Background: an optimization exercise with open tools, aiming at small area and a short achievable clock period. Do not read the settings as production practice.
At most, simulation tests tie the RTL to the original design; equivalence was not proved.
The series may have gaps, and a smaller design here may also do less where the tests do not look.
Only the layout flow was run in runs 6, 7, 9 to 12 and 16 to 18; the RTL was not checked for function there.

**flow/constraint.sdc**
```tcl
create_clock -name core_clock -period 110.0 [get_ports {clock}]
set_input_delay 22.0000 -clock core_clock [delete_from_list [all_inputs] [get_ports {clock}]]
set_output_delay 22.0000 -clock core_clock [all_outputs]
set_load 0.01 [all_outputs]
```
**flow/run.sh**
```bash
#!/bin/bash
# synth_recipe.tcl (not shown) runs the flow's synth.tcl, then flattens the netlist and writes it again
# the make line also repeats each setting of config.mk as NAME=value (left out here)
make -C /OpenROAD-flow-scripts/flow DESIGN_CONFIG=/design/flow/config.mk WORK_HOME=/design/flow/orfs CLKGATE_MAP_FILE= SYNTH_SCRIPT=/design/flow/synth_recipe.tcl finish
```
**flow/design.v**
```verilog
module ADC	#(parameter CODING = 1'b1, parameter RANGE = 1'b0) 
	(clock, reset, ADC_CS_N, ADC_DIN, ADC_SCLK, ADC_DOUT,serial_parallel_data); 
	input clock, reset;
	reg [11:0] data;         
	output reg ADC_CS_N;          
	output reg ADC_DIN;           
	output reg ADC_SCLK;          
	input ADC_DOUT;               
	integer temp;
	output reg [11:0] serial_parallel_data;
	parameter QUIET0 = 3'b000, QUIET1 = 3'b001, QUIET2 = 3'b010;
	parameter CYCLE0 = 3'b100, CYCLE1 = 3'b101, CYCLE2 = 3'b110, CYCLE3 = 3'b111;
	reg [2:0] state;    
	reg [2:0] addr;     
	reg [3:0] count;    
	reg [14:0] buffer;  
	integer counter_clk;
	reg clk;
	wire [3:0] count_incr;  
	reg ctrl;               
	assign count_incr = count + 1'b1;
	always @(*)
		case (count)
			4'b0000:  
				ctrl = 1'b1;
			4'b0001:  
				ctrl = 1'b0;
			4'b0010:  
				ctrl = 1'b0;
			4'b0011:  
				ctrl = 0;  
			4'b0100:  
				ctrl = 0;  
			4'b0101:  
				ctrl = 0;  
			4'b0110:  
				ctrl = 1'b1;
			4'b0111:  
				ctrl = 1'b1;
			4'b1000:  
				ctrl = 1'b0;
			4'b1001:  
				ctrl = 1'b0;
			4'b1010:  
				ctrl = RANGE;
			4'b1011:  
				ctrl = CODING;
			default:  
				ctrl = 1'b0;
		endcase
	always @(posedge clock) begin
		if (reset) begin
			counter_clk <= 'd0;
			clk <= 1'b0;
		end else if(counter_clk == 'd4) begin
			counter_clk <= 'd0;
			clk <= 1;
		end else begin
			counter_clk <= counter_clk + 1;
			clk <= 0;
		end
	end
	always @(posedge clock)
		if (reset)
			begin
				ADC_CS_N <= 1'b1;
				ADC_DIN <= 1'b0;
				ADC_SCLK <= 1'b1;
				state <= QUIET0;
				addr <= 3'b0;
				count <= 4'b0;
				buffer <= 15'b0;
				data <= 12'b0;
				serial_parallel_data <= 12'b0;
			end
		else if (clk)
			begin
				case (state)
					QUIET0:  
						begin
							state <= QUIET1;
							data <= buffer[11:0];
							serial_parallel_data <= data[11:0];
						end
					QUIET1:
						begin
							state <= QUIET2;
						end
					QUIET2:  
						begin
							state <= CYCLE0;
							ADC_CS_N <= 1'b0;
							ADC_DIN <= ctrl;
							count <= count_incr;
						end
					CYCLE0:  
						begin
							state <= CYCLE1;
							ADC_SCLK <= 1'b0;
						end
					CYCLE1:
						begin
							state <= CYCLE2;
						end
					CYCLE2:  
						begin
							state <= CYCLE3;
							ADC_SCLK <= 1'b1;
						end
					CYCLE3:  
						begin
							if (count == 4'b1111)  
								begin
									state <= QUIET0;
									ADC_CS_N <= 1'b1;
									addr <= addr + 1'b1;
								end
							else
								begin
									state <= CYCLE0;
								end
							ADC_DIN <= ctrl;
							buffer <= {buffer[13:0], ADC_DOUT};
							count <= count_incr;
						end
				endcase
			end
endmodule
module magnitude(voltage,clk,reset,amp,dc_offset);
input reset;
input [11:0] voltage; 
input clk;
output reg [11:0] amp;
integer counter;
output reg [11:0] dc_offset;
reg [11:0] max;
reg [11:0] min;
always @(posedge clk)
if (reset) begin
	amp <= 12'b0;
	max <= 12'b0;
	min <= 12'b111111111111;
	dc_offset <= 12'b0;
	counter <= 'd0;
end else
begin
	if(max<voltage) max<=voltage;
	else max<=max;
	if(min>voltage) min<=voltage;
	else min<=min;
	amp<=(max-min);
	dc_offset<=(max+min)/2;
	counter<=counter+1;
	if(counter==999999)
	begin
		amp <= 12'b0;
		max <= 12'b0;
		min <= 12'b111111111111;
		counter <= 'd0;
	end
end
endmodule
module frequency(clk,reset,data,mean,freq_out);
	input clk;
	input reset;
	input [11:0] mean;
	input [11:0] data;
	output reg [31:0] freq_out;
	reg [1:0] mode;
	integer counter;
	integer freq_int;
	wire signed [31:0] freq_const = 'd100000;   
	integer counter_clk;
	reg clk_en;
	always @(posedge clk) begin
		if (reset) begin
			counter <= 'd0;
			mode <= 2'b00;
			freq_out <= 32'b0;
			freq_int <= 'd0;
		end else if(data < mean && mode == 2'b00) begin
			counter <= counter + 'd1;
		end else if(data > mean && mode == 2'b00) begin
			freq_int <= (counter == 0) ? 'd0 : freq_const / counter;
			freq_out <= freq_int[31:0]; 
			counter <= 'd1;
			mode <= 2'b11;
		end else if(data > mean && mode == 2'b11) begin
			counter <= counter + 'd1;
			mode <= 2'b01;
		end else if(data > mean && mode == 2'b01) begin
			counter <= counter + 'd1;
		end else if(data < mean && mode == 2'b01) begin
			counter <= counter + 'd1;
			mode <= 2'b00;
		end
	end
endmodule
module hvsync_generator(
    input clk,
    input en,
    input reset,
    output vga_h_sync,
    output vga_v_sync,
    output reg inDisplayArea,
    output reg [9:0] CounterX,
    output reg [8:0] CounterY
  );
    reg vga_HS, vga_VS;
    wire CounterXmaxed = (CounterX == 800);  
    wire CounterYmaxed = (CounterY == 525);  
    always @(posedge clk)
    if (reset)
      CounterX <= 0;
    else if (!en)
      CounterX <= CounterX;
    else if (CounterXmaxed)
      CounterX <= 0;
    else
      CounterX <= CounterX + 1;
    always @(posedge clk)
    if (reset)
      CounterY <= 0;
    else if (en)
    begin
      if (CounterXmaxed)
      begin
        if(CounterYmaxed)
          CounterY <= 0;
        else
          CounterY <= CounterY + 1;
      end
    end
    always @(posedge clk)
    if (reset)
    begin
      vga_HS <= 1'b0;
      vga_VS <= 1'b0;
    end
    else if (en)
    begin
      vga_HS <= (CounterX > (640 + 16) && (CounterX < (640 + 16 + 96)));    
      vga_VS <= (CounterY > (480 + 10) && (CounterY < (480 + 10 + 2)));    
    end
    always @(posedge clk)
    if (reset)
        inDisplayArea <= 1'b0;
    else if (en)
    begin
        inDisplayArea <= (CounterX < 640) && (CounterY < 480);
    end
    assign vga_h_sync = ~vga_HS;
    assign vga_v_sync = ~vga_VS;
endmodule
module vga(vpp,offset,freq,clk,reset, vga_h_sync, vga_v_sync, vga_R, vga_G, vga_B, vga_clk, vga_blank, vga_sync);
input clk;
input reset;
input wire [11:0] vpp,offset,freq;
output vga_h_sync, vga_v_sync, vga_clk, vga_blank, vga_sync;
output reg [7:0] vga_R,vga_G,vga_B;
wire inDisplayArea;
wire [9:0] CounterX;
wire [8:0] CounterY;
reg bal;
reg [7:0] red,blue,green;
reg clk_25;
wire pix_en = ~clk_25;
integer vpp_sayi1;
integer vpp_sayi2;
integer vrms_sayi1;
integer vrms_sayi2;
integer offset_sayi1;
integer offset_sayi2;
integer freq_sayi1;
integer freq_sayi2;
integer freq_sayi3;
integer freq_sayi4;
integer freq_sayi5;
integer voltdiv1;
integer voltdiv2;
integer timediv1;
integer timediv2;
integer timediv3;
integer timediv4;
integer timediv5;
integer timediv6;
reg [31:0] vpp_reg;
reg [31:0] offset_reg;
reg [31:0] freq_reg;
integer a1, a2, a3,a4,a5,a6,a7,a8;
integer b1,b2,b3,b4,b5,b6,b7;
integer c1,c2,c3,c4,c5,c6,c7,c8;
integer d1,d2,d3,d4,d5,d6,d7;
integer e1,e2,e3,e4,e5,e6,e7,e8;
integer f1,f2,f3,f4,f5,f6,f7;
integer k1,k2,k3,k4,k5,k6,k7;
integer m1,m2,m3,m4,m5,m6,m7;
integer n1,n2,n3,n4,n5,n6,n7;
integer p1,p2,p3,p4,p5,p6,p7;
integer r1,r2,r3,r4,r5,r6,r7;
integer v1,v2,v3,v4,v5,v6,v7,v8;
integer S1,S2,S3,S4,S5,S6,S7;
integer t1,t2,t3,t4,t5,t6,t7;
integer g1,g2,g3,g4,g5,g6,g7;
integer h1,h2,h3,h4,h5,h6,h7;
integer y1,y2,y3,y4,y5,y6,y7;
integer l1,l2,l3,l4,l5,l6,l7;
integer u1,u2,u3,u4,u5,u6,u7;
integer dalgalar;
always @(posedge clk)
begin
	if (reset) clk_25 <= 1'b0;
	else clk_25 <= ~clk_25;
end
hvsync_generator sync_gen(.clk(clk), .en(pix_en), .reset(reset), .vga_h_sync(vga_h_sync), .vga_v_sync(vga_v_sync), 
                            .inDisplayArea(inDisplayArea), .CounterX(CounterX), .CounterY(CounterY));
always @(*) begin
	vrms_sayi1 = 0;
	vrms_sayi2 = 0;
	dalgalar = 0;
	{v1,v2,v3,v4,v5,v6,v7,v8} = 0;
	{S1,S2,S3,S4,S5,S6,S7} = 0;
	{t1,t2,t3,t4,t5,t6,t7} = 0;
	{g1,g2,g3,g4,g5,g6,g7} = 0;
	{h1,h2,h3,h4,h5,h6,h7} = 0;
	{y1,y2,y3,y4,y5,y6,y7} = 0;
	{l1,l2,l3,l4,l5,l6,l7} = 0;
	{u1,u2,u3,u4,u5,u6,u7} = 0;
	vpp_reg =(50*vpp)/4096;
	vpp_sayi1 = vpp_reg/10;
	vpp_sayi2 = vpp_reg%10;
	offset_reg = (50*offset)/4096;
	offset_sayi1 = offset_reg/10;
	offset_sayi2 = offset_reg%10;
	freq_sayi5 = freq%10;
	freq_sayi4 = (freq/10)%10;
	freq_sayi3 = (freq/100)%10;
	freq_sayi2 = (freq/1000);
	freq_sayi1 = (freq/10000);								 
end
always @(posedge clk)
if (reset) begin
  red <= 8'h00;green <= 8'h00;blue <= 8'h00;
  vga_R <= 8'h00;
  vga_G <= 8'h00;
  vga_B <= 8'h00;
end else if (pix_en)
begin
  if(inDisplayArea)begin
		if(CounterY==0 || CounterY==479) begin
			if(0<=CounterX && CounterX<680) begin
				green <= 8'h00;red <= 8'hFF;blue <= 8'h00;		 
			end
			else begin
				red <= 8'h00;green <= 8'h00;blue <= 8'h00;  end
		end
		if(CounterX==0 || CounterX==679) begin 					 
			if(0<=CounterY && CounterY<480) begin
				green <= 8'h00;red <= 8'hFF;blue <= 8'h00;
				end
			end
		else begin
			red <= 8'h00;green <= 8'h00;blue <= 8'h00;  end	
		if((CounterY ==439))
			begin
			if(50 < CounterX && CounterX< 601) begin
				green <= 8'hFF;red <= 8'hFF;blue <= 8'h00;
				end
			else begin
				red <= 8'h00;green <= 8'h00;blue <= 8'h00;
				end
			end
		if((CounterX == 41))		 
			begin
			if(40<CounterY && CounterY<440)
				begin
				green <= 8'hFF;red <= 8'hFF;blue <= 8'h00;
				end
			else begin
				red <= 8'h00;green <= 8'h00;blue <= 8'h00;  end
			end
		if(41<CounterX && CounterX<51)    
			begin
			if(CounterY==41 || CounterY==80 || CounterY==120 || CounterY==160 || CounterY==200 || CounterY==240 || CounterY==280
						|| CounterY==320 || CounterY==360 || CounterY==400 || CounterY==439)
						begin
						green <= 8'hFF;red <= 8'h00;blue <= 8'h00;
						end
			else begin
					red <= 8'h00;green <= 8'h00;blue <= 8'h00;
					end
			end
		if(430<CounterY && CounterY<439) begin    
			if(CounterX==41 || CounterX==80 || CounterX==120 || CounterX==160 || CounterX==200 || CounterX==240 || CounterX==280 ||
						CounterX==320 || CounterX==360 || CounterX==400 || CounterX==440 || CounterX==480 || CounterX==520 || CounterX==560 || CounterX==600)
						begin
							green <= 8'hFF;red <= 8'h00;blue <= 8'h00;
						end
				else begin
					red <= 8'h00;green <= 8'h00;blue <= 8'h00;
				end
		end
			case(vpp_sayi1)
			0: begin
				a1 = (CounterY==450 && (CounterX>79  && CounterX<91));
				a2 = (CounterX==90  && (CounterY>449 && CounterY<460));
				a3 = (CounterX==90  && (CounterY>459 && CounterY<471));
				a4 = (CounterY==470 && (CounterX>79  && CounterX<91));
				a5 = (CounterX==79  && (CounterY>459 && CounterY<471));
				a6 = (CounterX==79  && (CounterY>449 && CounterY<460));
				a7 = 0;
				a8 = ((468<CounterY && CounterY<471) && (CounterX>93 && CounterX<96));
			end
			1: begin
				a1 = 0;
				a2 = (CounterX==90  && (CounterY>449 && CounterY<460));
				a3 = (CounterX==90  && (CounterY>459 && CounterY<471));
				a4 = 0;
				a5 = 0;
				a6 = 0;
				a7 = 0;
				a8 = ((468<CounterY && CounterY<471) && (CounterX>93 && CounterX<96));
			end
			2: begin
				a1 = (CounterY==450 && (CounterX>79  && CounterX<91));
				a2 = (CounterX==90  && (CounterY>449 && CounterY<460));
				a3 = 0;
				a4 = (CounterY==470 && (CounterX>79  && CounterX<91));
				a5 = (CounterX==79  && (CounterY>459 && CounterY<471));
				a6 = 0;
				a7 = (CounterY==460 && (CounterX>79  && CounterX<91));
				a8 = ((468<CounterY && CounterY<471) && (CounterX>93 && CounterX<96));
			end
			3: begin
				a1 = (CounterY==450 && (CounterX>79  && CounterX<91));
				a2 = (CounterX==90  && (CounterY>449 && CounterY<460));
				a3 = (CounterX==90  && (CounterY>459 && CounterY<471));
				a4 = (CounterY==470 && (CounterX>79  && CounterX<91));
				a5 = 0;
				a6 = 0;
				a7 = (CounterY==460 && (CounterX>79  && CounterX<91));
				a8 = ((468<CounterY && CounterY<471) && (CounterX>93 && CounterX<96));
			end
			4: begin
				a1 = 0;
				a2 = (CounterX==90  && (CounterY>449 && CounterY<460));
				a3 = (CounterX==90  && (CounterY>459 && CounterY<471));
				a4 = 0;
				a5 = 0;
				a6 = (CounterX==79  && (CounterY>449 && CounterY<460));
				a7 = (CounterY==460 && (CounterX>79  && CounterX<91));
				a8 = ((468<CounterY && CounterY<471) && (CounterX>93 && CounterX<96));
			end
			5: begin
				a1 = (CounterY==450 && (CounterX>79  && CounterX<91));
				a2 = 0;
				a3 = (CounterX==90  && (CounterY>459 && CounterY<471));
				a4 = (CounterY==470 && (CounterX>79  && CounterX<91));
				a5 = 0;
				a6 = (CounterX==79  && (CounterY>449 && CounterY<460));
				a7 = (CounterY==460 && (CounterX>79  && CounterX<91));
				a8 = ((468<CounterY && CounterY<471) && (CounterX>93 && CounterX<96));
			end
			6: begin
				a1 = (CounterY==450 && (CounterX>79  && CounterX<91));
				a2 = 0;
				a3 = (CounterX==90  && (CounterY>459 && CounterY<471));
				a4 = (CounterY==470 && (CounterX>79  && CounterX<91));
				a5 = (CounterX==79  && (CounterY>459 && CounterY<471));
				a6 = (CounterX==79  && (CounterY>449 && CounterY<460));
				a7 = (CounterY==460 && (CounterX>79  && CounterX<91));
				a8 = ((468<CounterY && CounterY<471) && (CounterX>93 && CounterX<96));
			end
			7: begin
				a1 = (CounterY==450 && (CounterX>79  && CounterX<91));
				a2 = (CounterX==90  && (CounterY>449 && CounterY<460));
				a3 = (CounterX==90  && (CounterY>459 && CounterY<471));
				a4 = 0;
				a5 = 0;
				a6 = 0;
				a7 = 0;
				a8 = ((468<CounterY && CounterY<471) && (CounterX>93 && CounterX<96));
			end
			8: begin
				a1 = (CounterY==450 && (CounterX>79  && CounterX<91));
				a2 = (CounterX==90  && (CounterY>449 && CounterY<460));
				a3 = (CounterX==90  && (CounterY>459 && CounterY<471));
				a4 = (CounterY==470 && (CounterX>79  && CounterX<91));
				a5 = (CounterX==79  && (CounterY>459 && CounterY<471));
				a6 = (CounterX==79  && (CounterY>449 && CounterY<460));
				a7 = (CounterY==460 && (CounterX>79  && CounterX<91));
				a8 = ((468<CounterY && CounterY<471) && (CounterX>93 && CounterX<96));
			end
			9: begin
				a1 = (CounterY==450 && (CounterX>79 && CounterX<91));
				a2 = (CounterX==90 && (CounterY>449 && CounterY<460));
				a3 = (CounterX==90 && (CounterY>459 && CounterY<471));
				a4 = (CounterY==470 && (CounterX>79 && CounterX<91));
				a5 = 0;
				a6 = (CounterX==79 && (CounterY>449 && CounterY<460));
				a7 = (CounterY==460 && (CounterX>79  && CounterX<91));
				a8 = ((468<CounterY && CounterY<471) && (CounterX>93 && CounterX<96));
			end
			default: begin
				a1 = (CounterY==450 && (CounterX>79 && CounterX<91));
				a2 = (CounterX==90 && (CounterY>449 && CounterY<460));
				a3 = (CounterX==90 && (CounterY>459 && CounterY<471));
				a4 = (CounterY==470 && (CounterX>79 && CounterX<91));
				a5 = (CounterX==79 && (CounterY>459 && CounterY<471));
				a6 = (CounterX==79 && (CounterY>449 && CounterY<460));
				a7 = 0;
				a8 = ((468<CounterY && CounterY<471) && (CounterX>93 && CounterX<96));			
			end
		endcase
			case(vpp_sayi2)
			0: begin
				b1 = (CounterY==450 && (CounterX>98  && CounterX<108));
				b2 = (CounterX==108 && (CounterY>449 && CounterY<460));
				b3 = (CounterX==108 && (CounterY>459 && CounterY<471));
				b4 = (CounterY==470 && (CounterX>98 && CounterX<108));
				b5 = (CounterX==98 && (CounterY>459 && CounterY<471));
				b6 = (CounterX==98 && (CounterY>449 && CounterY<460));
				b7 = 0;
			end
			1: begin
				b1 = 0;
				b2 = (CounterX==108 && (CounterY>449 && CounterY<460));
				b3 = (CounterX==108 && (CounterY>459 && CounterY<471));
				b4 = 0;
				b5 = 0;
				b6 = 0;
				b7 = 0;
			end
			2: begin
				b1 = (CounterY==450 && (CounterX>98  && CounterX<108));
				b2 = (CounterX==108 && (CounterY>449 && CounterY<460));
				b3 = 0;
				b4 = (CounterY==470 && (CounterX>98 && CounterX<108));
				b5 = (CounterX==98 && (CounterY>459 && CounterY<471));
				b6 = 0;
				b7 = (CounterY==460 && (CounterX>98  && CounterX<108));
			end
			3: begin
				b1 = (CounterY==450 && (CounterX>98  && CounterX<108));
				b2 = (CounterX==108 && (CounterY>449 && CounterY<460));
				b3 = (CounterX==108 && (CounterY>459 && CounterY<471));
				b4 = (CounterY==470 && (CounterX>98 && CounterX<108));
				b5 = 0;
				b6 = 0;
				b7 = (CounterY==460 && (CounterX>98  && CounterX<108));
			end
			4: begin
				b1 = 0;
				b2 = (CounterX==108 && (CounterY>449 && CounterY<460));
				b3 = (CounterX==108 && (CounterY>459 && CounterY<471));
				b4 = 0;
				b5 = 0;
				b6 = (CounterX==98 && (CounterY>449 && CounterY<460));
				b7 = (CounterY==460 && (CounterX>98  && CounterX<108));
			end
			5: begin
				b1 = (CounterY==450 && (CounterX>98  && CounterX<108));
				b2 = 0;
				b3 = (CounterX==108 && (CounterY>459 && CounterY<471));
				b4 = (CounterY==470 && (CounterX>98 && CounterX<108));
				b5 = 0;
				b6 = (CounterX==98 && (CounterY>449 && CounterY<460));
				b7 = (CounterY==460 && (CounterX>98  && CounterX<108));
			end
			6: begin
				b1 = (CounterY==450 && (CounterX>98  && CounterX<108));
				b2 = 0;
				b3 = (CounterX==108 && (CounterY>459 && CounterY<471));
				b4 = (CounterY==470 && (CounterX>98 && CounterX<108));
				b5 = (CounterX==98 && (CounterY>459 && CounterY<471));
				b6 = (CounterX==98 && (CounterY>449 && CounterY<460));
				b7 = (CounterY==460 && (CounterX>98  && CounterX<108));
			end
			7: begin
				b1 = (CounterY==450 && (CounterX>98  && CounterX<108));
				b2 = (CounterX==108 && (CounterY>449 && CounterY<460));
				b3 = (CounterX==108 && (CounterY>459 && CounterY<471));
				b4 = 0;
				b5 = 0;
				b6 = 0;
				b7 = 0;
			end
			8: begin
				b1 = (CounterY==450 && (CounterX>98  && CounterX<108));
				b2 = (CounterX==108 && (CounterY>449 && CounterY<460));
				b3 = (CounterX==108 && (CounterY>459 && CounterY<471));
				b4 = (CounterY==470 && (CounterX>98 && CounterX<108));
				b5 = (CounterX==98 && (CounterY>459 && CounterY<471));
				b6 = (CounterX==98 && (CounterY>449 && CounterY<460));
				b7 = (CounterY==460 && (CounterX>98  && CounterX<108));
			end
			9: begin
				b1 = (CounterY==450 && (CounterX>98  && CounterX<108));
				b2 = (CounterX==108 && (CounterY>449 && CounterY<460));
				b3 = (CounterX==108 && (CounterY>459 && CounterY<471));
				b4 = (CounterY==470 && (CounterX>98 && CounterX<108));
				b5 = 0;
				b6 = (CounterX==98 && (CounterY>449 && CounterY<460));
				b7 = (CounterY==460 && (CounterX>98  && CounterX<108));
			end 
			default: begin
				b1 = (CounterY==450 && (CounterX>98  && CounterX<108));
				b2 = (CounterX==108 && (CounterY>449 && CounterY<460));
				b3 = (CounterX==108 && (CounterY>459 && CounterY<471));
				b4 = (CounterY==470 && (CounterX>98 && CounterX<108));
				b5 = (CounterX==98 && (CounterY>459 && CounterY<471));
				b6 = (CounterX==98 && (CounterY>449 && CounterY<460));
				b7 = (CounterY==460 && (CounterX>98  && CounterX<108));
			end
		endcase
		case(vrms_sayi1)
			0:begin
				c1 = (CounterY==450 && (CounterX>158  && CounterX<168));
				c2 = (CounterX==168 && (CounterY>449 && CounterY<460));
				c3 = (CounterX==168 && (CounterY>459 && CounterY<471));
				c4 = (CounterY==470 && (CounterX>158 && CounterX<168));
				c5 = (CounterX==158 && (CounterY>459 && CounterY<471));
				c6 = (CounterX==158 && (CounterY>449 && CounterY<460));
				c7 = 0;
				c8 = ((468<CounterY && CounterY<471) && (CounterX>170 && CounterX<173));						
			end
			1:begin
				c1 = 0;
				c2 = (CounterX==168 && (CounterY>449 && CounterY<460));
				c3 = (CounterX==168 && (CounterY>459 && CounterY<471));
				c4 = 0;
				c5 = 0;
				c6 = 0;
				c7 = 0;
				c8 = ((468<CounterY && CounterY<471) && (CounterX>170 && CounterX<173));						
			end
			2:begin
				c1 = (CounterY==450 && (CounterX>158  && CounterX<168));
				c2 = (CounterX==168 && (CounterY>449 && CounterY<460));
				c3 = 0;
				c4 = (CounterY==470 && (CounterX>158 && CounterX<168));
				c5 = (CounterX==158 && (CounterY>459 && CounterY<471));
				c6 = 0;
				c7 = (CounterY==460 && (CounterX>158  && CounterX<168));
				c8 = ((468<CounterY && CounterY<471) && (CounterX>170 && CounterX<173));						
			end
			3:begin
				c1 = (CounterY==450 && (CounterX>158  && CounterX<168));
				c2 = (CounterX==168 && (CounterY>449 && CounterY<460));
				c3 = (CounterX==168 && (CounterY>459 && CounterY<471));
				c4 = (CounterY==470 && (CounterX>158 && CounterX<168));
				c5 = 0;
				c6 = 0;
				c7 = (CounterY==460 && (CounterX>158  && CounterX<168));
				c8 = ((468<CounterY && CounterY<471) && (CounterX>170 && CounterX<173));						
			end
			4:begin
				c1 = 0;
				c2 = (CounterX==168 && (CounterY>449 && CounterY<460));
				c3 = (CounterX==168 && (CounterY>459 && CounterY<471));
				c4 = 0;
				c5 = 0;
				c6 = (CounterX==158 && (CounterY>449 && CounterY<460));
				c7 = (CounterY==460 && (CounterX>158  && CounterX<168));
				c8 = ((468<CounterY && CounterY<471) && (CounterX>170 && CounterX<173));						
			end			
			5:begin
				c1 = (CounterY==450 && (CounterX>158  && CounterX<168));
				c2 = 0;
				c3 = (CounterX==168 && (CounterY>459 && CounterY<471));
				c4 = (CounterY==470 && (CounterX>158 && CounterX<168));
				c5 = 0;
				c6 = (CounterX==158 && (CounterY>449 && CounterY<460));
				c7 = (CounterY==460 && (CounterX>158  && CounterX<168));
				c8 = ((468<CounterY && CounterY<471) && (CounterX>170 && CounterX<173));						
			end
			6:begin
				c1 = (CounterY==450 && (CounterX>158  && CounterX<168));
				c2 = 0;
				c3 = (CounterX==168 && (CounterY>459 && CounterY<471));
				c4 = (CounterY==470 && (CounterX>158 && CounterX<168));
				c5 = (CounterX==158 && (CounterY>459 && CounterY<471));
				c6 = (CounterX==158 && (CounterY>449 && CounterY<460));
				c7 = (CounterY==460 && (CounterX>158  && CounterX<168));
				c8 = ((468<CounterY && CounterY<471) && (CounterX>170 && CounterX<173));						
			end			
			7:begin
				c1 = (CounterY==450 && (CounterX>158  && CounterX<168));
				c2 = (CounterX==168 && (CounterY>449 && CounterY<460));
				c3 = (CounterX==168 && (CounterY>459 && CounterY<471));
				c4 = 0;
				c5 = 0;
				c6 = 0;
				c7 = 0;
				c8 = ((468<CounterY && CounterY<471) && (CounterX>170 && CounterX<173));						
			end			
			8:begin
				c1 = (CounterY==450 && (CounterX>158  && CounterX<168));
				c2 = (CounterX==168 && (CounterY>449 && CounterY<460));
				c3 = (CounterX==168 && (CounterY>459 && CounterY<471));
				c4 = (CounterY==470 && (CounterX>158 && CounterX<168));
				c5 = (CounterX==158 && (CounterY>459 && CounterY<471));
				c6 = (CounterX==158 && (CounterY>449 && CounterY<460));
				c7 = (CounterY==460 && (CounterX>158  && CounterX<168));
				c8 = ((468<CounterY && CounterY<471) && (CounterX>170 && CounterX<173));						
			end
			9:begin
				c1 = (CounterY==450 && (CounterX>158  && CounterX<168));
				c2 = (CounterX==168 && (CounterY>449 && CounterY<460));
				c3 = (CounterX==168 && (CounterY>459 && CounterY<471));
				c4 = (CounterY==470 && (CounterX>158 && CounterX<168));
				c5 = 0;
				c6 = (CounterX==158 && (CounterY>449 && CounterY<460));
				c7 = (CounterY==460 && (CounterX>158  && CounterX<168));
				c8 = ((468<CounterY && CounterY<471) && (CounterX>170 && CounterX<173));						
			end			
			default: begin
				c1 = (CounterY==450 && (CounterX>158  && CounterX<168));
				c2 = (CounterX==168 && (CounterY>449 && CounterY<460));
				c3 = (CounterX==168 && (CounterY>459 && CounterY<471));
				c4 = (CounterY==470 && (CounterX>158 && CounterX<168));
				c5 = (CounterX==158 && (CounterY>459 && CounterY<471));
				c6 = (CounterX==158 && (CounterY>449 && CounterY<460));
				c7 = 0;
				c8 = ((468<CounterY && CounterY<471) && (CounterX>170 && CounterX<173));				
				end		
		endcase
		case(vrms_sayi2)
			0: begin
				d1 = (CounterY==450 && (CounterX>177  && CounterX<187));
				d2 = (CounterX==187 && (CounterY>449  && CounterY<460));
				d3 = (CounterX==187 && (CounterY>459  && CounterY<471));
				d4 = (CounterY==470 && (CounterX>177  && CounterX<187));
				d5 = (CounterX==177 && (CounterY>459  && CounterY<471));
				d6 = (CounterX==177 && (CounterY>449  && CounterY<460));
				d7 = 0;			
				end
			1: begin
				d1 = 0;
				d2 = (CounterX==187 && (CounterY>449  && CounterY<460));
				d3 = (CounterX==187 && (CounterY>459  && CounterY<471));
				d4 = 0;
				d5 = 0;
				d6 = 0;
				d7 = 0;			
				end	
			2: begin
				d1 = (CounterY==450 && (CounterX>177  && CounterX<187));
				d2 = (CounterX==187 && (CounterY>449  && CounterY<460));
				d3 = 0;
				d4 = (CounterY==470 && (CounterX>177  && CounterX<187));
				d5 = (CounterX==177 && (CounterY>459  && CounterY<471));
				d6 = 0;
				d7 = (CounterY==460 && (CounterX>177  && CounterX<187));			
				end			
			3: begin
				d1 = (CounterY==450 && (CounterX>177  && CounterX<187));
				d2 = (CounterX==187 && (CounterY>449  && CounterY<460));
				d3 = (CounterX==187 && (CounterY>459  && CounterY<471));
				d4 = (CounterY==470 && (CounterX>177  && CounterX<187));
				d5 = 0;
				d6 = 0;
				d7 = (CounterY==460 && (CounterX>177  && CounterX<187));			
				end	
			4: begin
				d1 = 0;
				d2 = (CounterX==187 && (CounterY>449  && CounterY<460));
				d3 = (CounterX==187 && (CounterY>459  && CounterY<471));
				d4 = 0;
				d5 = 0;
				d6 = (CounterX==177 && (CounterY>449  && CounterY<460));
				d7 = (CounterY==460 && (CounterX>177  && CounterX<187));			
				end	
			5: begin
				d1 = (CounterY==450 && (CounterX>177  && CounterX<187));
				d2 = 0;
				d3 = (CounterX==187 && (CounterY>459  && CounterY<471));
				d4 = (CounterY==470 && (CounterX>177  && CounterX<187));
				d5 = 0;
				d6 = (CounterX==177 && (CounterY>449  && CounterY<460));
				d7 = (CounterY==460 && (CounterX>177  && CounterX<187));			
				end	
			6: begin
				d1 = (CounterY==450 && (CounterX>177  && CounterX<187));
				d2 = 0;
				d3 = (CounterX==187 && (CounterY>459  && CounterY<471));
				d4 = (CounterY==470 && (CounterX>177  && CounterX<187));
				d5 = (CounterX==177 && (CounterY>459  && CounterY<471));
				d6 = (CounterX==177 && (CounterY>449  && CounterY<460));
				d7 = (CounterY==460 && (CounterX>177  && CounterX<187));			
				end			
			7: begin
				d1 = (CounterY==450 && (CounterX>177  && CounterX<187));
				d2 = (CounterX==187 && (CounterY>449  && CounterY<460));
				d3 = (CounterX==187 && (CounterY>459  && CounterY<471));
				d4 = 0;
				d5 = 0;
				d6 = 0;
				d7 = 0;			
				end	
			8: begin
				d1 = (CounterY==450 && (CounterX>177  && CounterX<187));
				d2 = (CounterX==187 && (CounterY>449  && CounterY<460));
				d3 = (CounterX==187 && (CounterY>459  && CounterY<471));
				d4 = (CounterY==470 && (CounterX>177  && CounterX<187));
				d5 = (CounterX==177 && (CounterY>459  && CounterY<471));
				d6 = (CounterX==177 && (CounterY>449  && CounterY<460));
				d7 = (CounterY==460 && (CounterX>177  && CounterX<187));			
				end	
			9: begin
				d1 = (CounterY==450 && (CounterX>177  && CounterX<187));
				d2 = (CounterX==187 && (CounterY>449  && CounterY<460));
				d3 = (CounterX==187 && (CounterY>459  && CounterY<471));
				d4 = (CounterY==470 && (CounterX>177  && CounterX<187));
				d5 = 0;
				d6 = (CounterX==177 && (CounterY>449  && CounterY<460));
				d7 = (CounterY==460 && (CounterX>177  && CounterX<187));			
				end	
			default: begin
				d1 = (CounterY==450 && (CounterX>177  && CounterX<187));
				d2 = (CounterX==187 && (CounterY>449  && CounterY<460));
				d3 = (CounterX==187 && (CounterY>459  && CounterY<471));
				d4 = (CounterY==470 && (CounterX>177  && CounterX<187));
				d5 = (CounterX==177 && (CounterY>459  && CounterY<471));
				d6 = (CounterX==177 && (CounterY>449  && CounterY<460));
				d7 = (CounterY==460 && (CounterX>177  && CounterX<187));			
				end
		endcase
		case(offset_sayi1)
			0: begin
				e1 = (CounterY==450 && (CounterX>247  && CounterX<257));
				e2 = (CounterX==257 && (CounterY>449  && CounterY<460));
				e3 = (CounterX==257 && (CounterY>459  && CounterY<471));
				e4 = (CounterY==470 && (CounterX>247  && CounterX<257));
				e5 = (CounterX==247 && (CounterY>459  && CounterY<471));
				e6 = (CounterX==247 && (CounterY>449  && CounterY<460));
				e7 = 0;
				e8 = ((468<CounterY && CounterY<471)  && (CounterX>260 && CounterX<263));
			end
			1: begin
				e1 = 0;
				e2 = (CounterX==257 && (CounterY>449  && CounterY<460));
				e3 = (CounterX==257 && (CounterY>459  && CounterY<471));
				e4 = 0;
				e5 = 0;
				e6 = 0;
				e7 = 0;
				e8 = ((468<CounterY && CounterY<471)  && (CounterX>260 && CounterX<263));
			end
			2: begin
				e1 = (CounterY==450 && (CounterX>247  && CounterX<257));
				e2 = (CounterX==257 && (CounterY>449  && CounterY<460));
				e3 = 0;
				e4 = (CounterY==470 && (CounterX>247  && CounterX<257));
				e5 = (CounterX==247 && (CounterY>459  && CounterY<471));
				e6 = 0;
				e7 = (CounterY==460 && (CounterX>247  && CounterX<257));
				e8 = ((468<CounterY && CounterY<471)  && (CounterX>260 && CounterX<263));
			end
			3: begin
				e1 = (CounterY==450 && (CounterX>247  && CounterX<257));
				e2 = (CounterX==257 && (CounterY>449  && CounterY<460));
				e3 = (CounterX==257 && (CounterY>459  && CounterY<471));
				e4 = (CounterY==470 && (CounterX>247  && CounterX<257));
				e5 = 0;
				e6 = 0;
				e7 = (CounterY==460 && (CounterX>247  && CounterX<257));
				e8 = ((468<CounterY && CounterY<471)  && (CounterX>260 && CounterX<263));
			end			
			4: begin
				e1 = 0;
				e2 = (CounterX==257 && (CounterY>449  && CounterY<460));
				e3 = (CounterX==257 && (CounterY>459  && CounterY<471));
				e4 = 0;
				e5 = 0;
				e6 = (CounterX==247 && (CounterY>449  && CounterY<460));
				e7 = (CounterY==460 && (CounterX>247  && CounterX<257));
				e8 = ((468<CounterY && CounterY<471)  && (CounterX>260 && CounterX<263));
			end		
			5: begin
				e1 = (CounterY==450 && (CounterX>247  && CounterX<257));
				e2 = 0;
				e3 = (CounterX==257 && (CounterY>459  && CounterY<471));
				e4 = (CounterY==470 && (CounterX>247  && CounterX<257));
				e5 = 0;
				e6 = (CounterX==247 && (CounterY>449  && CounterY<460));
				e7 = (CounterY==460 && (CounterX>247  && CounterX<257));
				e8 = ((468<CounterY && CounterY<471)  && (CounterX>260 && CounterX<263));
			end		
			6: begin
				e1 = (CounterY==450 && (CounterX>247  && CounterX<257));
				e2 = 0;
				e3 = (CounterX==257 && (CounterY>459  && CounterY<471));
				e4 = (CounterY==470 && (CounterX>247  && CounterX<257));
				e5 = (CounterX==247 && (CounterY>459  && CounterY<471));
				e6 = (CounterX==247 && (CounterY>449  && CounterY<460));
				e7 = (CounterY==460 && (CounterX>247  && CounterX<257));
				e8 = ((468<CounterY && CounterY<471)  && (CounterX>260 && CounterX<263));
			end				
			7: begin
				e1 = (CounterY==450 && (CounterX>247  && CounterX<257));
				e2 = (CounterX==257 && (CounterY>449  && CounterY<460));
				e3 = (CounterX==257 && (CounterY>459  && CounterY<471));
				e4 = 0;
				e5 = 0;
				e6 = 0;
				e7 = 0;
				e8 = ((468<CounterY && CounterY<471)  && (CounterX>260 && CounterX<263));
			end			
			8: begin
				e1 = (CounterY==450 && (CounterX>247  && CounterX<257));
				e2 = (CounterX==257 && (CounterY>449  && CounterY<460));
				e3 = (CounterX==257 && (CounterY>459  && CounterY<471));
				e4 = (CounterY==470 && (CounterX>247  && CounterX<257));
				e5 = (CounterX==247 && (CounterY>459  && CounterY<471));
				e6 = (CounterX==247 && (CounterY>449  && CounterY<460));
				e7 = (CounterY==460 && (CounterX>247  && CounterX<257));
				e8 = ((468<CounterY && CounterY<471)  && (CounterX>260 && CounterX<263));
			end		
			9: begin
				e1 = (CounterY==450 && (CounterX>247  && CounterX<257));
				e2 = (CounterX==257 && (CounterY>449  && CounterY<460));
				e3 = (CounterX==257 && (CounterY>459  && CounterY<471));
				e4 = (CounterY==470 && (CounterX>247  && CounterX<257));
				e5 = 0;
				e6 = (CounterX==247 && (CounterY>449  && CounterY<460));
				e7 = (CounterY==460 && (CounterX>247  && CounterX<257));
				e8 = ((468<CounterY && CounterY<471)  && (CounterX>260 && CounterX<263));
			end			
			default: begin
				e1 = (CounterY==450 && (CounterX>247  && CounterX<257));
				e2 = (CounterX==257 && (CounterY>449  && CounterY<460));
				e3 = (CounterX==257 && (CounterY>459  && CounterY<471));
				e4 = (CounterY==470 && (CounterX>247  && CounterX<257));
				e5 = (CounterX==247 && (CounterY>459  && CounterY<471));
				e6 = (CounterX==247 && (CounterY>449  && CounterY<460));
				e7 = (CounterY==460 && (CounterX>247  && CounterX<257));
				e8 = ((468<CounterY && CounterY<471)  && (CounterX>260 && CounterX<263));
			end
		endcase
		case(offset_sayi2)
			0: begin
				f1 = (CounterY==450 && (CounterX>268  && CounterX<278));
				f2 = (CounterX==278 && (CounterY>449  && CounterY<460));
				f3 = (CounterX==278 && (CounterY>459  && CounterY<471));
				f4 = (CounterY==470 && (CounterX>268  && CounterX<278));
				f5 = (CounterX==268 && (CounterY>459  && CounterY<471));
				f6 = (CounterX==268 && (CounterY>449  && CounterY<460));
				f7 = 0;		
			end
			1: begin
				f1 = 0;
				f2 = (CounterX==278 && (CounterY>449  && CounterY<460));
				f3 = (CounterX==278 && (CounterY>459  && CounterY<471));
				f4 = 0;
				f5 = 0;
				f6 = 0;
				f7 = 0;		
			end		
			2: begin
				f1 = (CounterY==450 && (CounterX>268  && CounterX<278));
				f2 = (CounterX==278 && (CounterY>449  && CounterY<460));
				f3 = 0;
				f4 = (CounterY==470 && (CounterX>268  && CounterX<278));
				f5 = (CounterX==268 && (CounterY>459  && CounterY<471));
				f6 = 0;
				f7 = (CounterY==460 && (CounterX>268  && CounterX<278));		
			end		
			3: begin
				f1 = (CounterY==450 && (CounterX>268  && CounterX<278));
				f2 = (CounterX==278 && (CounterY>449  && CounterY<460));
				f3 = (CounterX==278 && (CounterY>459  && CounterY<471));
				f4 = 0;
				f5 = 0;
				f6 = (CounterX==268 && (CounterY>449  && CounterY<460));
				f7 = (CounterY==460 && (CounterX>268  && CounterX<278));		
			end		
			4: begin
				f1 = 0;
				f2 = (CounterX==278 && (CounterY>449  && CounterY<460));
				f3 = (CounterX==278 && (CounterY>459  && CounterY<471));
				f4 = 0;
				f5 = 0;
				f6 = (CounterX==268 && (CounterY>449  && CounterY<460));
				f7 = (CounterY==460 && (CounterX>268  && CounterX<278));		
			end		
			5: begin
				f1 = (CounterY==450 && (CounterX>268  && CounterX<278));
				f2 = 0;
				f3 = (CounterX==278 && (CounterY>459  && CounterY<471));
				f4 = (CounterY==470 && (CounterX>268  && CounterX<278));
				f5 = 0;
				f6 = (CounterX==268 && (CounterY>449  && CounterY<460));
				f7 = (CounterY==460 && (CounterX>268  && CounterX<278));		
			end		
			6: begin
				f1 = (CounterY==450 && (CounterX>268  && CounterX<278));
				f2 = 0;
				f3 = (CounterX==278 && (CounterY>459  && CounterY<471));
				f4 = (CounterY==470 && (CounterX>268  && CounterX<278));
				f5 = (CounterX==268 && (CounterY>459  && CounterY<471));
				f6 = (CounterX==268 && (CounterY>449  && CounterY<460));
				f7 = (CounterY==460 && (CounterX>268  && CounterX<278));		
			end		
			7: begin
				f1 = (CounterY==450 && (CounterX>268  && CounterX<278));
				f2 = (CounterX==278 && (CounterY>449  && CounterY<460));
				f3 = (CounterX==278 && (CounterY>459  && CounterY<471));
				f4 = 0;
				f5 = 0;
				f6 = 0;
				f7 = 0;		
			end		
			8: begin
				f1 = (CounterY==450 && (CounterX>268  && CounterX<278));
				f2 = (CounterX==278 && (CounterY>449  && CounterY<460));
				f3 = (CounterX==278 && (CounterY>459  && CounterY<471));
				f4 = (CounterY==470 && (CounterX>268  && CounterX<278));
				f5 = (CounterX==268 && (CounterY>459  && CounterY<471));
				f6 = (CounterX==268 && (CounterY>449  && CounterY<460));
				f7 = (CounterY==460 && (CounterX>268  && CounterX<278));		
			end		
			9: begin
				f1 = (CounterY==450 && (CounterX>268  && CounterX<278));
				f2 = (CounterX==278 && (CounterY>449  && CounterY<460));
				f3 = (CounterX==278 && (CounterY>459  && CounterY<471));
				f4 = (CounterY==470 && (CounterX>268  && CounterX<278));
				f5 = 0;
				f6 = (CounterX==268 && (CounterY>449  && CounterY<460));
				f7 = (CounterY==460 && (CounterX>268  && CounterX<278));		
			end		
			default: begin
				f1 = (CounterY==450 && (CounterX>268  && CounterX<278));
				f2 = (CounterX==278 && (CounterY>449  && CounterY<460));
				f3 = (CounterX==278 && (CounterY>459  && CounterY<471));
				f4 = (CounterY==470 && (CounterX>268  && CounterX<278));
				f5 = (CounterX==268 && (CounterY>459  && CounterY<471));
				f6 = (CounterX==268 && (CounterY>449  && CounterY<460));
				f7 = (CounterY==460 && (CounterX>268  && CounterX<278));		
			end
		endcase
		case(freq_sayi1)
	0:begin
		k1 = (CounterY==450 && (CounterX>398 && CounterX<411));	
		k2 = (CounterX==410 && (CounterY>449 && CounterY<460));
		k3 = (CounterX==410 && (CounterY>459 && CounterY<471));
		k4 = (CounterY==470 && (CounterX>398 && CounterX<411));
		k5 = (CounterX==399 && (CounterY>459 && CounterY<471));
		k6 = (CounterX==399 && (CounterY>449 && CounterY<460));
		k7 = 0;
		end
	1:begin
		k1 = 0;	
		k2 = (CounterX==410 && (CounterY>449 && CounterY<460));
		k3 = (CounterX==410 && (CounterY>459 && CounterY<471));
		k4 = 0;
		k5 = 0;
		k6 = 0;
		k7 = 0;
		end
	2:begin
		k1 = (CounterY==450 && (CounterX>398 && CounterX<411));	
		k2 = (CounterX==410 && (CounterY>449 && CounterY<460));
		k3 = 0;
		k4 = (CounterY==470 && (CounterX>398 && CounterX<411));
		k5 = (CounterX==399 && (CounterY>459 && CounterY<471));
		k6 = 0;
		k7 = (CounterY==460 && (CounterX>398 && CounterX<411));
		end
	3:begin
		k1 = (CounterY==450 && (CounterX>398 && CounterX<411));	
		k2 = (CounterX==410 && (CounterY>449 && CounterY<460));
		k3 = (CounterX==410 && (CounterY>459 && CounterY<471));
		k4 = (CounterY==470 && (CounterX>398 && CounterX<411));
		k5 = 0;
		k6 = 0;
		k7 = (CounterY==460 && (CounterX>398 && CounterX<411));
		end		
	default : begin
		k1 = (CounterY==450 && (CounterX>398 && CounterX<411));	
		k2 = (CounterX==410 && (CounterY>449 && CounterY<460));
		k3 = (CounterX==410 && (CounterY>459 && CounterY<471));
		k4 = (CounterY==470 && (CounterX>398 && CounterX<411));
		k5 = (CounterX==399 && (CounterY>459 && CounterY<471));
		k6 = (CounterX==399 && (CounterY>449 && CounterY<460));
		k7 = 0;
		end
endcase
		case(freq_sayi2)
	0:begin
		m1 = (CounterY==450 && (CounterX>413 && CounterX<425));	
		m2 = (CounterX==425 && (CounterY>449 && CounterY<460));
		m3 = (CounterX==425 && (CounterY>459 && CounterY<471));
		m4 = (CounterY==470 && (CounterX>413 && CounterX<425));
		m5 = (CounterX==413 && (CounterY>459 && CounterY<471));
		m6 = (CounterX==413 && (CounterY>449 && CounterY<460));
		m7 = 0;
		end
	1:begin
		m1 = 0;	
		m2 = (CounterX==425 && (CounterY>449 && CounterY<460));
		m3 = (CounterX==425 && (CounterY>459 && CounterY<471));
		m4 = 0;
		m5 = 0;
		m6 = 0;
		m7 = 0;		
		end
	2:begin
		m1 = (CounterY==450 && (CounterX>413 && CounterX<425));	
		m2 = (CounterX==425 && (CounterY>449 && CounterY<460));
		m3 = 0;
		m4 = (CounterY==470 && (CounterX>413 && CounterX<425));
		m5 = (CounterX==413 && (CounterY>459 && CounterY<471));
		m6 = 0;
		m7 = (CounterY==460 && (CounterX>413 && CounterX<425));
		end
	3:begin
		m1 = (CounterY==450 && (CounterX>413 && CounterX<425));	
		m2 = (CounterX==425 && (CounterY>449 && CounterY<460));
		m3 = (CounterX==425 && (CounterY>459 && CounterY<471));
		m4 = (CounterY==470 && (CounterX>413 && CounterX<425));
		m5 = 0;
		m6 = 0;
		m7 = (CounterY==460 && (CounterX>413 && CounterX<425));
		end
	4:begin
		m1 = 0;	
		m2 = (CounterX==425 && (CounterY>449 && CounterY<460));
		m3 = (CounterX==425 && (CounterY>459 && CounterY<471));
		m4 = 0;
		m5 = (CounterX==413 && (CounterY>459 && CounterY<471));
		m6 = 0;
		m7 = (CounterY==460 && (CounterX>413 && CounterX<425));
		end
	5:begin
		m1 = (CounterY==450 && (CounterX>413 && CounterX<425));	
		m2 = 0;
		m3 = (CounterX==425 && (CounterY>459 && CounterY<471));
		m4 = (CounterY==470 && (CounterX>413 && CounterX<425));
		m5 = 0;
		m6 = (CounterX==413 && (CounterY>449 && CounterY<460));
		m7 = (CounterY==460 && (CounterX>413 && CounterX<425));
		end
	6:begin
		m1 = (CounterY==450 && (CounterX>413 && CounterX<425));	
		m2 = 0;
		m3 = (CounterX==425 && (CounterY>459 && CounterY<471));
		m4 = (CounterY==470 && (CounterX>413 && CounterX<425));
		m5 = (CounterX==413 && (CounterY>459 && CounterY<471));
		m6 = (CounterX==413 && (CounterY>449 && CounterY<460));
		m7 = (CounterY==460 && (CounterX>413 && CounterX<425));
		end
	7:begin
		m1 = (CounterY==450 && (CounterX>413 && CounterX<425));	
		m2 = (CounterX==425 && (CounterY>449 && CounterY<460));
		m3 = (CounterX==425 && (CounterY>459 && CounterY<471));
		m4 = 0;
		m5 = 0;
		m6 = 0;
		m7 = 0;
		end
	8:begin
		m1 = (CounterY==450 && (CounterX>413 && CounterX<425));	
		m2 = (CounterX==425 && (CounterY>449 && CounterY<460));
		m3 = (CounterX==425 && (CounterY>459 && CounterY<471));
		m4 = (CounterY==470 && (CounterX>413 && CounterX<425));
		m5 = (CounterX==413 && (CounterY>459 && CounterY<471));
		m6 = (CounterX==413 && (CounterY>449 && CounterY<460));
		m7 = (CounterY==460 && (CounterX>413 && CounterX<425));
		end	
	9:begin
		m1 = (CounterY==450 && (CounterX>413 && CounterX<425));	
		m2 = (CounterX==425 && (CounterY>449 && CounterY<460));
		m3 = (CounterX==425 && (CounterY>459 && CounterY<471));
		m4 = (CounterY==470 && (CounterX>413 && CounterX<425));
		m5 = 0;
		m6 = (CounterX==413 && (CounterY>449 && CounterY<460));
		m7 = (CounterY==460 && (CounterX>413 && CounterX<425));
		end
	default:begin
		m1 = (CounterY==450 && (CounterX>413 && CounterX<425));	
		m2 = (CounterX==425 && (CounterY>449 && CounterY<460));
		m3 = (CounterX==425 && (CounterY>459 && CounterY<471));
		m4 = (CounterY==470 && (CounterX>413 && CounterX<425));
		m5 = (CounterX==413 && (CounterY>459 && CounterY<471));
		m6 = (CounterX==413 && (CounterY>449 && CounterY<460));
		m7 = 0;
		end
endcase		
		case(freq_sayi3)
	0:begin
		n1 = (CounterY==450 && (CounterX>428 && CounterX<440));	
		n2 = (CounterX==440 && (CounterY>449 && CounterY<460));
		n3 = (CounterX==440 && (CounterY>459 && CounterY<471));
		n4 = (CounterY==470 && (CounterX>428 && CounterX<440));
		n5 = (CounterX==428 && (CounterY>459 && CounterY<471));
		n6 = (CounterX==428 && (CounterY>449 && CounterY<460));
		n7 = 0;
		end
	1:begin
		n1 = 0;	
		n2 = (CounterX==440 && (CounterY>449 && CounterY<460));
		n3 = (CounterX==440 && (CounterY>459 && CounterY<471));
		n4 = 0;
		n5 = 0;
		n6 = 0;
		n7 = 0;
		end	
	2:begin
		n1 = (CounterY==450 && (CounterX>428 && CounterX<440));	
		n2 = (CounterX==440 && (CounterY>449 && CounterY<460));
		n3 = 0;
		n4 = (CounterY==470 && (CounterX>428 && CounterX<440));
		n5 = (CounterX==428 && (CounterY>459 && CounterY<471));
		n6 = 0;
		n7 = (CounterY==460 && (CounterX>428 && CounterX<440));
		end	
	3:begin
		n1 = (CounterY==450 && (CounterX>428 && CounterX<440));	
		n2 = (CounterX==440 && (CounterY>449 && CounterY<460));
		n3 = (CounterX==440 && (CounterY>459 && CounterY<471));
		n4 = (CounterY==470 && (CounterX>428 && CounterX<440));
		n5 = 0;
		n6 = 0;
		n7 = (CounterY==460 && (CounterX>428 && CounterX<440));
		end	
	4:begin
		n1 = 0;	
		n2 = (CounterX==440 && (CounterY>449 && CounterY<460));
		n3 = (CounterX==440 && (CounterY>459 && CounterY<471));
		n4 = 0;
		n5 = 0;
		n6 = (CounterX==428 && (CounterY>449 && CounterY<460));
		n7 = (CounterY==460 && (CounterX>428 && CounterX<440));
		end	
	5:begin
		n1 = (CounterY==450 && (CounterX>428 && CounterX<440));	
		n2 = 0;
		n3 = (CounterX==440 && (CounterY>459 && CounterY<471));
		n4 = (CounterY==470 && (CounterX>428 && CounterX<440));
		n5 = 0;
		n6 = (CounterX==428 && (CounterY>449 && CounterY<460));
		n7 = (CounterY==460 && (CounterX>428 && CounterX<440));
		end	
	6:begin
		n1 = (CounterY==450 && (CounterX>428 && CounterX<440));	
		n2 = 0;
		n3 = (CounterX==440 && (CounterY>459 && CounterY<471));
		n4 = (CounterY==470 && (CounterX>428 && CounterX<440));
		n5 = (CounterX==428 && (CounterY>459 && CounterY<471));
		n6 = (CounterX==428 && (CounterY>449 && CounterY<460));
		n7 = (CounterY==460 && (CounterX>428 && CounterX<440));
		end	
	7:begin
		n1 = (CounterY==450 && (CounterX>428 && CounterX<440));	
		n2 = (CounterX==440 && (CounterY>449 && CounterY<460));
		n3 = (CounterX==440 && (CounterY>459 && CounterY<471));
		n4 = 0;
		n5 = 0;
		n6 = 0;
		n7 = 0;
		end	
	8:begin
		n1 = (CounterY==450 && (CounterX>428 && CounterX<440));	
		n2 = (CounterX==440 && (CounterY>449 && CounterY<460));
		n3 = (CounterX==440 && (CounterY>459 && CounterY<471));
		n4 = (CounterY==470 && (CounterX>428 && CounterX<440));
		n5 = (CounterX==428 && (CounterY>459 && CounterY<471));
		n6 = (CounterX==428 && (CounterY>449 && CounterY<460));
		n7 = (CounterY==460 && (CounterX>428 && CounterX<440));
		end	
	9:begin
		n1 = (CounterY==450 && (CounterX>428 && CounterX<440));	
		n2 = (CounterX==440 && (CounterY>449 && CounterY<460));
		n3 = (CounterX==440 && (CounterY>459 && CounterY<471));
		n4 = (CounterY==470 && (CounterX>428 && CounterX<440));
		n5 = 0;
		n6 = (CounterX==428 && (CounterY>449 && CounterY<460));
		n7 = (CounterY==460 && (CounterX>428 && CounterX<440));
		end	
	default:begin
		n1 = (CounterY==450 && (CounterX>428 && CounterX<440));	
		n2 = (CounterX==440 && (CounterY>449 && CounterY<460));
		n3 = (CounterX==440 && (CounterY>459 && CounterY<471));
		n4 = (CounterY==470 && (CounterX>428 && CounterX<440));
		n5 = (CounterX==428 && (CounterY>459 && CounterY<471));
		n6 = (CounterX==428 && (CounterY>449 && CounterY<460));
		n7 = 0;
		end	
endcase	
		case(freq_sayi4)
		0:begin
			p1 = (CounterY==450 && (CounterX>444 && CounterX<456));	
			p2 = (CounterX==456 && (CounterY>449 && CounterY<460));
			p3 = (CounterX==456 && (CounterY>459 && CounterY<471));
			p4 = (CounterY==470 && (CounterX>444 && CounterX<456));
			p5 = (CounterX==444 && (CounterY>459 && CounterY<471));
			p6 = (CounterX==444 && (CounterY>449 && CounterY<460));
			p7 = 0;
		end					
		1:begin
			p1 = 0;	
			p2 = (CounterX==456 && (CounterY>449 && CounterY<460));
			p3 = (CounterX==456 && (CounterY>459 && CounterY<471));
			p4 = 0;
			p5 = 0;
			p6 = 0;
			p7 = 0;
		end					
		2:begin
			p1 = (CounterY==450 && (CounterX>444 && CounterX<456));	
			p2 = (CounterX==456 && (CounterY>449 && CounterY<460));
			p3 = 0;
			p4 = (CounterY==470 && (CounterX>444 && CounterX<456));
			p5 = (CounterX==444 && (CounterY>459 && CounterY<471));
			p6 = 0;
			p7 = (CounterY==460 && (CounterX>444 && CounterX<456));
		end					
		3:begin
			p1 = (CounterY==450 && (CounterX>444 && CounterX<456));	
			p2 = (CounterX==456 && (CounterY>449 && CounterY<460));
			p3 = (CounterX==456 && (CounterY>459 && CounterY<471));
			p4 = (CounterY==470 && (CounterX>444 && CounterX<456));
			p5 = 0;
			p6 = 0;
			p7 = (CounterY==460 && (CounterX>444 && CounterX<456));
		end					
		4:begin
			p1 = 0;	
			p2 = (CounterX==456 && (CounterY>449 && CounterY<460));
			p3 = (CounterX==456 && (CounterY>459 && CounterY<471));
			p4 = 0;
			p5 = 0;
			p6 = (CounterX==444 && (CounterY>449 && CounterY<460));
			p7 = (CounterY==460 && (CounterX>444 && CounterX<456));
		end					
		5:begin
			p1 = (CounterY==450 && (CounterX>444 && CounterX<456));	
			p2 = 0;
			p3 = (CounterX==456 && (CounterY>459 && CounterY<471));
			p4 = (CounterY==470 && (CounterX>444 && CounterX<456));
			p5 = 0;
			p6 = (CounterX==444 && (CounterY>449 && CounterY<460));
			p7 = (CounterY==460 && (CounterX>444 && CounterX<456));
		end	
		6:begin
			p1 = (CounterY==450 && (CounterX>444 && CounterX<456));	
			p2 = 0;
			p3 = (CounterX==456 && (CounterY>459 && CounterY<471));
			p4 = (CounterY==470 && (CounterX>444 && CounterX<456));
			p5 = (CounterX==444 && (CounterY>459 && CounterY<471));
			p6 = (CounterX==444 && (CounterY>449 && CounterY<460));
			p7 = (CounterY==460 && (CounterX>444 && CounterX<456));
		end			
		7:begin
			p1 = (CounterY==450 && (CounterX>444 && CounterX<456));	
			p2 = (CounterX==456 && (CounterY>449 && CounterY<460));
			p3 = (CounterX==456 && (CounterY>459 && CounterY<471));
			p4 = 0;
			p5 = 0;
			p6 = 0;
			p7 = 0;
		end			
		8:begin
			p1 = (CounterY==450 && (CounterX>444 && CounterX<456));	
			p2 = (CounterX==456 && (CounterY>449 && CounterY<460));
			p3 = (CounterX==456 && (CounterY>459 && CounterY<471));
			p4 = (CounterY==470 && (CounterX>444 && CounterX<456));
			p5 = (CounterX==444 && (CounterY>459 && CounterY<471));
			p6 = (CounterX==444 && (CounterY>449 && CounterY<460));
			p7 = (CounterY==460 && (CounterX>444 && CounterX<456));
		end			
		9:begin
			p1 = (CounterY==450 && (CounterX>444 && CounterX<456));	
			p2 = (CounterX==456 && (CounterY>449 && CounterY<460));
			p3 = (CounterX==456 && (CounterY>459 && CounterY<471));
			p4 = (CounterY==470 && (CounterX>444 && CounterX<456));
			p5 = 0;
			p6 = (CounterX==444 && (CounterY>449 && CounterY<460));
			p7 = (CounterY==460 && (CounterX>444 && CounterX<456));
		end			
		default:begin
			p1 = (CounterY==450 && (CounterX>444 && CounterX<456));	
			p2 = (CounterX==456 && (CounterY>449 && CounterY<460));
			p3 = (CounterX==456 && (CounterY>459 && CounterY<471));
			p4 = (CounterY==470 && (CounterX>444 && CounterX<456));
			p5 = (CounterX==444 && (CounterY>459 && CounterY<471));
			p6 = (CounterX==444 && (CounterY>449 && CounterY<460));
			p7 = 0;
		end				
		endcase
		case(freq_sayi5)
		0:begin
			r1 = (CounterY==450 && (CounterX>458 && CounterX<470));	
			r2 = (CounterX==470 && (CounterY>449 && CounterY<460));
			r3 = (CounterX==470 && (CounterY>459 && CounterY<471));
			r4 = (CounterY==470 && (CounterX>458 && CounterX<470));
			r5 = (CounterX==458 && (CounterY>459 && CounterY<471));
			r6 = (CounterX==458 && (CounterY>449 && CounterY<460));
			r7 = 0;
		end
		1:begin
			r1 = 0;	
			r2 = (CounterX==470 && (CounterY>449 && CounterY<460));
			r3 = (CounterX==470 && (CounterY>459 && CounterY<471));
			r4 = 0;
			r5 = 0;
			r6 = 0;
			r7 = 0;
		end					
		2:begin
			r1 = (CounterY==450 && (CounterX>458 && CounterX<470));	
			r2 = (CounterX==470 && (CounterY>449 && CounterY<460));
			r3 = 0;
			r4 = (CounterY==470 && (CounterX>458 && CounterX<470));
			r5 = (CounterX==458 && (CounterY>459 && CounterY<471));
			r6 = 0;
			r7 = (CounterY==460 && (CounterX>458 && CounterX<470));
		end					
		3:begin
			r1 = (CounterY==450 && (CounterX>458 && CounterX<470));	
			r2 = (CounterX==470 && (CounterY>449 && CounterY<460));
			r3 = (CounterX==470 && (CounterY>459 && CounterY<471));
			r4 = (CounterY==470 && (CounterX>458 && CounterX<470));
			r5 = 0;
			r6 = 0;
			r7 = (CounterY==460 && (CounterX>458 && CounterX<470));
		end					
		4:begin
			r1 = 0;	
			r2 = (CounterX==470 && (CounterY>449 && CounterY<460));
			r3 = (CounterX==470 && (CounterY>459 && CounterY<471));
			r4 = 0;
			r5 = 0;
			r6 = (CounterX==458 && (CounterY>449 && CounterY<460));
			r7 = (CounterY==460 && (CounterX>458 && CounterX<470));
		end					
		5:begin
			r1 = (CounterY==450 && (CounterX>458 && CounterX<470));	
			r2 = 0;
			r3 = (CounterX==470 && (CounterY>459 && CounterY<471));
			r4 = (CounterY==470 && (CounterX>458 && CounterX<470));
			r5 = 0;
			r6 = (CounterX==458 && (CounterY>449 && CounterY<460));
			r7 = (CounterY==460 && (CounterX>458 && CounterX<470));
		end					
		6:begin
			r1 = (CounterY==450 && (CounterX>458 && CounterX<470));	
			r2 = 0;
			r3 = (CounterX==470 && (CounterY>459 && CounterY<471));
			r4 = (CounterY==470 && (CounterX>458 && CounterX<470));
			r5 = (CounterX==458 && (CounterY>459 && CounterY<471));
			r6 = (CounterX==458 && (CounterY>449 && CounterY<460));
			r7 = (CounterY==460 && (CounterX>458 && CounterX<470));
		end					
		7:begin
			r1 = (CounterY==450 && (CounterX>458 && CounterX<470));	
			r2 = (CounterX==470 && (CounterY>449 && CounterY<460));
			r3 = (CounterX==470 && (CounterY>459 && CounterY<471));
			r4 = 0;
			r5 = 0;
			r6 = 0;
			r7 = 0;
		end					
		8:begin
			r1 = (CounterY==450 && (CounterX>458 && CounterX<470));	
			r2 = (CounterX==470 && (CounterY>449 && CounterY<460));
			r3 = (CounterX==470 && (CounterY>459 && CounterY<471));
			r4 = (CounterY==470 && (CounterX>458 && CounterX<470));
			r5 = (CounterX==458 && (CounterY>459 && CounterY<471));
			r6 = (CounterX==458 && (CounterY>449 && CounterY<460));
			r7 = (CounterY==460 && (CounterX>458 && CounterX<470));
		end					
		9:begin
			r1 = (CounterY==450 && (CounterX>458 && CounterX<470));	
			r2 = (CounterX==470 && (CounterY>449 && CounterY<460));
			r3 = (CounterX==470 && (CounterY>459 && CounterY<471));
			r4 = (CounterY==470 && (CounterX>458 && CounterX<470));
			r5 = 0;
			r6 = (CounterX==458 && (CounterY>449 && CounterY<460));
			r7 = (CounterY==460 && (CounterX>458 && CounterX<470));
		end							
		default:begin
			r1 = (CounterY==450 && (CounterX>458 && CounterX<470));	
			r2 = (CounterX==470 && (CounterY>449 && CounterY<460));
			r3 = (CounterX==470 && (CounterY>459 && CounterY<471));
			r4 = (CounterY==470 && (CounterX>458 && CounterX<470));
			r5 = (CounterX==458 && (CounterY>459 && CounterY<471));
			r6 = (CounterX==458 && (CounterY>449 && CounterY<460));
			r7 = 0;
		end					
		endcase
		case(dalgalar)
		1:begin
		if((CounterX == 80)||(CounterX==240)||(CounterX==400)||(CounterX==560))		
			begin
			if((121<CounterY && CounterY<279))
				begin
				green <= 8'hFF;red <= 8'h00;blue <= 8'h00;
				end
			end
		if((CounterY==121 ))		
			begin
			if((80 < CounterX && CounterX< 240)||(400< CounterX && CounterX< 560))begin
				green <= 8'hFF;red <= 8'h00;blue <= 8'h00;
				end
			end
		if((CounterY==279))
			begin
			if((52 < CounterX && CounterX< 80)||(240 < CounterX && CounterX< 400)||(560< CounterX && CounterX< 590))
				begin
				green <= 8'hFF;red <= 8'h00;blue <= 8'h00;
				end
		end		
		end
		2: begin 
			if(59<CounterX && CounterX<141 && 119< CounterY && CounterY<281) begin
				if(CounterY==(-2*CounterX+400)) begin
				green <= 8'hFF;red <= 8'h00;blue <= 8'h00; end
			end
			if(140<CounterX && CounterX<221 && 119< CounterY && CounterY<281)begin
				if(CounterY==(2*CounterX-160)) begin
				green <= 8'hFF;red <= 8'h00;blue <= 8'h00; end
			end
			if(220<CounterX && CounterX<301 && 119< CounterY && CounterY<281) begin
				if(CounterY==(-2*(CounterX-160)+400)) begin
				green <= 8'hFF;red <= 8'h00;blue <= 8'h00; end
			end
			if(300<CounterX && CounterX<381 && 119< CounterY && CounterY<281)begin
				if(CounterY==(2*(CounterX-160)-160))begin
				green <= 8'hFF;red <= 8'h00;blue <= 8'h00; end
			end
			if(380<CounterX && CounterX<461 && 119< CounterY && CounterY<281) begin
				if(CounterY==(-2*(CounterX-320)+400)) begin
				green <= 8'hFF;red <= 8'h00;blue <= 8'h00; end
			end
			if(460<CounterX && CounterX<541 && 119< CounterY && CounterY<281)begin
				if(CounterY==(2*(CounterX-320)-160))begin
				green <= 8'hFF;red <= 8'h00;blue <= 8'h00; end
			end
end
		3:begin 
			if(59<CounterX && CounterX<221 && 119< CounterY && CounterY<281) begin
				if(CounterY==(-CounterX+340)) begin
				green <= 8'hFF;red <= 8'h00;blue <= 8'h00; end
			end
			if(220<CounterX && CounterX<381 && 119< CounterY && CounterY<281)begin
				if(CounterY==(CounterX-100)) begin
				green <= 8'hFF;red <= 8'h00;blue <= 8'h00; end
			end
			if(380<CounterX && CounterX<541 && 119< CounterY && CounterY<281) begin
				if(CounterY==(-(CounterX-320)+340)) begin
				green <= 8'hFF;red <= 8'h00;blue <= 8'h00; end
			end
			if(540<CounterX && CounterX<580 && 119< CounterY && CounterY<281)begin
				if(CounterY==(2*(CounterX-320)-100))begin
				green <= 8'hFF;red <= 8'h00;blue <= 8'h00; end
			end
end	
		endcase
		vga_B <= (blue) ? 8'hFF : 0;
		vga_R <= (a1||a2||a3||a4||a5||a6||a7||a8||b1||b2||b3||b4||b5||b6||b7||c1||c2||c3||c4||c5||c6||c7||c8||d1||d2||d3||d4||d5||d6||d7
					||e1||e2||e3||e4||e5||e6||e7||e8||f1||f2||f3||f4||f5||f6||f7||k1||k2||k3||k4||k5||k6||k7||m1||m2||m3||m4||m5||m6||m7
					||n1||n2||n3||n4||n5||n6||n7||p1||p2||p3||p4||p5||p6||p7||r1||r2||r3||r4||r5||r6||r7||v1||v2||v3||v4||v5||v6||v7||v8
					||S1||S2||S3||S4||S5||S6||S7||t1||t2||t3||t4||t5||t6||t7||g1||g2||g3||g4||g5||g6||g7||h1||h2||h3||h4||h5||h6||h7
					||y1||y2||y3||y4||y5||y6||y7||l1||l2||l3||l4||l5||l6||l7||u1||u2||u3||u4||u5||u6||u7||red) ? 8'hFF : 0;
		vga_G <= (green) ? 8'hFF : 0;
  end else begin
  vga_R <= 8'h00;
  vga_G <= 8'h00;
  vga_B <= 8'h00;
  end
end
assign vga_blank = vga_h_sync&vga_v_sync;
assign vga_sync = (vga_h_sync&vga_v_sync);
assign vga_clk = clk_25;
endmodule 
module adc_to_vga(clock, reset, ADC_CS_N, ADC_DIN, ADC_SCLK, ADC_DOUT, vga_R, vga_G,
vga_B, vga_clk, vga_blank, vga_sync, vga_h_sync, vga_v_sync);
	output [7:0] vga_R, vga_G, vga_B;
	output wire vga_clk, vga_blank, vga_sync, vga_h_sync, vga_v_sync;
	input clock, reset;
	output wire ADC_CS_N;          
	output wire  ADC_DIN;           
	output wire ADC_SCLK;          
	input ADC_DOUT;               
	wire [11:0] serial_parallel_data;
	wire [11:0] signal_amp;
	wire  [11:0] signal_offset;
	wire  [31:0] signal_frequency;
ADC system_1(.clock(clock), .reset(reset), .ADC_CS_N(ADC_CS_N), .ADC_DIN(ADC_DIN), .ADC_SCLK(ADC_SCLK), .ADC_DOUT(ADC_DOUT), .serial_parallel_data(serial_parallel_data));
magnitude system_2(.voltage(serial_parallel_data), .clk(clock), .reset(reset), .dc_offset(signal_offset), .amp(signal_amp));
frequency system_3(.clk(clock), .reset(reset), .data(serial_parallel_data), .freq_out(signal_frequency),.mean(signal_offset));
vga system_4(.vpp(signal_amp), .offset(signal_offset), .freq(signal_frequency[11:0]),.clk(clock), .reset(reset), .vga_h_sync(vga_h_sync), .vga_v_sync(vga_v_sync),
.vga_R(vga_R), .vga_G(vga_G), .vga_B(vga_B), .vga_clk(vga_clk), .vga_blank(vga_blank), .vga_sync(vga_sync));
endmodule
```
**flow/config.mk**
```make
export PLATFORM = sky130hd
export DESIGN_NAME = adc_to_vga
export DESIGN_NICKNAME = adc_to_vga
export VERILOG_FILES = /design/flow/design.v
export SDC_FILE = /design/flow/constraint.sdc
export NUM_CORES = 4
export LEC_CHECK = 0
export CAP_MARGIN = 20
export CORE_MARGIN = 2
export CORE_UTILIZATION = 40
export SLEW_MARGIN = 20
```
Figure 1. The metal 4 layer (run 1).
Supply wires on this layer in grey.
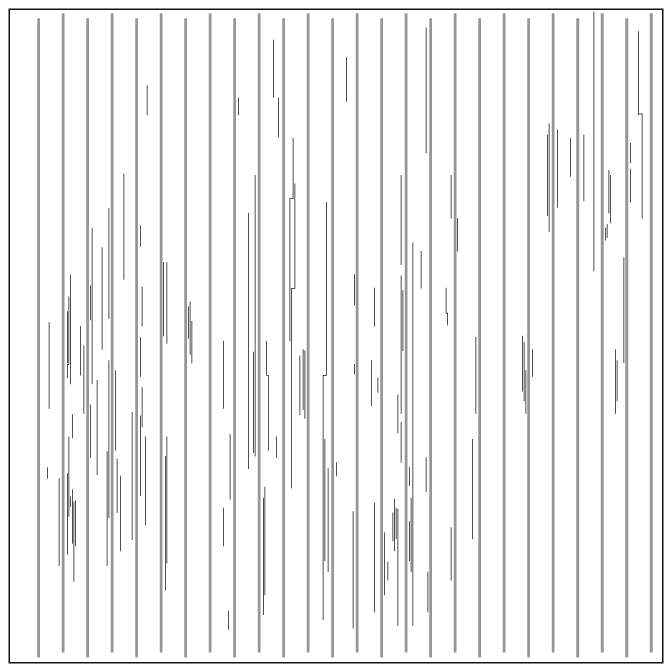
- longest straight run: 212 µm
- main direction: vertical
- share of all routed wire: 3.1%

Figure 2. Congestion heat map (run 1).
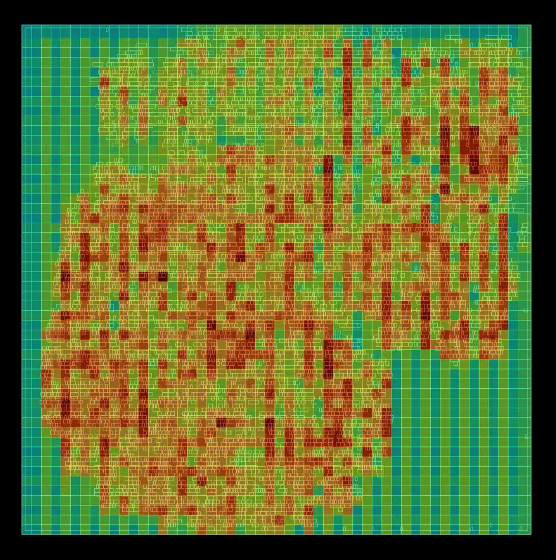
DR WL/cell: 18.2 µm
Final Util: 0.427
gr usage total: 0.240
Most Used Layer, Global Route: met2
routing usage on met1: 0.340

Figure 3. Wires at chosen ports, followed through buffers (run 1).
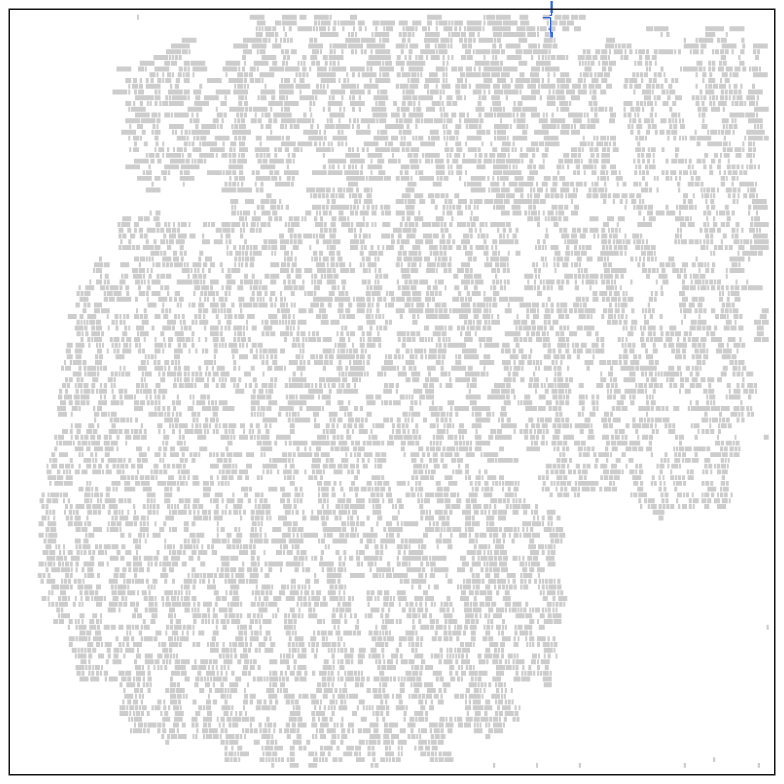
- blue: vga_blank (direction output; edge top; end cells 1; buffers 1; wire 15.3 µm)

Figure 4. Met1 routing (run 1).
Scale bar: 100 µm. Supply wires on this layer in grey.
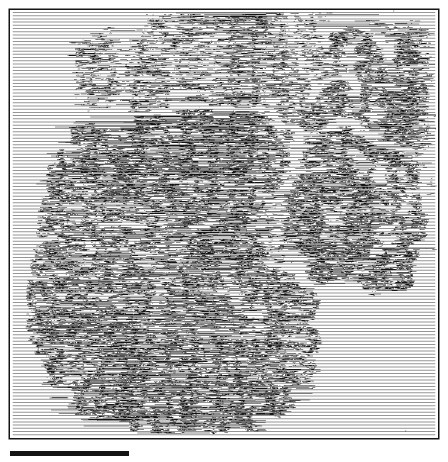
- wire length on this layer: 77.7 mm
- longest straight run: 91.1 µm
- nets with wire on the layer: 7727

==> results.yml, run 1 <==
floorplanning:
  ios: 35
  initial_core_util: 0.402
  die_w_um: 361
critical_path:
  rr_endpoint: "system_3.freq_int[0]"
  regToRegStartpoint: "system_3.counter[30]"
  cp-end-kind: "flip-flop"
  crit_family: "compound AO/OA/AOI/OAI gates"
  path_depth: 496
  worst-path-buf-inv: 14
  critPathRequiredTime_ps: 110500
  cp.arrival_ps: 100320
  cp_common_cell: "o21ai_0"
  critical_path.endpoint: "system_3.freq_int[0]"
clock_tree:
  clockRootBuffer: "clkbuf_16"
  cts.path.max_buffers: 3
  numCtsBuffers: 31
  cts_sinks: 244
cells_and_area:
  layout_commonest_cell: "nor2_1"
  instances_no_fill: 9023
  area_growth_pct: 6.31
  n_antenna_cell: 0
sta:
  finalSetupViolCount: 0
  final_max_slew_viol_count: 0
  hold_violations: 0
  fin_hold_ws_ps: 437
detailed_routing:
  wl_met1_mm: 77.7
  met3WireLength_mm: 9.20
  drc_errors: 0
  wirelength_mm: 164
logic_synthesis:
  yosys-top-cells-area: "ha_1, dfxtp_1, nor2_1, o21ai_0, nand2_1"
  yosys-top-cells-count: "nor2_1, nand2_1, ha_1"
  ys.flop_type: "dfxtp_1"
  ys_warn_count: 5
  netlist_area_mm2: 0.0510
placement:
  post-dp-hpwl_mm: 124
flow_run:
  maxCapViolations: 0
hold_path:
  whs_path_depth: 2
grt:
  gr-usage-met3: 0.0159
  grt_max_degree: 67
  met2_usage: 0.388
  antenna_found_initial: 0
status:
  status: "finished clean"
-- run 1: through the flow --
step | setup TNS (ps) | utilization | area (µm²) | setup slack (ps)
2_1_floorplan | 0 | - | 51000 | 15920
3_3_place_gp | 0 | 0.416 | 52800 | 10120
3_5_place_dp | 0 | 0.416 | 52800 | 7280
4_1_cts | 0 | 0.424 | 53900 | 6600
5_1_grt | -320 | 0.427 | 54200 | -320
6_report | 0 | 0.427 | 54200 | 10180
-- run 1: cell type report --
class	instances	area, µm²	area share
multi-input combinational	6344	42900	0.792
sequential	244	4890	0.0901
clock inverter	12	136	0.00251
tap	1662	2080	0.0383
timing repair buffer	140	1130	0.0208
inverter	577	2170	0.0401
clock buffer	44	905	0.0167
-- run 1: kinds of logic (layout without fill, tap and decap cells) --
family	Yosys count	after routing	synth area share
AOI/OAI and AO/OA	2269	2270	0.295
xor gates and xnor gates	358	358	0.0615
adders and majority gates	700	700	0.173
buffers and inverters	885	773	0.0687
DFF	244	244	0.0958
muxes	224	224	0.0477
other	1	8	0.0000735
and+or+nand+nor	2784	2784	0.258
-- run 1: what timing repair did --
item	4_1_cts	5_1_grt
endpoints found under the setup margin	0	2
buffers inserted	0	21
hold buffers	0	0
resized for setup	0	52
Figure 5. Placement by cell class (run 1).
Scale bar: 100 µm. Fill, decap, tap and diode cells in grey.
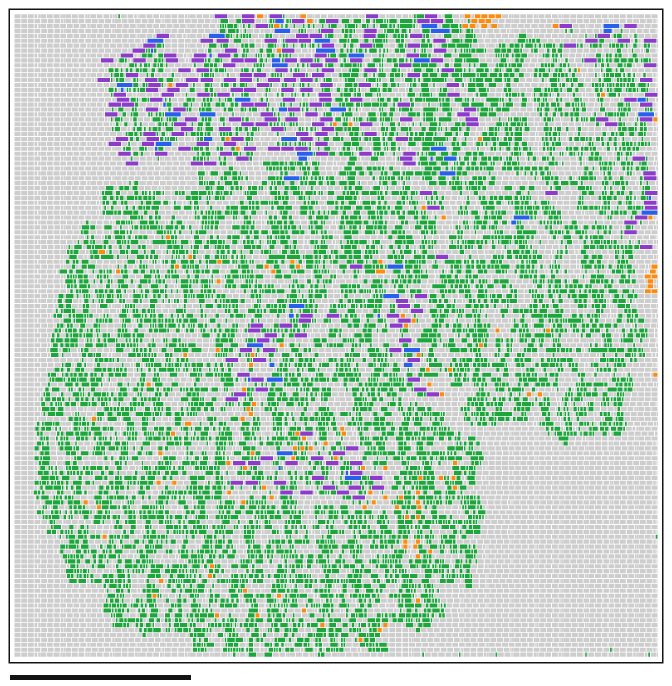

--- run 2 (changed files replaced; the others as in run 1) ---
==> flow/design.v <==
module ADC(clock, reset, ADC_CS_N, ADC_DIN, ADC_SCLK, ADC_DOUT, serial_parallel_data, pre_last);
	input clock, reset;
	output reg ADC_CS_N;
	output reg ADC_DIN;
	output reg ADC_SCLK;
	input ADC_DOUT;
	output reg [11:0] serial_parallel_data;
	output pre_last;
	reg [2:0] pre;
	reg [5:0] j;
	reg [11:0] buffer;
	reg [11:0] data;
	wire tick = pre[2] & pre[0];
	assign pre_last = pre[2] & ~pre[0];
	wire [6:0] j_inc = {1'b0, j} + 7'd1;
	wire [5:0] j_next = j_inc[5:0] | {5'b0, j_inc[6]};
	wire [3:0] cnt_next = j_next[5:2];
	wire quiet_next = (cnt_next == 4'd0);
	always @(posedge clock)
		if (reset) pre <= 3'd0;
		else if (pre_last) pre <= 3'd5;
		else if (tick) pre <= 3'd1;
		else pre <= pre + 3'd1;
	always @(posedge clock)
		if (reset) begin
			j <= 6'd1;
			ADC_CS_N <= 1'b1;
			ADC_SCLK <= 1'b1;
			ADC_DIN <= 1'b0;
			buffer <= 12'd0;
			data <= 12'd0;
			serial_parallel_data <= 12'd0;
		end else if (tick) begin
			j <= j_next;
			ADC_CS_N <= quiet_next;
			ADC_SCLK <= quiet_next | ~(j_next[1] ^ j_next[0]);
			ADC_DIN <= (cnt_next == 4'd1) | (cnt_next == 4'd7) | (cnt_next == 4'd8) | (cnt_next == 4'd12);
			if (j == 6'd1) begin
				data <= buffer;
				serial_parallel_data <= data;
			end
			if (j[1:0] == 2'b11 && j[5:2] != 4'd0)
				buffer <= {buffer[10:0], ADC_DOUT};
		end
endmodule
module magnitude(voltage, clk, reset, pre_last, amp_t, amp_u, dc_offset);
input reset;
input [11:0] voltage;
input clk;
input pre_last;
output reg [2:0] amp_t;    
output reg [3:0] amp_u;    
output reg [11:0] dc_offset;
reg [11:0] max;
reg [11:0] min;
reg [17:0] T;
wire wend = pre_last & (T == 18'd199999);
wire [11:0] diff = max - min;
wire [2:0] dt;
wire [3:0] du;
conv50 cv(.x(diff), .t(dt), .u(du));
always @(posedge clk)
if (reset) begin
	amp_t <= 3'd0;
	amp_u <= 4'd0;
	max <= 12'd0;
	min <= 12'hFFF;
	dc_offset <= 12'd0;
	T <= 18'd0;
end else begin
	dc_offset <= ({1'b0, max} + {1'b0, min}) >> 1;
	if (wend) begin
		amp_t <= 3'd0;
		amp_u <= 4'd0;
		max <= 12'd0;
		min <= 12'hFFF;
		T <= 18'd0;
	end else begin
		amp_t <= dt;
		amp_u <= du;
		if (max < voltage) max <= voltage;
		if (min > voltage) min <= voltage;
		if (pre_last) T <= T + 18'd1;
	end
end
endmodule
module conv50(x, t, u);
input [11:0] x;
output [2:0] t;
output [3:0] u;
wire [16:0] p = {5'b0, x} * 17'd25;
wire [5:0] v = p[16:11];
assign t = v / 6'd10;
assign u = v % 6'd10;
endmodule
module frequency(clk, reset, data, mean, f_th, f_h, f_t, f_u);
	input clk;
	input reset;
	input [11:0] mean;
	input [11:0] data;
	output [2:0] f_th;
	output [3:0] f_h, f_t, f_u;
	reg [1:0] mode;
	reg [16:0] e;
	reg [16:0] D;
	reg [16:0] R;
	reg [4:0] s;
	reg [14:0] Q;
	reg [14:0] fout;
	assign f_th = fout[14:12];
	assign f_h = fout[11:8];
	assign f_t = fout[7:4];
	assign f_u = fout[3:0];
	wire lt = data < mean;
	wire gt = data > mean;
	wire xing = gt & ~mode[0];
	wire inc = (lt & ~mode[1]) | (gt & mode[0]);
	wire sat = e[16] & e[15] & ~e[14] & e[13];
	localparam [16:0] N = 17'd100000;
	wire nb = N[5'd16 - s];
	wire [17:0] rs = {R, nb};
	wire [18:0] sub = {1'b0, rs} + {2'b01, ~D};
	wire ge = sub[18];
	wire busy = (s != 5'd17);
	function [3:0] adj(input [3:0] d);
		adj = (d >= 4'd5) ? d + 4'd3 : d;
	endfunction
	wire [3:0] au = adj(Q[3:0]);
	wire [3:0] at = adj(Q[7:4]);
	wire [3:0] ah = adj(Q[11:8]);
	wire [14:0] Qn = {Q[13:12], ah[3], ah[2:0], at[3], at[2:0], au[3], au[2:0], ge};
	always @(posedge clk) begin
		if (reset) begin
			mode <= 2'b00;
			e <= 17'h1FFFF;
			s <= 5'd17;
			Q <= 15'd0;
			fout <= 15'd0;
		end else begin
			if (xing) begin
				fout <= Q;
				Q <= 15'd0;
				D <= e;
				R <= 17'd0;
				s <= 5'd0;
				e <= 17'd0;
				mode <= 2'b11;
			end else begin
				if (inc & ~sat) e <= e + 17'd1;
				if (gt & mode == 2'b11) mode <= 2'b01;
				if (lt & mode == 2'b01) mode <= 2'b00;
				if (busy) begin
					R <= ge ? sub[16:0] : rs[16:0];
					if (s >= 5'd5) Q <= Qn;
					s <= s + 5'd1;
				end
			end
		end
	end
endmodule
module hvsync_generator(
    input clk,
    input en,
    input reset,
    output vga_h_sync,
    output vga_v_sync,
    output reg [9:0] CounterX,
    output reg [8:0] CounterY
  );
    reg vga_HS, vga_VS;
    wire CounterXmaxed = (CounterX == 10'd800);
    always @(posedge clk)
    if (reset) begin
      CounterX <= 10'd0;
      CounterY <= 9'd0;
      vga_HS <= 1'b0;
      vga_VS <= 1'b0;
    end else if (en) begin
      CounterX <= CounterXmaxed ? 10'd0 : CounterX + 10'd1;
      if (CounterXmaxed) CounterY <= CounterY + 9'd1;
      vga_HS <= (CounterX > 10'd656) && (CounterX < 10'd752);
      vga_VS <= (CounterY == 9'd491);
    end
    assign vga_h_sync = ~vga_HS;
    assign vga_v_sync = ~vga_VS;
endmodule
module vga(vpp_t, vpp_u, off, f_th, f_h, f_t, f_u, clk, reset, vga_h_sync, vga_v_sync, vga_R, vga_G, vga_B, vga_clk, vga_blank, vga_sync);
input clk;
input reset;
input [2:0] vpp_t;
input [3:0] vpp_u;
input [11:0] off;
input [2:0] f_th;
input [3:0] f_h, f_t, f_u;
output vga_h_sync, vga_v_sync, vga_clk, vga_blank, vga_sync;
output [7:0] vga_R, vga_G, vga_B;
wire [9:0] X;
wire [8:0] Y;
reg clk_25;
reg r_q, g_q;
wire pix_en = ~clk_25;
always @(posedge clk)
	if (reset) clk_25 <= 1'b0;
	else clk_25 <= ~clk_25;
hvsync_generator sync_gen(.clk(clk), .en(pix_en), .reset(reset), .vga_h_sync(vga_h_sync), .vga_v_sync(vga_v_sync),
                            .CounterX(X), .CounterY(Y));
wire [2:0] off_t;
wire [3:0] off_u;
conv50 cvo(.x(off), .t(off_t), .u(off_u));
wire y40 = (Y == 9'd41) || (Y == 9'd80) || (Y == 9'd120) || (Y == 9'd160) || (Y == 9'd200) || (Y == 9'd240) ||
           (Y == 9'd280) || (Y == 9'd320) || (Y == 9'd360) || (Y == 9'd400) || (Y == 9'd439);
wire x40 = (X == 10'd42) || (X == 10'd81) || (X == 10'd121) || (X == 10'd161) || (X == 10'd201) || (X == 10'd241) ||
           (X == 10'd281) || (X == 10'd321) || (X == 10'd361) || (X == 10'd401) || (X == 10'd441) || (X == 10'd481) ||
           (X == 10'd521) || (X == 10'd561) || (X == 10'd601);
wire yellow = ((X == 10'd42) && (((Y >= 9'd41) && (Y <= 9'd430)) || (Y == 9'd439))) ||
              ((Y == 9'd439) && (X >= 10'd52) && (X <= 10'd601));
wire gonly = ((X >= 10'd43) && (X <= 10'd51) && y40) ||
             ((Y >= 9'd431) && (Y <= 9'd438) && x40);
reg isL, isR, inH;
reg [3:0] dg;
reg qf, qm;
always @(*) begin
	isL = 1'b0; isR = 1'b0; inH = 1'b0; dg = 4'd0; qf = 1'b0; qm = 1'b0;
	if (X < 10'd96) begin
		isL = (X == 10'd79); isR = (X == 10'd90); inH = (X >= 10'd80) && (X <= 10'd90); dg = {1'b0, vpp_t};
	end else if (X < 10'd128) begin
		isL = (X == 10'd98); isR = (X == 10'd108); inH = (X > 10'd98) && (X < 10'd108); dg = vpp_u;
	end else if (X < 10'd176) begin
		isL = (X == 10'd158); isR = (X == 10'd168); inH = (X > 10'd158) && (X < 10'd168);
	end else if (X < 10'd224) begin
		isL = (X == 10'd177); isR = (X == 10'd187); inH = (X > 10'd177) && (X < 10'd187);
	end else if (X < 10'd264) begin
		isL = (X == 10'd247); isR = (X == 10'd257); inH = (X > 10'd247) && (X < 10'd257); dg = {1'b0, off_t};
	end else if (X < 10'd320) begin
		isL = (X == 10'd268); isR = (X == 10'd278); inH = (X > 10'd268) && (X < 10'd278); dg = off_u; qf = 1'b1;
	end else if (X < 10'd412) begin
		isL = (X == 10'd399); isR = (X == 10'd410); inH = (X > 10'd399) && (X < 10'd410);
	end else if (X < 10'd427) begin
		isL = (X == 10'd413); isR = (X == 10'd425); inH = (X > 10'd413) && (X < 10'd425); dg = {1'b0, f_th}; qm = 1'b1;
	end else if (X < 10'd442) begin
		isL = (X == 10'd428); isR = (X == 10'd440); inH = (X > 10'd428) && (X < 10'd440); dg = f_h;
	end else if (X < 10'd457) begin
		isL = (X == 10'd444); isR = (X == 10'd456); inH = (X > 10'd444) && (X < 10'd456); dg = f_t;
	end else begin
		isL = (X == 10'd458); isR = (X == 10'd470); inH = (X > 10'd458) && (X < 10'd470); dg = f_u;
	end
end
reg [6:0] sg;
always @(*) begin
	case (dg)
		4'd0: sg = 7'b1111110;
		4'd1: sg = 7'b0110000;
		4'd2: sg = 7'b1101101;
		4'd3: sg = qf ? 7'b1110011 : 7'b1111001;
		4'd4: sg = qm ? 7'b0110101 : 7'b0110011;
		4'd5: sg = 7'b1011011;
		4'd6: sg = 7'b1011111;
		4'd7: sg = 7'b1110000;
		4'd8: sg = 7'b1111111;
		default: sg = 7'b1111011;
	endcase
end
wire yup = (Y >= 9'd450) && (Y <= 9'd459);
wire ylo = (Y >= 9'd460) && (Y <= 9'd470);
wire dp = ((Y == 9'd469) || (Y == 9'd470)) &&
          (((X == 10'd94) || (X == 10'd95)) || ((X == 10'd171) || (X == 10'd172)) || ((X == 10'd261) || (X == 10'd262)));
wire seg = (inH && (Y == 9'd450) && sg[6]) || (isR && yup && sg[5]) || (isR && ylo && sg[4]) ||
           (inH && (Y == 9'd470) && sg[3]) || (isL && ylo && sg[2]) || (isL && yup && sg[1]) ||
           (inH && (Y == 9'd460) && sg[0]) || dp;
always @(posedge clk)
	if (reset) begin
		r_q <= 1'b0;
		g_q <= 1'b0;
	end else if (pix_en) begin
		r_q <= seg | yellow;
		g_q <= yellow | gonly;
	end
assign vga_R = {8{r_q}};
assign vga_G = {8{g_q}};
assign vga_B = 8'h00;
assign vga_blank = vga_h_sync & vga_v_sync;
assign vga_sync = vga_h_sync & vga_v_sync;
assign vga_clk = clk_25;
endmodule
module adc_to_vga(clock, reset, ADC_CS_N, ADC_DIN, ADC_SCLK, ADC_DOUT, vga_R, vga_G,
vga_B, vga_clk, vga_blank, vga_sync, vga_h_sync, vga_v_sync);
	output [7:0] vga_R, vga_G, vga_B;
	output wire vga_clk, vga_blank, vga_sync, vga_h_sync, vga_v_sync;
	input clock, reset;
	output wire ADC_CS_N;
	output wire ADC_DIN;
	output wire ADC_SCLK;
	input ADC_DOUT;
	wire [11:0] serial_parallel_data;
	wire pre_last;
	wire [2:0] amp_t;
	wire [3:0] amp_u;
	wire [11:0] signal_offset;
	wire [2:0] f_th;
	wire [3:0] f_h, f_t, f_u;
ADC system_1(.clock(clock), .reset(reset), .ADC_CS_N(ADC_CS_N), .ADC_DIN(ADC_DIN), .ADC_SCLK(ADC_SCLK), .ADC_DOUT(ADC_DOUT),
	.serial_parallel_data(serial_parallel_data), .pre_last(pre_last));
magnitude system_2(.voltage(serial_parallel_data), .clk(clock), .reset(reset), .pre_last(pre_last),
	.amp_t(amp_t), .amp_u(amp_u), .dc_offset(signal_offset));
frequency system_3(.clk(clock), .reset(reset), .data(serial_parallel_data), .mean(signal_offset),
	.f_th(f_th), .f_h(f_h), .f_t(f_t), .f_u(f_u));
vga system_4(.vpp_t(amp_t), .vpp_u(amp_u), .off(signal_offset), .f_th(f_th), .f_h(f_h), .f_t(f_t), .f_u(f_u),
	.clk(clock), .reset(reset), .vga_h_sync(vga_h_sync), .vga_v_sync(vga_v_sync),
	.vga_R(vga_R), .vga_G(vga_G), .vga_B(vga_B), .vga_clk(vga_clk), .vga_blank(vga_blank), .vga_sync(vga_sync));
endmodule
Figure 6. Placement by cell class (run 2).
Scale bar: 50 µm. Fill, decap, tap and diode cells in grey.
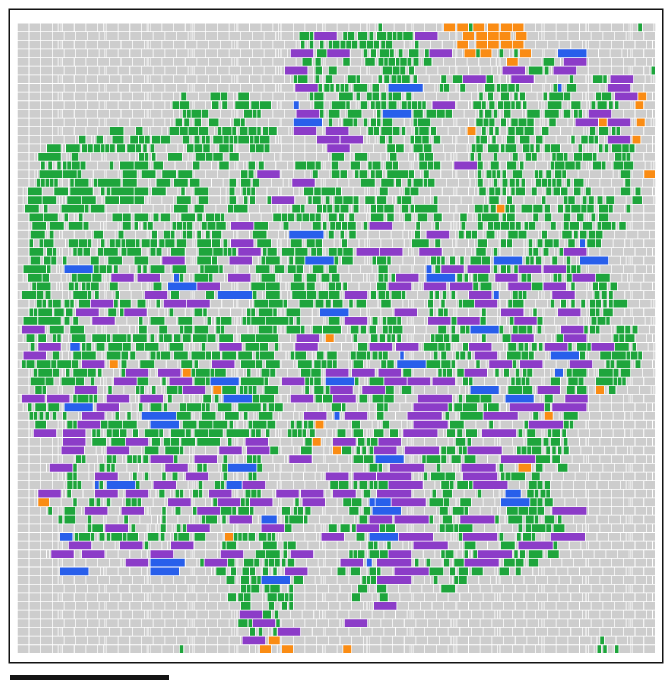
- orange: other buffers and delay cells (cells 44)
- purple: flip-flops (cells 221)
- blue: clock drivers and dummy loads (cells 52)
- green: all other logic (cells 1682)

Figure 7. The clock network (run 2).
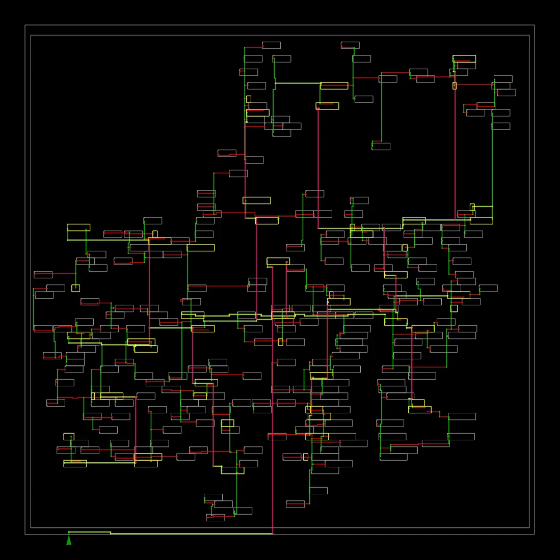
Skew-Pair Late Insertion Delay: 550 ps
number of clock buffers in the layout: 35
total clock sinks: 221
FF+latch count: 221

==> results.yml, run 2 <==
grt:
  met2_usage: 0.285
  antenna_found_initial: 0
  use_met1: 0.236
  grt_max_degree: 72
  grt_pass1_vias: 13013
  track_usage: 0.173
  grt_busiest_layer: "met2"
  gr-usage-met3: 0.0234
logic_synthesis:
  ys_warn_count: 5
  synth_edf_count: 34
  ys_seq_area_frac: 0.294
  yosys.area_share.simple: 0.201
  syn_avg_cell_area_um2: 8.05
  synth_compound_area_frac: 0.187
  synth_top_family_by_area: "simple AND/OR/NAND/NOR gates"
  ys.flop_type: "dfxtp_1"
  synth_cells: 2015
  synthMuxAreaShare: 0.0340
  synthArstFlopShare: 0
  synth_seq_cells: 221
  synth_xor_xnor_area_share: 0.0561
  synth-adder-area-share: 0.157
  yosys-top-cells-count: "nand2_1, nor2_1, dfxtp_1"
  yosys-top-cells-area: "dfxtp_1, ha_1, edfxtp_1, nand2_1, a21oi_1"
  netlist_area_mm2: 0.0162
clock_tree:
  hold_buffers: 0
  htreeDepth: 1
  numCtsBuffers: 28
  cts_resized: 0
  cts.path.max_buffers: 3
  clockRootBuffer: "clkbuf_16"
  cts_setup_buffers: 0
cells_and_area:
  largest-register: "system_2.T"
  clkCellAreaFrac: 0.0568
  instances_no_fill: 2524
  area_growth_pct: 9.59
  nFillCells: 3915
  n_antenna_cell: 0
  final_cell_area_mm2: 0.0178
  buf_share: 0.0223
  inv_count: 157
  post-route-util: 0.445
  seq_area_frac: 0.268
  num-multi-input-gates: 1525
  nonClockBufferCount: 44
  multi_input_area_share: 0.583
  largest_class: "multi-input gates"
  layout_commonest_cell: "nand2_1"
  fin_nets: 2174
  largest_register_ffs: 18
  regArea_mm2: 0.00476
  multi_input_area_mm2: 0.0104
placement:
  globalplace.congestion: 0.924
  placed_cell_area_mm2: 0.0168
  pre_cts_ws_ps: 85610
  post-dp-hpwl_mm: 25.8
sta:
  finalSetupViolCount: 0
  skew_ps: 14.5
  hold_violations: 0
  tightest_slew_ps: 923
  fin_hold_ws_ps: 429
  fmax_mhz: 41.9
  post-route-min-period_ps: 23870
  fin_ws_ps: 86130
  rsz0062_at_grt: "no"
  fin_setup_tns_ps: 0
  final_max_slew_viol_count: 0
  period_share: 0.217
  slew_headroom: 0.369
hold_path:
  hold_class: "reg2reg"
critical_path:
  critPathRequiredTime_ps: 88000
  crit_path_max_fanout: 13
  path_cells: "clkdlybuf4s50_1"
  crit_path_start_kind: "flip-flop"
  cp_slowest_cell: "dfxtp_1"
  cp.arrival_ps: 1870
  worst-path-buf-inv: 1
  crit_family: "flip-flops"
  cp-end-kind: "primary output"
detailed_routing:
  wl_met1_mm: 17.1
  met3WireLength_mm: 1.66
  drc_errors: 0
  wl_met2_mm: 16.3
  first_iter_violations: 896
  wirelength_mm: 36.0
  routedWlPerCell_um: 14.3
  avgViaCountPerCell: 5.40
  ant_nets: 0
floorplanning:
  initial_core_util: 0.406
  taps: 525
  die_w_um: 205
  ios: 35
  core_area_mm2: 0.0399
flow_run:
  maxCapViolations: 0
status:
  status: "finished clean"
-- run 2: changes by cell type after synthesis, moves of 149 or more --
cell      previous run  this run
a21boi_0           161         2
a21oi_1            458       156
clkbuf_1           220        71
ha_1               678       179
inv_1              568       156
nand2_1            726       220
nand3_1            228        50
nor2_1             888       208
nor3_1             228        46
o21a_1             164        11
o21ai_0            588        72
xnor2_1            253        55
-- run 2: final timing paths --
check | startpoint | to | slack [ps] | cells after the start
max | system_4.clk_25 | vga_clk | 86130 | 1
min | system_3.e[10] | system_3.D[10] | 430 | 0
max reg2reg | system_2.min[1] | system_2.amp_u[2] | 102630 | 32
min reg2reg | system_3.e[10] | system_3.D[10] | 430 | 0
-- run 2: worst register-to-register path, delay by kind of cell (launching register included) --
| family | cells | cell delay, ps |
|---|---|---|
| AND/OR/NAND/NOR | 7 | 1290 |
| AO/OA/AOI/OAI | 13 | 2590 |
| XOR/XNOR | 1 | 300 |
| adder cells (fa/ha/maj) | 7 | 2350 |
| flip-flops | 1 | 360 |
| buffers and inverters | 4 | 420 |
Figure 8. Wires at chosen ports, followed through buffers (run 2).
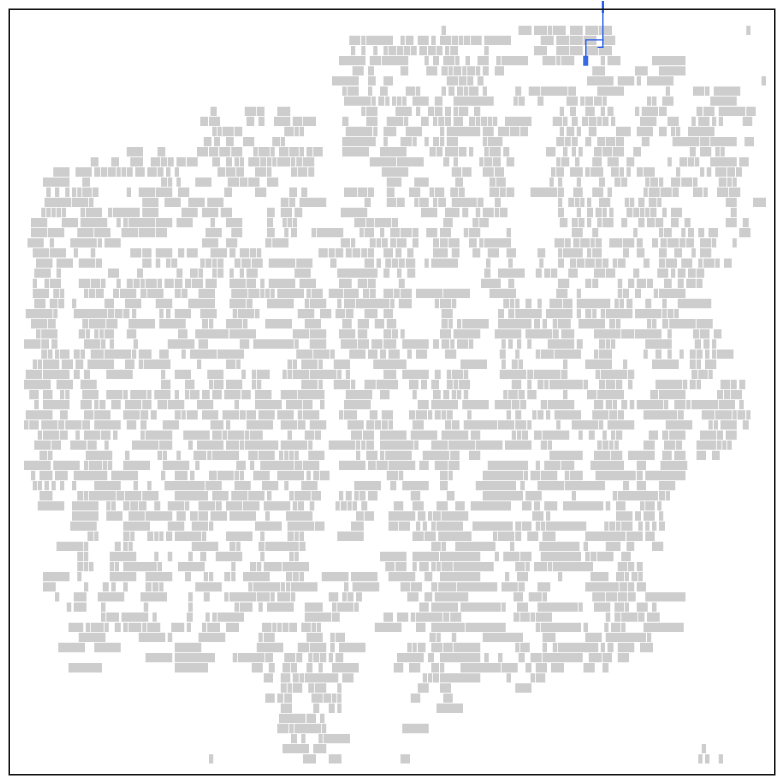

--- run 3 (changed files replaced; the others as in run 2) ---
==> flow/design.v <==
module ADC(clock, reset, ADC_CS_N, ADC_DIN, ADC_SCLK, ADC_DOUT, serial_parallel_data, pre_last);
	input clock, reset;
	output reg ADC_CS_N;
	output reg ADC_DIN;
	output reg ADC_SCLK;
	input ADC_DOUT;
	output reg [11:0] serial_parallel_data;
	output pre_last;
	reg [2:0] pre;
	reg [5:0] j;
	reg [11:0] buffer;
	reg [11:0] data;
	wire tick = pre[2] & pre[0];
	assign pre_last = pre[2] & ~pre[0];
	wire [6:0] j_inc = {1'b0, j} + 7'd1;
	wire [5:0] j_next = j_inc[5:0] | {5'b0, j_inc[6]};
	wire [3:0] cnt_next = j_next[5:2];
	wire quiet_next = (cnt_next == 4'd0);
	always @(posedge clock)
		if (reset) pre <= 3'd0;
		else if (pre_last) pre <= 3'd5;
		else if (tick) pre <= 3'd1;
		else pre <= pre + 3'd1;
	always @(posedge clock)
		if (reset) begin
			j <= 6'd1;
			ADC_CS_N <= 1'b1;
			ADC_SCLK <= 1'b1;
			ADC_DIN <= 1'b0;
			buffer <= 12'd0;
			data <= 12'd0;
			serial_parallel_data <= 12'd0;
		end else if (tick) begin
			j <= j_next;
			ADC_CS_N <= quiet_next;
			ADC_SCLK <= quiet_next | ~(j_next[1] ^ j_next[0]);
			ADC_DIN <= (cnt_next == 4'd1) | (cnt_next == 4'd7) | (cnt_next == 4'd8) | (cnt_next == 4'd12);
			if (j == 6'd1) begin
				data <= buffer;
				serial_parallel_data <= data;
			end
			if (j[1:0] == 2'b11 && j[5:2] != 4'd0)
				buffer <= {buffer[10:0], ADC_DOUT};
		end
endmodule
module magnitude(voltage, clk, reset, pre_last, sel, cv_x, cv_t, cv_u, amp_t, amp_u, dc_offset);
input reset;
input [11:0] voltage;
input clk;
input pre_last;
input sel;
output [11:0] cv_x;
input [2:0] cv_t;
input [3:0] cv_u;
output reg [2:0] amp_t;
output reg [3:0] amp_u;
output reg [11:0] dc_offset;
reg [11:0] max;
reg [11:0] min;
reg [17:0] T;
function lt12(input [11:0] a, input [11:0] b);
	integer i;
	reg l;
	begin
		l = 1'b0;
		for (i = 0; i < 12; i = i + 1)
			l = (~a[i] & b[i]) | (~(a[i] ^ b[i]) & l);
		lt12 = l;
	end
endfunction
function [12:0] add12(input [11:0] a, input [11:0] b, input ci);
	integer i;
	reg c;
	begin
		c = ci;
		for (i = 0; i < 12; i = i + 1) begin
			add12[i] = a[i] ^ b[i] ^ c;
			c = (a[i] & b[i]) | (c & (a[i] ^ b[i]));
		end
		add12[12] = c;
	end
endfunction
function [18:0] inc18(input [17:0] x, input ci);
	integer i;
	reg c;
	begin
		c = ci;
		for (i = 0; i < 18; i = i + 1) begin
			inc18[i] = x[i] ^ c;
			c = c & x[i];
		end
		inc18[18] = c;
	end
endfunction
localparam [17:0] T0 = 18'd62144;    
wire [18:0] Tn = inc18(T, 1'b1);
wire wend = pre_last & Tn[18];
wire [12:0] sum = add12(max, min, 1'b0);
wire [12:0] dif = add12(max, ~min, 1'b1);
assign cv_x = sel ? dc_offset : dif[11:0];
always @(posedge clk)
if (reset) begin
	amp_t <= 3'd0;
	amp_u <= 4'd0;
	max <= 12'd0;
	min <= 12'hFFF;
	dc_offset <= 12'd0;
	T <= T0;
end else begin
	dc_offset <= sum[12:1];
	if (wend) begin
		amp_t <= 3'd0;
		amp_u <= 4'd0;
		max <= 12'd0;
		min <= 12'hFFF;
		T <= T0;
	end else begin
		if (~sel) begin
			amp_t <= cv_t;
			amp_u <= cv_u;
		end
		if (lt12(max, voltage)) max <= voltage;
		if (lt12(voltage, min)) min <= voltage;
		if (pre_last) T <= Tn[17:0];
	end
end
endmodule
module conv50(x, t, u);
input [11:0] x;
output [2:0] t;
output [3:0] u;
function [13:0] add14(input [13:0] a, input [13:0] b);
	integer i;
	reg c;
	begin
		c = 1'b0;
		for (i = 0; i < 14; i = i + 1) begin
			add14[i] = a[i] ^ b[i] ^ c;
			c = (a[i] & b[i]) | (c & (a[i] ^ b[i]));
		end
	end
endfunction
wire [13:0] p = add14(add14({1'b0, x, 1'b0}, {2'b0, x}), {5'b0, x[11:3]});
wire [5:0] v = p[13:8];
reg [6:0] tu;
always @(*) begin
	case (v)
		6'd0: tu = 7'h00; 6'd1: tu = 7'h01; 6'd2: tu = 7'h02; 6'd3: tu = 7'h03; 6'd4: tu = 7'h04;
		6'd5: tu = 7'h05; 6'd6: tu = 7'h06; 6'd7: tu = 7'h07; 6'd8: tu = 7'h08; 6'd9: tu = 7'h09;
		6'd10: tu = 7'h10; 6'd11: tu = 7'h11; 6'd12: tu = 7'h12; 6'd13: tu = 7'h13; 6'd14: tu = 7'h14;
		6'd15: tu = 7'h15; 6'd16: tu = 7'h16; 6'd17: tu = 7'h17; 6'd18: tu = 7'h18; 6'd19: tu = 7'h19;
		6'd20: tu = 7'h20; 6'd21: tu = 7'h21; 6'd22: tu = 7'h22; 6'd23: tu = 7'h23; 6'd24: tu = 7'h24;
		6'd25: tu = 7'h25; 6'd26: tu = 7'h26; 6'd27: tu = 7'h27; 6'd28: tu = 7'h28; 6'd29: tu = 7'h29;
		6'd30: tu = 7'h30; 6'd31: tu = 7'h31; 6'd32: tu = 7'h32; 6'd33: tu = 7'h33; 6'd34: tu = 7'h34;
		6'd35: tu = 7'h35; 6'd36: tu = 7'h36; 6'd37: tu = 7'h37; 6'd38: tu = 7'h38; 6'd39: tu = 7'h39;
		6'd40: tu = 7'h40; 6'd41: tu = 7'h41; 6'd42: tu = 7'h42; 6'd43: tu = 7'h43; 6'd44: tu = 7'h44;
		6'd45: tu = 7'h45; 6'd46: tu = 7'h46; 6'd47: tu = 7'h47; 6'd48: tu = 7'h48; default: tu = 7'h49;
	endcase
end
assign t = tu[6:4];
assign u = tu[3:0];
endmodule
module frequency(clk, reset, data, mean, f_th, f_h, f_t, f_u);
	input clk;
	input reset;
	input [11:0] mean;
	input [11:0] data;
	output [2:0] f_th;
	output [3:0] f_h, f_t, f_u;
	reg [1:0] mode;
	reg [16:0] e;
	reg [4:0] aux;
	reg [16:0] R;
	reg [4:0] s;
	reg [14:0] Q;
	reg [14:0] fout;
	assign f_th = fout[14:12];
	assign f_h = fout[11:8];
	assign f_t = fout[7:4];
	assign f_u = fout[3:0];
	function lt12(input [11:0] a, input [11:0] b);
		integer i;
		reg l;
		begin
			l = 1'b0;
			for (i = 0; i < 12; i = i + 1)
				l = (~a[i] & b[i]) | (~(a[i] ^ b[i]) & l);
			lt12 = l;
		end
	endfunction
	function [17:0] inc17(input [16:0] x, input ci);
		integer i;
		reg c;
		begin
			c = ci;
			for (i = 0; i < 17; i = i + 1) begin
				inc17[i] = x[i] ^ c;
				c = c & x[i];
			end
			inc17[17] = c;
		end
	endfunction
	function [18:0] sub18(input [17:0] a, input [17:0] b);
		integer i;
		reg c;
		begin
			c = 1'b0;
			for (i = 0; i < 18; i = i + 1) begin
				sub18[i] = a[i] ^ ~b[i] ^ c;
				c = (a[i] & ~b[i]) | (c & (a[i] ^ ~b[i]));
			end
			sub18[18] = c;
		end
	endfunction
	wire lt = lt12(data, mean);
	wire eq = (data == mean);
	wire gt = ~lt & ~eq;
	wire xing = gt & ~mode[0];
	wire inc = (lt & ~mode[1]) | (gt & mode[0]);
	wire sat = e[16] & e[15] & ~e[14] & e[13];
	wire [17:0] e1x = inc17(e, 1'b1);
	wire [16:0] e1 = e1x[16:0];
	wire [17:0] a1x = inc17({12'd0, aux}, inc);
	wire [4:0] aux1 = a1x[4:0];
	reg nb;
	always @(*) begin
		case (s)
			5'd0, 5'd1, 5'd6, 5'd7, 5'd9, 5'd11: nb = 1'b1;
			default: nb = 1'b0;
		endcase
	end
	wire [17:0] rs = {R, nb};
	wire [18:0] dfx = sub18(rs, {1'b0, e});
	wire [17:0] df = dfx[17:0];
	wire ge = dfx[18];
	wire busy = ~(s[4] & s[0]);    
	wire last = s[4];
	function [3:0] adj(input [3:0] d);
		case (d)
			4'd5: adj = 4'd8;
			4'd6: adj = 4'd9;
			4'd7: adj = 4'd10;
			4'd8: adj = 4'd11;
			4'd9: adj = 4'd12;
			default: adj = d;
		endcase
	endfunction
	wire [3:0] au = adj(Q[3:0]);
	wire [3:0] at = adj(Q[7:4]);
	wire [3:0] ah = adj(Q[11:8]);
	wire [14:0] Qn = {Q[13:12], ah[3], ah[2:0], at[3], at[2:0], au[3], au[2:0], ge};
	wire qstep = (s >= 5'd5);
	always @(posedge clk) begin
		if (reset) begin
			mode <= 2'b00;
			e <= 17'h1FFFF;
			s <= 5'd17;
			Q <= 15'd0;
			fout <= 15'd0;
		end else begin
			if (xing) begin
				fout <= Q;
				Q <= 15'd0;
				R <= 17'd0;
				s <= 5'd0;
				aux <= 5'd0;
				mode <= 2'b11;
			end else begin
				if (gt & mode == 2'b11) mode <= 2'b01;
				if (lt & mode == 2'b01) mode <= 2'b00;
				if (busy) begin
					R <= ge ? df[16:0] : rs[16:0];
					if (qstep) Q <= Qn;
					s <= s + 5'd1;
					aux <= aux1;
					if (last) e <= {12'd0, aux1};
				end else if (inc & ~sat)
					e <= e1;
			end
		end
	end
endmodule
module hvsync_generator(
    input clk,
    input en,
    input reset,
    output vga_h_sync,
    output vga_v_sync,
    output reg [9:0] CounterX,
    output reg [8:0] CounterY
  );
    reg vga_HS, vga_VS;
    function [9:0] inc10(input [9:0] x);
      integer i;
      reg c;
      begin
        c = 1'b1;
        for (i = 0; i < 10; i = i + 1) begin
          inc10[i] = x[i] ^ c;
          c = c & x[i];
        end
      end
    endfunction
    wire CounterXmaxed = (CounterX == 10'd800);
    wire [9:0] xn = inc10(CounterX);
    wire [9:0] yn = inc10({1'b0, CounterY});
    always @(posedge clk)
    if (reset) begin
      CounterX <= 10'd0;
      CounterY <= 9'd0;
      vga_HS <= 1'b0;
      vga_VS <= 1'b0;
    end else if (en) begin
      CounterX <= CounterXmaxed ? 10'd0 : xn;
      if (CounterXmaxed) CounterY <= yn[8:0];
      vga_HS <= (CounterX > 10'd656) && (CounterX < 10'd752);
      vga_VS <= (CounterY == 9'd491);
    end
    assign vga_h_sync = ~vga_HS;
    assign vga_v_sync = ~vga_VS;
endmodule
module vga(vpp_t, vpp_u, off_t, off_u, sel, f_th, f_h, f_t, f_u, clk, reset, vga_h_sync, vga_v_sync, vga_R, vga_G, vga_B, vga_clk, vga_blank, vga_sync);
input clk;
input reset;
input [2:0] vpp_t;
input [3:0] vpp_u;
input [2:0] off_t;
input [3:0] off_u;
output sel;
input [2:0] f_th;
input [3:0] f_h, f_t, f_u;
output vga_h_sync, vga_v_sync, vga_clk, vga_blank, vga_sync;
output [7:0] vga_R, vga_G, vga_B;
wire [9:0] X;
wire [8:0] Y;
reg clk_25;
reg r_q, g_q;
wire pix_en = ~clk_25;
always @(posedge clk)
	if (reset) clk_25 <= 1'b0;
	else clk_25 <= ~clk_25;
hvsync_generator sync_gen(.clk(clk), .en(pix_en), .reset(reset), .vga_h_sync(vga_h_sync), .vga_v_sync(vga_v_sync),
                            .CounterX(X), .CounterY(Y));
assign sel = (X >= 10'd240) && (X < 10'd320);
wire y40 = (Y == 9'd41) || (Y == 9'd80) || (Y == 9'd120) || (Y == 9'd160) || (Y == 9'd200) || (Y == 9'd240) ||
           (Y == 9'd280) || (Y == 9'd320) || (Y == 9'd360) || (Y == 9'd400) || (Y == 9'd439);
wire x40 = (X == 10'd42) || (X == 10'd81) || (X == 10'd121) || (X == 10'd161) || (X == 10'd201) || (X == 10'd241) ||
           (X == 10'd281) || (X == 10'd321) || (X == 10'd361) || (X == 10'd401) || (X == 10'd441) || (X == 10'd481) ||
           (X == 10'd521) || (X == 10'd561) || (X == 10'd601);
wire yellow = ((X == 10'd42) && (((Y >= 9'd41) && (Y <= 9'd430)) || (Y == 9'd439))) ||
              ((Y == 9'd439) && (X >= 10'd52) && (X <= 10'd601));
wire gonly = ((X >= 10'd43) && (X <= 10'd51) && y40) ||
             ((Y >= 9'd431) && (Y <= 9'd438) && x40);
reg isL, isR, inH;
reg [3:0] dg;
reg qf, qm;
always @(*) begin
	isL = 1'b0; isR = 1'b0; inH = 1'b0; dg = 4'd0; qf = 1'b0; qm = 1'b0;
	if (X < 10'd96) begin
		isL = (X == 10'd79); isR = (X == 10'd90); inH = (X >= 10'd80) && (X <= 10'd90); dg = {1'b0, vpp_t};
	end else if (X < 10'd128) begin
		isL = (X == 10'd98); isR = (X == 10'd108); inH = (X > 10'd98) && (X < 10'd108); dg = vpp_u;
	end else if (X < 10'd176) begin
		isL = (X == 10'd158); isR = (X == 10'd168); inH = (X > 10'd158) && (X < 10'd168);
	end else if (X < 10'd224) begin
		isL = (X == 10'd177); isR = (X == 10'd187); inH = (X > 10'd177) && (X < 10'd187);
	end else if (X < 10'd264) begin
		isL = (X == 10'd247); isR = (X == 10'd257); inH = (X > 10'd247) && (X < 10'd257); dg = {1'b0, off_t};
	end else if (X < 10'd320) begin
		isL = (X == 10'd268); isR = (X == 10'd278); inH = (X > 10'd268) && (X < 10'd278); dg = off_u; qf = 1'b1;
	end else if (X < 10'd412) begin
		isL = (X == 10'd399); isR = (X == 10'd410); inH = (X > 10'd399) && (X < 10'd410);
	end else if (X < 10'd427) begin
		isL = (X == 10'd413); isR = (X == 10'd425); inH = (X > 10'd413) && (X < 10'd425); dg = {1'b0, f_th}; qm = 1'b1;
	end else if (X < 10'd442) begin
		isL = (X == 10'd428); isR = (X == 10'd440); inH = (X > 10'd428) && (X < 10'd440); dg = f_h;
	end else if (X < 10'd457) begin
		isL = (X == 10'd444); isR = (X == 10'd456); inH = (X > 10'd444) && (X < 10'd456); dg = f_t;
	end else begin
		isL = (X == 10'd458); isR = (X == 10'd470); inH = (X > 10'd458) && (X < 10'd470); dg = f_u;
	end
end
reg [6:0] sg;
always @(*) begin
	case (dg)
		4'd0: sg = 7'b1111110;
		4'd1: sg = 7'b0110000;
		4'd2: sg = 7'b1101101;
		4'd3: sg = qf ? 7'b1110011 : 7'b1111001;
		4'd4: sg = qm ? 7'b0110101 : 7'b0110011;
		4'd5: sg = 7'b1011011;
		4'd6: sg = 7'b1011111;
		4'd7: sg = 7'b1110000;
		4'd8: sg = 7'b1111111;
		default: sg = 7'b1111011;
	endcase
end
wire yup = (Y >= 9'd450) && (Y <= 9'd459);
wire ylo = (Y >= 9'd460) && (Y <= 9'd470);
wire dp = ((Y == 9'd469) || (Y == 9'd470)) &&
          (((X == 10'd94) || (X == 10'd95)) || ((X == 10'd171) || (X == 10'd172)) || ((X == 10'd261) || (X == 10'd262)));
wire seg = (inH && (Y == 9'd450) && sg[6]) || (isR && yup && sg[5]) || (isR && ylo && sg[4]) ||
           (inH && (Y == 9'd470) && sg[3]) || (isL && ylo && sg[2]) || (isL && yup && sg[1]) ||
           (inH && (Y == 9'd460) && sg[0]) || dp;
always @(posedge clk)
	if (reset) begin
		r_q <= 1'b0;
		g_q <= 1'b0;
	end else if (pix_en) begin
		r_q <= seg | yellow;
		g_q <= yellow | gonly;
	end
assign vga_R = {8{r_q}};
assign vga_G = {8{g_q}};
assign vga_B = 8'h00;
assign vga_blank = vga_h_sync & vga_v_sync;
assign vga_sync = vga_h_sync & vga_v_sync;
assign vga_clk = clk_25;
endmodule
module adc_to_vga(clock, reset, ADC_CS_N, ADC_DIN, ADC_SCLK, ADC_DOUT, vga_R, vga_G,
vga_B, vga_clk, vga_blank, vga_sync, vga_h_sync, vga_v_sync);
	output [7:0] vga_R, vga_G, vga_B;
	output wire vga_clk, vga_blank, vga_sync, vga_h_sync, vga_v_sync;
	input clock, reset;
	output wire ADC_CS_N;
	output wire ADC_DIN;
	output wire ADC_SCLK;
	input ADC_DOUT;
	wire [11:0] serial_parallel_data;
	wire pre_last;
	wire [2:0] amp_t;
	wire [3:0] amp_u;
	wire [11:0] signal_offset;
	wire sel;
	wire [11:0] cv_x;
	wire [2:0] cv_t;
	wire [3:0] cv_u;
	wire [2:0] f_th;
	wire [3:0] f_h, f_t, f_u;
ADC system_1(.clock(clock), .reset(reset), .ADC_CS_N(ADC_CS_N), .ADC_DIN(ADC_DIN), .ADC_SCLK(ADC_SCLK), .ADC_DOUT(ADC_DOUT),
	.serial_parallel_data(serial_parallel_data), .pre_last(pre_last));
magnitude system_2(.voltage(serial_parallel_data), .clk(clock), .reset(reset), .pre_last(pre_last), .sel(sel), .cv_x(cv_x), .cv_t(cv_t), .cv_u(cv_u),
	.amp_t(amp_t), .amp_u(amp_u), .dc_offset(signal_offset));
conv50 cv(.x(cv_x), .t(cv_t), .u(cv_u));
frequency system_3(.clk(clock), .reset(reset), .data(serial_parallel_data), .mean(signal_offset),
	.f_th(f_th), .f_h(f_h), .f_t(f_t), .f_u(f_u));
vga system_4(.vpp_t(amp_t), .vpp_u(amp_u), .off_t(cv_t), .off_u(cv_u), .sel(sel), .f_th(f_th), .f_h(f_h), .f_t(f_t), .f_u(f_u),
	.clk(clock), .reset(reset), .vga_h_sync(vga_h_sync), .vga_v_sync(vga_v_sync),
	.vga_R(vga_R), .vga_G(vga_G), .vga_B(vga_B), .vga_clk(vga_clk), .vga_blank(vga_blank), .vga_sync(vga_sync));
endmodule
==> flow/config.mk <==
export PLATFORM = sky130hd
export DESIGN_NAME = adc_to_vga
export DESIGN_NICKNAME = adc_to_vga
export VERILOG_FILES = /design/flow/design.v
export SDC_FILE = /design/flow/constraint.sdc
export NUM_CORES = 4
export LEC_CHECK = 0
export ABC_AREA = 1
export CAP_MARGIN = 20
export CORE_MARGIN = 2
export CORE_UTILIZATION = 40
export SLEW_MARGIN = 20
Figure 9. Wires at chosen ports, followed through buffers (run 3).
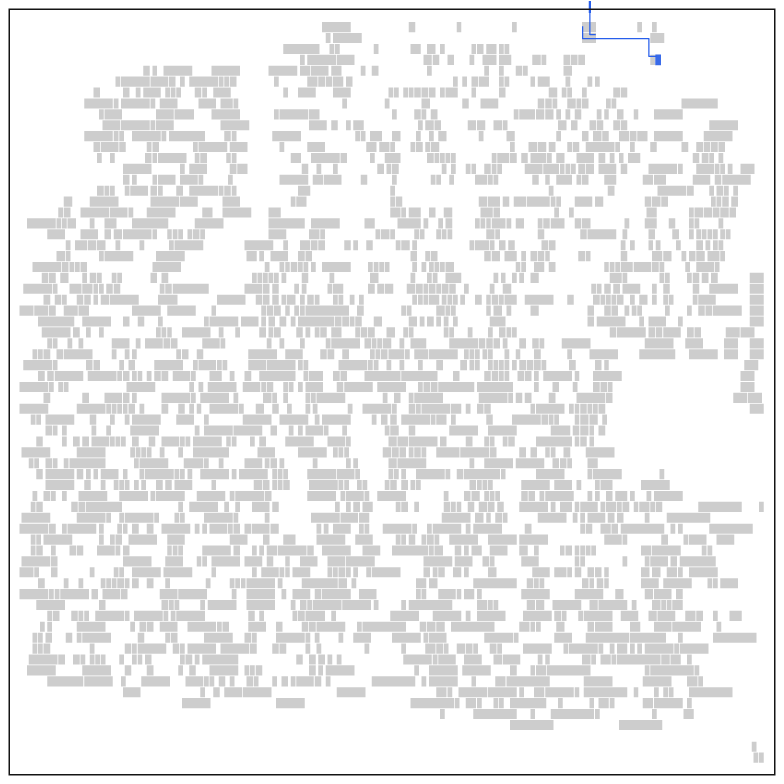
- blue: vga_blank (direction output; edge top; end cells 1; buffers 1; wire 33.2 µm)

==> results.yml, run 3 <==
logic_synthesis:
  yosys-top-cells-area: "dfxtp_1, ha_1, nand2_1, fa_1, inv_1"
  ys.flop_type: "dfxtp_1"
  ys_seq_area_frac: 0.316
  synth_edf_count: 22
  yosys.area.top_type: "dfxtp_1"
  ys_warn_count: 6
  syn_avg_cell_area_um2: 7.33
  netlist_area_mm2: 0.0139
  synthArstFlopShare: 0
  yosys-top-cells-count: "nand2_1, inv_1, dfxtp_1"
sta:
  slew_headroom: 0.262
  skew_ps: 20.4
  fin_setup_tns_ps: 0
  final_max_slew_viol_count: 0
  fmax_mhz: 41.4
  finalSetupViolCount: 0
  fin_ws_ps: 85840
  rsz0062_at_grt: "no"
  hold_violations: 0
  tightest_slew_ps: 1080
  post-route-min-period_ps: 24160
critical_path:
  cp.arrival_ps: 2160
  r2r_cells: 27
  cp-end-kind: "primary output"
  critPathRequiredTime_ps: 88000
  regToRegStartpoint: "system_3.s[0]"
  timing.reg2reg.setup_slack_ps: 100320
  path_cells: "clkdlybuf4s50_1"
  crit_path_max_fanout: 22
  crit_path_start_kind: "flip-flop"
  cp_slowest_cell: "dfxtp_1"
  crit_family: "flip-flops"
  worst-path-buf-inv: 1
  crit_start: "system_4.clk_25"
  path_depth: 1
floorplanning:
  die_w_um: 191
  initial_core_util: 0.405
  taps: 455
  die_y_um: 191
  ios: 35
cells_and_area:
  num-multi-input-gates: 1320
  largest_register_ffs: 18
  largest-register: "system_2.T"
  top_regs: "system_2.T (18), system_3.R (17), system_3.e (17)"
  fin_nets: 2047
  area_growth_pct: 9.33
  regArea_mm2: 0.00440
  clkCellAreaFrac: 0.0544
  nonClockBufferCount: 35
  seq_area_frac: 0.289
  n_antenna_cell: 0
  layout_commonest_cell: "nand2_1"
  buf_share: 0.0212
  multi_input_area_mm2: 0.00802
  nFillCells: 3527
  multi_input_area_share: 0.527
  inv_count: 287
hold_path:
  whs_path_depth: 1
  hold_class: "reg2reg"
  hp-start: "system_1.pre[2]"
grt:
  use_met1: 0.262
  grt_busiest_layer: "met2"
  antenna_found_initial: 0
  met2_usage: 0.315
  track_usage: 0.191
detailed_routing:
  wirelength_mm: 34.6
  drc_errors: 0
  ant_nets: 0
  met3WireLength_mm: 1.75
  wl_met2_mm: 15.6
  wl_met1_mm: 16.6
  avgViaCountPerCell: 5.18
clock_tree:
  cts.path.max_buffers: 3
  cts_setup_buffers: 0
  cts_resized: 0
  numCtsBuffers: 26
  htreeDepth: 1
  clockRootBuffer: "clkbuf_16"
  hold_buffers: 0
placement:
  globalplace.congestion: 0.995
  pre_cts_ws_ps: 85480
status:
  status: "finished clean"
flow_run:
  maxCapViolations: 0
Figure 10. The clock network (run 3).
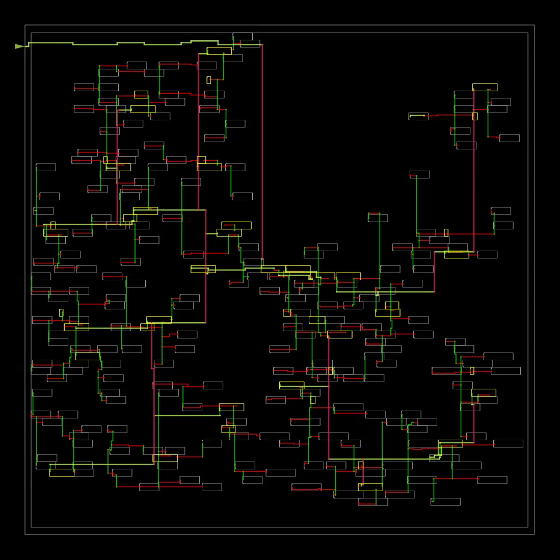
total clock sinks: 209
FF+latch count: 209
number of clock buffers in the layout: 38
Skew-Pair Late Insertion Delay: 540 ps

[run 3: cell types whose count changed in the layout (fill, tap and decap cells not counted), moves of 36 or more]
cell     before  now
ha_1        179  116
nand2_1     220  365
xor2_1       49    8
a21o_1       46    0
nand3_1      50  131
inv_1       156  258
nor2_1      207  171
o21ai_0      71  119
xnor2_1      55    3
mux2i_1      54    0
[run 3: final timing paths]
path | end
setup / recovery | vga_clk
hold / removal | system_1.pre[1]
setup reg to reg | system_3.R[6]
hold reg to reg | system_1.pre[1]
[run 3: through the flow]
step	std cells	hold WS, ps	instance area, µm²
2_1_floorplan	1908	426	14000
3_3_place_gp	2306	436	14400
3_5_place_dp	2306	446	14400
4_1_cts	2352	464	15200
5_1_grt	2352	492	15200
6_report	2352	461	15200
[run 3: kinds of logic (layout without fill, tap and decap cells)]
kind of cell | count (synthesis) | count (layout) | share of synthesized area
adders and majority gates | 165 | 165 | 0.175
xor gates and xnor gates | 11 | 11 | 0.00692
DFF | 209 | 209 | 0.316
AOI/OAI and AO/OA | 339 | 339 | 0.140
and+or+nand+nor | 797 | 797 | 0.252
buffers and inverters | 379 | 368 | 0.111
other | 1 | 8 | 0.000269
Figure 11. Congestion heat map (run 3).
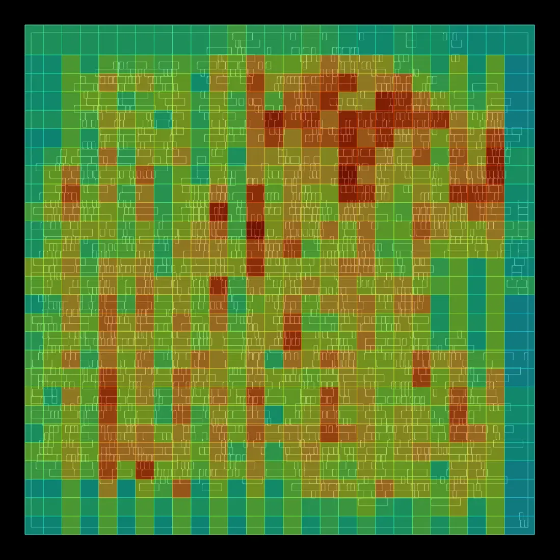

==> inputs of run 4 (changes only) <==
--- a/flow/design.v
+++ b/flow/design.v
@@ -12,8 +12,19 @@
 	reg [11:0] data;
 	wire tick = pre[2] & pre[0];
 	assign pre_last = pre[2] & ~pre[0];
-	wire [6:0] j_inc = {1'b0, j} + 7'd1;
-	wire [5:0] j_next = j_inc[5:0] | {5'b0, j_inc[6]};
+	function [5:0] jstep(input [5:0] x, input ci);
+		integer i;
+		reg c;
+		begin
+			c = ci;
+			for (i = 0; i < 6; i = i + 1) begin
+				jstep[i] = x[i] ^ c;
+				c = c & x[i];
+			end
+			jstep[0] = jstep[0] | c;
+		end
+	endfunction
+	wire [5:0] j_next = jstep(j, tick);
 	wire [3:0] cnt_next = j_next[5:2];
 	wire quiet_next = (cnt_next == 4'd0);
 	always @(posedge clock)
@@ -30,8 +41,9 @@
 			buffer <= 12'd0;
 			data <= 12'd0;
 			serial_parallel_data <= 12'd0;
-		end else if (tick) begin
+		end else begin
 			j <= j_next;
+			if (tick) begin
 			ADC_CS_N <= quiet_next;
 			ADC_SCLK <= quiet_next | ~(j_next[1] ^ j_next[0]);
 			ADC_DIN <= (cnt_next == 4'd1) | (cnt_next == 4'd7) | (cnt_next == 4'd8) | (cnt_next == 4'd12);
@@ -41,6 +53,7 @@
 			end
 			if (j[1:0] == 2'b11 && j[5:2] != 4'd0)
 				buffer <= {buffer[10:0], ADC_DOUT};
+			end
 		end
 endmodule
 module magnitude(voltage, clk, reset, pre_last, sel, cv_x, cv_t, cv_u, amp_t, amp_u, dc_offset);
@@ -93,8 +106,8 @@
 	end
 endfunction
 localparam [17:0] T0 = 18'd62144;    
-wire [18:0] Tn = inc18(T, 1'b1);
-wire wend = pre_last & Tn[18];
+wire [18:0] Tn = inc18(T, pre_last);
+wire wend = Tn[18];
 wire [12:0] sum = add12(max, min, 1'b0);
 wire [12:0] dif = add12(max, ~min, 1'b1);
 assign cv_x = sel ? dc_offset : dif[11:0];
@@ -121,7 +134,7 @@
 		end
 		if (lt12(max, voltage)) max <= voltage;
 		if (lt12(voltage, min)) min <= voltage;
-		if (pre_last) T <= Tn[17:0];
+		T <= Tn[17:0];
 	end
 end
 endmodule
@@ -218,7 +231,9 @@
 	wire xing = gt & ~mode[0];
 	wire inc = (lt & ~mode[1]) | (gt & mode[0]);
 	wire sat = e[16] & e[15] & ~e[14] & e[13];
-	wire [17:0] e1x = inc17(e, 1'b1);
+	wire busy = ~(s[4] & s[0]);    
+	wire last = s[4] & ~s[0];
+	wire [17:0] e1x = inc17(e, ~busy & inc & ~sat);
 	wire [16:0] e1 = e1x[16:0];
 	wire [17:0] a1x = inc17({12'd0, aux}, inc);
 	wire [4:0] aux1 = a1x[4:0];
@@ -233,8 +248,6 @@
 	wire [18:0] dfx = sub18(rs, {1'b0, e});
 	wire [17:0] df = dfx[17:0];
 	wire ge = dfx[18];
-	wire busy = ~(s[4] & s[0]);    
-	wire last = s[4];
 	function [3:0] adj(input [3:0] d);
 		case (d)
 			4'd5: adj = 4'd8;
@@ -271,53 +284,63 @@
 				if (busy) begin
 					R <= ge ? df[16:0] : rs[16:0];
 					if (qstep) Q <= Qn;
-					s <= s + 5'd1;
+					s <= s + 5'd1;   
 					aux <= aux1;
 					if (last) e <= {12'd0, aux1};
-				end else if (inc & ~sat)
-					e <= e1;
+				end
+				if (~last) e <= e1;
 			end
 		end
 	end
 endmodule
 module hvsync_generator(
     input clk,
-    input en,
     input reset,
-    output vga_h_sync,
-    output vga_v_sync,
+    output en,
+    output reg vga_h_sync,
+    output reg vga_v_sync,
+    output reg vga_blank,
     output reg [9:0] CounterX,
     output reg [8:0] CounterY
   );
-    reg vga_HS, vga_VS;
-    function [9:0] inc10(input [9:0] x);
+    reg b;
+    assign en = b;
+    function [9:0] inc10(input [9:0] x, input ci);
       integer i;
       reg c;
       begin
-        c = 1'b1;
+        c = ci;
         for (i = 0; i < 10; i = i + 1) begin
           inc10[i] = x[i] ^ c;
           c = c & x[i];
         end
       end
     endfunction
-    wire CounterXmaxed = (CounterX == 10'd800);
-    wire [9:0] xn = inc10(CounterX);
-    wire [9:0] yn = inc10({1'b0, CounterY});
+    wire wrap = b & (CounterX == 10'd800);
+    wire [9:0] xn = inc10(CounterX, b);
+    wire [9:0] yn = inc10({1'b0, CounterY}, wrap);
+    wire hs_n = ~((CounterX > 10'd656) && (CounterX < 10'd752));
+    wire vs_n = ~(CounterY == 9'd491);
     always @(posedge clk)
     if (reset) begin
+      b <= 1'b1;
       CounterX <= 10'd0;
       CounterY <= 9'd0;
-      vga_HS <= 1'b0;
-      vga_VS <= 1'b0;
-    end else if (en) begin
-      CounterX <= CounterXmaxed ? 10'd0 : xn;
-      if (CounterXmaxed) CounterY <= yn[8:0];
-      vga_HS <= (CounterX > 10'd656) && (CounterX < 10'd752);
-      vga_VS <= (CounterY == 9'd491);
+    end else begin
+      b <= ~b;
+      CounterX <= wrap ? 10'd0 : xn;
+      CounterY <= yn[8:0];
+    end
+    always @(posedge clk)
+    if (reset) begin
+      vga_h_sync <= 1'b1;
+      vga_v_sync <= 1'b1;
+      vga_blank <= 1'b1;
+    end else if (b) begin
+      vga_h_sync <= hs_n;
+      vga_v_sync <= vs_n;
+      vga_blank <= hs_n & vs_n;
     end
-    assign vga_h_sync = ~vga_HS;
-    assign vga_v_sync = ~vga_VS;
 endmodule
 module vga(vpp_t, vpp_u, off_t, off_u, sel, f_th, f_h, f_t, f_u, clk, reset, vga_h_sync, vga_v_sync, vga_R, vga_G, vga_B, vga_clk, vga_blank, vga_sync);
 input clk;
@@ -335,12 +358,13 @@
 wire [8:0] Y;
 reg clk_25;
 reg r_q, g_q;
-wire pix_en = ~clk_25;
+wire pix_en;
+wire blank;
 always @(posedge clk)
 	if (reset) clk_25 <= 1'b0;
 	else clk_25 <= ~clk_25;
-hvsync_generator sync_gen(.clk(clk), .en(pix_en), .reset(reset), .vga_h_sync(vga_h_sync), .vga_v_sync(vga_v_sync),
-                            .CounterX(X), .CounterY(Y));
+hvsync_generator sync_gen(.clk(clk), .reset(reset), .en(pix_en), .vga_h_sync(vga_h_sync), .vga_v_sync(vga_v_sync),
+                            .vga_blank(blank), .CounterX(X), .CounterY(Y));
 assign sel = (X >= 10'd240) && (X < 10'd320);
 wire y40 = (Y == 9'd41) || (Y == 9'd80) || (Y == 9'd120) || (Y == 9'd160) || (Y == 9'd200) || (Y == 9'd240) ||
            (Y == 9'd280) || (Y == 9'd320) || (Y == 9'd360) || (Y == 9'd400) || (Y == 9'd439);
@@ -351,34 +375,31 @@
               ((Y == 9'd439) && (X >= 10'd52) && (X <= 10'd601));
 wire gonly = ((X >= 10'd43) && (X <= 10'd51) && y40) ||
              ((Y >= 9'd431) && (Y <= 9'd438) && x40);
-reg isL, isR, inH;
+reg box;
+wire colL = (X == 10'd79) || (X == 10'd98) || (X == 10'd158) || (X == 10'd177) || (X == 10'd247) || (X == 10'd268) ||
+            (X == 10'd399) || (X == 10'd413) || (X == 10'd428) || (X == 10'd444) || (X == 10'd458);
+wire colRb = (X == 10'd108) || (X == 10'd168) || (X == 10'd187) || (X == 10'd257) || (X == 10'd278) ||
+            (X == 10'd410) || (X == 10'd425) || (X == 10'd440) || (X == 10'd456) || (X == 10'd470);
+wire colR = colRb || (X == 10'd90);
+wire isL = colL, isR = colR;
+wire inH = box & ~colRb;
+always @(posedge clk)
+	if (reset) box <= 1'b0;
+	else if (pix_en) box <= colL | (box & ~colR);
 reg [3:0] dg;
 reg qf, qm;
 always @(*) begin
-	isL = 1'b0; isR = 1'b0; inH = 1'b0; dg = 4'd0; qf = 1'b0; qm = 1'b0;
-	if (X < 10'd96) begin
-		isL = (X == 10'd79); isR = (X == 10'd90); inH = (X >= 10'd80) && (X <= 10'd90); dg = {1'b0, vpp_t};
-	end else if (X < 10'd128) begin
-		isL = (X == 10'd98); isR = (X == 10'd108); inH = (X > 10'd98) && (X < 10'd108); dg = vpp_u;
-	end else if (X < 10'd176) begin
-		isL = (X == 10'd158); isR = (X == 10'd168); inH = (X > 10'd158) && (X < 10'd168);
-	end else if (X < 10'd224) begin
-		isL = (X == 10'd177); isR = (X == 10'd187); inH = (X > 10'd177) && (X < 10'd187);
-	end else if (X < 10'd264) begin
-		isL = (X == 10'd247); isR = (X == 10'd257); inH = (X > 10'd247) && (X < 10'd257); dg = {1'b0, off_t};
-	end else if (X < 10'd320) begin
-		isL = (X == 10'd268); isR = (X == 10'd278); inH = (X > 10'd268) && (X < 10'd278); dg = off_u; qf = 1'b1;
-	end else if (X < 10'd412) begin
-		isL = (X == 10'd399); isR = (X == 10'd410); inH = (X > 10'd399) && (X < 10'd410);
-	end else if (X < 10'd427) begin
-		isL = (X == 10'd413); isR = (X == 10'd425); inH = (X > 10'd413) && (X < 10'd425); dg = {1'b0, f_th}; qm = 1'b1;
-	end else if (X < 10'd442) begin
-		isL = (X == 10'd428); isR = (X == 10'd440); inH = (X > 10'd428) && (X < 10'd440); dg = f_h;
-	end else if (X < 10'd457) begin
-		isL = (X == 10'd444); isR = (X == 10'd456); inH = (X > 10'd444) && (X < 10'd456); dg = f_t;
-	end else begin
-		isL = (X == 10'd458); isR = (X == 10'd470); inH = (X > 10'd458) && (X < 10'd470); dg = f_u;
-	end
+	dg = 4'd0; qf = 1'b0; qm = 1'b0;
+	if (X < 10'd96) dg = {1'b0, vpp_t};
+	else if (X < 10'd128) dg = vpp_u;
+	else if (X < 10'd240) dg = 4'd0;
+	else if (X < 10'd264) dg = {1'b0, off_t};
+	else if (X < 10'd320) begin dg = off_u; qf = 1'b1; end
+	else if (X < 10'd412) dg = 4'd0;
+	else if (X < 10'd427) begin dg = {1'b0, f_th}; qm = 1'b1; end
+	else if (X < 10'd442) dg = f_h;
+	else if (X < 10'd457) dg = f_t;
+	else dg = f_u;
 end
 reg [6:0] sg;
 always @(*) begin
@@ -413,8 +434,8 @@
 assign vga_R = {8{r_q}};
 assign vga_G = {8{g_q}};
 assign vga_B = 8'h00;
-assign vga_blank = vga_h_sync & vga_v_sync;
-assign vga_sync = vga_h_sync & vga_v_sync;
+assign vga_blank = blank;
+assign vga_sync = blank;
 assign vga_clk = clk_25;
 endmodule
 module adc_to_vga(clock, reset, ADC_CS_N, ADC_DIN, ADC_SCLK, ADC_DOUT, vga_R, vga_G,
--- a/flow/config.mk
+++ b/flow/config.mk
@@ -9,4 +9,5 @@
 export CAP_MARGIN = 20
 export CORE_MARGIN = 2
 export CORE_UTILIZATION = 40
+export CTS_BUF_LIST = sky130_fd_sc_hd__clkbuf_4
 export SLEW_MARGIN = 20
Figure 12. Congestion heat map (run 4).
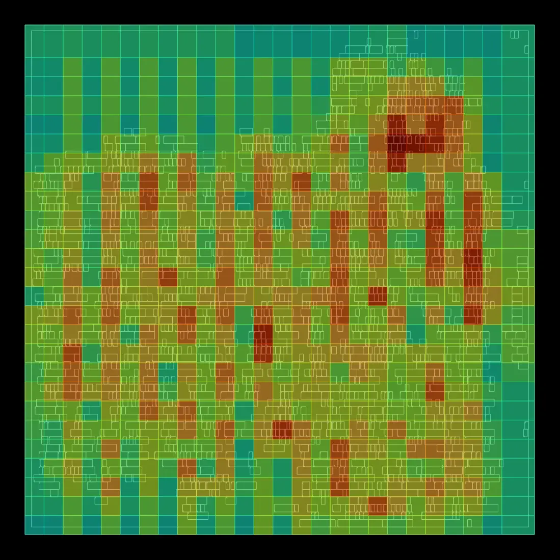
gr usage total: 0.166
DR WL/cell: 12.2 µm

Figure 13. The metal 4 layer (run 4).
Supply wires on this layer in grey.
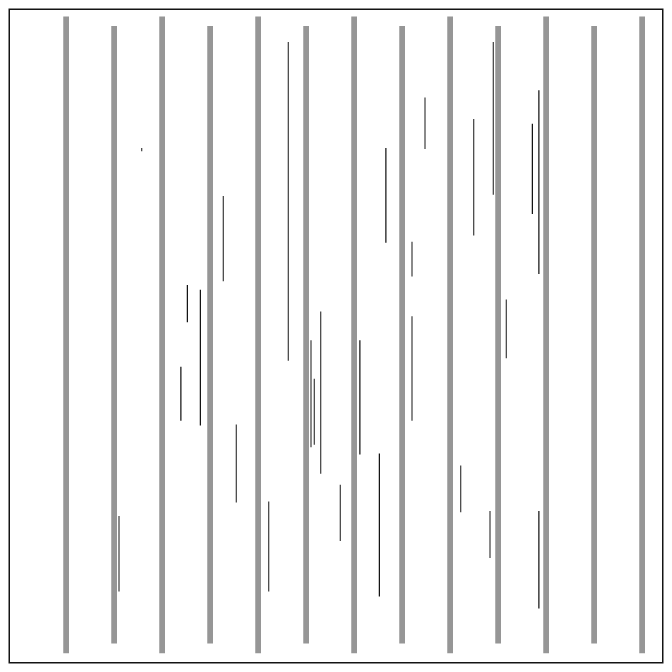
- wire length on this layer: 728 µm
- main direction: vertical
- longest straight run: 89.8 µm

==> results.yml, run 4 <==
clock_tree:
  clk_latency_ps: 700
  clockRootBuffer: "clkbuf_4"
  cts.path.max_buffers: 3
  htreeDepth: 2
detailed_routing:
  wirelength_mm: 27.5
  avgViaCountPerCell: 4.79
  drc_errors: 0
  first_iter_violations: 540
sta:
  final_max_slew_viol_count: 0
  hold_violations: 0
  fin_hold_ws_ps: 408
  rsz0062_at_grt: "no"
critical_path:
  critPathRequiredTime_ps: 88000
  cp.arrival_ps: 1770
  cp_slowest_cell: "clkdlybuf4s50_1"
  regToRegStartpoint: "system_2.max[0]"
  timing.reg2reg.setup_slack_ps: 101720
  crit_path_start_kind: "flip-flop"
  crit_family: "buffers and inverters"
  crit_path_max_fanout: 9
  crit_start: "system_4.g_q"
placement:
  placed_cell_area_mm2: 0.0135
  globalplace.congestion: 0.843
  pre_cts_ws_ps: 86240
  post-dp-hpwl_mm: 19.9
logic_synthesis:
  synth_edf_count: 22
  ys.flop_type: "dfxtp_1"
  netlist_area_mm2: 0.0130
  ys_warn_count: 6
  synthArstFlopShare: 0
  syn_avg_cell_area_um2: 7.44
cells_and_area:
  top_regs: "system_2.T (18), system_3.R (17), system_3.e (17)"
  post-route-util: 0.442
  largest-register: "system_2.T"
  area_growth_pct: 9.71
  instances_no_fill: 2259
  layout_commonest_cell: "nand2_1"
  nFillCells: 3272
  largest_register_ffs: 18
hold_path:
  hold_end: "system_4.clk_25"
status:
  status: "finished clean"
grt:
  antenna_found_initial: 1
  grt_busiest_layer: "met2"
  gr-usage-met3: 0.0271
floorplanning:
  die_y_um: 184
  core_area_mm2: 0.0323
  ios: 35
run 4: worst max path at each step:
stage               depth (start not counted)  slack, ps             to
floorplan                                   3      86080  system_3.R[0]
global placement                            6      86270  system_2.T[7]
detailed placement                          6      86240  system_2.T[7]
CTS                                         1      86150       vga_G[3]
global route                                1      86110       vga_G[3]
finish                                      1      86230       vga_G[7]
run 4: final cells by class:
class	count	area [µm²]	share of cell area
clock buffer	87	653	0.0458
multi-input combinational	1181	7130	0.500
antenna	1	2.50	0.000175
timing repair buffer	34	315	0.0221
clock inverter	18	82.6	0.00579
tap	442	553	0.0388
sequential	212	4460	0.313
inverter	284	1070	0.0747
run 4: logic make-up after synthesis:
group | after synthesis | synth area share
other cells | 1 | 0.000288
compound gates | 287 | 0.122
mux | 1 | 0.000866
flops | 212 | 0.343
xor+xnor | 7 | 0.00471
simple gates | 710 | 0.227
fa+ha+maj | 168 | 0.190
buf+inv | 362 | 0.112
run 4: metal layers:
layer	up-vias	routed length, µm
li1	5677	-
met1	4876	12800
met2	214	13000
met3	61	1070
met4	0	728
met5	-	0
Figure 14. Placement by cell class (run 4).
Scale bar: 50 µm. Fill, decap, tap and diode cells in grey.
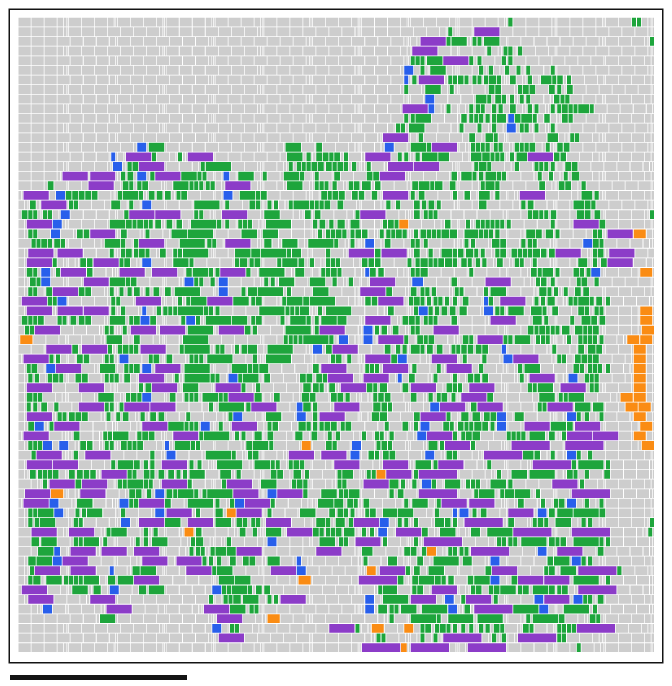

==> inputs of run 5 (changes only) <==
--- a/flow/config.mk
+++ b/flow/config.mk
@@ -9,5 +9,6 @@
 export CAP_MARGIN = 20
 export CORE_MARGIN = 2
 export CORE_UTILIZATION = 40
-export CTS_BUF_LIST = sky130_fd_sc_hd__clkbuf_4
+export CTS_BUF_LIST = sky130_fd_sc_hd__clkbuf_2
+export CTS_CLUSTER_SIZE = 30
 export SLEW_MARGIN = 20
Figure 15. Placement by cell class (run 5).
Scale bar: 50 µm. Fill, decap, tap and diode cells in grey.
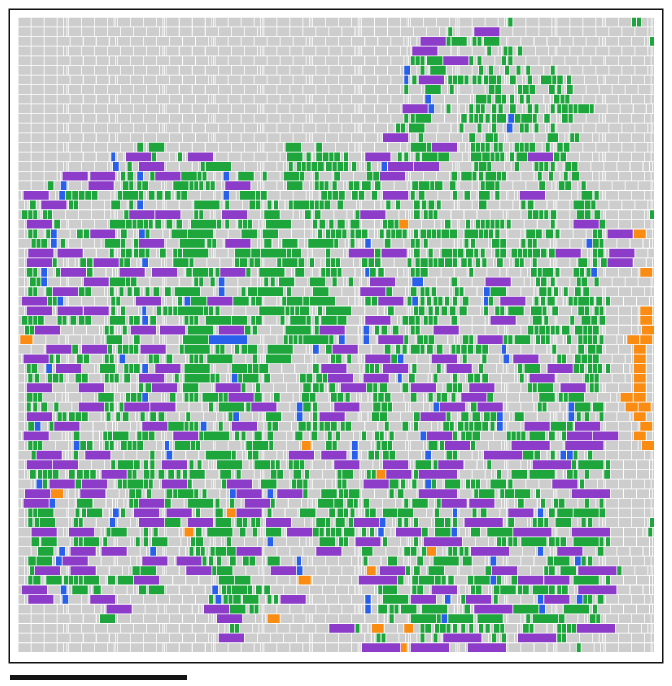
- orange: other buffers and delay cells (cells 34)
- purple: flip-flops (cells 212)
- blue: clock drivers and dummy loads (cells 101)
- green: all other logic (cells 1465)

Figure 16. Met1 routing (run 5).
Scale bar: 50 µm. Supply wires on this layer in grey.
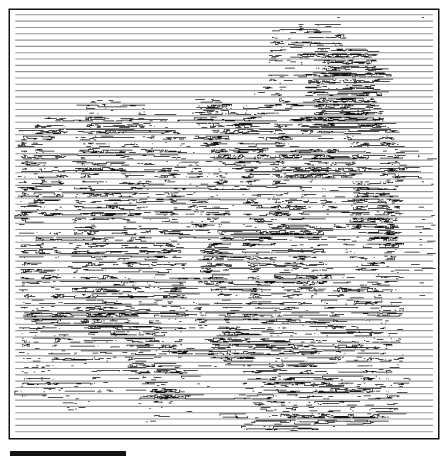
- share of all routed wire: 46%
- main direction: horizontal

==> results.yml, run 5 <==
status:
  status: "finished clean"
grt:
  grt_pass1_vias: 10463
  use_met1: 0.209
  antenna_found_initial: 1
  gr-usage-met3: 0.0290
  met2_usage: 0.287
  gr-total-overflow: 0
  grt_max_degree: 63
detailed_routing:
  avgViaCountPerCell: 4.79
  wirelength_mm: 27.6
  ant_nets: 0
  first_iter_violations: 548
  wl_met1_mm: 12.7
  drc_errors: 0
  met3WireLength_mm: 1.15
  maxUsedRoutingLayer: "met4"
cells_and_area:
  largest-register: "system_2.T"
  clkbuf_count: 85
  inv_count: 284
  layout_commonest_cell: "nand2_1"
  nFillCells: 3320
  largest_register_ffs: 18
  final_cell_area_mm2: 0.0141
  multi_input_area_mm2: 0.00713
  regArea_mm2: 0.00446
  clkCellAreaFrac: 0.0371
  multi_input_area_share: 0.507
  area_growth_pct: 8.06
  buf_share: 0.0224
  num-multi-input-gates: 1181
  seq_area_frac: 0.318
  n_antenna_cell: 1
  top_regs: "system_2.T (18), system_3.R (17), system_3.e (17)"
  seq_cells: 212
  largest_class: "multi-input gates"
  nonClockBufferCount: 34
logic_synthesis:
  yosys-top-cells-count: "nand2_1, inv_1, nor2_1"
  yosysMostFrequentCell: "nand2_1"
  synth_cells: 1748
  netlist_area_mm2: 0.0130
  synth_seq_cells: 212
  ys_warn_count: 6
  syn_avg_cell_area_um2: 7.44
  synth_edf_count: 22
  synthArstFlopShare: 0
floorplanning:
  core_area_mm2: 0.0323
  rows: 66
  ios: 35
  taps: 442
  die_y_um: 184
  initial_core_util: 0.403
critical_path:
  path_cells: "clkdlybuf4s50_1"
  critPathRequiredTime_ps: 88000
  crit_path_start_kind: "flip-flop"
  crit_family: "buffers and inverters"
  crit_start: "system_4.g_q"
  crit_path_max_fanout: 9
  cp_slowest_cell: "clkdlybuf4s50_1"
  path_depth: 1
  regToRegStartpoint: "system_2.max[0]"
  r2r_cells: 42
  cp.arrival_ps: 1920
  cp-end-kind: "primary output"
sta:
  finalSetupViolCount: 0
  fin_setup_tns_ps: 0
  fin_hold_ws_ps: 415
  post-route-min-period_ps: 23920
  fmax_mhz: 41.8
  tightest_slew_ps: 802
  hold_violations: 0
  skew_ps: 72.6
  slew_headroom: 0.462
  rsz0062_at_grt: "no"
placement:
  placed_cell_area_mm2: 0.0135
  post-dp-hpwl_mm: 19.9
  globalplace.congestion: 0.843
clock_tree:
  cts_sinks: 212
  clockRootBuffer: "clkbuf_2"
  clk_latency_ps: 860
  htreeDepth: 2
  cts_setup_buffers: 0
  cts.path.max_buffers: 3
  hold_buffers: 0
hold_path:
  whs_path_depth: 1
  hp-start: "system_4.clk_25"
flow_run:
  maxCapViolations: 0
[run 5: worst paths after layout]
check	end	slack, ps
worst min register to register	system_4.clk_25	420
worst max-delay path	vga_G[7]	86080
worst min-delay path	system_4.clk_25	420
worst max register to register	system_4.r_q	101710
[run 5: per-stage QoR]
| step | util | setup WS (ps) |
|---|---|---|
| after floorplan | - | 86080 |
| after global placement | 0.419 | 86270 |
| after detailed placement | 0.419 | 86240 |
| after CTS | 0.435 | 85970 |
| after global routing | 0.435 | 85940 |
| final | 0.435 | 86080 |
[run 5: kinds of logic (layout without fill, tap and decap cells)]
kind of cell	after synthesis	in the layout	synth area share
compound gates	287	287	0.122
other cells	1	9	0.000288
buf+inv	362	419	0.112
flops	212	212	0.343
mux	1	1	0.000866
xor+xnor	7	7	0.00471
simple gates	710	710	0.227
fa+ha+maj	168	168	0.190
[run 5: worst register-to-register path: cells and delay by family (launching register included)]
kind	cells	cell delay (ps)
AOI/OAI and AO/OA	5	840
adders and majority gates	14	4930
and+or+nand+nor	15	1470
DFF	1	320
buffers and inverters	8	640
Figure 17. Congestion heat map (run 5).
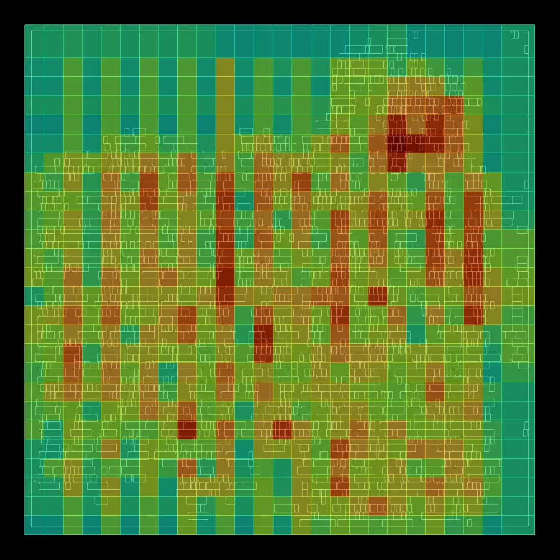

==> inputs of run 6 (changes only) <==
--- a/flow/design.v
+++ b/flow/design.v
@@ -281,8 +281,8 @@
 			end else begin
 				if (gt & mode == 2'b11) mode <= 2'b01;
 				if (lt & mode == 2'b01) mode <= 2'b00;
+				R <= ge ? df[16:0] : rs[16:0];    
 				if (busy) begin
-					R <= ge ? df[16:0] : rs[16:0];
 					if (qstep) Q <= Qn;
 					s <= s + 5'd1;   
 					aux <= aux1;
--- a/flow/config.mk
+++ b/flow/config.mk
@@ -9,6 +9,4 @@
 export CAP_MARGIN = 20
 export CORE_MARGIN = 2
 export CORE_UTILIZATION = 40
-export CTS_BUF_LIST = sky130_fd_sc_hd__clkbuf_2
-export CTS_CLUSTER_SIZE = 30
 export SLEW_MARGIN = 20
Figure 18. Congestion heat map (run 6).
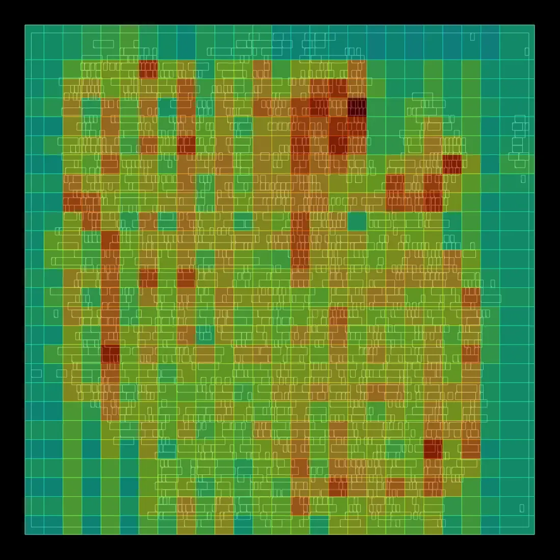
gr usage total: 0.165
Final Util: 0.441

==> results.yml, run 6 <==
status:
  status: "finished clean"
sta:
  final_max_slew_viol_count: 0
  rsz0062_at_grt: "no"
  fin_setup_tns_ps: 0
  hold_violations: 0
  period_share: 0.215
  fin_hold_ws_ps: 417
  fmax_mhz: 42.2
  slew_headroom: 0.311
  fin_ws_ps: 86320
  post-route-min-period_ps: 23680
clock_tree:
  cts_setup_buffers: 0
  clockRootBuffer: "clkbuf_16"
  htreeDepth: 1
  clk_latency_ps: 520
  numCtsBuffers: 23
  cts_sinks: 212
  hold_buffers: 0
detailed_routing:
  wl_met1_mm: 13.7
  wl_met2_mm: 11.9
  routedWlPerCell_um: 12.5
  wirelength_mm: 27.4
  avgViaCountPerCell: 4.84
  ant_nets: 0
  maxUsedRoutingLayer: "met4"
  met3WireLength_mm: 1.05
  drc_errors: 0
placement:
  pre_cts_ws_ps: 85920
  dp.cells: 2154
  post-dp-hpwl_mm: 20.2
  placed_cell_area_mm2: 0.0136
logic_synthesis:
  synth_seq_cells: 212
  synthArstFlopShare: 0
  yosys-top-cells-area: "dfxtp_1, ha_1, nand2_1, inv_1, fa_1"
  netlist_area_mm2: 0.0131
  syn_avg_cell_area_um2: 7.50
  ys_seq_area_frac: 0.340
  synth_cells: 1751
  ys.flop_type: "dfxtp_1"
  yosys-top-cells-count: "nand2_1, inv_1, dfxtp_1"
  synth_edf_count: 22
  yosys.area.top_type: "dfxtp_1"
cells_and_area:
  n_antenna_cell: 0
  multi_input_area_mm2: 0.00709
  area_growth_pct: 9.13
  instances_no_fill: 2196
  fin_nets: 1908
  top_regs: "system_2.T (18), system_3.R (17), system_3.e (17)"
  largest_register_ffs: 18
  largest-register: "system_2.T"
  final_cell_area_mm2: 0.0143
  nFillCells: 3272
floorplanning:
  die_w_um: 185
  initial_core_util: 0.404
  rows: 66
  core_area_mm2: 0.0325
  ios: 35
grt:
  gr-usage-met3: 0.0244
  grt_busiest_layer: "met2"
  met2_usage: 0.263
  grt_pass1_vias: 9894
critical_path:
  worst-path-buf-inv: 1
  cp_slowest_cell: "clkdlybuf4s50_1"
  critPathRequiredTime_ps: 88000
  crit_family: "buffers and inverters"
  crit_path_start_kind: "flip-flop"
  cp-end-kind: "primary output"
hold_path:
  hold_class: "reg2reg"
flow_run:
  maxCapViolations: 0
Figure 19. Wires at chosen ports, followed through buffers (run 6).
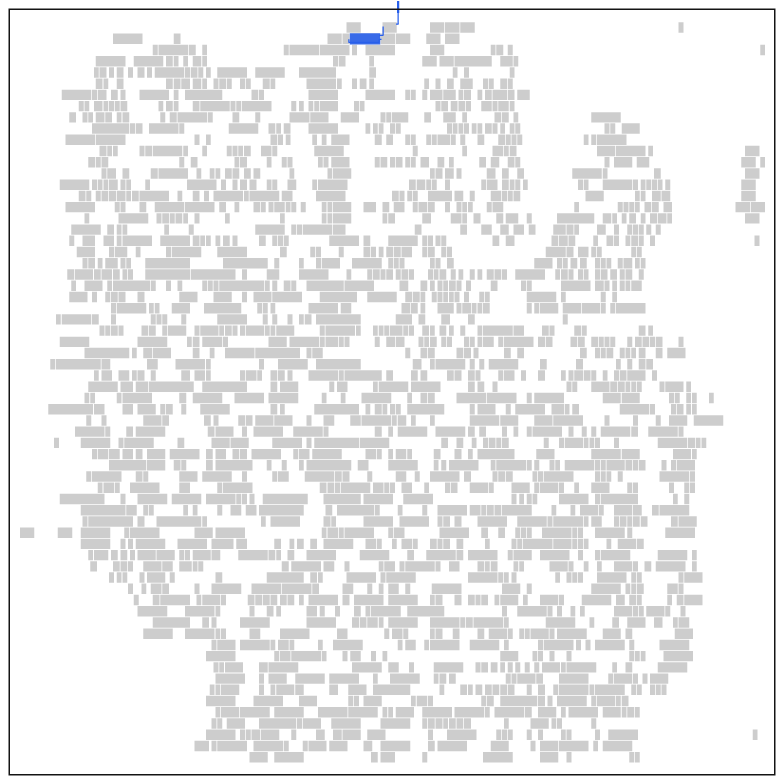
- blue: vga_blank (direction output; edge top; end cells 1; buffers 1; wire 15.8 µm)

==> run 6: cell types whose count changed after synthesis, moves of 13 or more <==
cell | before | now
nor2_1 | 215 | 156
o211ai_1 | 13 | 27
nand3_1 | 110 | 130
inv_1 | 267 | 307
o21ai_0 | 128 | 81
a21oi_1 | 107 | 94
a211oi_1 | 2 | 27
nand2_1 | 318 | 339
==> run 6: worst paths after layout <==
kind	cells after the start	endpoint	startpoint	slack, ps
max	1	vga_R[2]	system_4.r_q	86320
min	1	system_4.clk_25	system_4.clk_25	420
max reg2reg	27	system_3.R[11]	system_3.s[0]	101410
min reg2reg	1	system_4.clk_25	system_4.clk_25	420
==> run 6: cells by family after synthesis <==
logic type	count (synthesis)	synth area share
AND/OR/NAND/NOR	693	0.224
AO/OA/AOI/OAI	267	0.120
buffers and inverters	402	0.122
XOR/XNOR	8	0.00534
flip-flops	212	0.340
other	1	0.000286
adder cells (fa/ha/maj)	168	0.188
==> run 6: layout make-up <==
cell class | count | share of cell area
clock buffers | 30 | 0.0441
clock inverters | 12 | 0.00524
inverters | 325 | 0.0852
multi-input cells | 1144 | 0.495
flip-flops and latches | 212 | 0.312
well taps | 442 | 0.0386
repair buffers | 31 | 0.0204
Figure 20. Met1 routing (run 6).
Scale bar: 50 µm. Supply wires on this layer in grey.
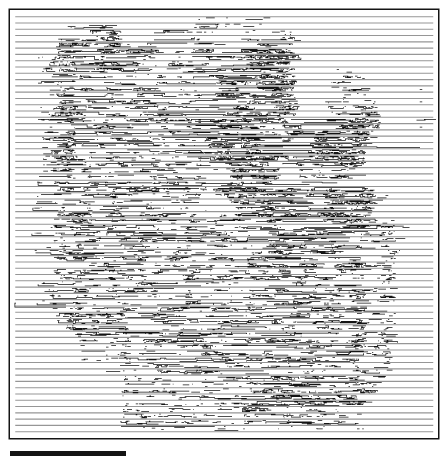

==> inputs of run 7 (changes only) <==
--- a/flow/config.mk
+++ b/flow/config.mk
@@ -6,7 +6,7 @@
 export NUM_CORES = 4
 export LEC_CHECK = 0
 export ABC_AREA = 1
-export CAP_MARGIN = 20
+export CAP_MARGIN = 50
 export CORE_MARGIN = 2
 export CORE_UTILIZATION = 40
-export SLEW_MARGIN = 20
+export SLEW_MARGIN = 70
Figure 21. Met1 routing (run 7).
Scale bar: 50 µm. Supply wires on this layer in grey.
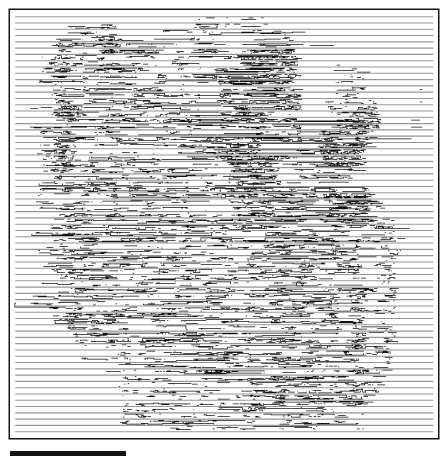
- share of all routed wire: 51%
- nets with wire on the layer: 1811
- wire length on this layer: 13800 µm
- main direction: horizontal

==> results.yml, run 7 <==
clock_tree:
  cts.path.max_buffers: 3
  clkTransAtPathRegs_ps: 60
  cts_setup_buffers: 0
  clk_latency_ps: 520
  htreeDepth: 1
  clockRootBuffer: "clkbuf_16"
  hold_buffers: 0
  numCtsBuffers: 24
hold_path:
  hold_end: "system_4.clk_25"
  whs_path_depth: 1
  hp-start: "system_4.clk_25"
  hold_class: "reg2reg"
cells_and_area:
  regArea_mm2: 0.00447
  top_regs: "system_2.T (18), system_3.R (17), system_3.e (17)"
  largest-register: "system_2.T"
  area_growth_pct: 10.5
  multi_input_area_mm2: 0.00712
  layout_commonest_cell: "nand2_1"
  drive_above_1_share: 0.0581
  nFillCells: 3264
  instances_no_fill: 2199
  n_antenna_cell: 0
  fin_nets: 1912
  largest_register_ffs: 18
logic_synthesis:
  ys.flop_type: "dfxtp_1"
  yosys-top-cells-area: "dfxtp_1, ha_1, nand2_1, inv_1, fa_1"
  synth-adder-area-share: 0.188
  synth_xor_xnor_area_share: 0.00534
  synth_cells: 1751
  yosysMostFrequentCell: "nand2_1"
  yosys.area_share.simple: 0.224
  ys_seq_area_frac: 0.340
  synthMuxAreaShare: 0
  synthArstFlopShare: 0
  yosys.area.top_type: "dfxtp_1"
  synth_edf_count: 22
  yosys-top-cells-count: "nand2_1, inv_1, dfxtp_1"
  synth_top_family_by_area: "simple AND/OR/NAND/NOR gates"
  netlist_area_mm2: 0.0131
  syn_avg_cell_area_um2: 7.50
  synth_compound_area_frac: 0.120
  ys_warn_count: 6
detailed_routing:
  first_iter_violations: 689
  dr.pass1.iters: 6
  wl_met2_mm: 11.8
  maxUsedRoutingLayer: "met4"
  ant_nets: 0
  avgViaCountPerCell: 4.80
  wl_met1_mm: 13.8
  met3WireLength_mm: 1.15
  drc_errors: 0
placement:
  pre_cts_ws_ps: 86730
sta:
  fin_setup_tns_ps: 0
  fin_ws_ps: 86360
  period_share: 0.215
  rsz0062_at_grt: "no"
  skew_ps: 9.25
  finalSetupViolCount: 0
  fmax_mhz: 42.3
grt:
  grt_max_degree: 65
  gr-total-overflow: 0
  grt_pass1_vias: 9915
  gr-usage-met3: 0.0242
  antenna_found_initial: 0
  grt_busiest_layer: "met2"
critical_path:
  r2r_cells: 40
  worst-path-buf-inv: 1
  crit_path_max_fanout: 9
  timing.reg2reg.setup_slack_ps: 101730
  crit_path_start_kind: "flip-flop"
  crit_family: "buffers and inverters"
  path_depth: 1
  cp_slowest_cell: "clkdlybuf4s50_1"
  regToRegStartpoint: "system_2.min[0]"
  rr_endpoint: "system_4.r_q"
  critPathRequiredTime_ps: 88000
  path_cells: "clkdlybuf4s50_1"
  cp-end-kind: "primary output"
  cp.arrival_ps: 1640
floorplanning:
  core_area_mm2: 0.0325
  initial_core_util: 0.404
  rows: 66
  die_y_um: 185
  ios: 35
status:
  status: "finished clean"
flow_run:
  maxCapViolations: 0
Figure 22. Congestion heat map (run 7).
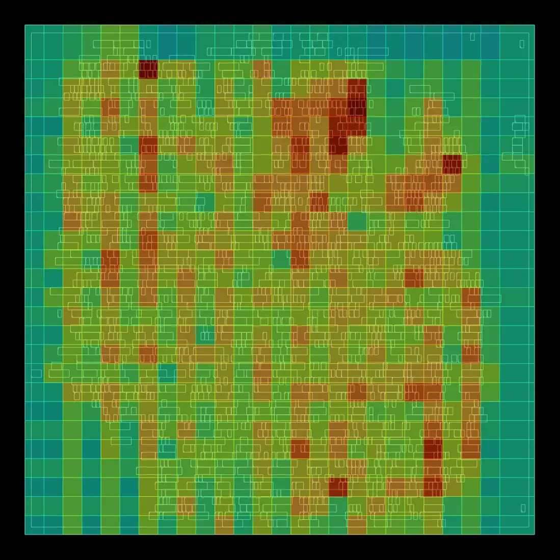
met2 Use GR: 0.261
routing usage on met1: 0.231
DR WL/cell: 12.4 µm
gr usage total: 0.163
Final Util: 0.447

## run 7: cell types whose count changed in the layout (fill, tap and decap cells not counted), moves of 3 or more
cell	before	now
clkinv_1	10	6
nand2_2	7	11
buf_4	5	2
clkbuf_8	3	7
clkinvlp_4	4	1
nand2_1	339	335
o21ai_1	6	11
o21ai_0	81	74
## run 7: final cells by class
| cell class | instances | share of cell area |
|---|---|---|
| timing repair buffer | 34 | 0.0236 |
| sequential | 212 | 0.308 |
| tap | 442 | 0.0381 |
| inverter | 325 | 0.0854 |
| multi-input combinational | 1144 | 0.491 |
| clock inverter | 6 | 0.00500 |
| clock buffer | 36 | 0.0493 |
## run 7: metrics by stage
| step | area [µm²] | hold WS (ps) | utilization |
|---|---|---|---|
| floorplan | 13200 | 426 | - |
| global placement | 13600 | 401 | 0.420 |
| detailed placement | 13700 | 402 | 0.422 |
| CTS | 14500 | 415 | 0.446 |
| global route | 14500 | 442 | 0.447 |
| finish | 14500 | 415 | 0.447 |
Figure 23. Placement by cell class (run 7).
Scale bar: 50 µm. Fill, decap, tap and diode cells in grey.
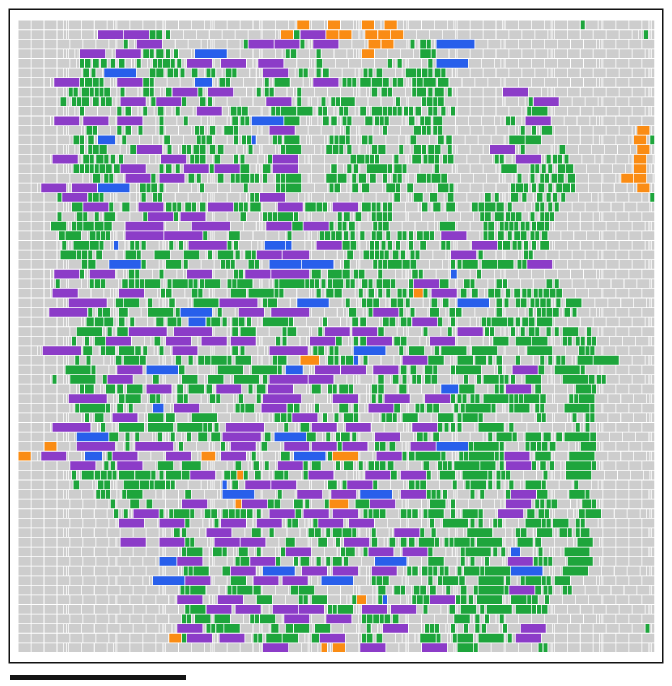

==> inputs of run 8 (changes only) <==
--- a/flow/design.v
+++ b/flow/design.v
@@ -281,8 +281,8 @@
 			end else begin
 				if (gt & mode == 2'b11) mode <= 2'b01;
 				if (lt & mode == 2'b01) mode <= 2'b00;
-				R <= ge ? df[16:0] : rs[16:0];    
 				if (busy) begin
+					R <= ge ? df[16:0] : rs[16:0];
 					if (qstep) Q <= Qn;
 					s <= s + 5'd1;   
 					aux <= aux1;
--- a/flow/config.mk
+++ b/flow/config.mk
@@ -6,7 +6,7 @@
 export NUM_CORES = 4
 export LEC_CHECK = 0
 export ABC_AREA = 1
-export CAP_MARGIN = 50
+export CAP_MARGIN = 20
 export CORE_MARGIN = 2
 export CORE_UTILIZATION = 40
-export SLEW_MARGIN = 70
+export SLEW_MARGIN = 20
Figure 24. Placement by cell class (run 8).
Scale bar: 50 µm. Fill, decap, tap and diode cells in grey.
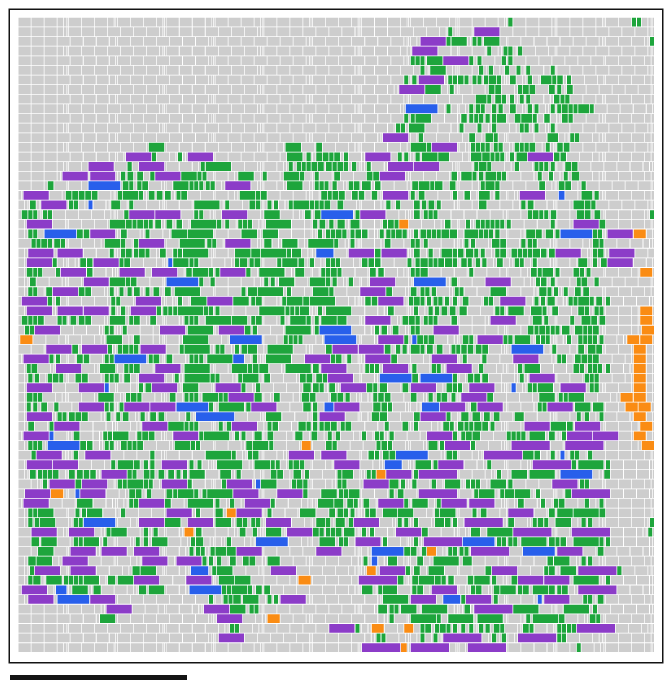
- orange: other buffers and delay cells (cells 34)
- blue: clock drivers and dummy loads (cells 46)
- green: all other logic (cells 1465)
- purple: flip-flops (cells 212)

==> results.yml, run 8 <==
placement:
  pre_cts_ws_ps: 86240
  post-dp-hpwl_mm: 19.9
  dp.cells: 2153
  globalplace.congestion: 0.843
cells_and_area:
  num-multi-input-gates: 1181
  largest-register: "system_2.T"
  multi_input_area_mm2: 0.00713
  clkbuf_count: 40
  seq_cells: 212
  area_growth_pct: 10.2
  nFillCells: 3237
  clkCellAreaFrac: 0.0556
  post-route-util: 0.444
  fin_nets: 1909
  regArea_mm2: 0.00446
  instances_no_fill: 2199
  buf_share: 0.0220
  layout_commonest_cell: "nand2_1"
  seq_area_frac: 0.312
  multi_input_area_share: 0.498
grt:
  gr-total-overflow: 0
  grt_pass1_vias: 10185
  antenna_found_initial: 0
  grt_max_degree: 63
sta:
  final_max_slew_viol_count: 0
  post-route-min-period_ps: 23620
  skew_ps: 18.4
  finalSetupViolCount: 0
  period_share: 0.215
floorplanning:
  initial_core_util: 0.403
  die_w_um: 184
  ios: 35
  rows: 66
  taps: 442
logic_synthesis:
  yosys-top-cells-area: "dfxtp_1, ha_1, nand2_1, inv_1, fa_1"
  yosys.area.top_type: "dfxtp_1"
  yosys-top-cells-count: "nand2_1, inv_1, nor2_1"
  ys.flop_type: "dfxtp_1"
  synth_edf_count: 22
  synth_cells: 1748
  syn_avg_cell_area_um2: 7.44
  netlist_area_mm2: 0.0130
  ys_seq_area_frac: 0.343
  synth_seq_cells: 212
  ys_warn_count: 6
  synthArstFlopShare: 0
  yosysMostFrequentCell: "nand2_1"
detailed_routing:
  dr.pass1.iters: 6
  ant_nets: 0
  routedWlPerCell_um: 12.4
  avgViaCountPerCell: 4.82
  drc_errors: 0
clock_tree:
  hold_buffers: 0
  cts_setup_buffers: 0
  cts_sinks: 212
  cts.path.max_buffers: 3
critical_path:
  cp.arrival_ps: 1620
  worst-path-buf-inv: 1
  timing.reg2reg.setup_slack_ps: 101680
  cp_slowest_cell: "clkdlybuf4s50_1"
  path_cells: "clkdlybuf4s50_1"
  crit_path_start_kind: "flip-flop"
  cp-end-kind: "primary output"
status:
  status: "finished clean"
hold_path:
  hp-start: "system_4.clk_25"
  hold_class: "reg2reg"
flow_run:
  maxCapViolations: 0
Figure 25. Wires at chosen ports, followed through buffers (run 8).
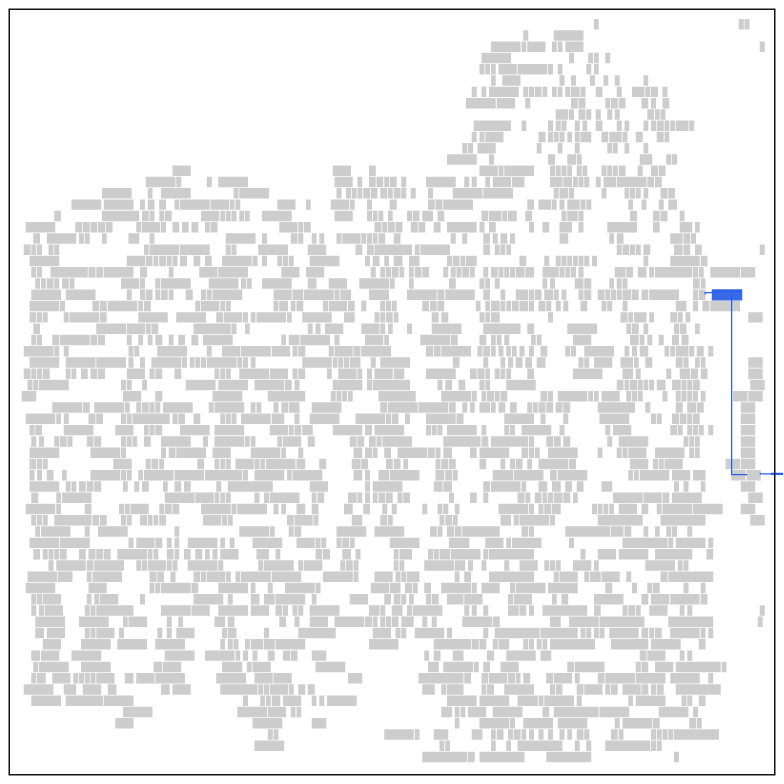
- blue: vga_blank (direction output; edge right; end cells 1; buffers 1; wire 60.0 µm)

-- run 8: through the flow --
| stage | hold WS, ps | instance area [µm²] |
|---|---|---|
| 3_3_place_gp | 398 | 13500 |
| 5_1_grt | 423 | 14300 |
| 2_1_floorplan | 426 | 13000 |
| 3_5_place_dp | 399 | 13500 |
| 4_1_cts | 407 | 14300 |
| 6_report | 409 | 14300 |
-- run 8: logic make-up after synthesis --
kind of cell               count (synthesis)  synth area share
and+or+nand+nor                          710             0.227
buffers and inverters                    362             0.112
AOI/OAI and AO/OA                        287             0.122
DFF                                      212             0.343
adders and majority gates                168             0.190
xor gates and xnor gates                   7           0.00471
other                                      1          0.000288
muxes                                      1          0.000866
-- run 8: routing by layer --
metal,vias up,track usage,share of wire
li1,5572,-,-
met1,4777,0.214,0.47
met2,198,0.288,0.47
met3,48,0.0205,0.036
met4,0,0.0474,0.026
met5,-,0,0
Figure 26. Congestion heat map (run 8).
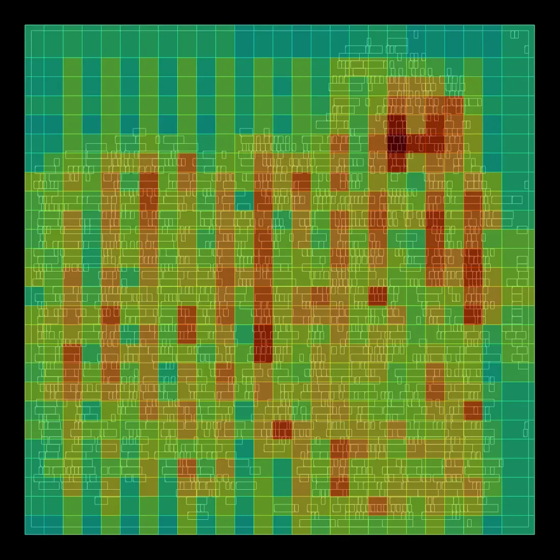

==> inputs of run 9 (changes only) <==
--- a/flow/design.v
+++ b/flow/design.v
@@ -281,8 +281,8 @@
 			end else begin
 				if (gt & mode == 2'b11) mode <= 2'b01;
 				if (lt & mode == 2'b01) mode <= 2'b00;
+				R <= ge ? df[16:0] : rs[16:0];    
 				if (busy) begin
-					R <= ge ? df[16:0] : rs[16:0];
 					if (qstep) Q <= Qn;
 					s <= s + 5'd1;   
 					aux <= aux1;
==> flow/flow/run.sh (new file) <==
#!/bin/bash
# Standard layout; the only change is the cell used for the port buffers
# (a plain buf_2 instead of the one the resizer picks), so that the output
# and input paths are not slowed by a delay cell.
set -o pipefail
export BUFFER_PORTS_ARGS="-buffer_cell sky130_fd_sc_hd__buf_2"
bash standard.sh > standard.log 2>&1
==> flow/standard.sh (new file) <==
#!/bin/bash
# synth_recipe.tcl (not shown) runs the flow's synth.tcl, then flattens the netlist and writes it again
# the make line also repeats each setting of config.mk as NAME=value (left out here)
make -C /OpenROAD-flow-scripts/flow DESIGN_CONFIG=/design/flow/config.mk WORK_HOME=/design/flow/orfs CLKGATE_MAP_FILE= SYNTH_SCRIPT=/design/flow/synth_recipe.tcl "${@:-finish}"
--- a/flow/config.mk
+++ b/flow/config.mk
@@ -9,4 +9,5 @@
 export CAP_MARGIN = 20
 export CORE_MARGIN = 2
 export CORE_UTILIZATION = 40
+export CTS_BUF_LIST = sky130_fd_sc_hd__clkbuf_4
 export SLEW_MARGIN = 20
removed: flow/run.sh
Figure 27. Congestion heat map (run 9).
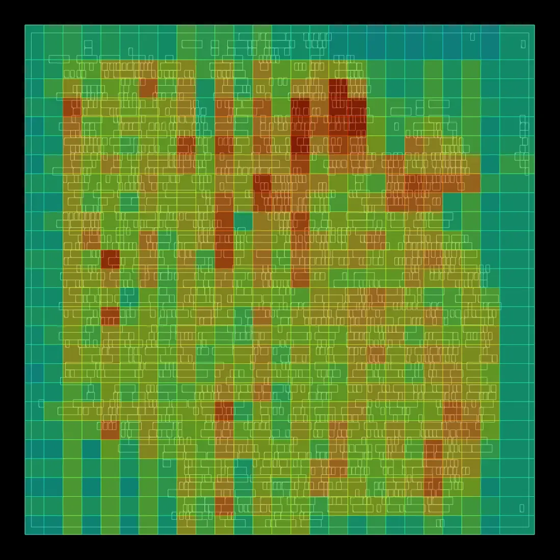
routing usage on met1: 0.233
gr usage total: 0.164
M3 GR Usage: 0.0283
DR WL/cell: 12.1 µm
Final Util: 0.437

Figure 28. The metal 4 layer (run 9).
Supply wires on this layer in grey.
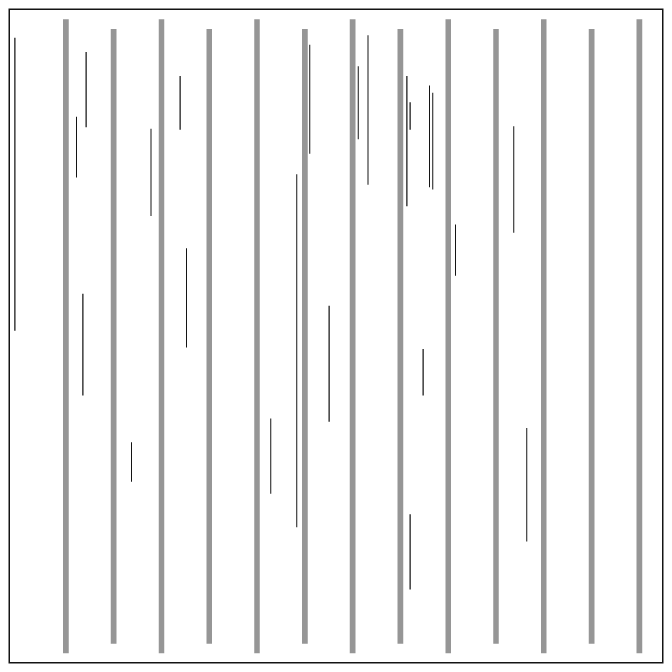
- nets with wire on the layer: 12
- share of all routed wire: 2.5%
- wire length on this layer: 685 µm

==> results.yml, run 9 <==
placement:
  placed_cell_area_mm2: 0.0135
  globalplace.congestion: 0.891
  post-dp-hpwl_mm: 20.0
  pre_cts_ws_ps: 85280
  dp.cells: 2154
cells_and_area:
  multi_input_area_mm2: 0.00709
  instances_no_fill: 2251
  largest-register: "system_2.T"
  nFillCells: 3279
  area_growth_pct: 8.15
  regArea_mm2: 0.00446
  fin_nets: 1941
  final_cell_area_mm2: 0.0142
  drive_above_1_share: 0.0879
clock_tree:
  cts_sinks: 212
  cts.path.max_buffers: 3
  cts_resized: 0
  htreeDepth: 2
  hold_buffers: 0
  clockRootBuffer: "clkbuf_4"
  cts_setup_buffers: 0
  numCtsBuffers: 56
  clk_latency_ps: 710
  clkTransAtPathRegs_ps: 60
critical_path:
  crit_path_max_fanout: 58
  worst-path-buf-inv: 3
  crit_family: "buffers and inverters"
  cp.arrival_ps: 24860
  path_depth: 5
  regToRegStartpoint: "system_3.s[0]"
  cp_slowest_cell: "nand2_1"
  r2r_cells: 27
  rr_endpoint: "system_3.R[11]"
  timing.reg2reg.setup_slack_ps: 101450
  critPathRequiredTime_ps: 110540
  path_cells: "buf_2, buf_4, clkinv_2, nand2_1, a21oi_1"
  crit_path_start_kind: "primary input"
  cp-end-kind: "flip-flop"
logic_synthesis:
  ys_seq_area_frac: 0.340
  synthMuxAreaShare: 0
  syn_avg_cell_area_um2: 7.50
  synth_xor_xnor_area_share: 0.00534
  yosys-top-cells-count: "nand2_1, inv_1, dfxtp_1"
  ys_warn_count: 6
  netlist_area_mm2: 0.0131
  synth_seq_cells: 212
  synth_top_family_by_area: "simple AND/OR/NAND/NOR gates"
  synth-adder-area-share: 0.188
  yosys.area_share.simple: 0.224
  yosysMostFrequentCell: "nand2_1"
  ys.flop_type: "dfxtp_1"
  synthArstFlopShare: 0
  synth_compound_area_frac: 0.120
  yosys-top-cells-area: "dfxtp_1, ha_1, nand2_1, inv_1, fa_1"
grt:
  grt_max_degree: 65
  grt_pass1_vias: 9799
  antenna_found_initial: 1
sta:
  fmax_mhz: 41.1
  slew_headroom: 0.370
  tightest_slew_ps: 944
  hold_violations: 0
  fin_setup_tns_ps: 0
  post-route-min-period_ps: 24320
  fin_ws_ps: 85680
  fin_hold_ws_ps: 397
  rsz0062_at_grt: "no"
  final_max_slew_viol_count: 0
  skew_ps: 63.1
  period_share: 0.221
floorplanning:
  core_area_mm2: 0.0325
  die_w_um: 185
  die_y_um: 185
  ios: 35
  rows: 66
detailed_routing:
  wirelength_mm: 27.2
  drc_errors: 0
  first_iter_violations: 774
  dr.pass1.iters: 6
  avgViaCountPerCell: 4.76
status:
  status: "finished clean"
flow_run:
  maxCapViolations: 0
## run 9: cell count changes after synthesis, sizes merged, moves of 14 or more
cell	previous run	this run
nand3	110	130
nor2	218	161
a211oi	2	27
o21ai	130	89
inv	276	316
o211ai	13	27
nand2	322	348
## run 9: final cells by class
cell class              instances  share of cell area
inverters                     325              0.0860
repair buffers                 31              0.0118
well taps                     442              0.0390
clock inverters                14             0.00591
clock buffers                  82              0.0434
flip-flops and latches        212               0.315
diodes                          1            0.000176
multi-input cells            1144               0.499
## run 9: how the worst min path moves through the flow
stage                     slack, ps       startpoint  cells after the start              end
after floorplan                 430  system_1.pre[2]                      1  system_1.pre[1]
after global placement          400  system_4.clk_25                      1  system_4.clk_25
after detailed placement        390  system_4.clk_25                      1  system_4.clk_25
after CTS                       400  system_4.clk_25                      1  system_4.clk_25
after global routing            420  system_4.clk_25                      1  system_4.clk_25
final                           400  system_4.clk_25                      1  system_4.clk_25
## run 9: metal layers
layer  wire (µm)  global-route usage
met5           0                   0
met4         684              0.0584
met3        1150              0.0283
met2       11600               0.251
met1       13800               0.233
## run 9: logic make-up after synthesis
logic type,count (synthesis)
simple gates,693
buf+inv,402
compound gates,267
flops,212
fa+ha+maj,168
xor+xnor,8
other cells,1
Figure 29. Met1 routing (run 9).
Scale bar: 50 µm. Supply wires on this layer in grey.
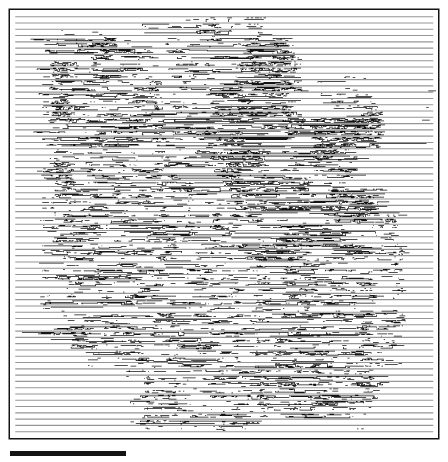

==> inputs of run 10 (changes only) <==
==> flow/flow/run.sh (replaced) <==
#!/bin/bash
# Standard layout; the only change is the cell used for the port buffers
# (a plain buf_8 instead of the one the resizer picks), so that the output
# and input paths are not slowed by a delay cell.
set -o pipefail
export BUFFER_PORTS_ARGS="-buffer_cell sky130_fd_sc_hd__buf_8"
bash standard.sh > standard.log 2>&1
--- a/flow/config.mk
+++ b/flow/config.mk
@@ -9,5 +9,4 @@
 export CAP_MARGIN = 20
 export CORE_MARGIN = 2
 export CORE_UTILIZATION = 40
-export CTS_BUF_LIST = sky130_fd_sc_hd__clkbuf_4
 export SLEW_MARGIN = 20
Figure 30. Met1 routing (run 10).
Scale bar: 50 µm. Supply wires on this layer in grey.
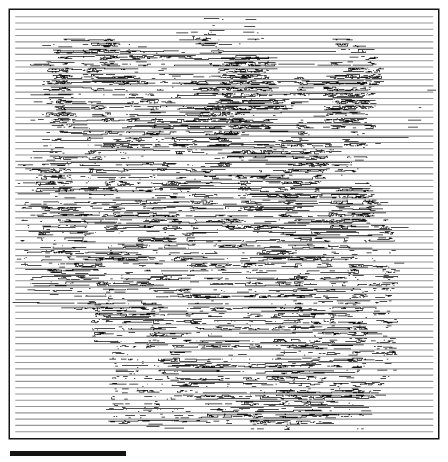
- main direction: horizontal
- wire length on this layer: 13800 µm

==> results.yml, run 10 <==
grt:
  grt_busiest_layer: "met2"
  use_met1: 0.235
  track_usage: 0.165
  gr-total-overflow: 0
  met2_usage: 0.264
  antenna_found_initial: 0
  grt_pass1_vias: 10069
placement:
  placed_cell_area_mm2: 0.0138
  post-dp-hpwl_mm: 20.2
  globalplace.congestion: 0.933
detailed_routing:
  wl_met1_mm: 13.8
  drc_errors: 0
  first_iter_violations: 781
  wl_met2_mm: 11.9
  ant_nets: 0
  wirelength_mm: 27.3
  routedWlPerCell_um: 12.4
  dr.pass1.iters: 5
  met3WireLength_mm: 1.13
  maxUsedRoutingLayer: "met4"
logic_synthesis:
  yosys-top-cells-area: "dfxtp_1, ha_1, nand2_1, inv_1, fa_1"
  synth_seq_cells: 212
  ys_warn_count: 6
  yosysMostFrequentCell: "nand2_1"
  synth_cells: 1751
  synthArstFlopShare: 0
  synth_edf_count: 22
  yosys-top-cells-count: "nand2_1, inv_1, dfxtp_1"
  netlist_area_mm2: 0.0131
critical_path:
  timing.reg2reg.setup_slack_ps: 101360
  crit_path_max_fanout: 9
  path_depth: 1
  path_cells: "buf_8"
  r2r_cells: 27
  crit_family: "flip-flops"
  worst-path-buf-inv: 1
  rr_endpoint: "system_3.R[12]"
  cp_slowest_cell: "dfxtp_1"
  critPathRequiredTime_ps: 88000
  crit_path_start_kind: "flip-flop"
hold_path:
  hold_class: "reg2reg"
  whs_path_depth: 1
  hold_end: "system_4.clk_25"
  hp-start: "system_4.clk_25"
cells_and_area:
  regArea_mm2: 0.00446
  drive_above_1_share: 0.0666
  final_cell_area_mm2: 0.0146
  layout_commonest_cell: "nand2_1"
  clkbuf_count: 31
  seq_area_frac: 0.306
  buf_share: 0.0293
  inv_count: 325
  largest_class: "multi-input gates"
  fin_nets: 1910
  largest-register: "system_2.T"
  multi_input_area_mm2: 0.00709
  area_growth_pct: 11.1
  clkCellAreaFrac: 0.0569
  multi_input_area_share: 0.486
  top_regs: "system_2.T (18), system_3.R (17), system_3.e (17)"
  nonClockBufferCount: 31
  n_antenna_cell: 0
  largest_register_ffs: 18
clock_tree:
  hold_buffers: 0
  cts_resized: 0
  htreeDepth: 1
  numCtsBuffers: 25
  clk_latency_ps: 520
  cts_setup_buffers: 0
  cts_sinks: 212
floorplanning:
  core_area_mm2: 0.0325
  initial_core_util: 0.404
  die_y_um: 185
  taps: 442
  rows: 66
  die_w_um: 185
sta:
  rsz0062_at_grt: "no"
  post-route-min-period_ps: 23470
  fmax_mhz: 42.6
  fin_setup_tns_ps: 0
  final_max_slew_viol_count: 0
  tightest_slew_ps: 945
  hold_violations: 0
  period_share: 0.213
status:
  status: "finished clean"
flow_run:
  maxCapViolations: 0
Figure 31. Placement by cell class (run 10).
Scale bar: 50 µm. Fill, decap, tap and diode cells in grey.
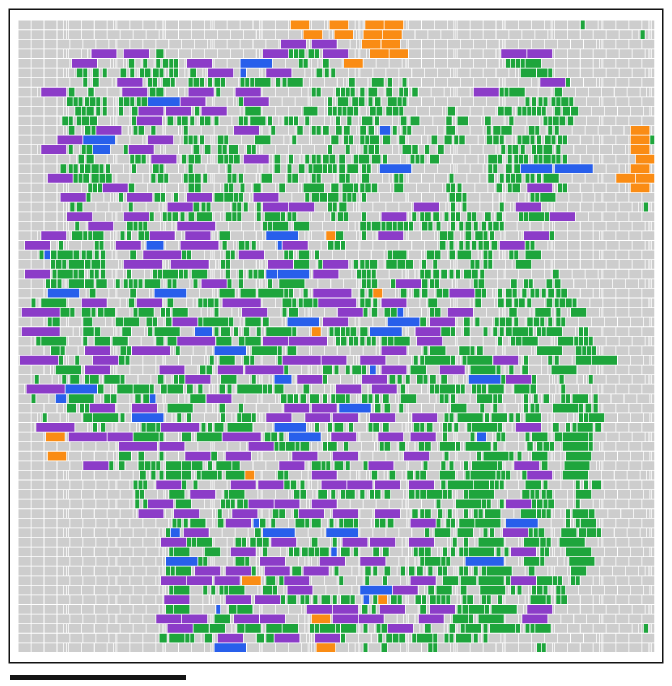
- purple: flip-flops (cells 212)
- green: all other logic (cells 1469)
- orange: other buffers and delay cells (cells 31)
- blue: clock drivers and dummy loads (cells 46)

## run 10: metrics by stage
step / std cells / utilization / hold slack, ps / setup slack [ps]
global placement: 2154 / 0.424 / 430 / 86150
floorplan: 1758 / - / 426 / 86680
CTS: 2200 / 0.449 / 449 / 86490
detailed placement: 2154 / 0.424 / 436 / 86120
global route: 2200 / 0.449 / 465 / 86460
finish: 2200 / 0.449 / 438 / 86530
## run 10: kinds of logic (layout without fill, tap and decap cells)
group,after synthesis,in the layout,synth area share
AOI/OAI and AO/OA,267,267,0.120
xor gates and xnor gates,8,8,0.00534
buffers and inverters,402,402,0.122
DFF,212,212,0.340
other,1,8,0.000286
adders and majority gates,168,168,0.188
and+or+nand+nor,693,693,0.224
## run 10: worst max-delay path by stage
stage / slack [ps] / end / startpoint
CTS: 86490 / vga_R[7] / system_4.r_q
floorplan: 86680 / system_3.R[0] / reset
finish: 86530 / vga_G[2] / system_4.g_q
global placement: 86150 / system_3.Q[7] / reset
global route: 86460 / vga_R[7] / system_4.r_q
detailed placement: 86120 / system_3.Q[6] / reset
Figure 32. The metal 4 layer (run 10).
Supply wires on this layer in grey.
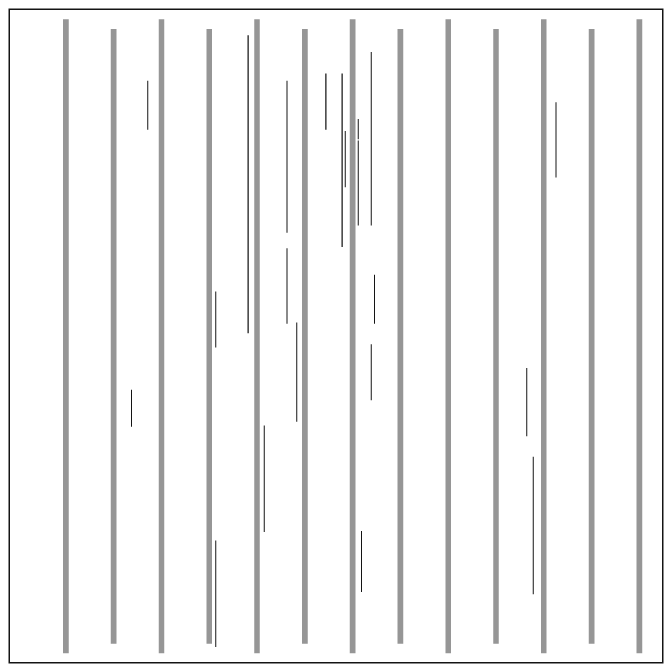

==> inputs of run 11 (changes only) <==
==> flow/flow/run.sh (replaced) <==
#!/bin/bash
# Standard layout; the only change is the cell used for the port buffers
# (a plain buf_4 instead of the one the resizer picks), so that the output
# and input paths are not slowed by a delay cell.
set -o pipefail
export BUFFER_PORTS_ARGS="-buffer_cell sky130_fd_sc_hd__buf_4"
bash standard.sh > standard.log 2>&1
Figure 33. The metal 4 layer (run 11).
Supply wires on this layer in grey.
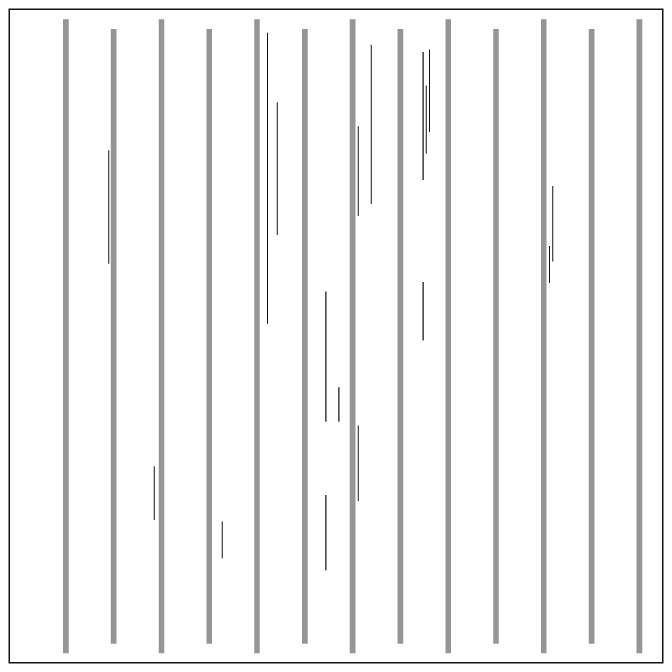
- share of all routed wire: 1.7%
- nets with wire on the layer: 10
- longest straight run: 82.3 µm
- main direction: vertical
- wire length on this layer: 461 µm

Figure 34. Wires at chosen ports, followed through buffers (run 11).
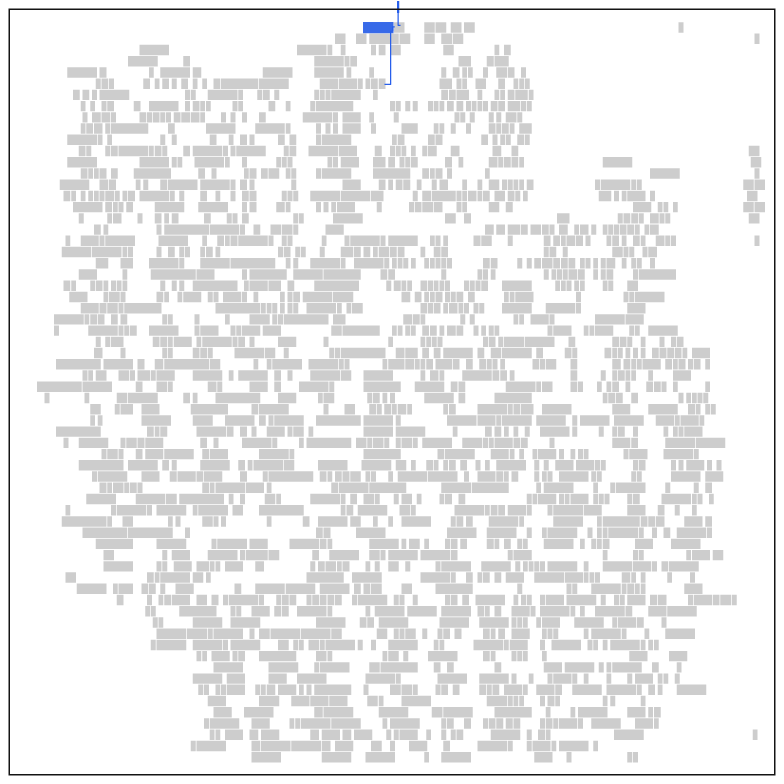
- blue: vga_blank (direction output; edge top; end cells 1; buffers 1; wire 20.2 µm)

==> results.yml, run 11 <==
detailed_routing:
  first_iter_violations: 632
  avgViaCountPerCell: 4.80
  routedWlPerCell_um: 12.5
  wirelength_mm: 27.5
  drc_errors: 0
  ant_nets: 0
cells_and_area:
  clkbuf_count: 40
  seq_area_frac: 0.311
  final_cell_area_mm2: 0.0144
  multi_input_area_mm2: 0.00709
  top_regs: "system_2.T (18), system_3.R (17), system_3.e (17)"
  clkCellAreaFrac: 0.0558
  nFillCells: 3262
  area_growth_pct: 9.46
  fin_nets: 1911
  num-multi-input-gates: 1144
  nonClockBufferCount: 32
  multi_input_area_share: 0.493
  buf_share: 0.0167
grt:
  track_usage: 0.168
  gr-total-overflow: 0
  antenna_found_initial: 0
  grt_pass1_vias: 10235
  grt_max_degree: 65
placement:
  post-dp-hpwl_mm: 20.4
  globalplace.congestion: 0.894
  dp.cells: 2155
  pre_cts_ws_ps: 85810
floorplanning:
  initial_core_util: 0.404
  ios: 35
  rows: 66
  die_y_um: 185
critical_path:
  critPathRequiredTime_ps: 110430
  cp_slowest_cell: "buf_4"
  cp_common_cell: "buf_4"
  crit_family: "buffers and inverters"
  worst-path-buf-inv: 4
sta:
  fin_ws_ps: 86400
  rsz0062_at_grt: "no"
  slew_headroom: 0.377
  hold_violations: 0
  period_share: 0.215
  final_max_slew_viol_count: 0
  tightest_slew_ps: 934
  finalSetupViolCount: 0
clock_tree:
  clockRootBuffer: "clkbuf_16"
  clkTransAtPathRegs_ps: 50
  cts.path.max_buffers: 3
  hold_buffers: 0
  cts_resized: 0
  clk_latency_ps: 520
logic_synthesis:
  netlist_area_mm2: 0.0131
  ys_warn_count: 6
  synth_cells: 1751
  synth_seq_cells: 212
  ys.flop_type: "dfxtp_1"
  yosys-top-cells-count: "nand2_1, inv_1, dfxtp_1"
  synthArstFlopShare: 0
  yosys.area.top_type: "dfxtp_1"
hold_path:
  hold_class: "reg2reg"
status:
  status: "finished clean"
-- run 11: logic make-up (layout without fill, tap and decap cells) --
family / after synthesis / count (layout) / share of synthesized area
compound gates: 267 / 267 / 0.120
xor+xnor: 8 / 8 / 0.00534
fa+ha+maj: 168 / 168 / 0.188
buf+inv: 402 / 403 / 0.122
flops: 212 / 212 / 0.340
other cells: 1 / 8 / 0.000286
simple gates: 693 / 693 / 0.224
-- run 11: layer usage --
metal / up-vias / GRT usage / wire length, µm
met4: 0 / 0.0381 / 461
met2: 194 / 0.277 / 12100
met1: 4754 / 0.232 / 13600
li1: 5575 / - / -
met5: - / 0 / 0
met3: 39 / 0.0234 / 1250
-- run 11: final timing paths --
| path | startpoint | end | slack, ps | cells after the start |
|---|---|---|---|---|
| setup / recovery | reset | system_3.Q[8] | 86400 | 6 |
| setup reg to reg | system_3.s[0] | system_3.R[11] | 101450 | 27 |
| hold reg to reg | system_4.clk_25 | system_4.clk_25 | 410 | 1 |
| hold / removal | system_4.clk_25 | system_4.clk_25 | 410 | 1 |
Figure 35. The clock network (run 11).
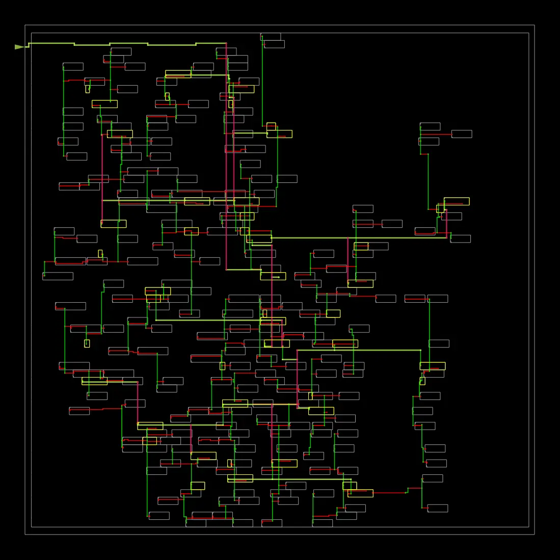

==> inputs of run 12 (changes only) <==
--- a/flow/design.v
+++ b/flow/design.v
@@ -70,7 +70,7 @@
 output reg [11:0] dc_offset;
 reg [11:0] max;
 reg [11:0] min;
-reg [17:0] T;
+reg [19:0] T;
 function lt12(input [11:0] a, input [11:0] b);
 	integer i;
 	reg l;
@@ -93,21 +93,9 @@
 		add12[12] = c;
 	end
 endfunction
-function [18:0] inc18(input [17:0] x, input ci);
-	integer i;
-	reg c;
-	begin
-		c = ci;
-		for (i = 0; i < 18; i = i + 1) begin
-			inc18[i] = x[i] ^ c;
-			c = c & x[i];
-		end
-		inc18[18] = c;
-	end
-endfunction
-localparam [17:0] T0 = 18'd62144;    
-wire [18:0] Tn = inc18(T, pre_last);
-wire wend = Tn[18];
+localparam [19:0] T0 = 20'd1;
+localparam [19:0] TEND = 20'h44F1F;
+wire wend = (T == TEND);
 wire [12:0] sum = add12(max, min, 1'b0);
 wire [12:0] dif = add12(max, ~min, 1'b1);
 assign cv_x = sel ? dc_offset : dif[11:0];
@@ -134,7 +122,7 @@
 		end
 		if (lt12(max, voltage)) max <= voltage;
 		if (lt12(voltage, min)) min <= voltage;
-		T <= Tn[17:0];
+		T <= {T[18:0], T[19] ^ T[16]};
 	end
 end
 endmodule
==> flow/run.sh (new file) <==
#!/bin/bash
# synth_recipe.tcl (not shown) runs the flow's synth.tcl, then flattens the netlist and writes it again
# the make line also repeats each setting of config.mk as NAME=value (left out here)
make -C /OpenROAD-flow-scripts/flow DESIGN_CONFIG=/design/flow/config.mk WORK_HOME=/design/flow/orfs CLKGATE_MAP_FILE= SYNTH_SCRIPT=/design/flow/synth_recipe.tcl finish
removed: flow/flow/run.sh
removed: flow/standard.sh
Figure 36. The clock network (run 12).
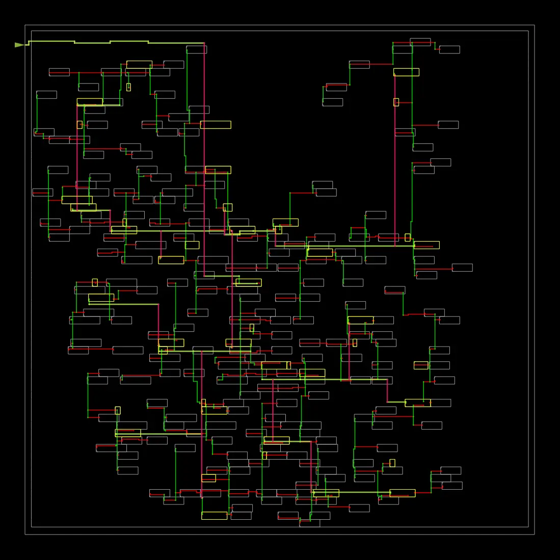
FF+latch count: 214
CTS buffer count: 25
Skew-Pair Late Insertion Delay: 520 ps

Figure 37. The metal 4 layer (run 12).
Supply wires on this layer in grey.
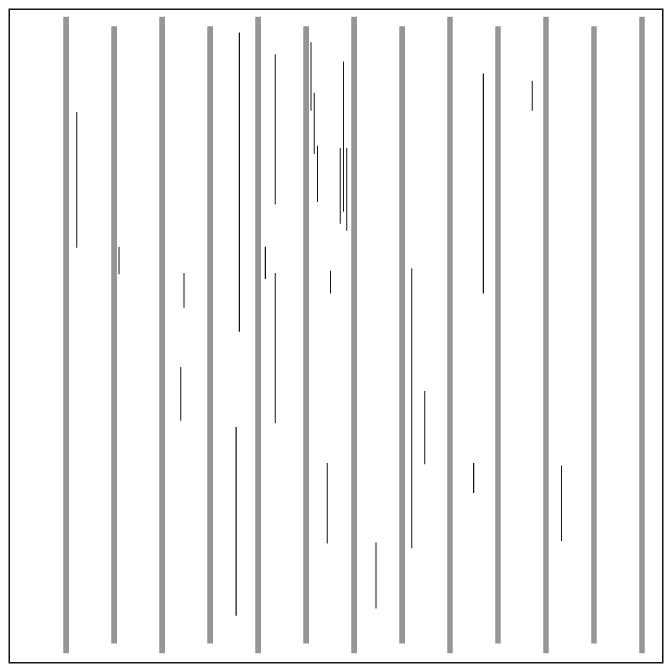
- share of all routed wire: 2.5%
- wire length on this layer: 684 µm
- nets with wire on the layer: 14
- main direction: vertical
- longest straight run: 84.3 µm

==> results.yml, run 12 <==
detailed_routing:
  drc_errors: 0
  wirelength_mm: 27.6
  routedWlPerCell_um: 12.6
  ant_nets: 0
  avgViaCountPerCell: 4.79
  dr.pass1.iters: 4
sta:
  hold_violations: 0
  post-route-min-period_ps: 24540
  finalSetupViolCount: 0
  skew_ps: 15.3
  fin_setup_tns_ps: 0
  fmax_mhz: 40.7
  period_share: 0.223
  tightest_slew_ps: 949
grt:
  gr-total-overflow: 0
  grt_max_degree: 77
  antenna_found_initial: 0
  grt_pass1_vias: 10018
logic_synthesis:
  ys.flop_type: "dfxtp_1"
  ys_seq_area_frac: 0.346
  yosys-top-cells-count: "nand2_1, inv_1, nor2_1"
  synth_top_family_by_area: "simple AND/OR/NAND/NOR gates"
  synth_compound_area_frac: 0.124
  synthMuxAreaShare: 0
  synth-adder-area-share: 0.173
  synth_seq_cells: 214
  synth_edf_count: 22
  netlist_area_mm2: 0.0130
  yosysMostFrequentCell: "nand2_1"
  synth_xor_xnor_area_share: 0.00606
cells_and_area:
  largest_class: "multi-input gates"
  seq_area_frac: 0.315
  nonClockBufferCount: 32
  drive_above_1_share: 0.0519
  buf_share: 0.0210
  n_antenna_cell: 0
  num-multi-input-gates: 1144
  area_growth_pct: 10.0
  clkbuf_count: 35
  post-route-util: 0.444
  final_cell_area_mm2: 0.0143
  nFillCells: 3245
  multi_input_area_share: 0.486
  inv_count: 317
  fin_nets: 1887
  largest-register: "system_2.T"
floorplanning:
  ios: 35
  initial_core_util: 0.403
  die_y_um: 184
  die_w_um: 184
critical_path:
  critPathRequiredTime_ps: 110440
  cp-end-kind: "flip-flop"
  regToRegStartpoint: "system_3.s[0]"
  critical_path.endpoint: "system_2.amp_t[1]"
  timing.reg2reg.setup_slack_ps: 101460
  crit_path_max_fanout: 76
  r2r_cells: 27
  cp.arrival_ps: 24980
clock_tree:
  cts_setup_buffers: 0
  clockRootBuffer: "clkbuf_16"
  cts_resized: 0
  cts.path.max_buffers: 3
status:
  status: "finished clean"
hold_path:
  whs_path_depth: 1
  hold_class: "reg2reg"
placement:
  globalplace.congestion: 0.861
  pre_cts_ws_ps: 84920
  placed_cell_area_mm2: 0.0135
-- run 12: metal layers --
layer | vias up | GRT usage | wire, µm
met3 | 54 | 0.0186 | 935
met5 | - | 0 | 0
met4 | 0 | 0.0483 | 684
li1 | 5521 | - | -
met1 | 4758 | 0.231 | 13700
met2 | 172 | 0.275 | 12300
-- run 12: through the flow --
stage	hold slack (ps)
6_report	416
5_1_grt	438
4_1_cts	426
3_5_place_dp	411
3_3_place_gp	414
2_1_floorplan	408
-- run 12: critical path, stage by stage --
cell,delay (ps)
buf_2,90
buf_4,370
inv_2,110
buf_4,530
nand2_1,550
inv_1,870
o21ai_0,230
a21oi_1,160
-- run 12: worst min-delay path by stage --
| stage | slack (ps) | endpoint | start |
|---|---|---|---|
| 2_1_floorplan | 410 | system_2.T[5] | system_2.T[4] |
| 3_3_place_gp | 410 | system_2.T[5] | system_2.T[4] |
| 3_5_place_dp | 410 | system_4.clk_25 | system_4.clk_25 |
| 4_1_cts | 430 | system_4.clk_25 | system_4.clk_25 |
| 5_1_grt | 440 | system_4.clk_25 | system_4.clk_25 |
| 6_report | 420 | system_4.clk_25 | system_4.clk_25 |
Figure 38. Congestion heat map (run 12).
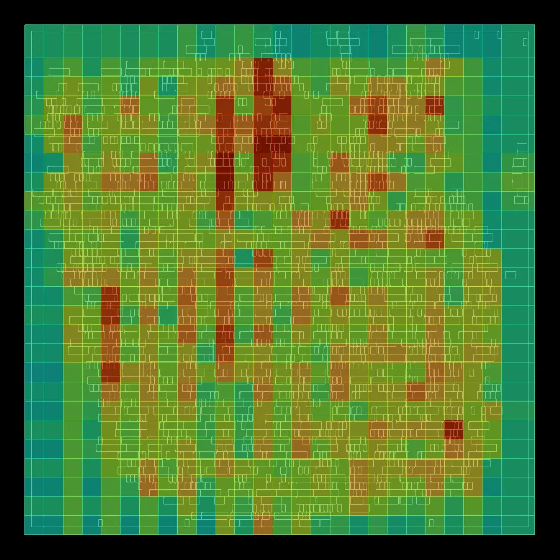

==> inputs of run 13 (changes only) <==
--- a/flow/design.v
+++ b/flow/design.v
@@ -94,8 +94,8 @@
 	end
 endfunction
 localparam [19:0] T0 = 20'd1;
-localparam [19:0] TEND = 20'h44F1F;
-wire wend = (T == TEND);
+localparam [19:0] TPRE = 20'hA278F;
+reg wend;
 wire [12:0] sum = add12(max, min, 1'b0);
 wire [12:0] dif = add12(max, ~min, 1'b1);
 assign cv_x = sel ? dc_offset : dif[11:0];
@@ -107,7 +107,9 @@
 	min <= 12'hFFF;
 	dc_offset <= 12'd0;
 	T <= T0;
+	wend <= 1'b0;
 end else begin
+	wend <= (T == TPRE);
 	dc_offset <= sum[12:1];
 	if (wend) begin
 		amp_t <= 3'd0;
Figure 39. Congestion heat map (run 13).
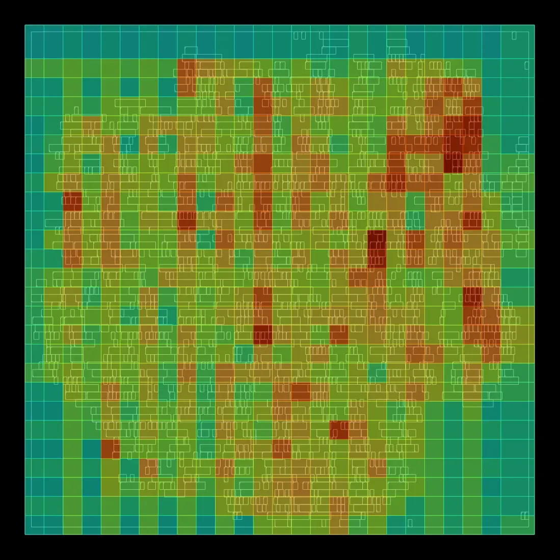
met2 Use GR: 0.294
routing usage on met1: 0.224
DR WL/cell: 12.5 µm
gr usage total: 0.170

Figure 40. The clock network (run 13).
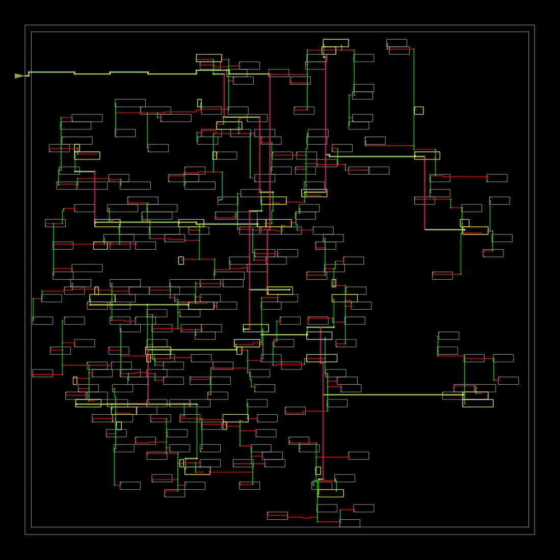
Clock Skew: 9.60 ps
number of clock buffers in the layout: 33
total clock sinks: 215
FF+latch count: 215

==> results.yml, run 13 <==
hold_path:
  hold_class: "reg2reg"
clock_tree:
  cts.path.max_buffers: 3
  cts_tree: "done"
  clk_latency_ps: 520
  hold_buffers: 0
  htreeDepth: 1
  numCtsBuffers: 25
  clkTransAtPathRegs_ps: 60
  cts_resized: 0
  cts_setup_buffers: 0
  clockRootBuffer: "clkbuf_16"
critical_path:
  critPathRequiredTime_ps: 110380
  path_cells: "buf_2, buf_4, inv_2, nand2_1, a21oi_1"
  crit_path_start_kind: "primary input"
  cp-end-kind: "flip-flop"
  worst-path-buf-inv: 3
  critPathKind: "in2reg"
  cp.arrival_ps: 24030
  crit_family: "buffers and inverters"
  cp_slowest_cell: "buf_4"
  crit_path_max_fanout: 44
  cp_slowest_stage_delay_ps: 590
logic_synthesis:
  synth_top_area_share: 0.296
  synthDistinctLibCells: 50
  netlist_area_mm2: 0.0131
  yosys-top-cells-area: "dfxtp_1, ha_1, nand2_1, inv_1, fa_1"
  yosys.area.top_type: "dfxtp_1"
  ys.flop_type: "dfxtp_1"
  syn_avg_cell_area_um2: 7.38
  synthArstFlopShare: 0
  synth_cells: 1770
  ys_warn_count: 6
  ys_seq_area_frac: 0.346
  yosys-top-cells-count: "nand2_1, inv_1, nor2_1"
  yosysMostFrequentCell: "nand2_1"
  synth_edf_count: 22
  synth_seq_cells: 215
sta:
  post-route-min-period_ps: 23650
  period_share: 0.215
  fmax_mhz: 42.3
  fin_hold_ws_ps: 405
  slew_headroom: 0.378
  rsz0062_at_grt: "no"
  finalSetupViolCount: 0
  final_max_slew_viol_count: 0
  hold_violations: 0
  tightest_slew_ps: 932
  fin_setup_tns_ps: 0
  fin_ws_ps: 86350
cells_and_area:
  area_growth_pct: 9.87
  largest_register_ffs: 20
  layout_common_cells: "nand2_1, inv_1, nor2_1, dfxtp_1, nand3_1"
  instances_no_fill: 2219
  fin_nets: 1912
  final_cell_area_mm2: 0.0144
  n_antenna_cell: 0
  drive_above_1_share: 0.0456
  post-route-util: 0.443
  largest-register: "system_2.T"
  layout_commonest_cell: "nand2_1"
  top_regs: "system_2.T (20), system_3.R (17), system_3.e (17)"
floorplanning:
  ios: 35
  initial_core_util: 0.404
  die_w_um: 185
  core_area_mm2: 0.0324
  die_y_um: 185
  die_area_mm2: 0.0341
  rows: 66
grt:
  gr-total-overflow: 0
  grt_max_degree: 49
  antenna_found_initial: 0
  grt_pass1_vias: 10374
  grt_pass1_wl_mm: 48.8
detailed_routing:
  vias: 10790
  avgViaCountPerCell: 4.86
  drc_errors: 0
  met3WireLength_um: 896
  maxUsedRoutingLayer: "met4"
  wl_met2_mm: 13.1
  ant_nets: 0
  wirelength_mm: 27.7
  wl_met1_mm: 13.1
  dr.pass1.iters: 5
  first_iter_violations: 613
placement:
  globalplace.congestion: 0.839
  pre_cts_ws_ps: 85760
  dp.cells: 2174
  post-dp-hpwl_mm: 20.4
  placed_cell_area_mm2: 0.0136
  buffer_ports.inserted: 26
flow_run:
  maxCapViolations: 0
status:
  status: "finished clean"
## run 13: cells by family after synthesis
kind of cell	Yosys count	synth area share
simple gates	731	0.234
flops	215	0.346
other cells	1	0.000287
buf+inv	398	0.123
compound gates	267	0.119
fa+ha+maj	150	0.172
xor+xnor	8	0.00536
## run 13: worst paths after layout
kind	depth (start not counted)	startpoint	slack (ps)	to
setup / recovery	5	reset	86350	system_3.Q[14]
hold / removal	1	system_4.clk_25	400	system_4.clk_25
setup reg to reg	27	system_3.s[0]	101380	system_3.R[12]
hold reg to reg	1	system_4.clk_25	400	system_4.clk_25
## run 13: cell type report
type                       count  area, µm²
clock buffer                  33        676
sequential                   215       4520
timing repair buffer          33        308
clock inverter                12        119
inverter                     320       1200
fill                        3317      18000
multi-input combinational   1164       6970
tap                          442        553
## run 13: layer usage
layer,vias up,global-route usage
met5,-,0
met4,0,0.0460
met3,38,0.0207
met2,169,0.294
met1,4978,0.224
li1,5605,-
Figure 41. The metal 4 layer (run 13).
Supply wires on this layer in grey.
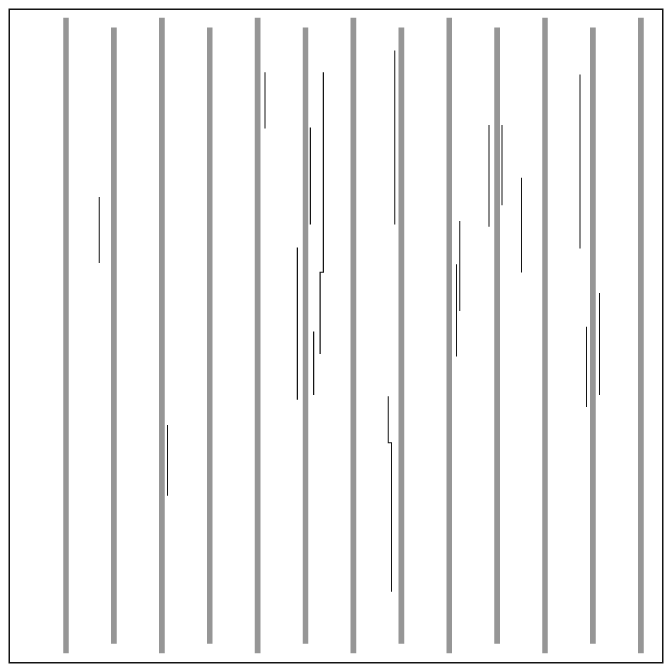

==> inputs of run 14 (changes only) <==
==> flow/flow/run.sh (new file) <==
#!/bin/bash
# Standard layout; the only change is the cell used for the port buffers
# (a plain buf_2 instead of the one the resizer picks), so that the output
# and input paths are not slowed by a delay cell.
set -o pipefail
export BUFFER_PORTS_ARGS="-buffer_cell sky130_fd_sc_hd__buf_2"
bash standard.sh > standard.log 2>&1
==> flow/standard.sh (new file) <==
#!/bin/bash
# synth_recipe.tcl (not shown) runs the flow's synth.tcl, then flattens the netlist and writes it again
# the make line also repeats each setting of config.mk as NAME=value (left out here)
make -C /OpenROAD-flow-scripts/flow DESIGN_CONFIG=/design/flow/config.mk WORK_HOME=/design/flow/orfs CLKGATE_MAP_FILE= SYNTH_SCRIPT=/design/flow/synth_recipe.tcl "${@:-finish}"
--- a/flow/config.mk
+++ b/flow/config.mk
@@ -6,7 +6,7 @@
 export NUM_CORES = 4
 export LEC_CHECK = 0
 export ABC_AREA = 1
-export CAP_MARGIN = 20
+export CAP_MARGIN = 50
 export CORE_MARGIN = 2
 export CORE_UTILIZATION = 40
-export SLEW_MARGIN = 20
+export SLEW_MARGIN = 70
removed: flow/run.sh
Figure 42. The metal 4 layer (run 14).
Supply wires on this layer in grey.
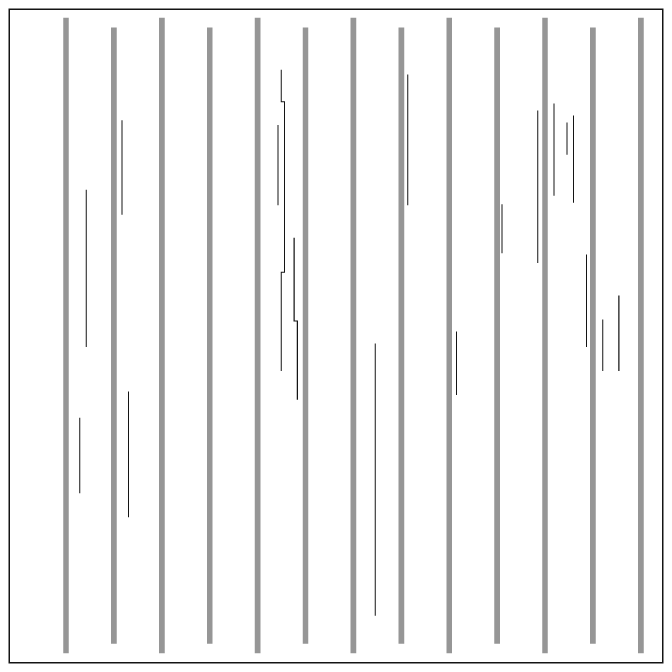
- share of all routed wire: 2.1%
- wire length on this layer: 591 µm
- longest straight run: 76.8 µm
- main direction: vertical

Figure 43. The clock network (run 14).
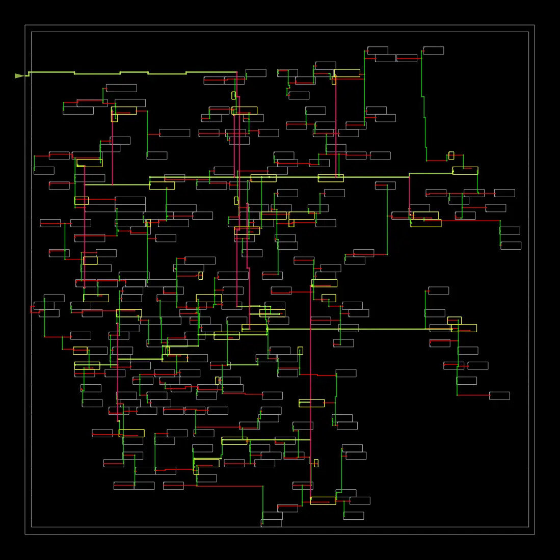
CTS buffer count: 26
number of clock buffers in the layout: 40
Clock Skew: 9.53 ps

==> results.yml, run 14 <==
clock_tree:
  cts_resized: 0
  hold_buffers: 0
  clk_latency_ps: 520
  cts.path.max_buffers: 3
cells_and_area:
  nFillCells: 3318
  drive_above_1_share: 0.0723
  area_growth_pct: 10.0
  multi_input_area_mm2: 0.00702
status:
  status: "finished clean"
sta:
  fmax_mhz: 43.2
  hold_violations: 0
  rsz0062_at_grt: "no"
  final_max_slew_viol_count: 0
  fin_setup_tns_ps: 0
  fin_hold_ws_ps: 401
  finalSetupViolCount: 0
flow_run:
  maxCapViolations: 0
logic_synthesis:
  ys.flop_type: "dfxtp_1"
  synthMuxAreaShare: 0
  yosys.area_share.simple: 0.234
  synth_top_family_by_area: "simple AND/OR/NAND/NOR gates"
  yosys-top-cells-area: "dfxtp_1, ha_1, nand2_1, inv_1, fa_1"
  yosysMostFrequentCell: "nand2_1"
  synth_top_area_share: 0.296
  ys_warn_count: 6
  synthArstFlopShare: 0
  synth_cells: 1770
critical_path:
  cp-end-kind: "primary output"
  cp.arrival_ps: 1150
  critPathRequiredTime_ps: 88000
  timing.reg2reg.setup_slack_ps: 101800
  path_depth: 1
floorplanning:
  rows: 66
  initial_core_util: 0.404
  ios: 35
hold_path:
  whs_path_depth: 1
  hold_end: "system_4.clk_25"
  hp-start: "system_4.clk_25"
grt:
  grt_pass1_wl_mm: 48.0
detailed_routing:
  wirelength_mm: 27.6
  vias: 10718
run 14: cell type report:
class	count	share of cell area
Timing Repair Buffer	38	0.0170
Clock inverter	6	0.00392
Clock buffer	40	0.0539
Multi-Input combinational cell	1164	0.488
Sequential cell	215	0.315
Inverter	320	0.0839
Tap cell	442	0.0385
run 14: kinds of logic after synthesis:
kind of cell             count (synthesis)
AO/OA/AOI/OAI                          267
AND/OR/NAND/NOR                        731
other                                    1
XOR/XNOR                                 8
buffers and inverters                  398
adder cells (fa/ha/maj)                150
flip-flops                             215
run 14: metrics by stage:
step / worst slack, ps
CTS: 86820
global placement: 86420
floorplan: 86820
global route: 86770
finish: 86850
detailed placement: 86560
run 14: metal layers:
layer	vias to the layer above	routed length (µm)	GRT usage	part of all wire
met5	-	0	0	0
met4	0	590	0.0470	0.021
met3	43	892	0.0190	0.032
met2	180	13000	0.294	0.47
met1	4882	13200	0.216	0.48
li1	5613	-	-	-
Figure 44. Wires at chosen ports, followed through buffers (run 14).
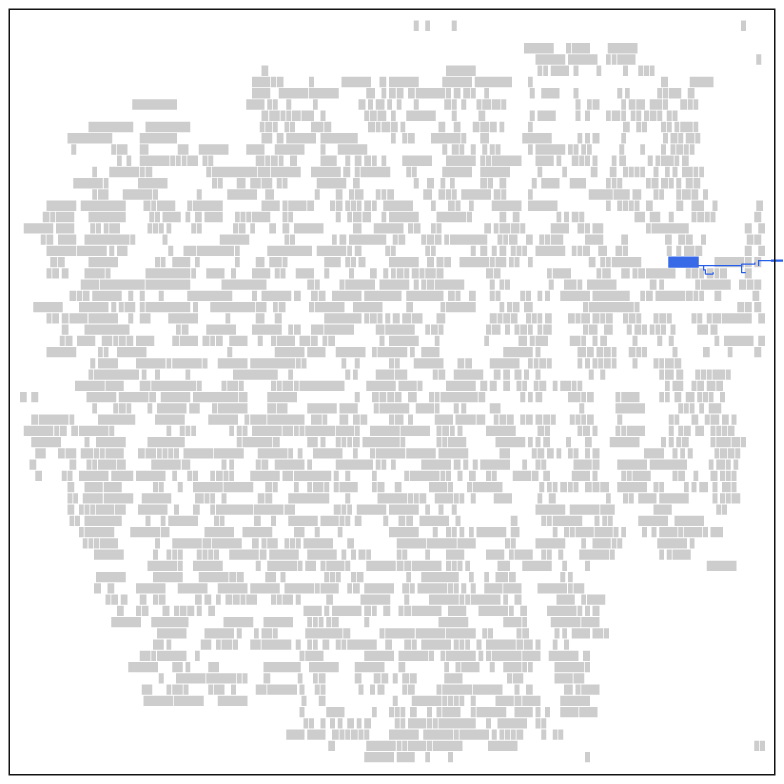

==> inputs of run 15 (changes only) <==
==> flow/flow/run.sh (replaced) <==
#!/bin/bash
# Standard layout; the only change is the cell used for the port buffers
# (a plain buf_4 instead of the one the resizer picks), so that the output
# and input paths are not slowed by a delay cell.
set -o pipefail
export BUFFER_PORTS_ARGS="-buffer_cell sky130_fd_sc_hd__buf_4"
bash standard.sh > standard.log 2>&1
Figure 45. Wires at chosen ports, followed through buffers (run 15).
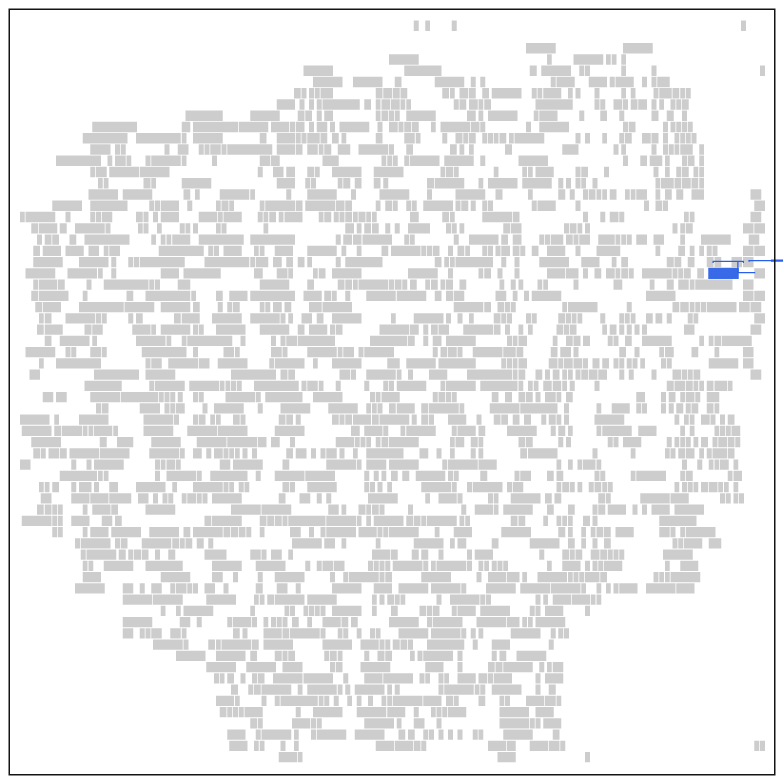
- blue: vga_blank (direction output; edge right; end cells 1; buffers 1; wire 20.8 µm)

==> results.yml, run 15 <==
clock_tree:
  clockRootBuffer: "clkbuf_16"
  cts_tree: "done"
  clk_latency_ps: 540
  clkTransAtPathRegs_ps: 60
  numCtsBuffers: 25
  hold_buffers: 0
grt:
  grt_pass1_wl_mm: 48.1
  use_met1: 0.216
  antenna_found_initial: 0
  grt_max_degree: 61
  grt_pass1_vias: 10270
placement:
  post-dp-hpwl_mm: 20.4
  globalplace.congestion: 0.876
  dp.cells: 2177
  pre_cts_ws_ps: 86540
detailed_routing:
  ant_nets: 0
  maxUsedRoutingLayer: "met4"
  wirelength_mm: 27.8
  vias: 10722
  avgViaCountPerCell: 4.83
  routedWlPerCell_um: 12.5
  drc_errors: 0
sta:
  hold_violations: 0
  finalSetupViolCount: 0
  post-route-min-period_ps: 23200
  fin_hold_ws_ps: 408
logic_synthesis:
  syn_avg_cell_area_um2: 7.38
  ys.flop_type: "dfxtp_1"
  synthDistinctLibCells: 50
  synthArstFlopShare: 0
  synth_edf_count: 22
  synth_top_area_share: 0.296
  yosys-top-cells-area: "dfxtp_1, ha_1, nand2_1, inv_1, fa_1"
floorplanning:
  ios: 35
  die_y_um: 185
  die_w_um: 185
  initial_core_util: 0.404
flow_run:
  maxCapViolations: 0
critical_path:
  critical_path.endpoint: "vga_R[6]"
  crit_path_max_fanout: 9
  cp_slowest_stage_delay_ps: 480
  crit_path_start_kind: "flip-flop"
  worst-path-buf-inv: 1
  cp_slowest_cell: "dfxtp_1"
  critPathRequiredTime_ps: 88000
  path_depth: 1
  crit_start: "system_4.r_q"
  crit_family: "flip-flops"
status:
  status: "finished clean"
cells_and_area:
  instances_no_fill: 2222
  drive_above_1_share: 0.0736
  layout_commonest_cell: "nand2_1"
  largest-register: "system_2.T"
  layout_common_cells: "nand2_1, inv_1, nor2_1, dfxtp_1, nand3_1"
  post-route-util: 0.445
hold_path:
  hold_class: "reg2reg"
Figure 46. Met1 routing (run 15).
Scale bar: 50 µm. Supply wires on this layer in grey.
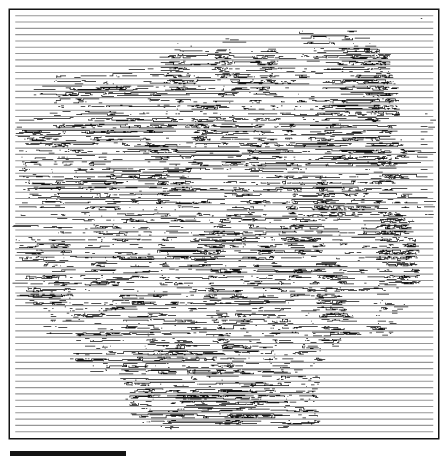
- main direction: horizontal
- wire length on this layer: 13000 µm
- nets with wire on the layer: 1817
- share of all routed wire: 47%
- longest straight run: 40.5 µm

==> run 15: worst min-delay path by stage <==
stage | slack, ps | cells after the start | endpoint
detailed placement | 400 | 1 | system_4.clk_25
finish | 410 | 1 | system_4.clk_25
CTS | 410 | 1 | system_4.clk_25
floorplan | 410 | 2 | system_2.T[7]
global route | 420 | 1 | system_4.clk_25
global placement | 400 | 1 | system_4.clk_25
==> run 15: area by class of cell <==
| class | instances | area, µm² |
|---|---|---|
| clock inverters | 10 | 96.3 |
| fillers | 3352 | 18000 |
| flip-flops and latches | 215 | 4520 |
| well taps | 442 | 553 |
| inverters | 320 | 1210 |
| repair buffers | 36 | 288 |
| multi-input cells | 1164 | 7010 |
| clock buffers | 35 | 713 |
==> run 15: kinds of logic (layout without fill, tap and decap cells) <==
group | count (synthesis) | after routing | synth area share
xor gates and xnor gates | 8 | 8 | 0.00536
AOI/OAI and AO/OA | 267 | 267 | 0.119
buffers and inverters | 398 | 401 | 0.123
DFF | 215 | 215 | 0.346
and+or+nand+nor | 731 | 731 | 0.234
adders and majority gates | 150 | 150 | 0.172
other | 1 | 8 | 0.000287
Figure 47. The metal 4 layer (run 15).
Supply wires on this layer in grey.
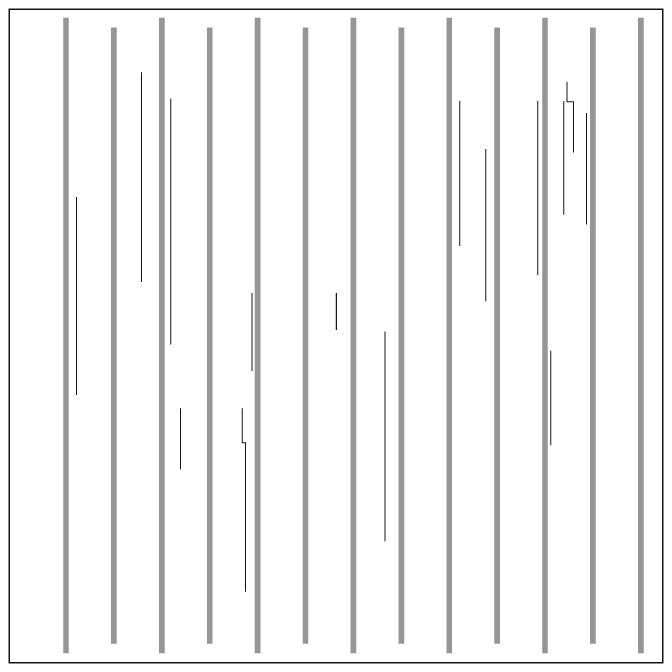

==> inputs of run 16 (changes only) <==
--- a/flow/design.v
+++ b/flow/design.v
@@ -132,36 +132,21 @@
 input [11:0] x;
 output [2:0] t;
 output [3:0] u;
-function [13:0] add14(input [13:0] a, input [13:0] b);
+function [14:0] add15(input [14:0] a, input [14:0] b);
 	integer i;
 	reg c;
 	begin
 		c = 1'b0;
-		for (i = 0; i < 14; i = i + 1) begin
-			add14[i] = a[i] ^ b[i] ^ c;
+		for (i = 0; i < 15; i = i + 1) begin
+			add15[i] = a[i] ^ b[i] ^ c;
 			c = (a[i] & b[i]) | (c & (a[i] ^ b[i]));
 		end
 	end
 endfunction
-wire [13:0] p = add14(add14({1'b0, x, 1'b0}, {2'b0, x}), {5'b0, x[11:3]});
-wire [5:0] v = p[13:8];
-reg [6:0] tu;
-always @(*) begin
-	case (v)
-		6'd0: tu = 7'h00; 6'd1: tu = 7'h01; 6'd2: tu = 7'h02; 6'd3: tu = 7'h03; 6'd4: tu = 7'h04;
-		6'd5: tu = 7'h05; 6'd6: tu = 7'h06; 6'd7: tu = 7'h07; 6'd8: tu = 7'h08; 6'd9: tu = 7'h09;
-		6'd10: tu = 7'h10; 6'd11: tu = 7'h11; 6'd12: tu = 7'h12; 6'd13: tu = 7'h13; 6'd14: tu = 7'h14;
-		6'd15: tu = 7'h15; 6'd16: tu = 7'h16; 6'd17: tu = 7'h17; 6'd18: tu = 7'h18; 6'd19: tu = 7'h19;
-		6'd20: tu = 7'h20; 6'd21: tu = 7'h21; 6'd22: tu = 7'h22; 6'd23: tu = 7'h23; 6'd24: tu = 7'h24;
-		6'd25: tu = 7'h25; 6'd26: tu = 7'h26; 6'd27: tu = 7'h27; 6'd28: tu = 7'h28; 6'd29: tu = 7'h29;
-		6'd30: tu = 7'h30; 6'd31: tu = 7'h31; 6'd32: tu = 7'h32; 6'd33: tu = 7'h33; 6'd34: tu = 7'h34;
-		6'd35: tu = 7'h35; 6'd36: tu = 7'h36; 6'd37: tu = 7'h37; 6'd38: tu = 7'h38; 6'd39: tu = 7'h39;
-		6'd40: tu = 7'h40; 6'd41: tu = 7'h41; 6'd42: tu = 7'h42; 6'd43: tu = 7'h43; 6'd44: tu = 7'h44;
-		6'd45: tu = 7'h45; 6'd46: tu = 7'h46; 6'd47: tu = 7'h47; 6'd48: tu = 7'h48; default: tu = 7'h49;
-	endcase
-end
-assign t = tu[6:4];
-assign u = tu[3:0];
+wire [14:0] p = add15({1'b0, x, 2'b0}, {3'b0, x});
+wire [14:0] q = add15({1'b0, p[11:0], 2'b0}, {3'b0, p[11:0]});
+assign t = p[14:12];
+assign u = q[14:11];
 endmodule
 module frequency(clk, reset, data, mean, f_th, f_h, f_t, f_u);
 	input clk;
==> flow/flow/run.sh (replaced) <==
#!/bin/bash
# Standard layout; the only change is the cell used for the port buffers
# (a plain buf_2 instead of the one the resizer picks), so that the output
# and input paths are not slowed by a delay cell.
set -o pipefail
export BUFFER_PORTS_ARGS="-buffer_cell sky130_fd_sc_hd__buf_2"
bash standard.sh > standard.log 2>&1
Figure 48. The metal 4 layer (run 16).
Supply wires on this layer in grey.
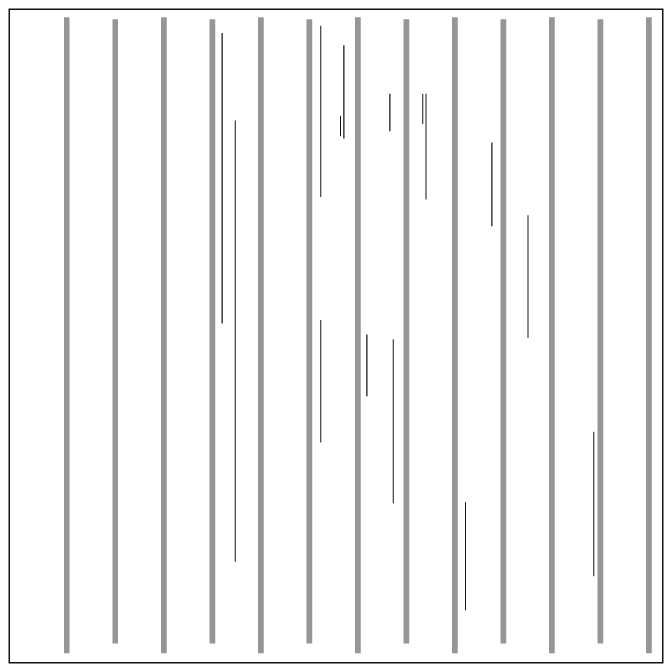
- wire length on this layer: 554 µm
- share of all routed wire: 2.1%
- longest straight run: 123 µm
- main direction: vertical

Figure 49. Congestion heat map (run 16).
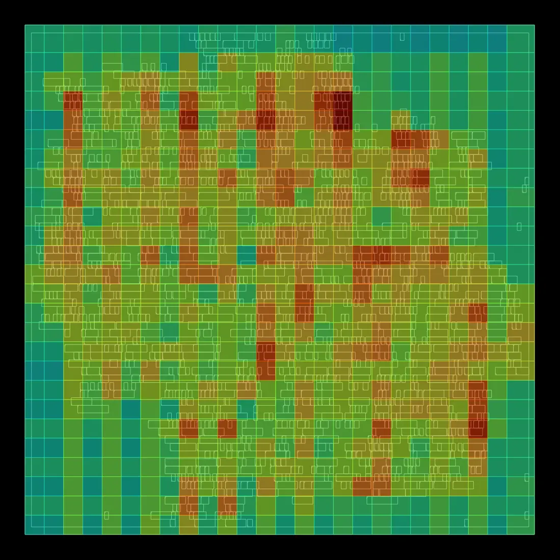
routing usage on met1: 0.228
gr usage total: 0.164
Final Util: 0.445
M3 GR Usage: 0.0259
met2 Use GR: 0.266

==> results.yml, run 16 <==
logic_synthesis:
  synth_edf_count: 22
  ys_warn_count: 6
  synth_top_family_by_area: "simple AND/OR/NAND/NOR gates"
  yosys.area.top_type: "dfxtp_1"
  synth-adder-area-share: 0.172
  synth_compound_area_frac: 0.133
  synthArstFlopShare: 0
  synth_seq_cells: 215
  synthMuxAreaShare: 0
  synth_top_area_share: 0.304
  synthDistinctLibCells: 52
  yosys-top-cells-count: "inv_1, nand2_1, dfxtp_1"
  yosys-top-cells-area: "dfxtp_1, ha_1, inv_1, nand2_1, fa_1"
  synth_cells: 1678
  yosys.area_share.simple: 0.209
  synth_xor_xnor_area_share: 0.00551
  netlist_area_mm2: 0.0127
  ys_seq_area_frac: 0.356
  ys.flop_type: "dfxtp_1"
hold_path:
  hp-start: "system_4.clk_25"
  whs_path_depth: 1
  hold_class: "reg2reg"
  hold_end: "system_4.clk_25"
sta:
  fin_ws_ps: 86820
  fin_setup_tns_ps: 0
  skew_ps: 16.8
  fin_hold_ws_ps: 399
  finalSetupViolCount: 0
  hold_violations: 0
  final_max_slew_viol_count: 0
  rsz0062_at_grt: "no"
  period_share: 0.211
  fmax_mhz: 43.1
  post-route-min-period_ps: 23180
clock_tree:
  cts_resized: 0
  htreeDepth: 1
  cts_setup_buffers: 0
  clockRootBuffer: "clkbuf_16"
  numCtsBuffers: 24
  hold_buffers: 0
  cts_sinks: 215
  clk_latency_ps: 520
  cts.path.max_buffers: 3
  cts_tree: "done"
cells_and_area:
  drive_above_1_share: 0.0830
  instances_no_fill: 2088
  area_growth_pct: 9.96
  largest_register_ffs: 20
  top_regs: "system_2.T (20), system_3.R (17), system_3.e (17)"
  layout_commonest_cell: "inv_1"
  layout_common_cells: "inv_1, nand2_1, dfxtp_1, nor2_1, ha_1"
  final_cell_area_mm2: 0.0140
  largest-register: "system_2.T"
  n_antenna_cell: 0
  fin_nets: 1818
placement:
  post-dp-hpwl_mm: 19.7
  placed_cell_area_mm2: 0.0131
  pre_cts_ws_ps: 86650
  dp.cells: 2043
  buffer_ports.inserted: 26
  globalplace.congestion: 0.897
critical_path:
  path_cells: "buf_2"
  cp_slowest_cell: "dfxtp_1"
  critical_path.endpoint: "vga_R[1]"
  crit_path_start_kind: "flip-flop"
  worst-path-buf-inv: 1
  crit_path_max_fanout: 9
  crit_start: "system_4.r_q"
  crit_family: "flip-flops"
  cp-end-kind: "primary output"
  critPathKind: "reg2out"
  r2r_cells: 39
  cp.arrival_ps: 1180
  path_depth: 1
  critPathRequiredTime_ps: 88000
  timing.reg2reg.setup_slack_ps: 101400
  cp_slowest_stage_delay_ps: 470
detailed_routing:
  vias: 10160
  avgViaCountPerCell: 4.87
  routedWlPerCell_um: 12.8
  dr.pass1.iters: 5
  drc_errors: 0
  ant_nets: 0
  first_iter_violations: 626
  wirelength_mm: 26.7
status:
  status: "finished clean"
floorplanning:
  rows: 65
  die_y_um: 182
  die_w_um: 182
  core_area_mm2: 0.0315
  initial_core_util: 0.404
  ios: 35
  die_area_mm2: 0.0333
grt:
  grt_pass1_wl_mm: 45.9
  grt_max_degree: 65
  antenna_found_initial: 0
  grt_pass1_vias: 9666
  gr-total-overflow: 0
flow_run:
  maxCapViolations: 0
run 16: cell types whose count changed in the layout (fill, tap and decap cells not counted), sizes merged, moves of 4 or more:
cell,delta
clkbuf,-8
o21ai,+7
inv,-14
nand4,+4
nand2,-59
nor2,-31
a31oi,-5
bufinv,+4
o211ai,+6
a21oi,+10
nand3,-22
clkinv,+11
run 16: final cells by class:
cell class | instances | area (µm²)
Clock buffer | 26 | 608
Clock inverter | 18 | 228
Fill cell | 3145 | 17500
Inverter | 313 | 1180
Multi-Input combinational cell | 1076 | 6700
Sequential cell | 215 | 4530
Tap cell | 402 | 503
Timing Repair Buffer | 38 | 248
run 16: routing by layer:
layer / global-route usage / up-vias / share of wire
met4: 0.0400 / 0 / 0.021
met5: 0 / - / 0
li1: - / 5338 / -
met2: 0.266 / 182 / 0.44
met1: 0.228 / 4604 / 0.50
met3: 0.0259 / 36 / 0.042
Figure 50. Met1 routing (run 16).
Scale bar: 50 µm. Supply wires on this layer in grey.
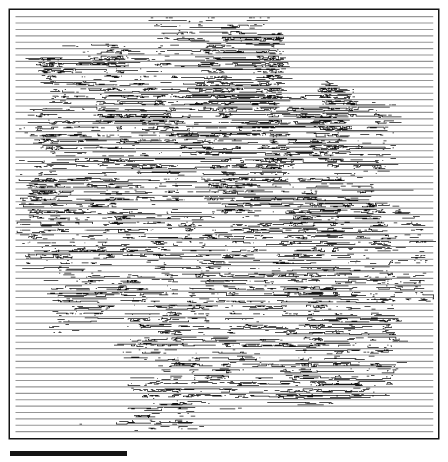

==> inputs of run 17 (changes only) <==
--- a/flow/config.mk
+++ b/flow/config.mk
@@ -9,4 +9,5 @@
 export CAP_MARGIN = 50
 export CORE_MARGIN = 2
 export CORE_UTILIZATION = 40
+export CTS_BUF_LIST = sky130_fd_sc_hd__clkbuf_8
 export SLEW_MARGIN = 70
Figure 51. Met1 routing (run 17).
Scale bar: 50 µm. Supply wires on this layer in grey.
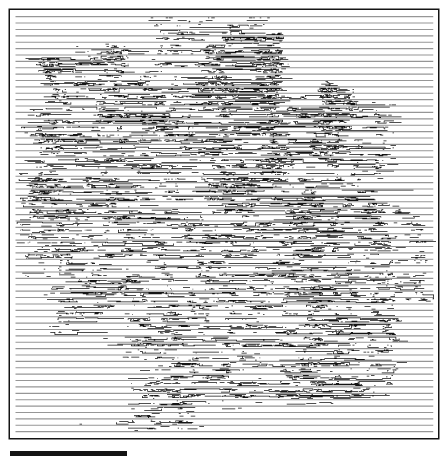
- nets with wire on the layer: 1738
- share of all routed wire: 50%
- main direction: horizontal

Figure 52. The metal 4 layer (run 17).
Supply wires on this layer in grey.
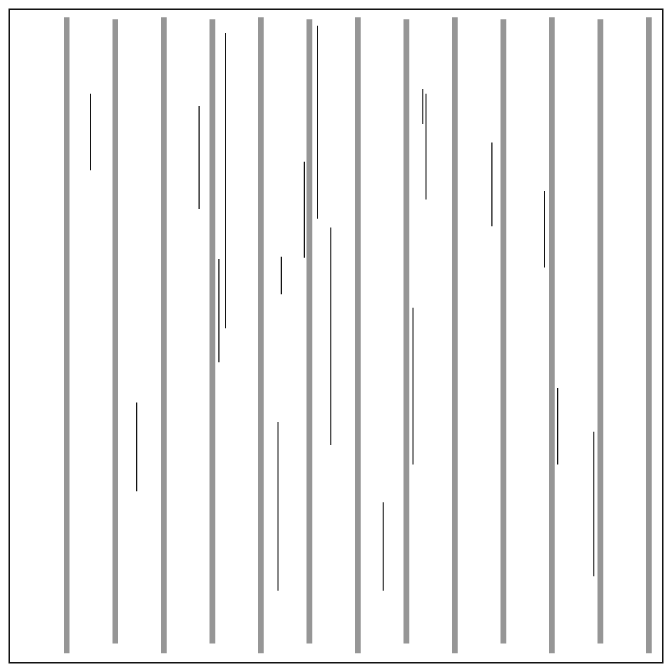
- longest straight run: 82.3 µm
- main direction: vertical
- nets with wire on the layer: 11
- wire length on this layer: 595 µm

==> results.yml, run 17 <==
logic_synthesis:
  ys_warn_count: 6
  synth_seq_cells: 215
  synthDistinctLibCells: 52
  yosys-top-cells-area: "dfxtp_1, ha_1, inv_1, nand2_1, fa_1"
  synthArstFlopShare: 0
  synth-adder-area-share: 0.172
  ys.flop_type: "dfxtp_1"
  yosysMostFrequentCell: "inv_1"
  synth_cells: 1678
  synthMuxAreaShare: 0
  yosys.area_share.simple: 0.209
  yosys.area.top_type: "dfxtp_1"
  synth_xor_xnor_area_share: 0.00551
cells_and_area:
  top_regs: "system_2.T (20), system_3.R (17), system_3.e (17)"
  drive_above_1_share: 0.0928
  fin_nets: 1834
  area_growth_pct: 9.53
  post-route-util: 0.443
  largest-register: "system_2.T"
  largest_register_ffs: 20
  layout_commonest_cell: "inv_1"
  layout_common_cells: "inv_1, nand2_1, dfxtp_1, nor2_1, ha_1"
detailed_routing:
  routedWlPerCell_um: 12.8
  wirelength_mm: 27.1
  drc_errors: 0
  ant_nets: 0
  vias: 10297
clock_tree:
  cts_tree: "done"
  hold_buffers: 0
  cts.path.max_buffers: 3
  clkTransAtPathRegs_ps: 60
  cts_sinks: 215
  numCtsBuffers: 40
  cts_setup_buffers: 0
critical_path:
  critPathRequiredTime_ps: 88000
  cp.arrival_ps: 1190
  cp_slowest_cell: "dfxtp_1"
  crit_family: "flip-flops"
  worst-path-buf-inv: 1
  crit_path_max_fanout: 9
  critPathKind: "reg2out"
  regToRegStartpoint: "system_4.sync_gen.CounterX[5]"
  timing.reg2reg.setup_slack_ps: 101410
  path_cells: "buf_2"
  crit_path_start_kind: "flip-flop"
  cp-end-kind: "primary output"
grt:
  grt_pass1_wl_mm: 46.4
  track_usage: 0.167
  grt_max_degree: 65
  antenna_found_initial: 0
  gr-total-overflow: 0
  use_met1: 0.228
  met2_usage: 0.267
sta:
  fmax_mhz: 43.1
  post-route-min-period_ps: 23190
  finalSetupViolCount: 0
  fin_hold_ws_ps: 397
  period_share: 0.211
  fin_setup_tns_ps: 0
placement:
  globalplace.congestion: 0.897
  pre_cts_ws_ps: 86650
  buffer_ports.inserted: 26
floorplanning:
  core_area_mm2: 0.0315
  initial_core_util: 0.404
  die_area_mm2: 0.0333
  ios: 35
  die_w_um: 182
  die_y_um: 182
status:
  status: "finished clean"
flow_run:
  maxCapViolations: 0
[run 17: cell counts after synthesis]
Identical to the previous run, type by type.
[run 17: area by class of cell]
type / instances / area, µm²
Multi-Input combinational cell: 1076 / 6700
Fill cell: 3167 / 17500
Timing Repair Buffer: 38 / 248
Inverter: 313 / 1180
Tap cell: 402 / 503
Clock inverter: 22 / 106
Sequential cell: 215 / 4530
Clock buffer: 49 / 674
[run 17: layer usage]
metal / share of wire / vias to the layer above
met5: 0 / -
met4: 0.022 / 0
met3: 0.048 / 45
met2: 0.44 / 186
met1: 0.50 / 4680
li1: - / 5386
[run 17: worst min-delay path by stage]
stage | endpoint | slack (ps)
4_1_cts | system_4.clk_25 | 400
3_5_place_dp | system_4.clk_25 | 390
5_1_grt | system_4.clk_25 | 430
3_3_place_gp | system_4.clk_25 | 390
2_1_floorplan | system_2.T[7] | 410
6_report | system_4.clk_25 | 400
Figure 53. Wires at chosen ports, followed through buffers (run 17).
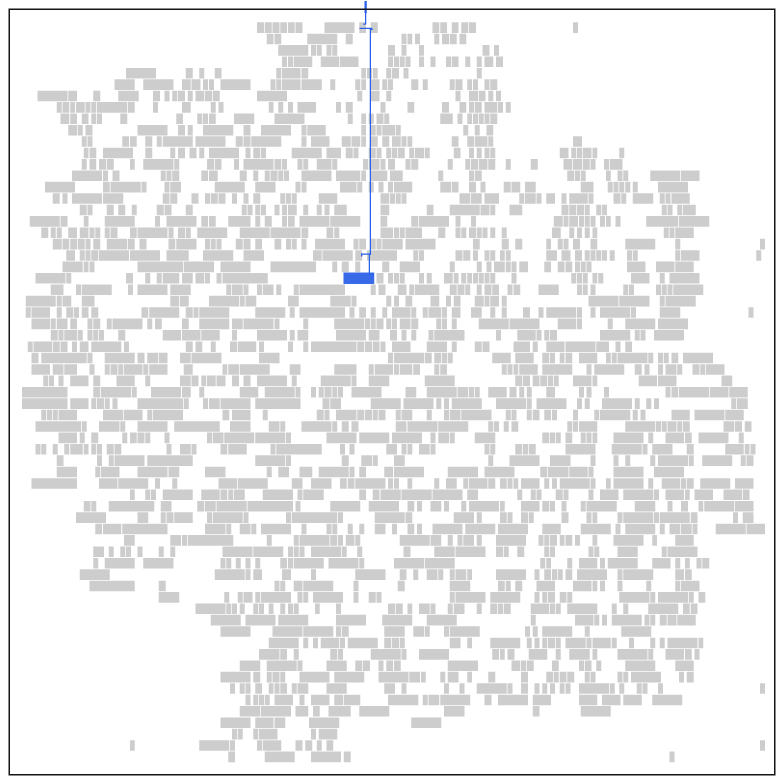

==> inputs of run 18 (changes only) <==
--- a/flow/config.mk
+++ b/flow/config.mk
@@ -10,4 +10,6 @@
 export CORE_MARGIN = 2
 export CORE_UTILIZATION = 40
 export CTS_BUF_LIST = sky130_fd_sc_hd__clkbuf_8
+export CTS_CLUSTER_DIAMETER = 60
+export CTS_CLUSTER_SIZE = 25
 export SLEW_MARGIN = 70
Figure 54. Wires at chosen ports, followed through buffers (run 18).
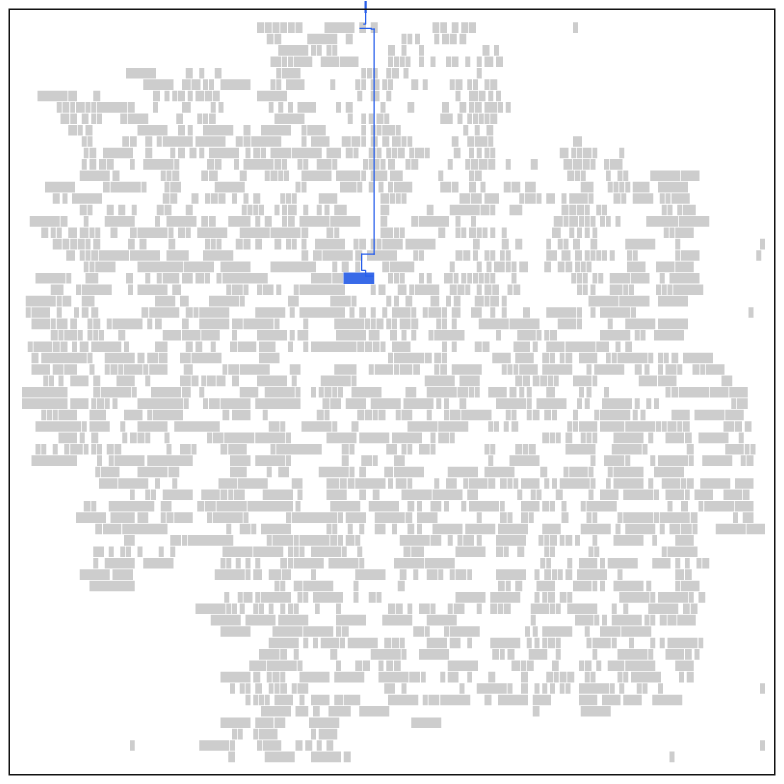
- blue: vga_blank (direction output; edge top; end cells 1; buffers 1; wire 71.7 µm)

==> results.yml, run 18 <==
status:
  status: "finished clean"
placement:
  pre_cts_ws_ps: 86650
  post-dp-hpwl_mm: 19.7
  globalplace.congestion: 0.897
  dp.cells: 2043
  placed_cell_area_mm2: 0.0131
  buffer_ports.inserted: 26
cells_and_area:
  final_cell_area_mm2: 0.0137
  post-route-util: 0.434
  drive_above_1_share: 0.0849
  n_antenna_cell: 0
  layout_commonest_cell: "inv_1"
  seq_cells: 215
  instances_no_fill: 2086
  area_growth_pct: 7.40
  multi_input_area_mm2: 0.00670
  layout_common_cells: "inv_1, nand2_1, dfxtp_1, nor2_1, ha_1"
  multi_input_area_share: 0.490
  num-multi-input-gates: 1076
  regArea_mm2: 0.00453
  clkCellAreaFrac: 0.0373
  largest_register_ffs: 20
  top_regs: "system_2.T (20), system_3.R (17), system_3.e (17)"
  seq_area_frac: 0.331
  largest_class: "multi-input gates"
  inv_count: 313
  largest-register: "system_2.T"
  clkbuf_count: 23
  fin_nets: 1817
  nonClockBufferCount: 38
  nFillCells: 3170
  buf_share: 0.0181
sta:
  post-route-min-period_ps: 23200
  rsz0062_at_grt: "no"
  finalSetupViolCount: 0
  fin_ws_ps: 86800
  fin_hold_ws_ps: 406
  period_share: 0.211
  fmax_mhz: 43.1
  hold_violations: 0
  skew_ps: 40.6
  final_max_slew_viol_count: 0
  fin_setup_tns_ps: 0
logic_synthesis:
  yosys.area.top_type: "dfxtp_1"
  ys.flop_type: "dfxtp_1"
  syn_avg_cell_area_um2: 7.58
  synth_seq_cells: 215
  synth_top_area_share: 0.304
  netlist_area_mm2: 0.0127
  synth_cells: 1678
  yosys-top-cells-area: "dfxtp_1, ha_1, inv_1, nand2_1, fa_1"
  ys_seq_area_frac: 0.356
  yosys-top-cells-count: "inv_1, nand2_1, dfxtp_1"
  synth_edf_count: 22
  synthArstFlopShare: 0
hold_path:
  hold_class: "reg2reg"
grt:
  antenna_found_initial: 0
  track_usage: 0.163
  gr-total-overflow: 0
  grt_max_degree: 65
  grt_pass1_vias: 9631
  grt_pass1_wl_mm: 45.7
floorplanning:
  die_y_um: 182
  taps: 402
  die_w_um: 182
  ios: 35
  die_area_mm2: 0.0333
  rows: 65
clock_tree:
  cts_resized: 0
  hold_buffers: 0
  clk_latency_ps: 570
  cts_tree: "done"
  htreeDepth: 1
  cts_setup_buffers: 0
  numCtsBuffers: 23
  cts_sinks: 215
  clockRootBuffer: "clkbuf_8"
  clkTransAtPathRegs_ps: 110
critical_path:
  path_cells: "buf_2"
  crit_path_start_kind: "flip-flop"
  crit_path_max_fanout: 9
  cp-end-kind: "primary output"
  critPathKind: "reg2out"
  critPathRequiredTime_ps: 88000
  cp_slowest_cell: "dfxtp_1"
  cp.arrival_ps: 1200
  crit_family: "flip-flops"
detailed_routing:
  routedWlPerCell_um: 12.7
  ant_nets: 0
  drc_errors: 0
  first_iter_violations: 633
  vias: 10143
  wirelength_mm: 26.6
  avgViaCountPerCell: 4.86
Figure 55. Met1 routing (run 18).
Scale bar: 50 µm. Supply wires on this layer in grey.
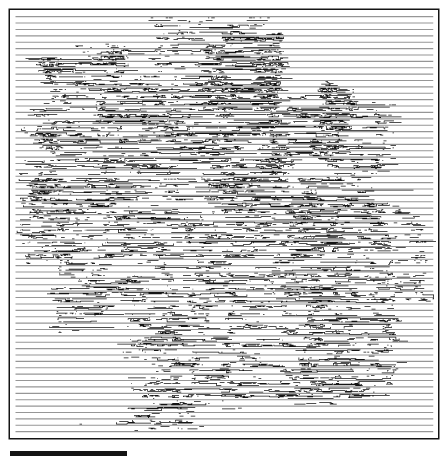
- main direction: horizontal
- wire length on this layer: 13200 µm
- longest straight run: 46.9 µm

[run 18: worst paths after layout]
path	from	endpoint	cells past startpoint	slack (ps)
max	system_4.r_q	vga_R[2]	1	86800
min	system_4.clk_25	system_4.clk_25	1	410
max reg2reg	system_4.sync_gen.CounterX[5]	system_4.r_q	39	101400
min reg2reg	system_4.clk_25	system_4.clk_25	1	410
[run 18: layer usage]
| metal | global-route usage | share of wire | wire length (µm) | vias to the layer above |
|---|---|---|---|---|
| li1 | - | - | - | 5337 |
| met1 | 0.227 | 0.50 | 13200 | 4583 |
| met2 | 0.266 | 0.44 | 11600 | 186 |
| met3 | 0.0253 | 0.049 | 1310 | 37 |
| met4 | 0.0413 | 0.019 | 517 | 0 |
| met5 | 0 | 0 | 0 | - |
[run 18: cell families (layout without fill, tap and decap cells)]
| family | count (synthesis) | after routing | synth area share |
|---|---|---|---|
| other cells | 1 | 8 | 0.000295 |
| xor+xnor | 8 | 8 | 0.00551 |
| compound gates | 288 | 288 | 0.133 |
| fa+ha+maj | 147 | 147 | 0.172 |
| simple gates | 625 | 625 | 0.209 |
| buf+inv | 394 | 393 | 0.124 |
| flops | 215 | 215 | 0.356 |

## Gallery

Wires at chosen ports, followed through buffers.
(a)
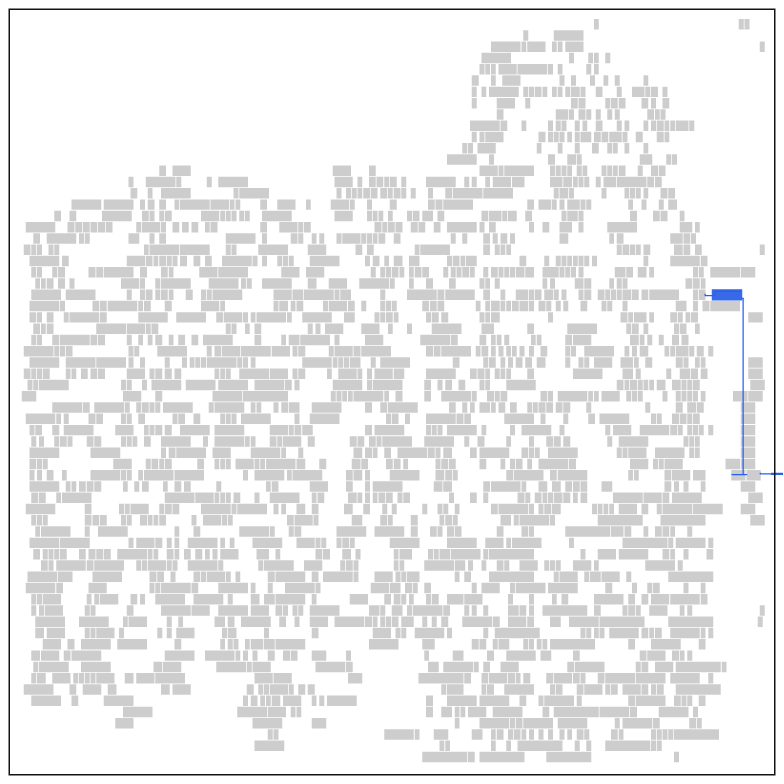
(b)
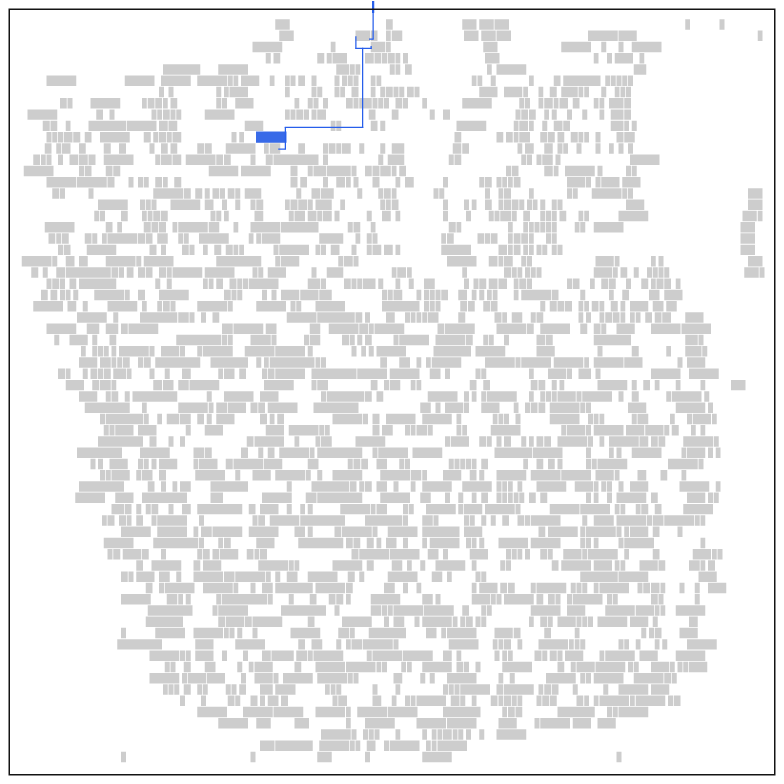
(c)
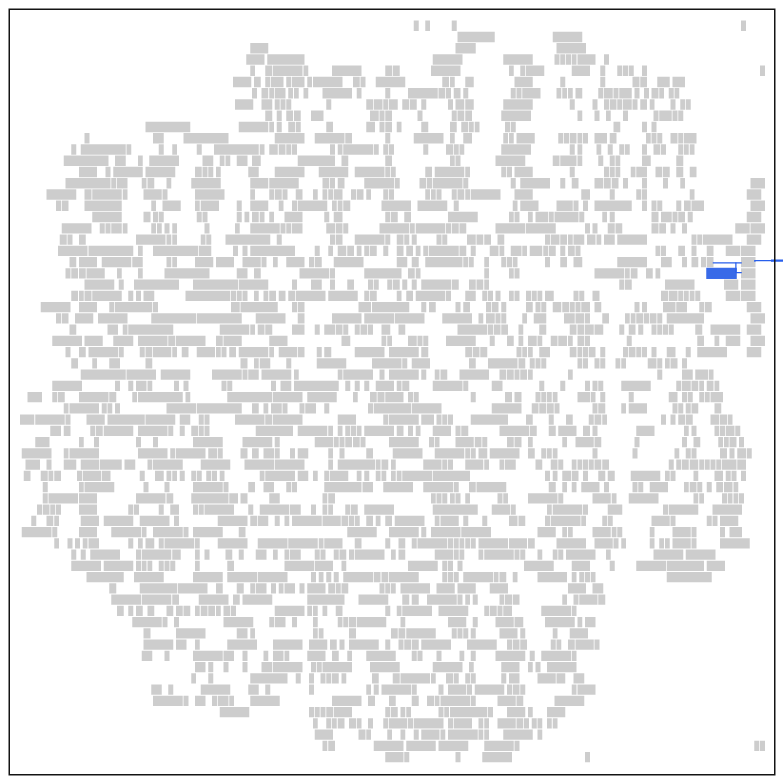
(d)
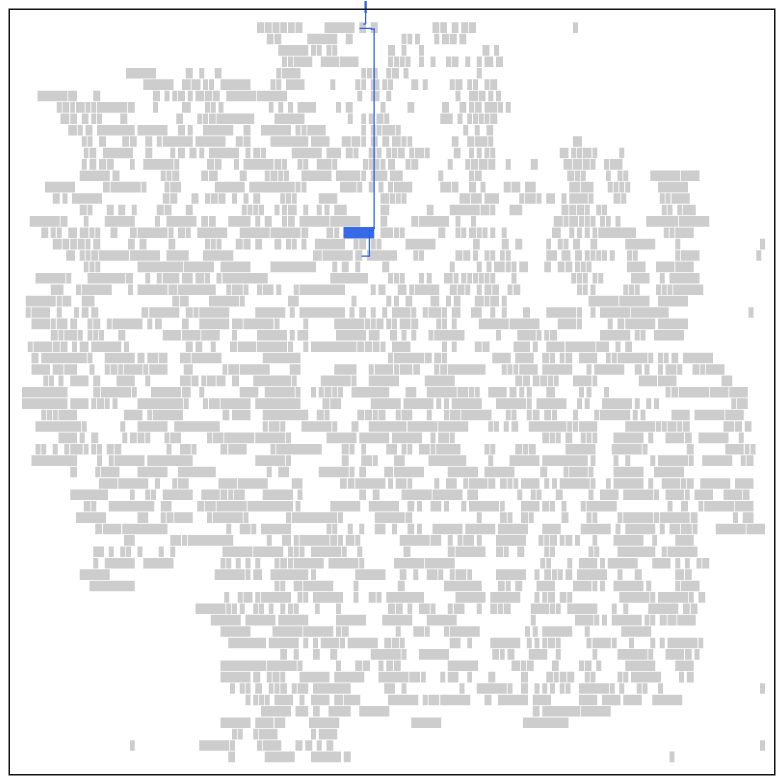
- run 5 = (a)
- run 16 = (d)
- run 12 = (b)
- run 13 = (c)

Key to (c):
- blue: vga_blank (direction output; edge right; end cells 1; buffers 1; wire 15.2 µm)


==> screenshots <==
Congestion heat map.
panel A
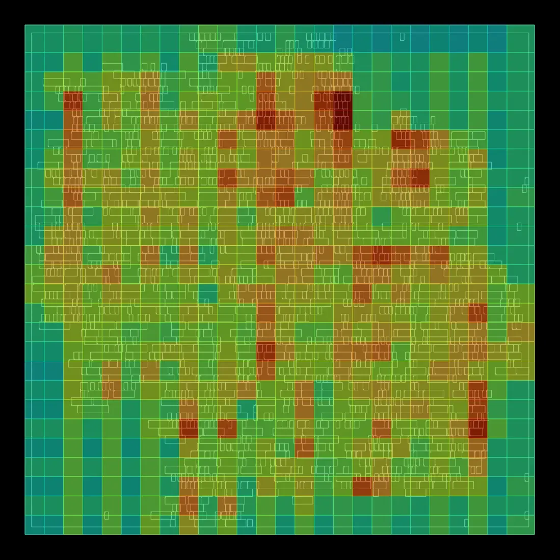
panel B
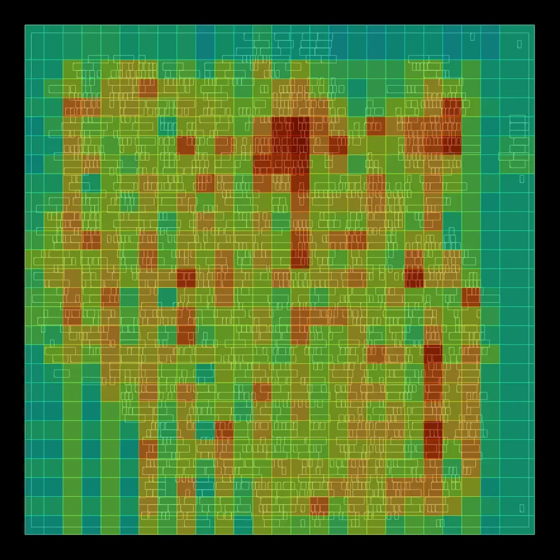
panel C
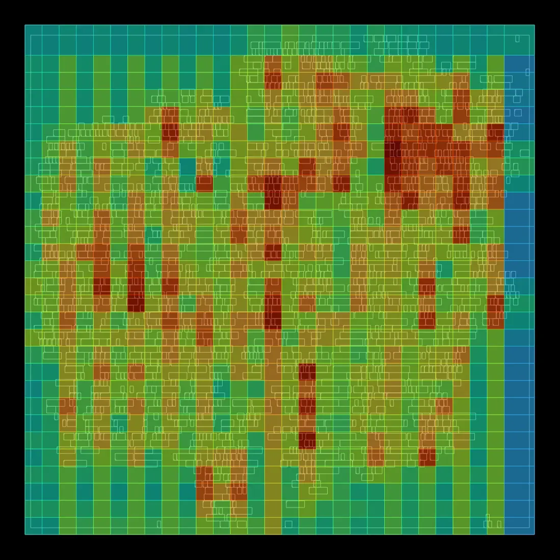
panel D
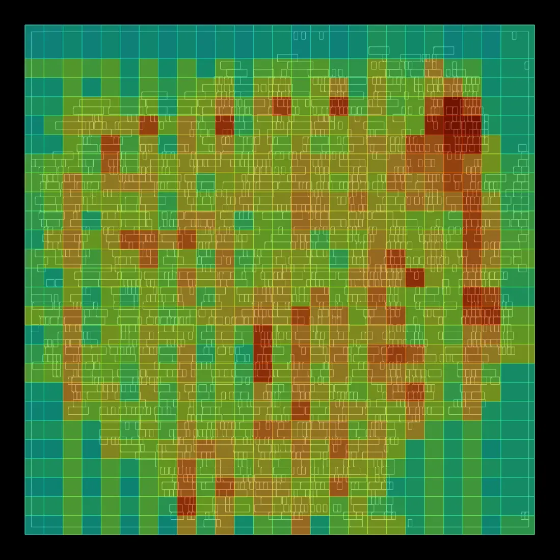
| from | picture |
|---|---|
| run 2 | panel C |
| run 10 | panel B |
| run 15 | panel D |
| run 18 | panel A |

static timing again, ports no longer ideal:
The flow's constraints put no driver on any port. The routed layouts listed below were extracted and timed again, unchanged, in two steps.
Step 1 assumes that a clkbuf_16 drives the clock port and a buf_2 every other input.
Step 2 also shifts input and output timing later by t, the mid clock arrival at the registers, as if the neighbouring blocks saw the same clock.
a / b / c = ideal ports / drivers / drivers and shift; a / b = the first two.
run	t (ns)	slack for setup (ns)	clock arrival spread, ns
run 1	0.681	10.182 / 10.182 / 10.182	0.026 / 0.027
run 2	0.593	86.129 / 86.079 / 85.699	0.015 / 0.015
run 3	0.579	85.840 / 85.790 / 85.493	0.021 / 0.021
run 4	0.711	86.233 / 86.190 / 86.299	0.060 / 0.060
run 5	0.865	86.080 / 86.035 / 86.288	0.072 / 0.072
run 6	0.560	86.323 / 86.274 / 85.992	0.011 / 0.011
run 7	0.562	86.361 / 86.311 / 86.749	0.009 / 0.010
run 8	0.564	86.378 / 86.331 / 86.274	0.020 / 0.020
run 9	0.717	85.677 / 85.695 / 84.978	0.063 / 0.064
run 10	0.567	86.526 / 86.478 / 86.145	0.009 / 0.009
run 11	0.559	86.404 / 86.431 / 85.872	0.014 / 0.014
run 12	0.564	85.458 / 85.489 / 84.925	0.015 / 0.016
run 13	0.569	86.346 / 86.354 / 85.806	0.010 / 0.009
run 14	0.569	86.850 / 86.800 / 86.570	0.010 / 0.010
run 15	0.577	86.799 / 86.752 / 86.550	0.014 / 0.015
run 16	0.559	86.824 / 86.776 / 86.647	0.017 / 0.016
run 17	0.583	86.805 / 86.760 / 86.635	0.030 / 0.030
run 18	0.592	86.801 / 86.758 / 86.670	0.042 / 0.042
After both steps every run listed still meets setup and hold. For run 9, which loses most, drivers alone change the setup slack by +0.018 ns; drivers and shift together by -0.699 ns.
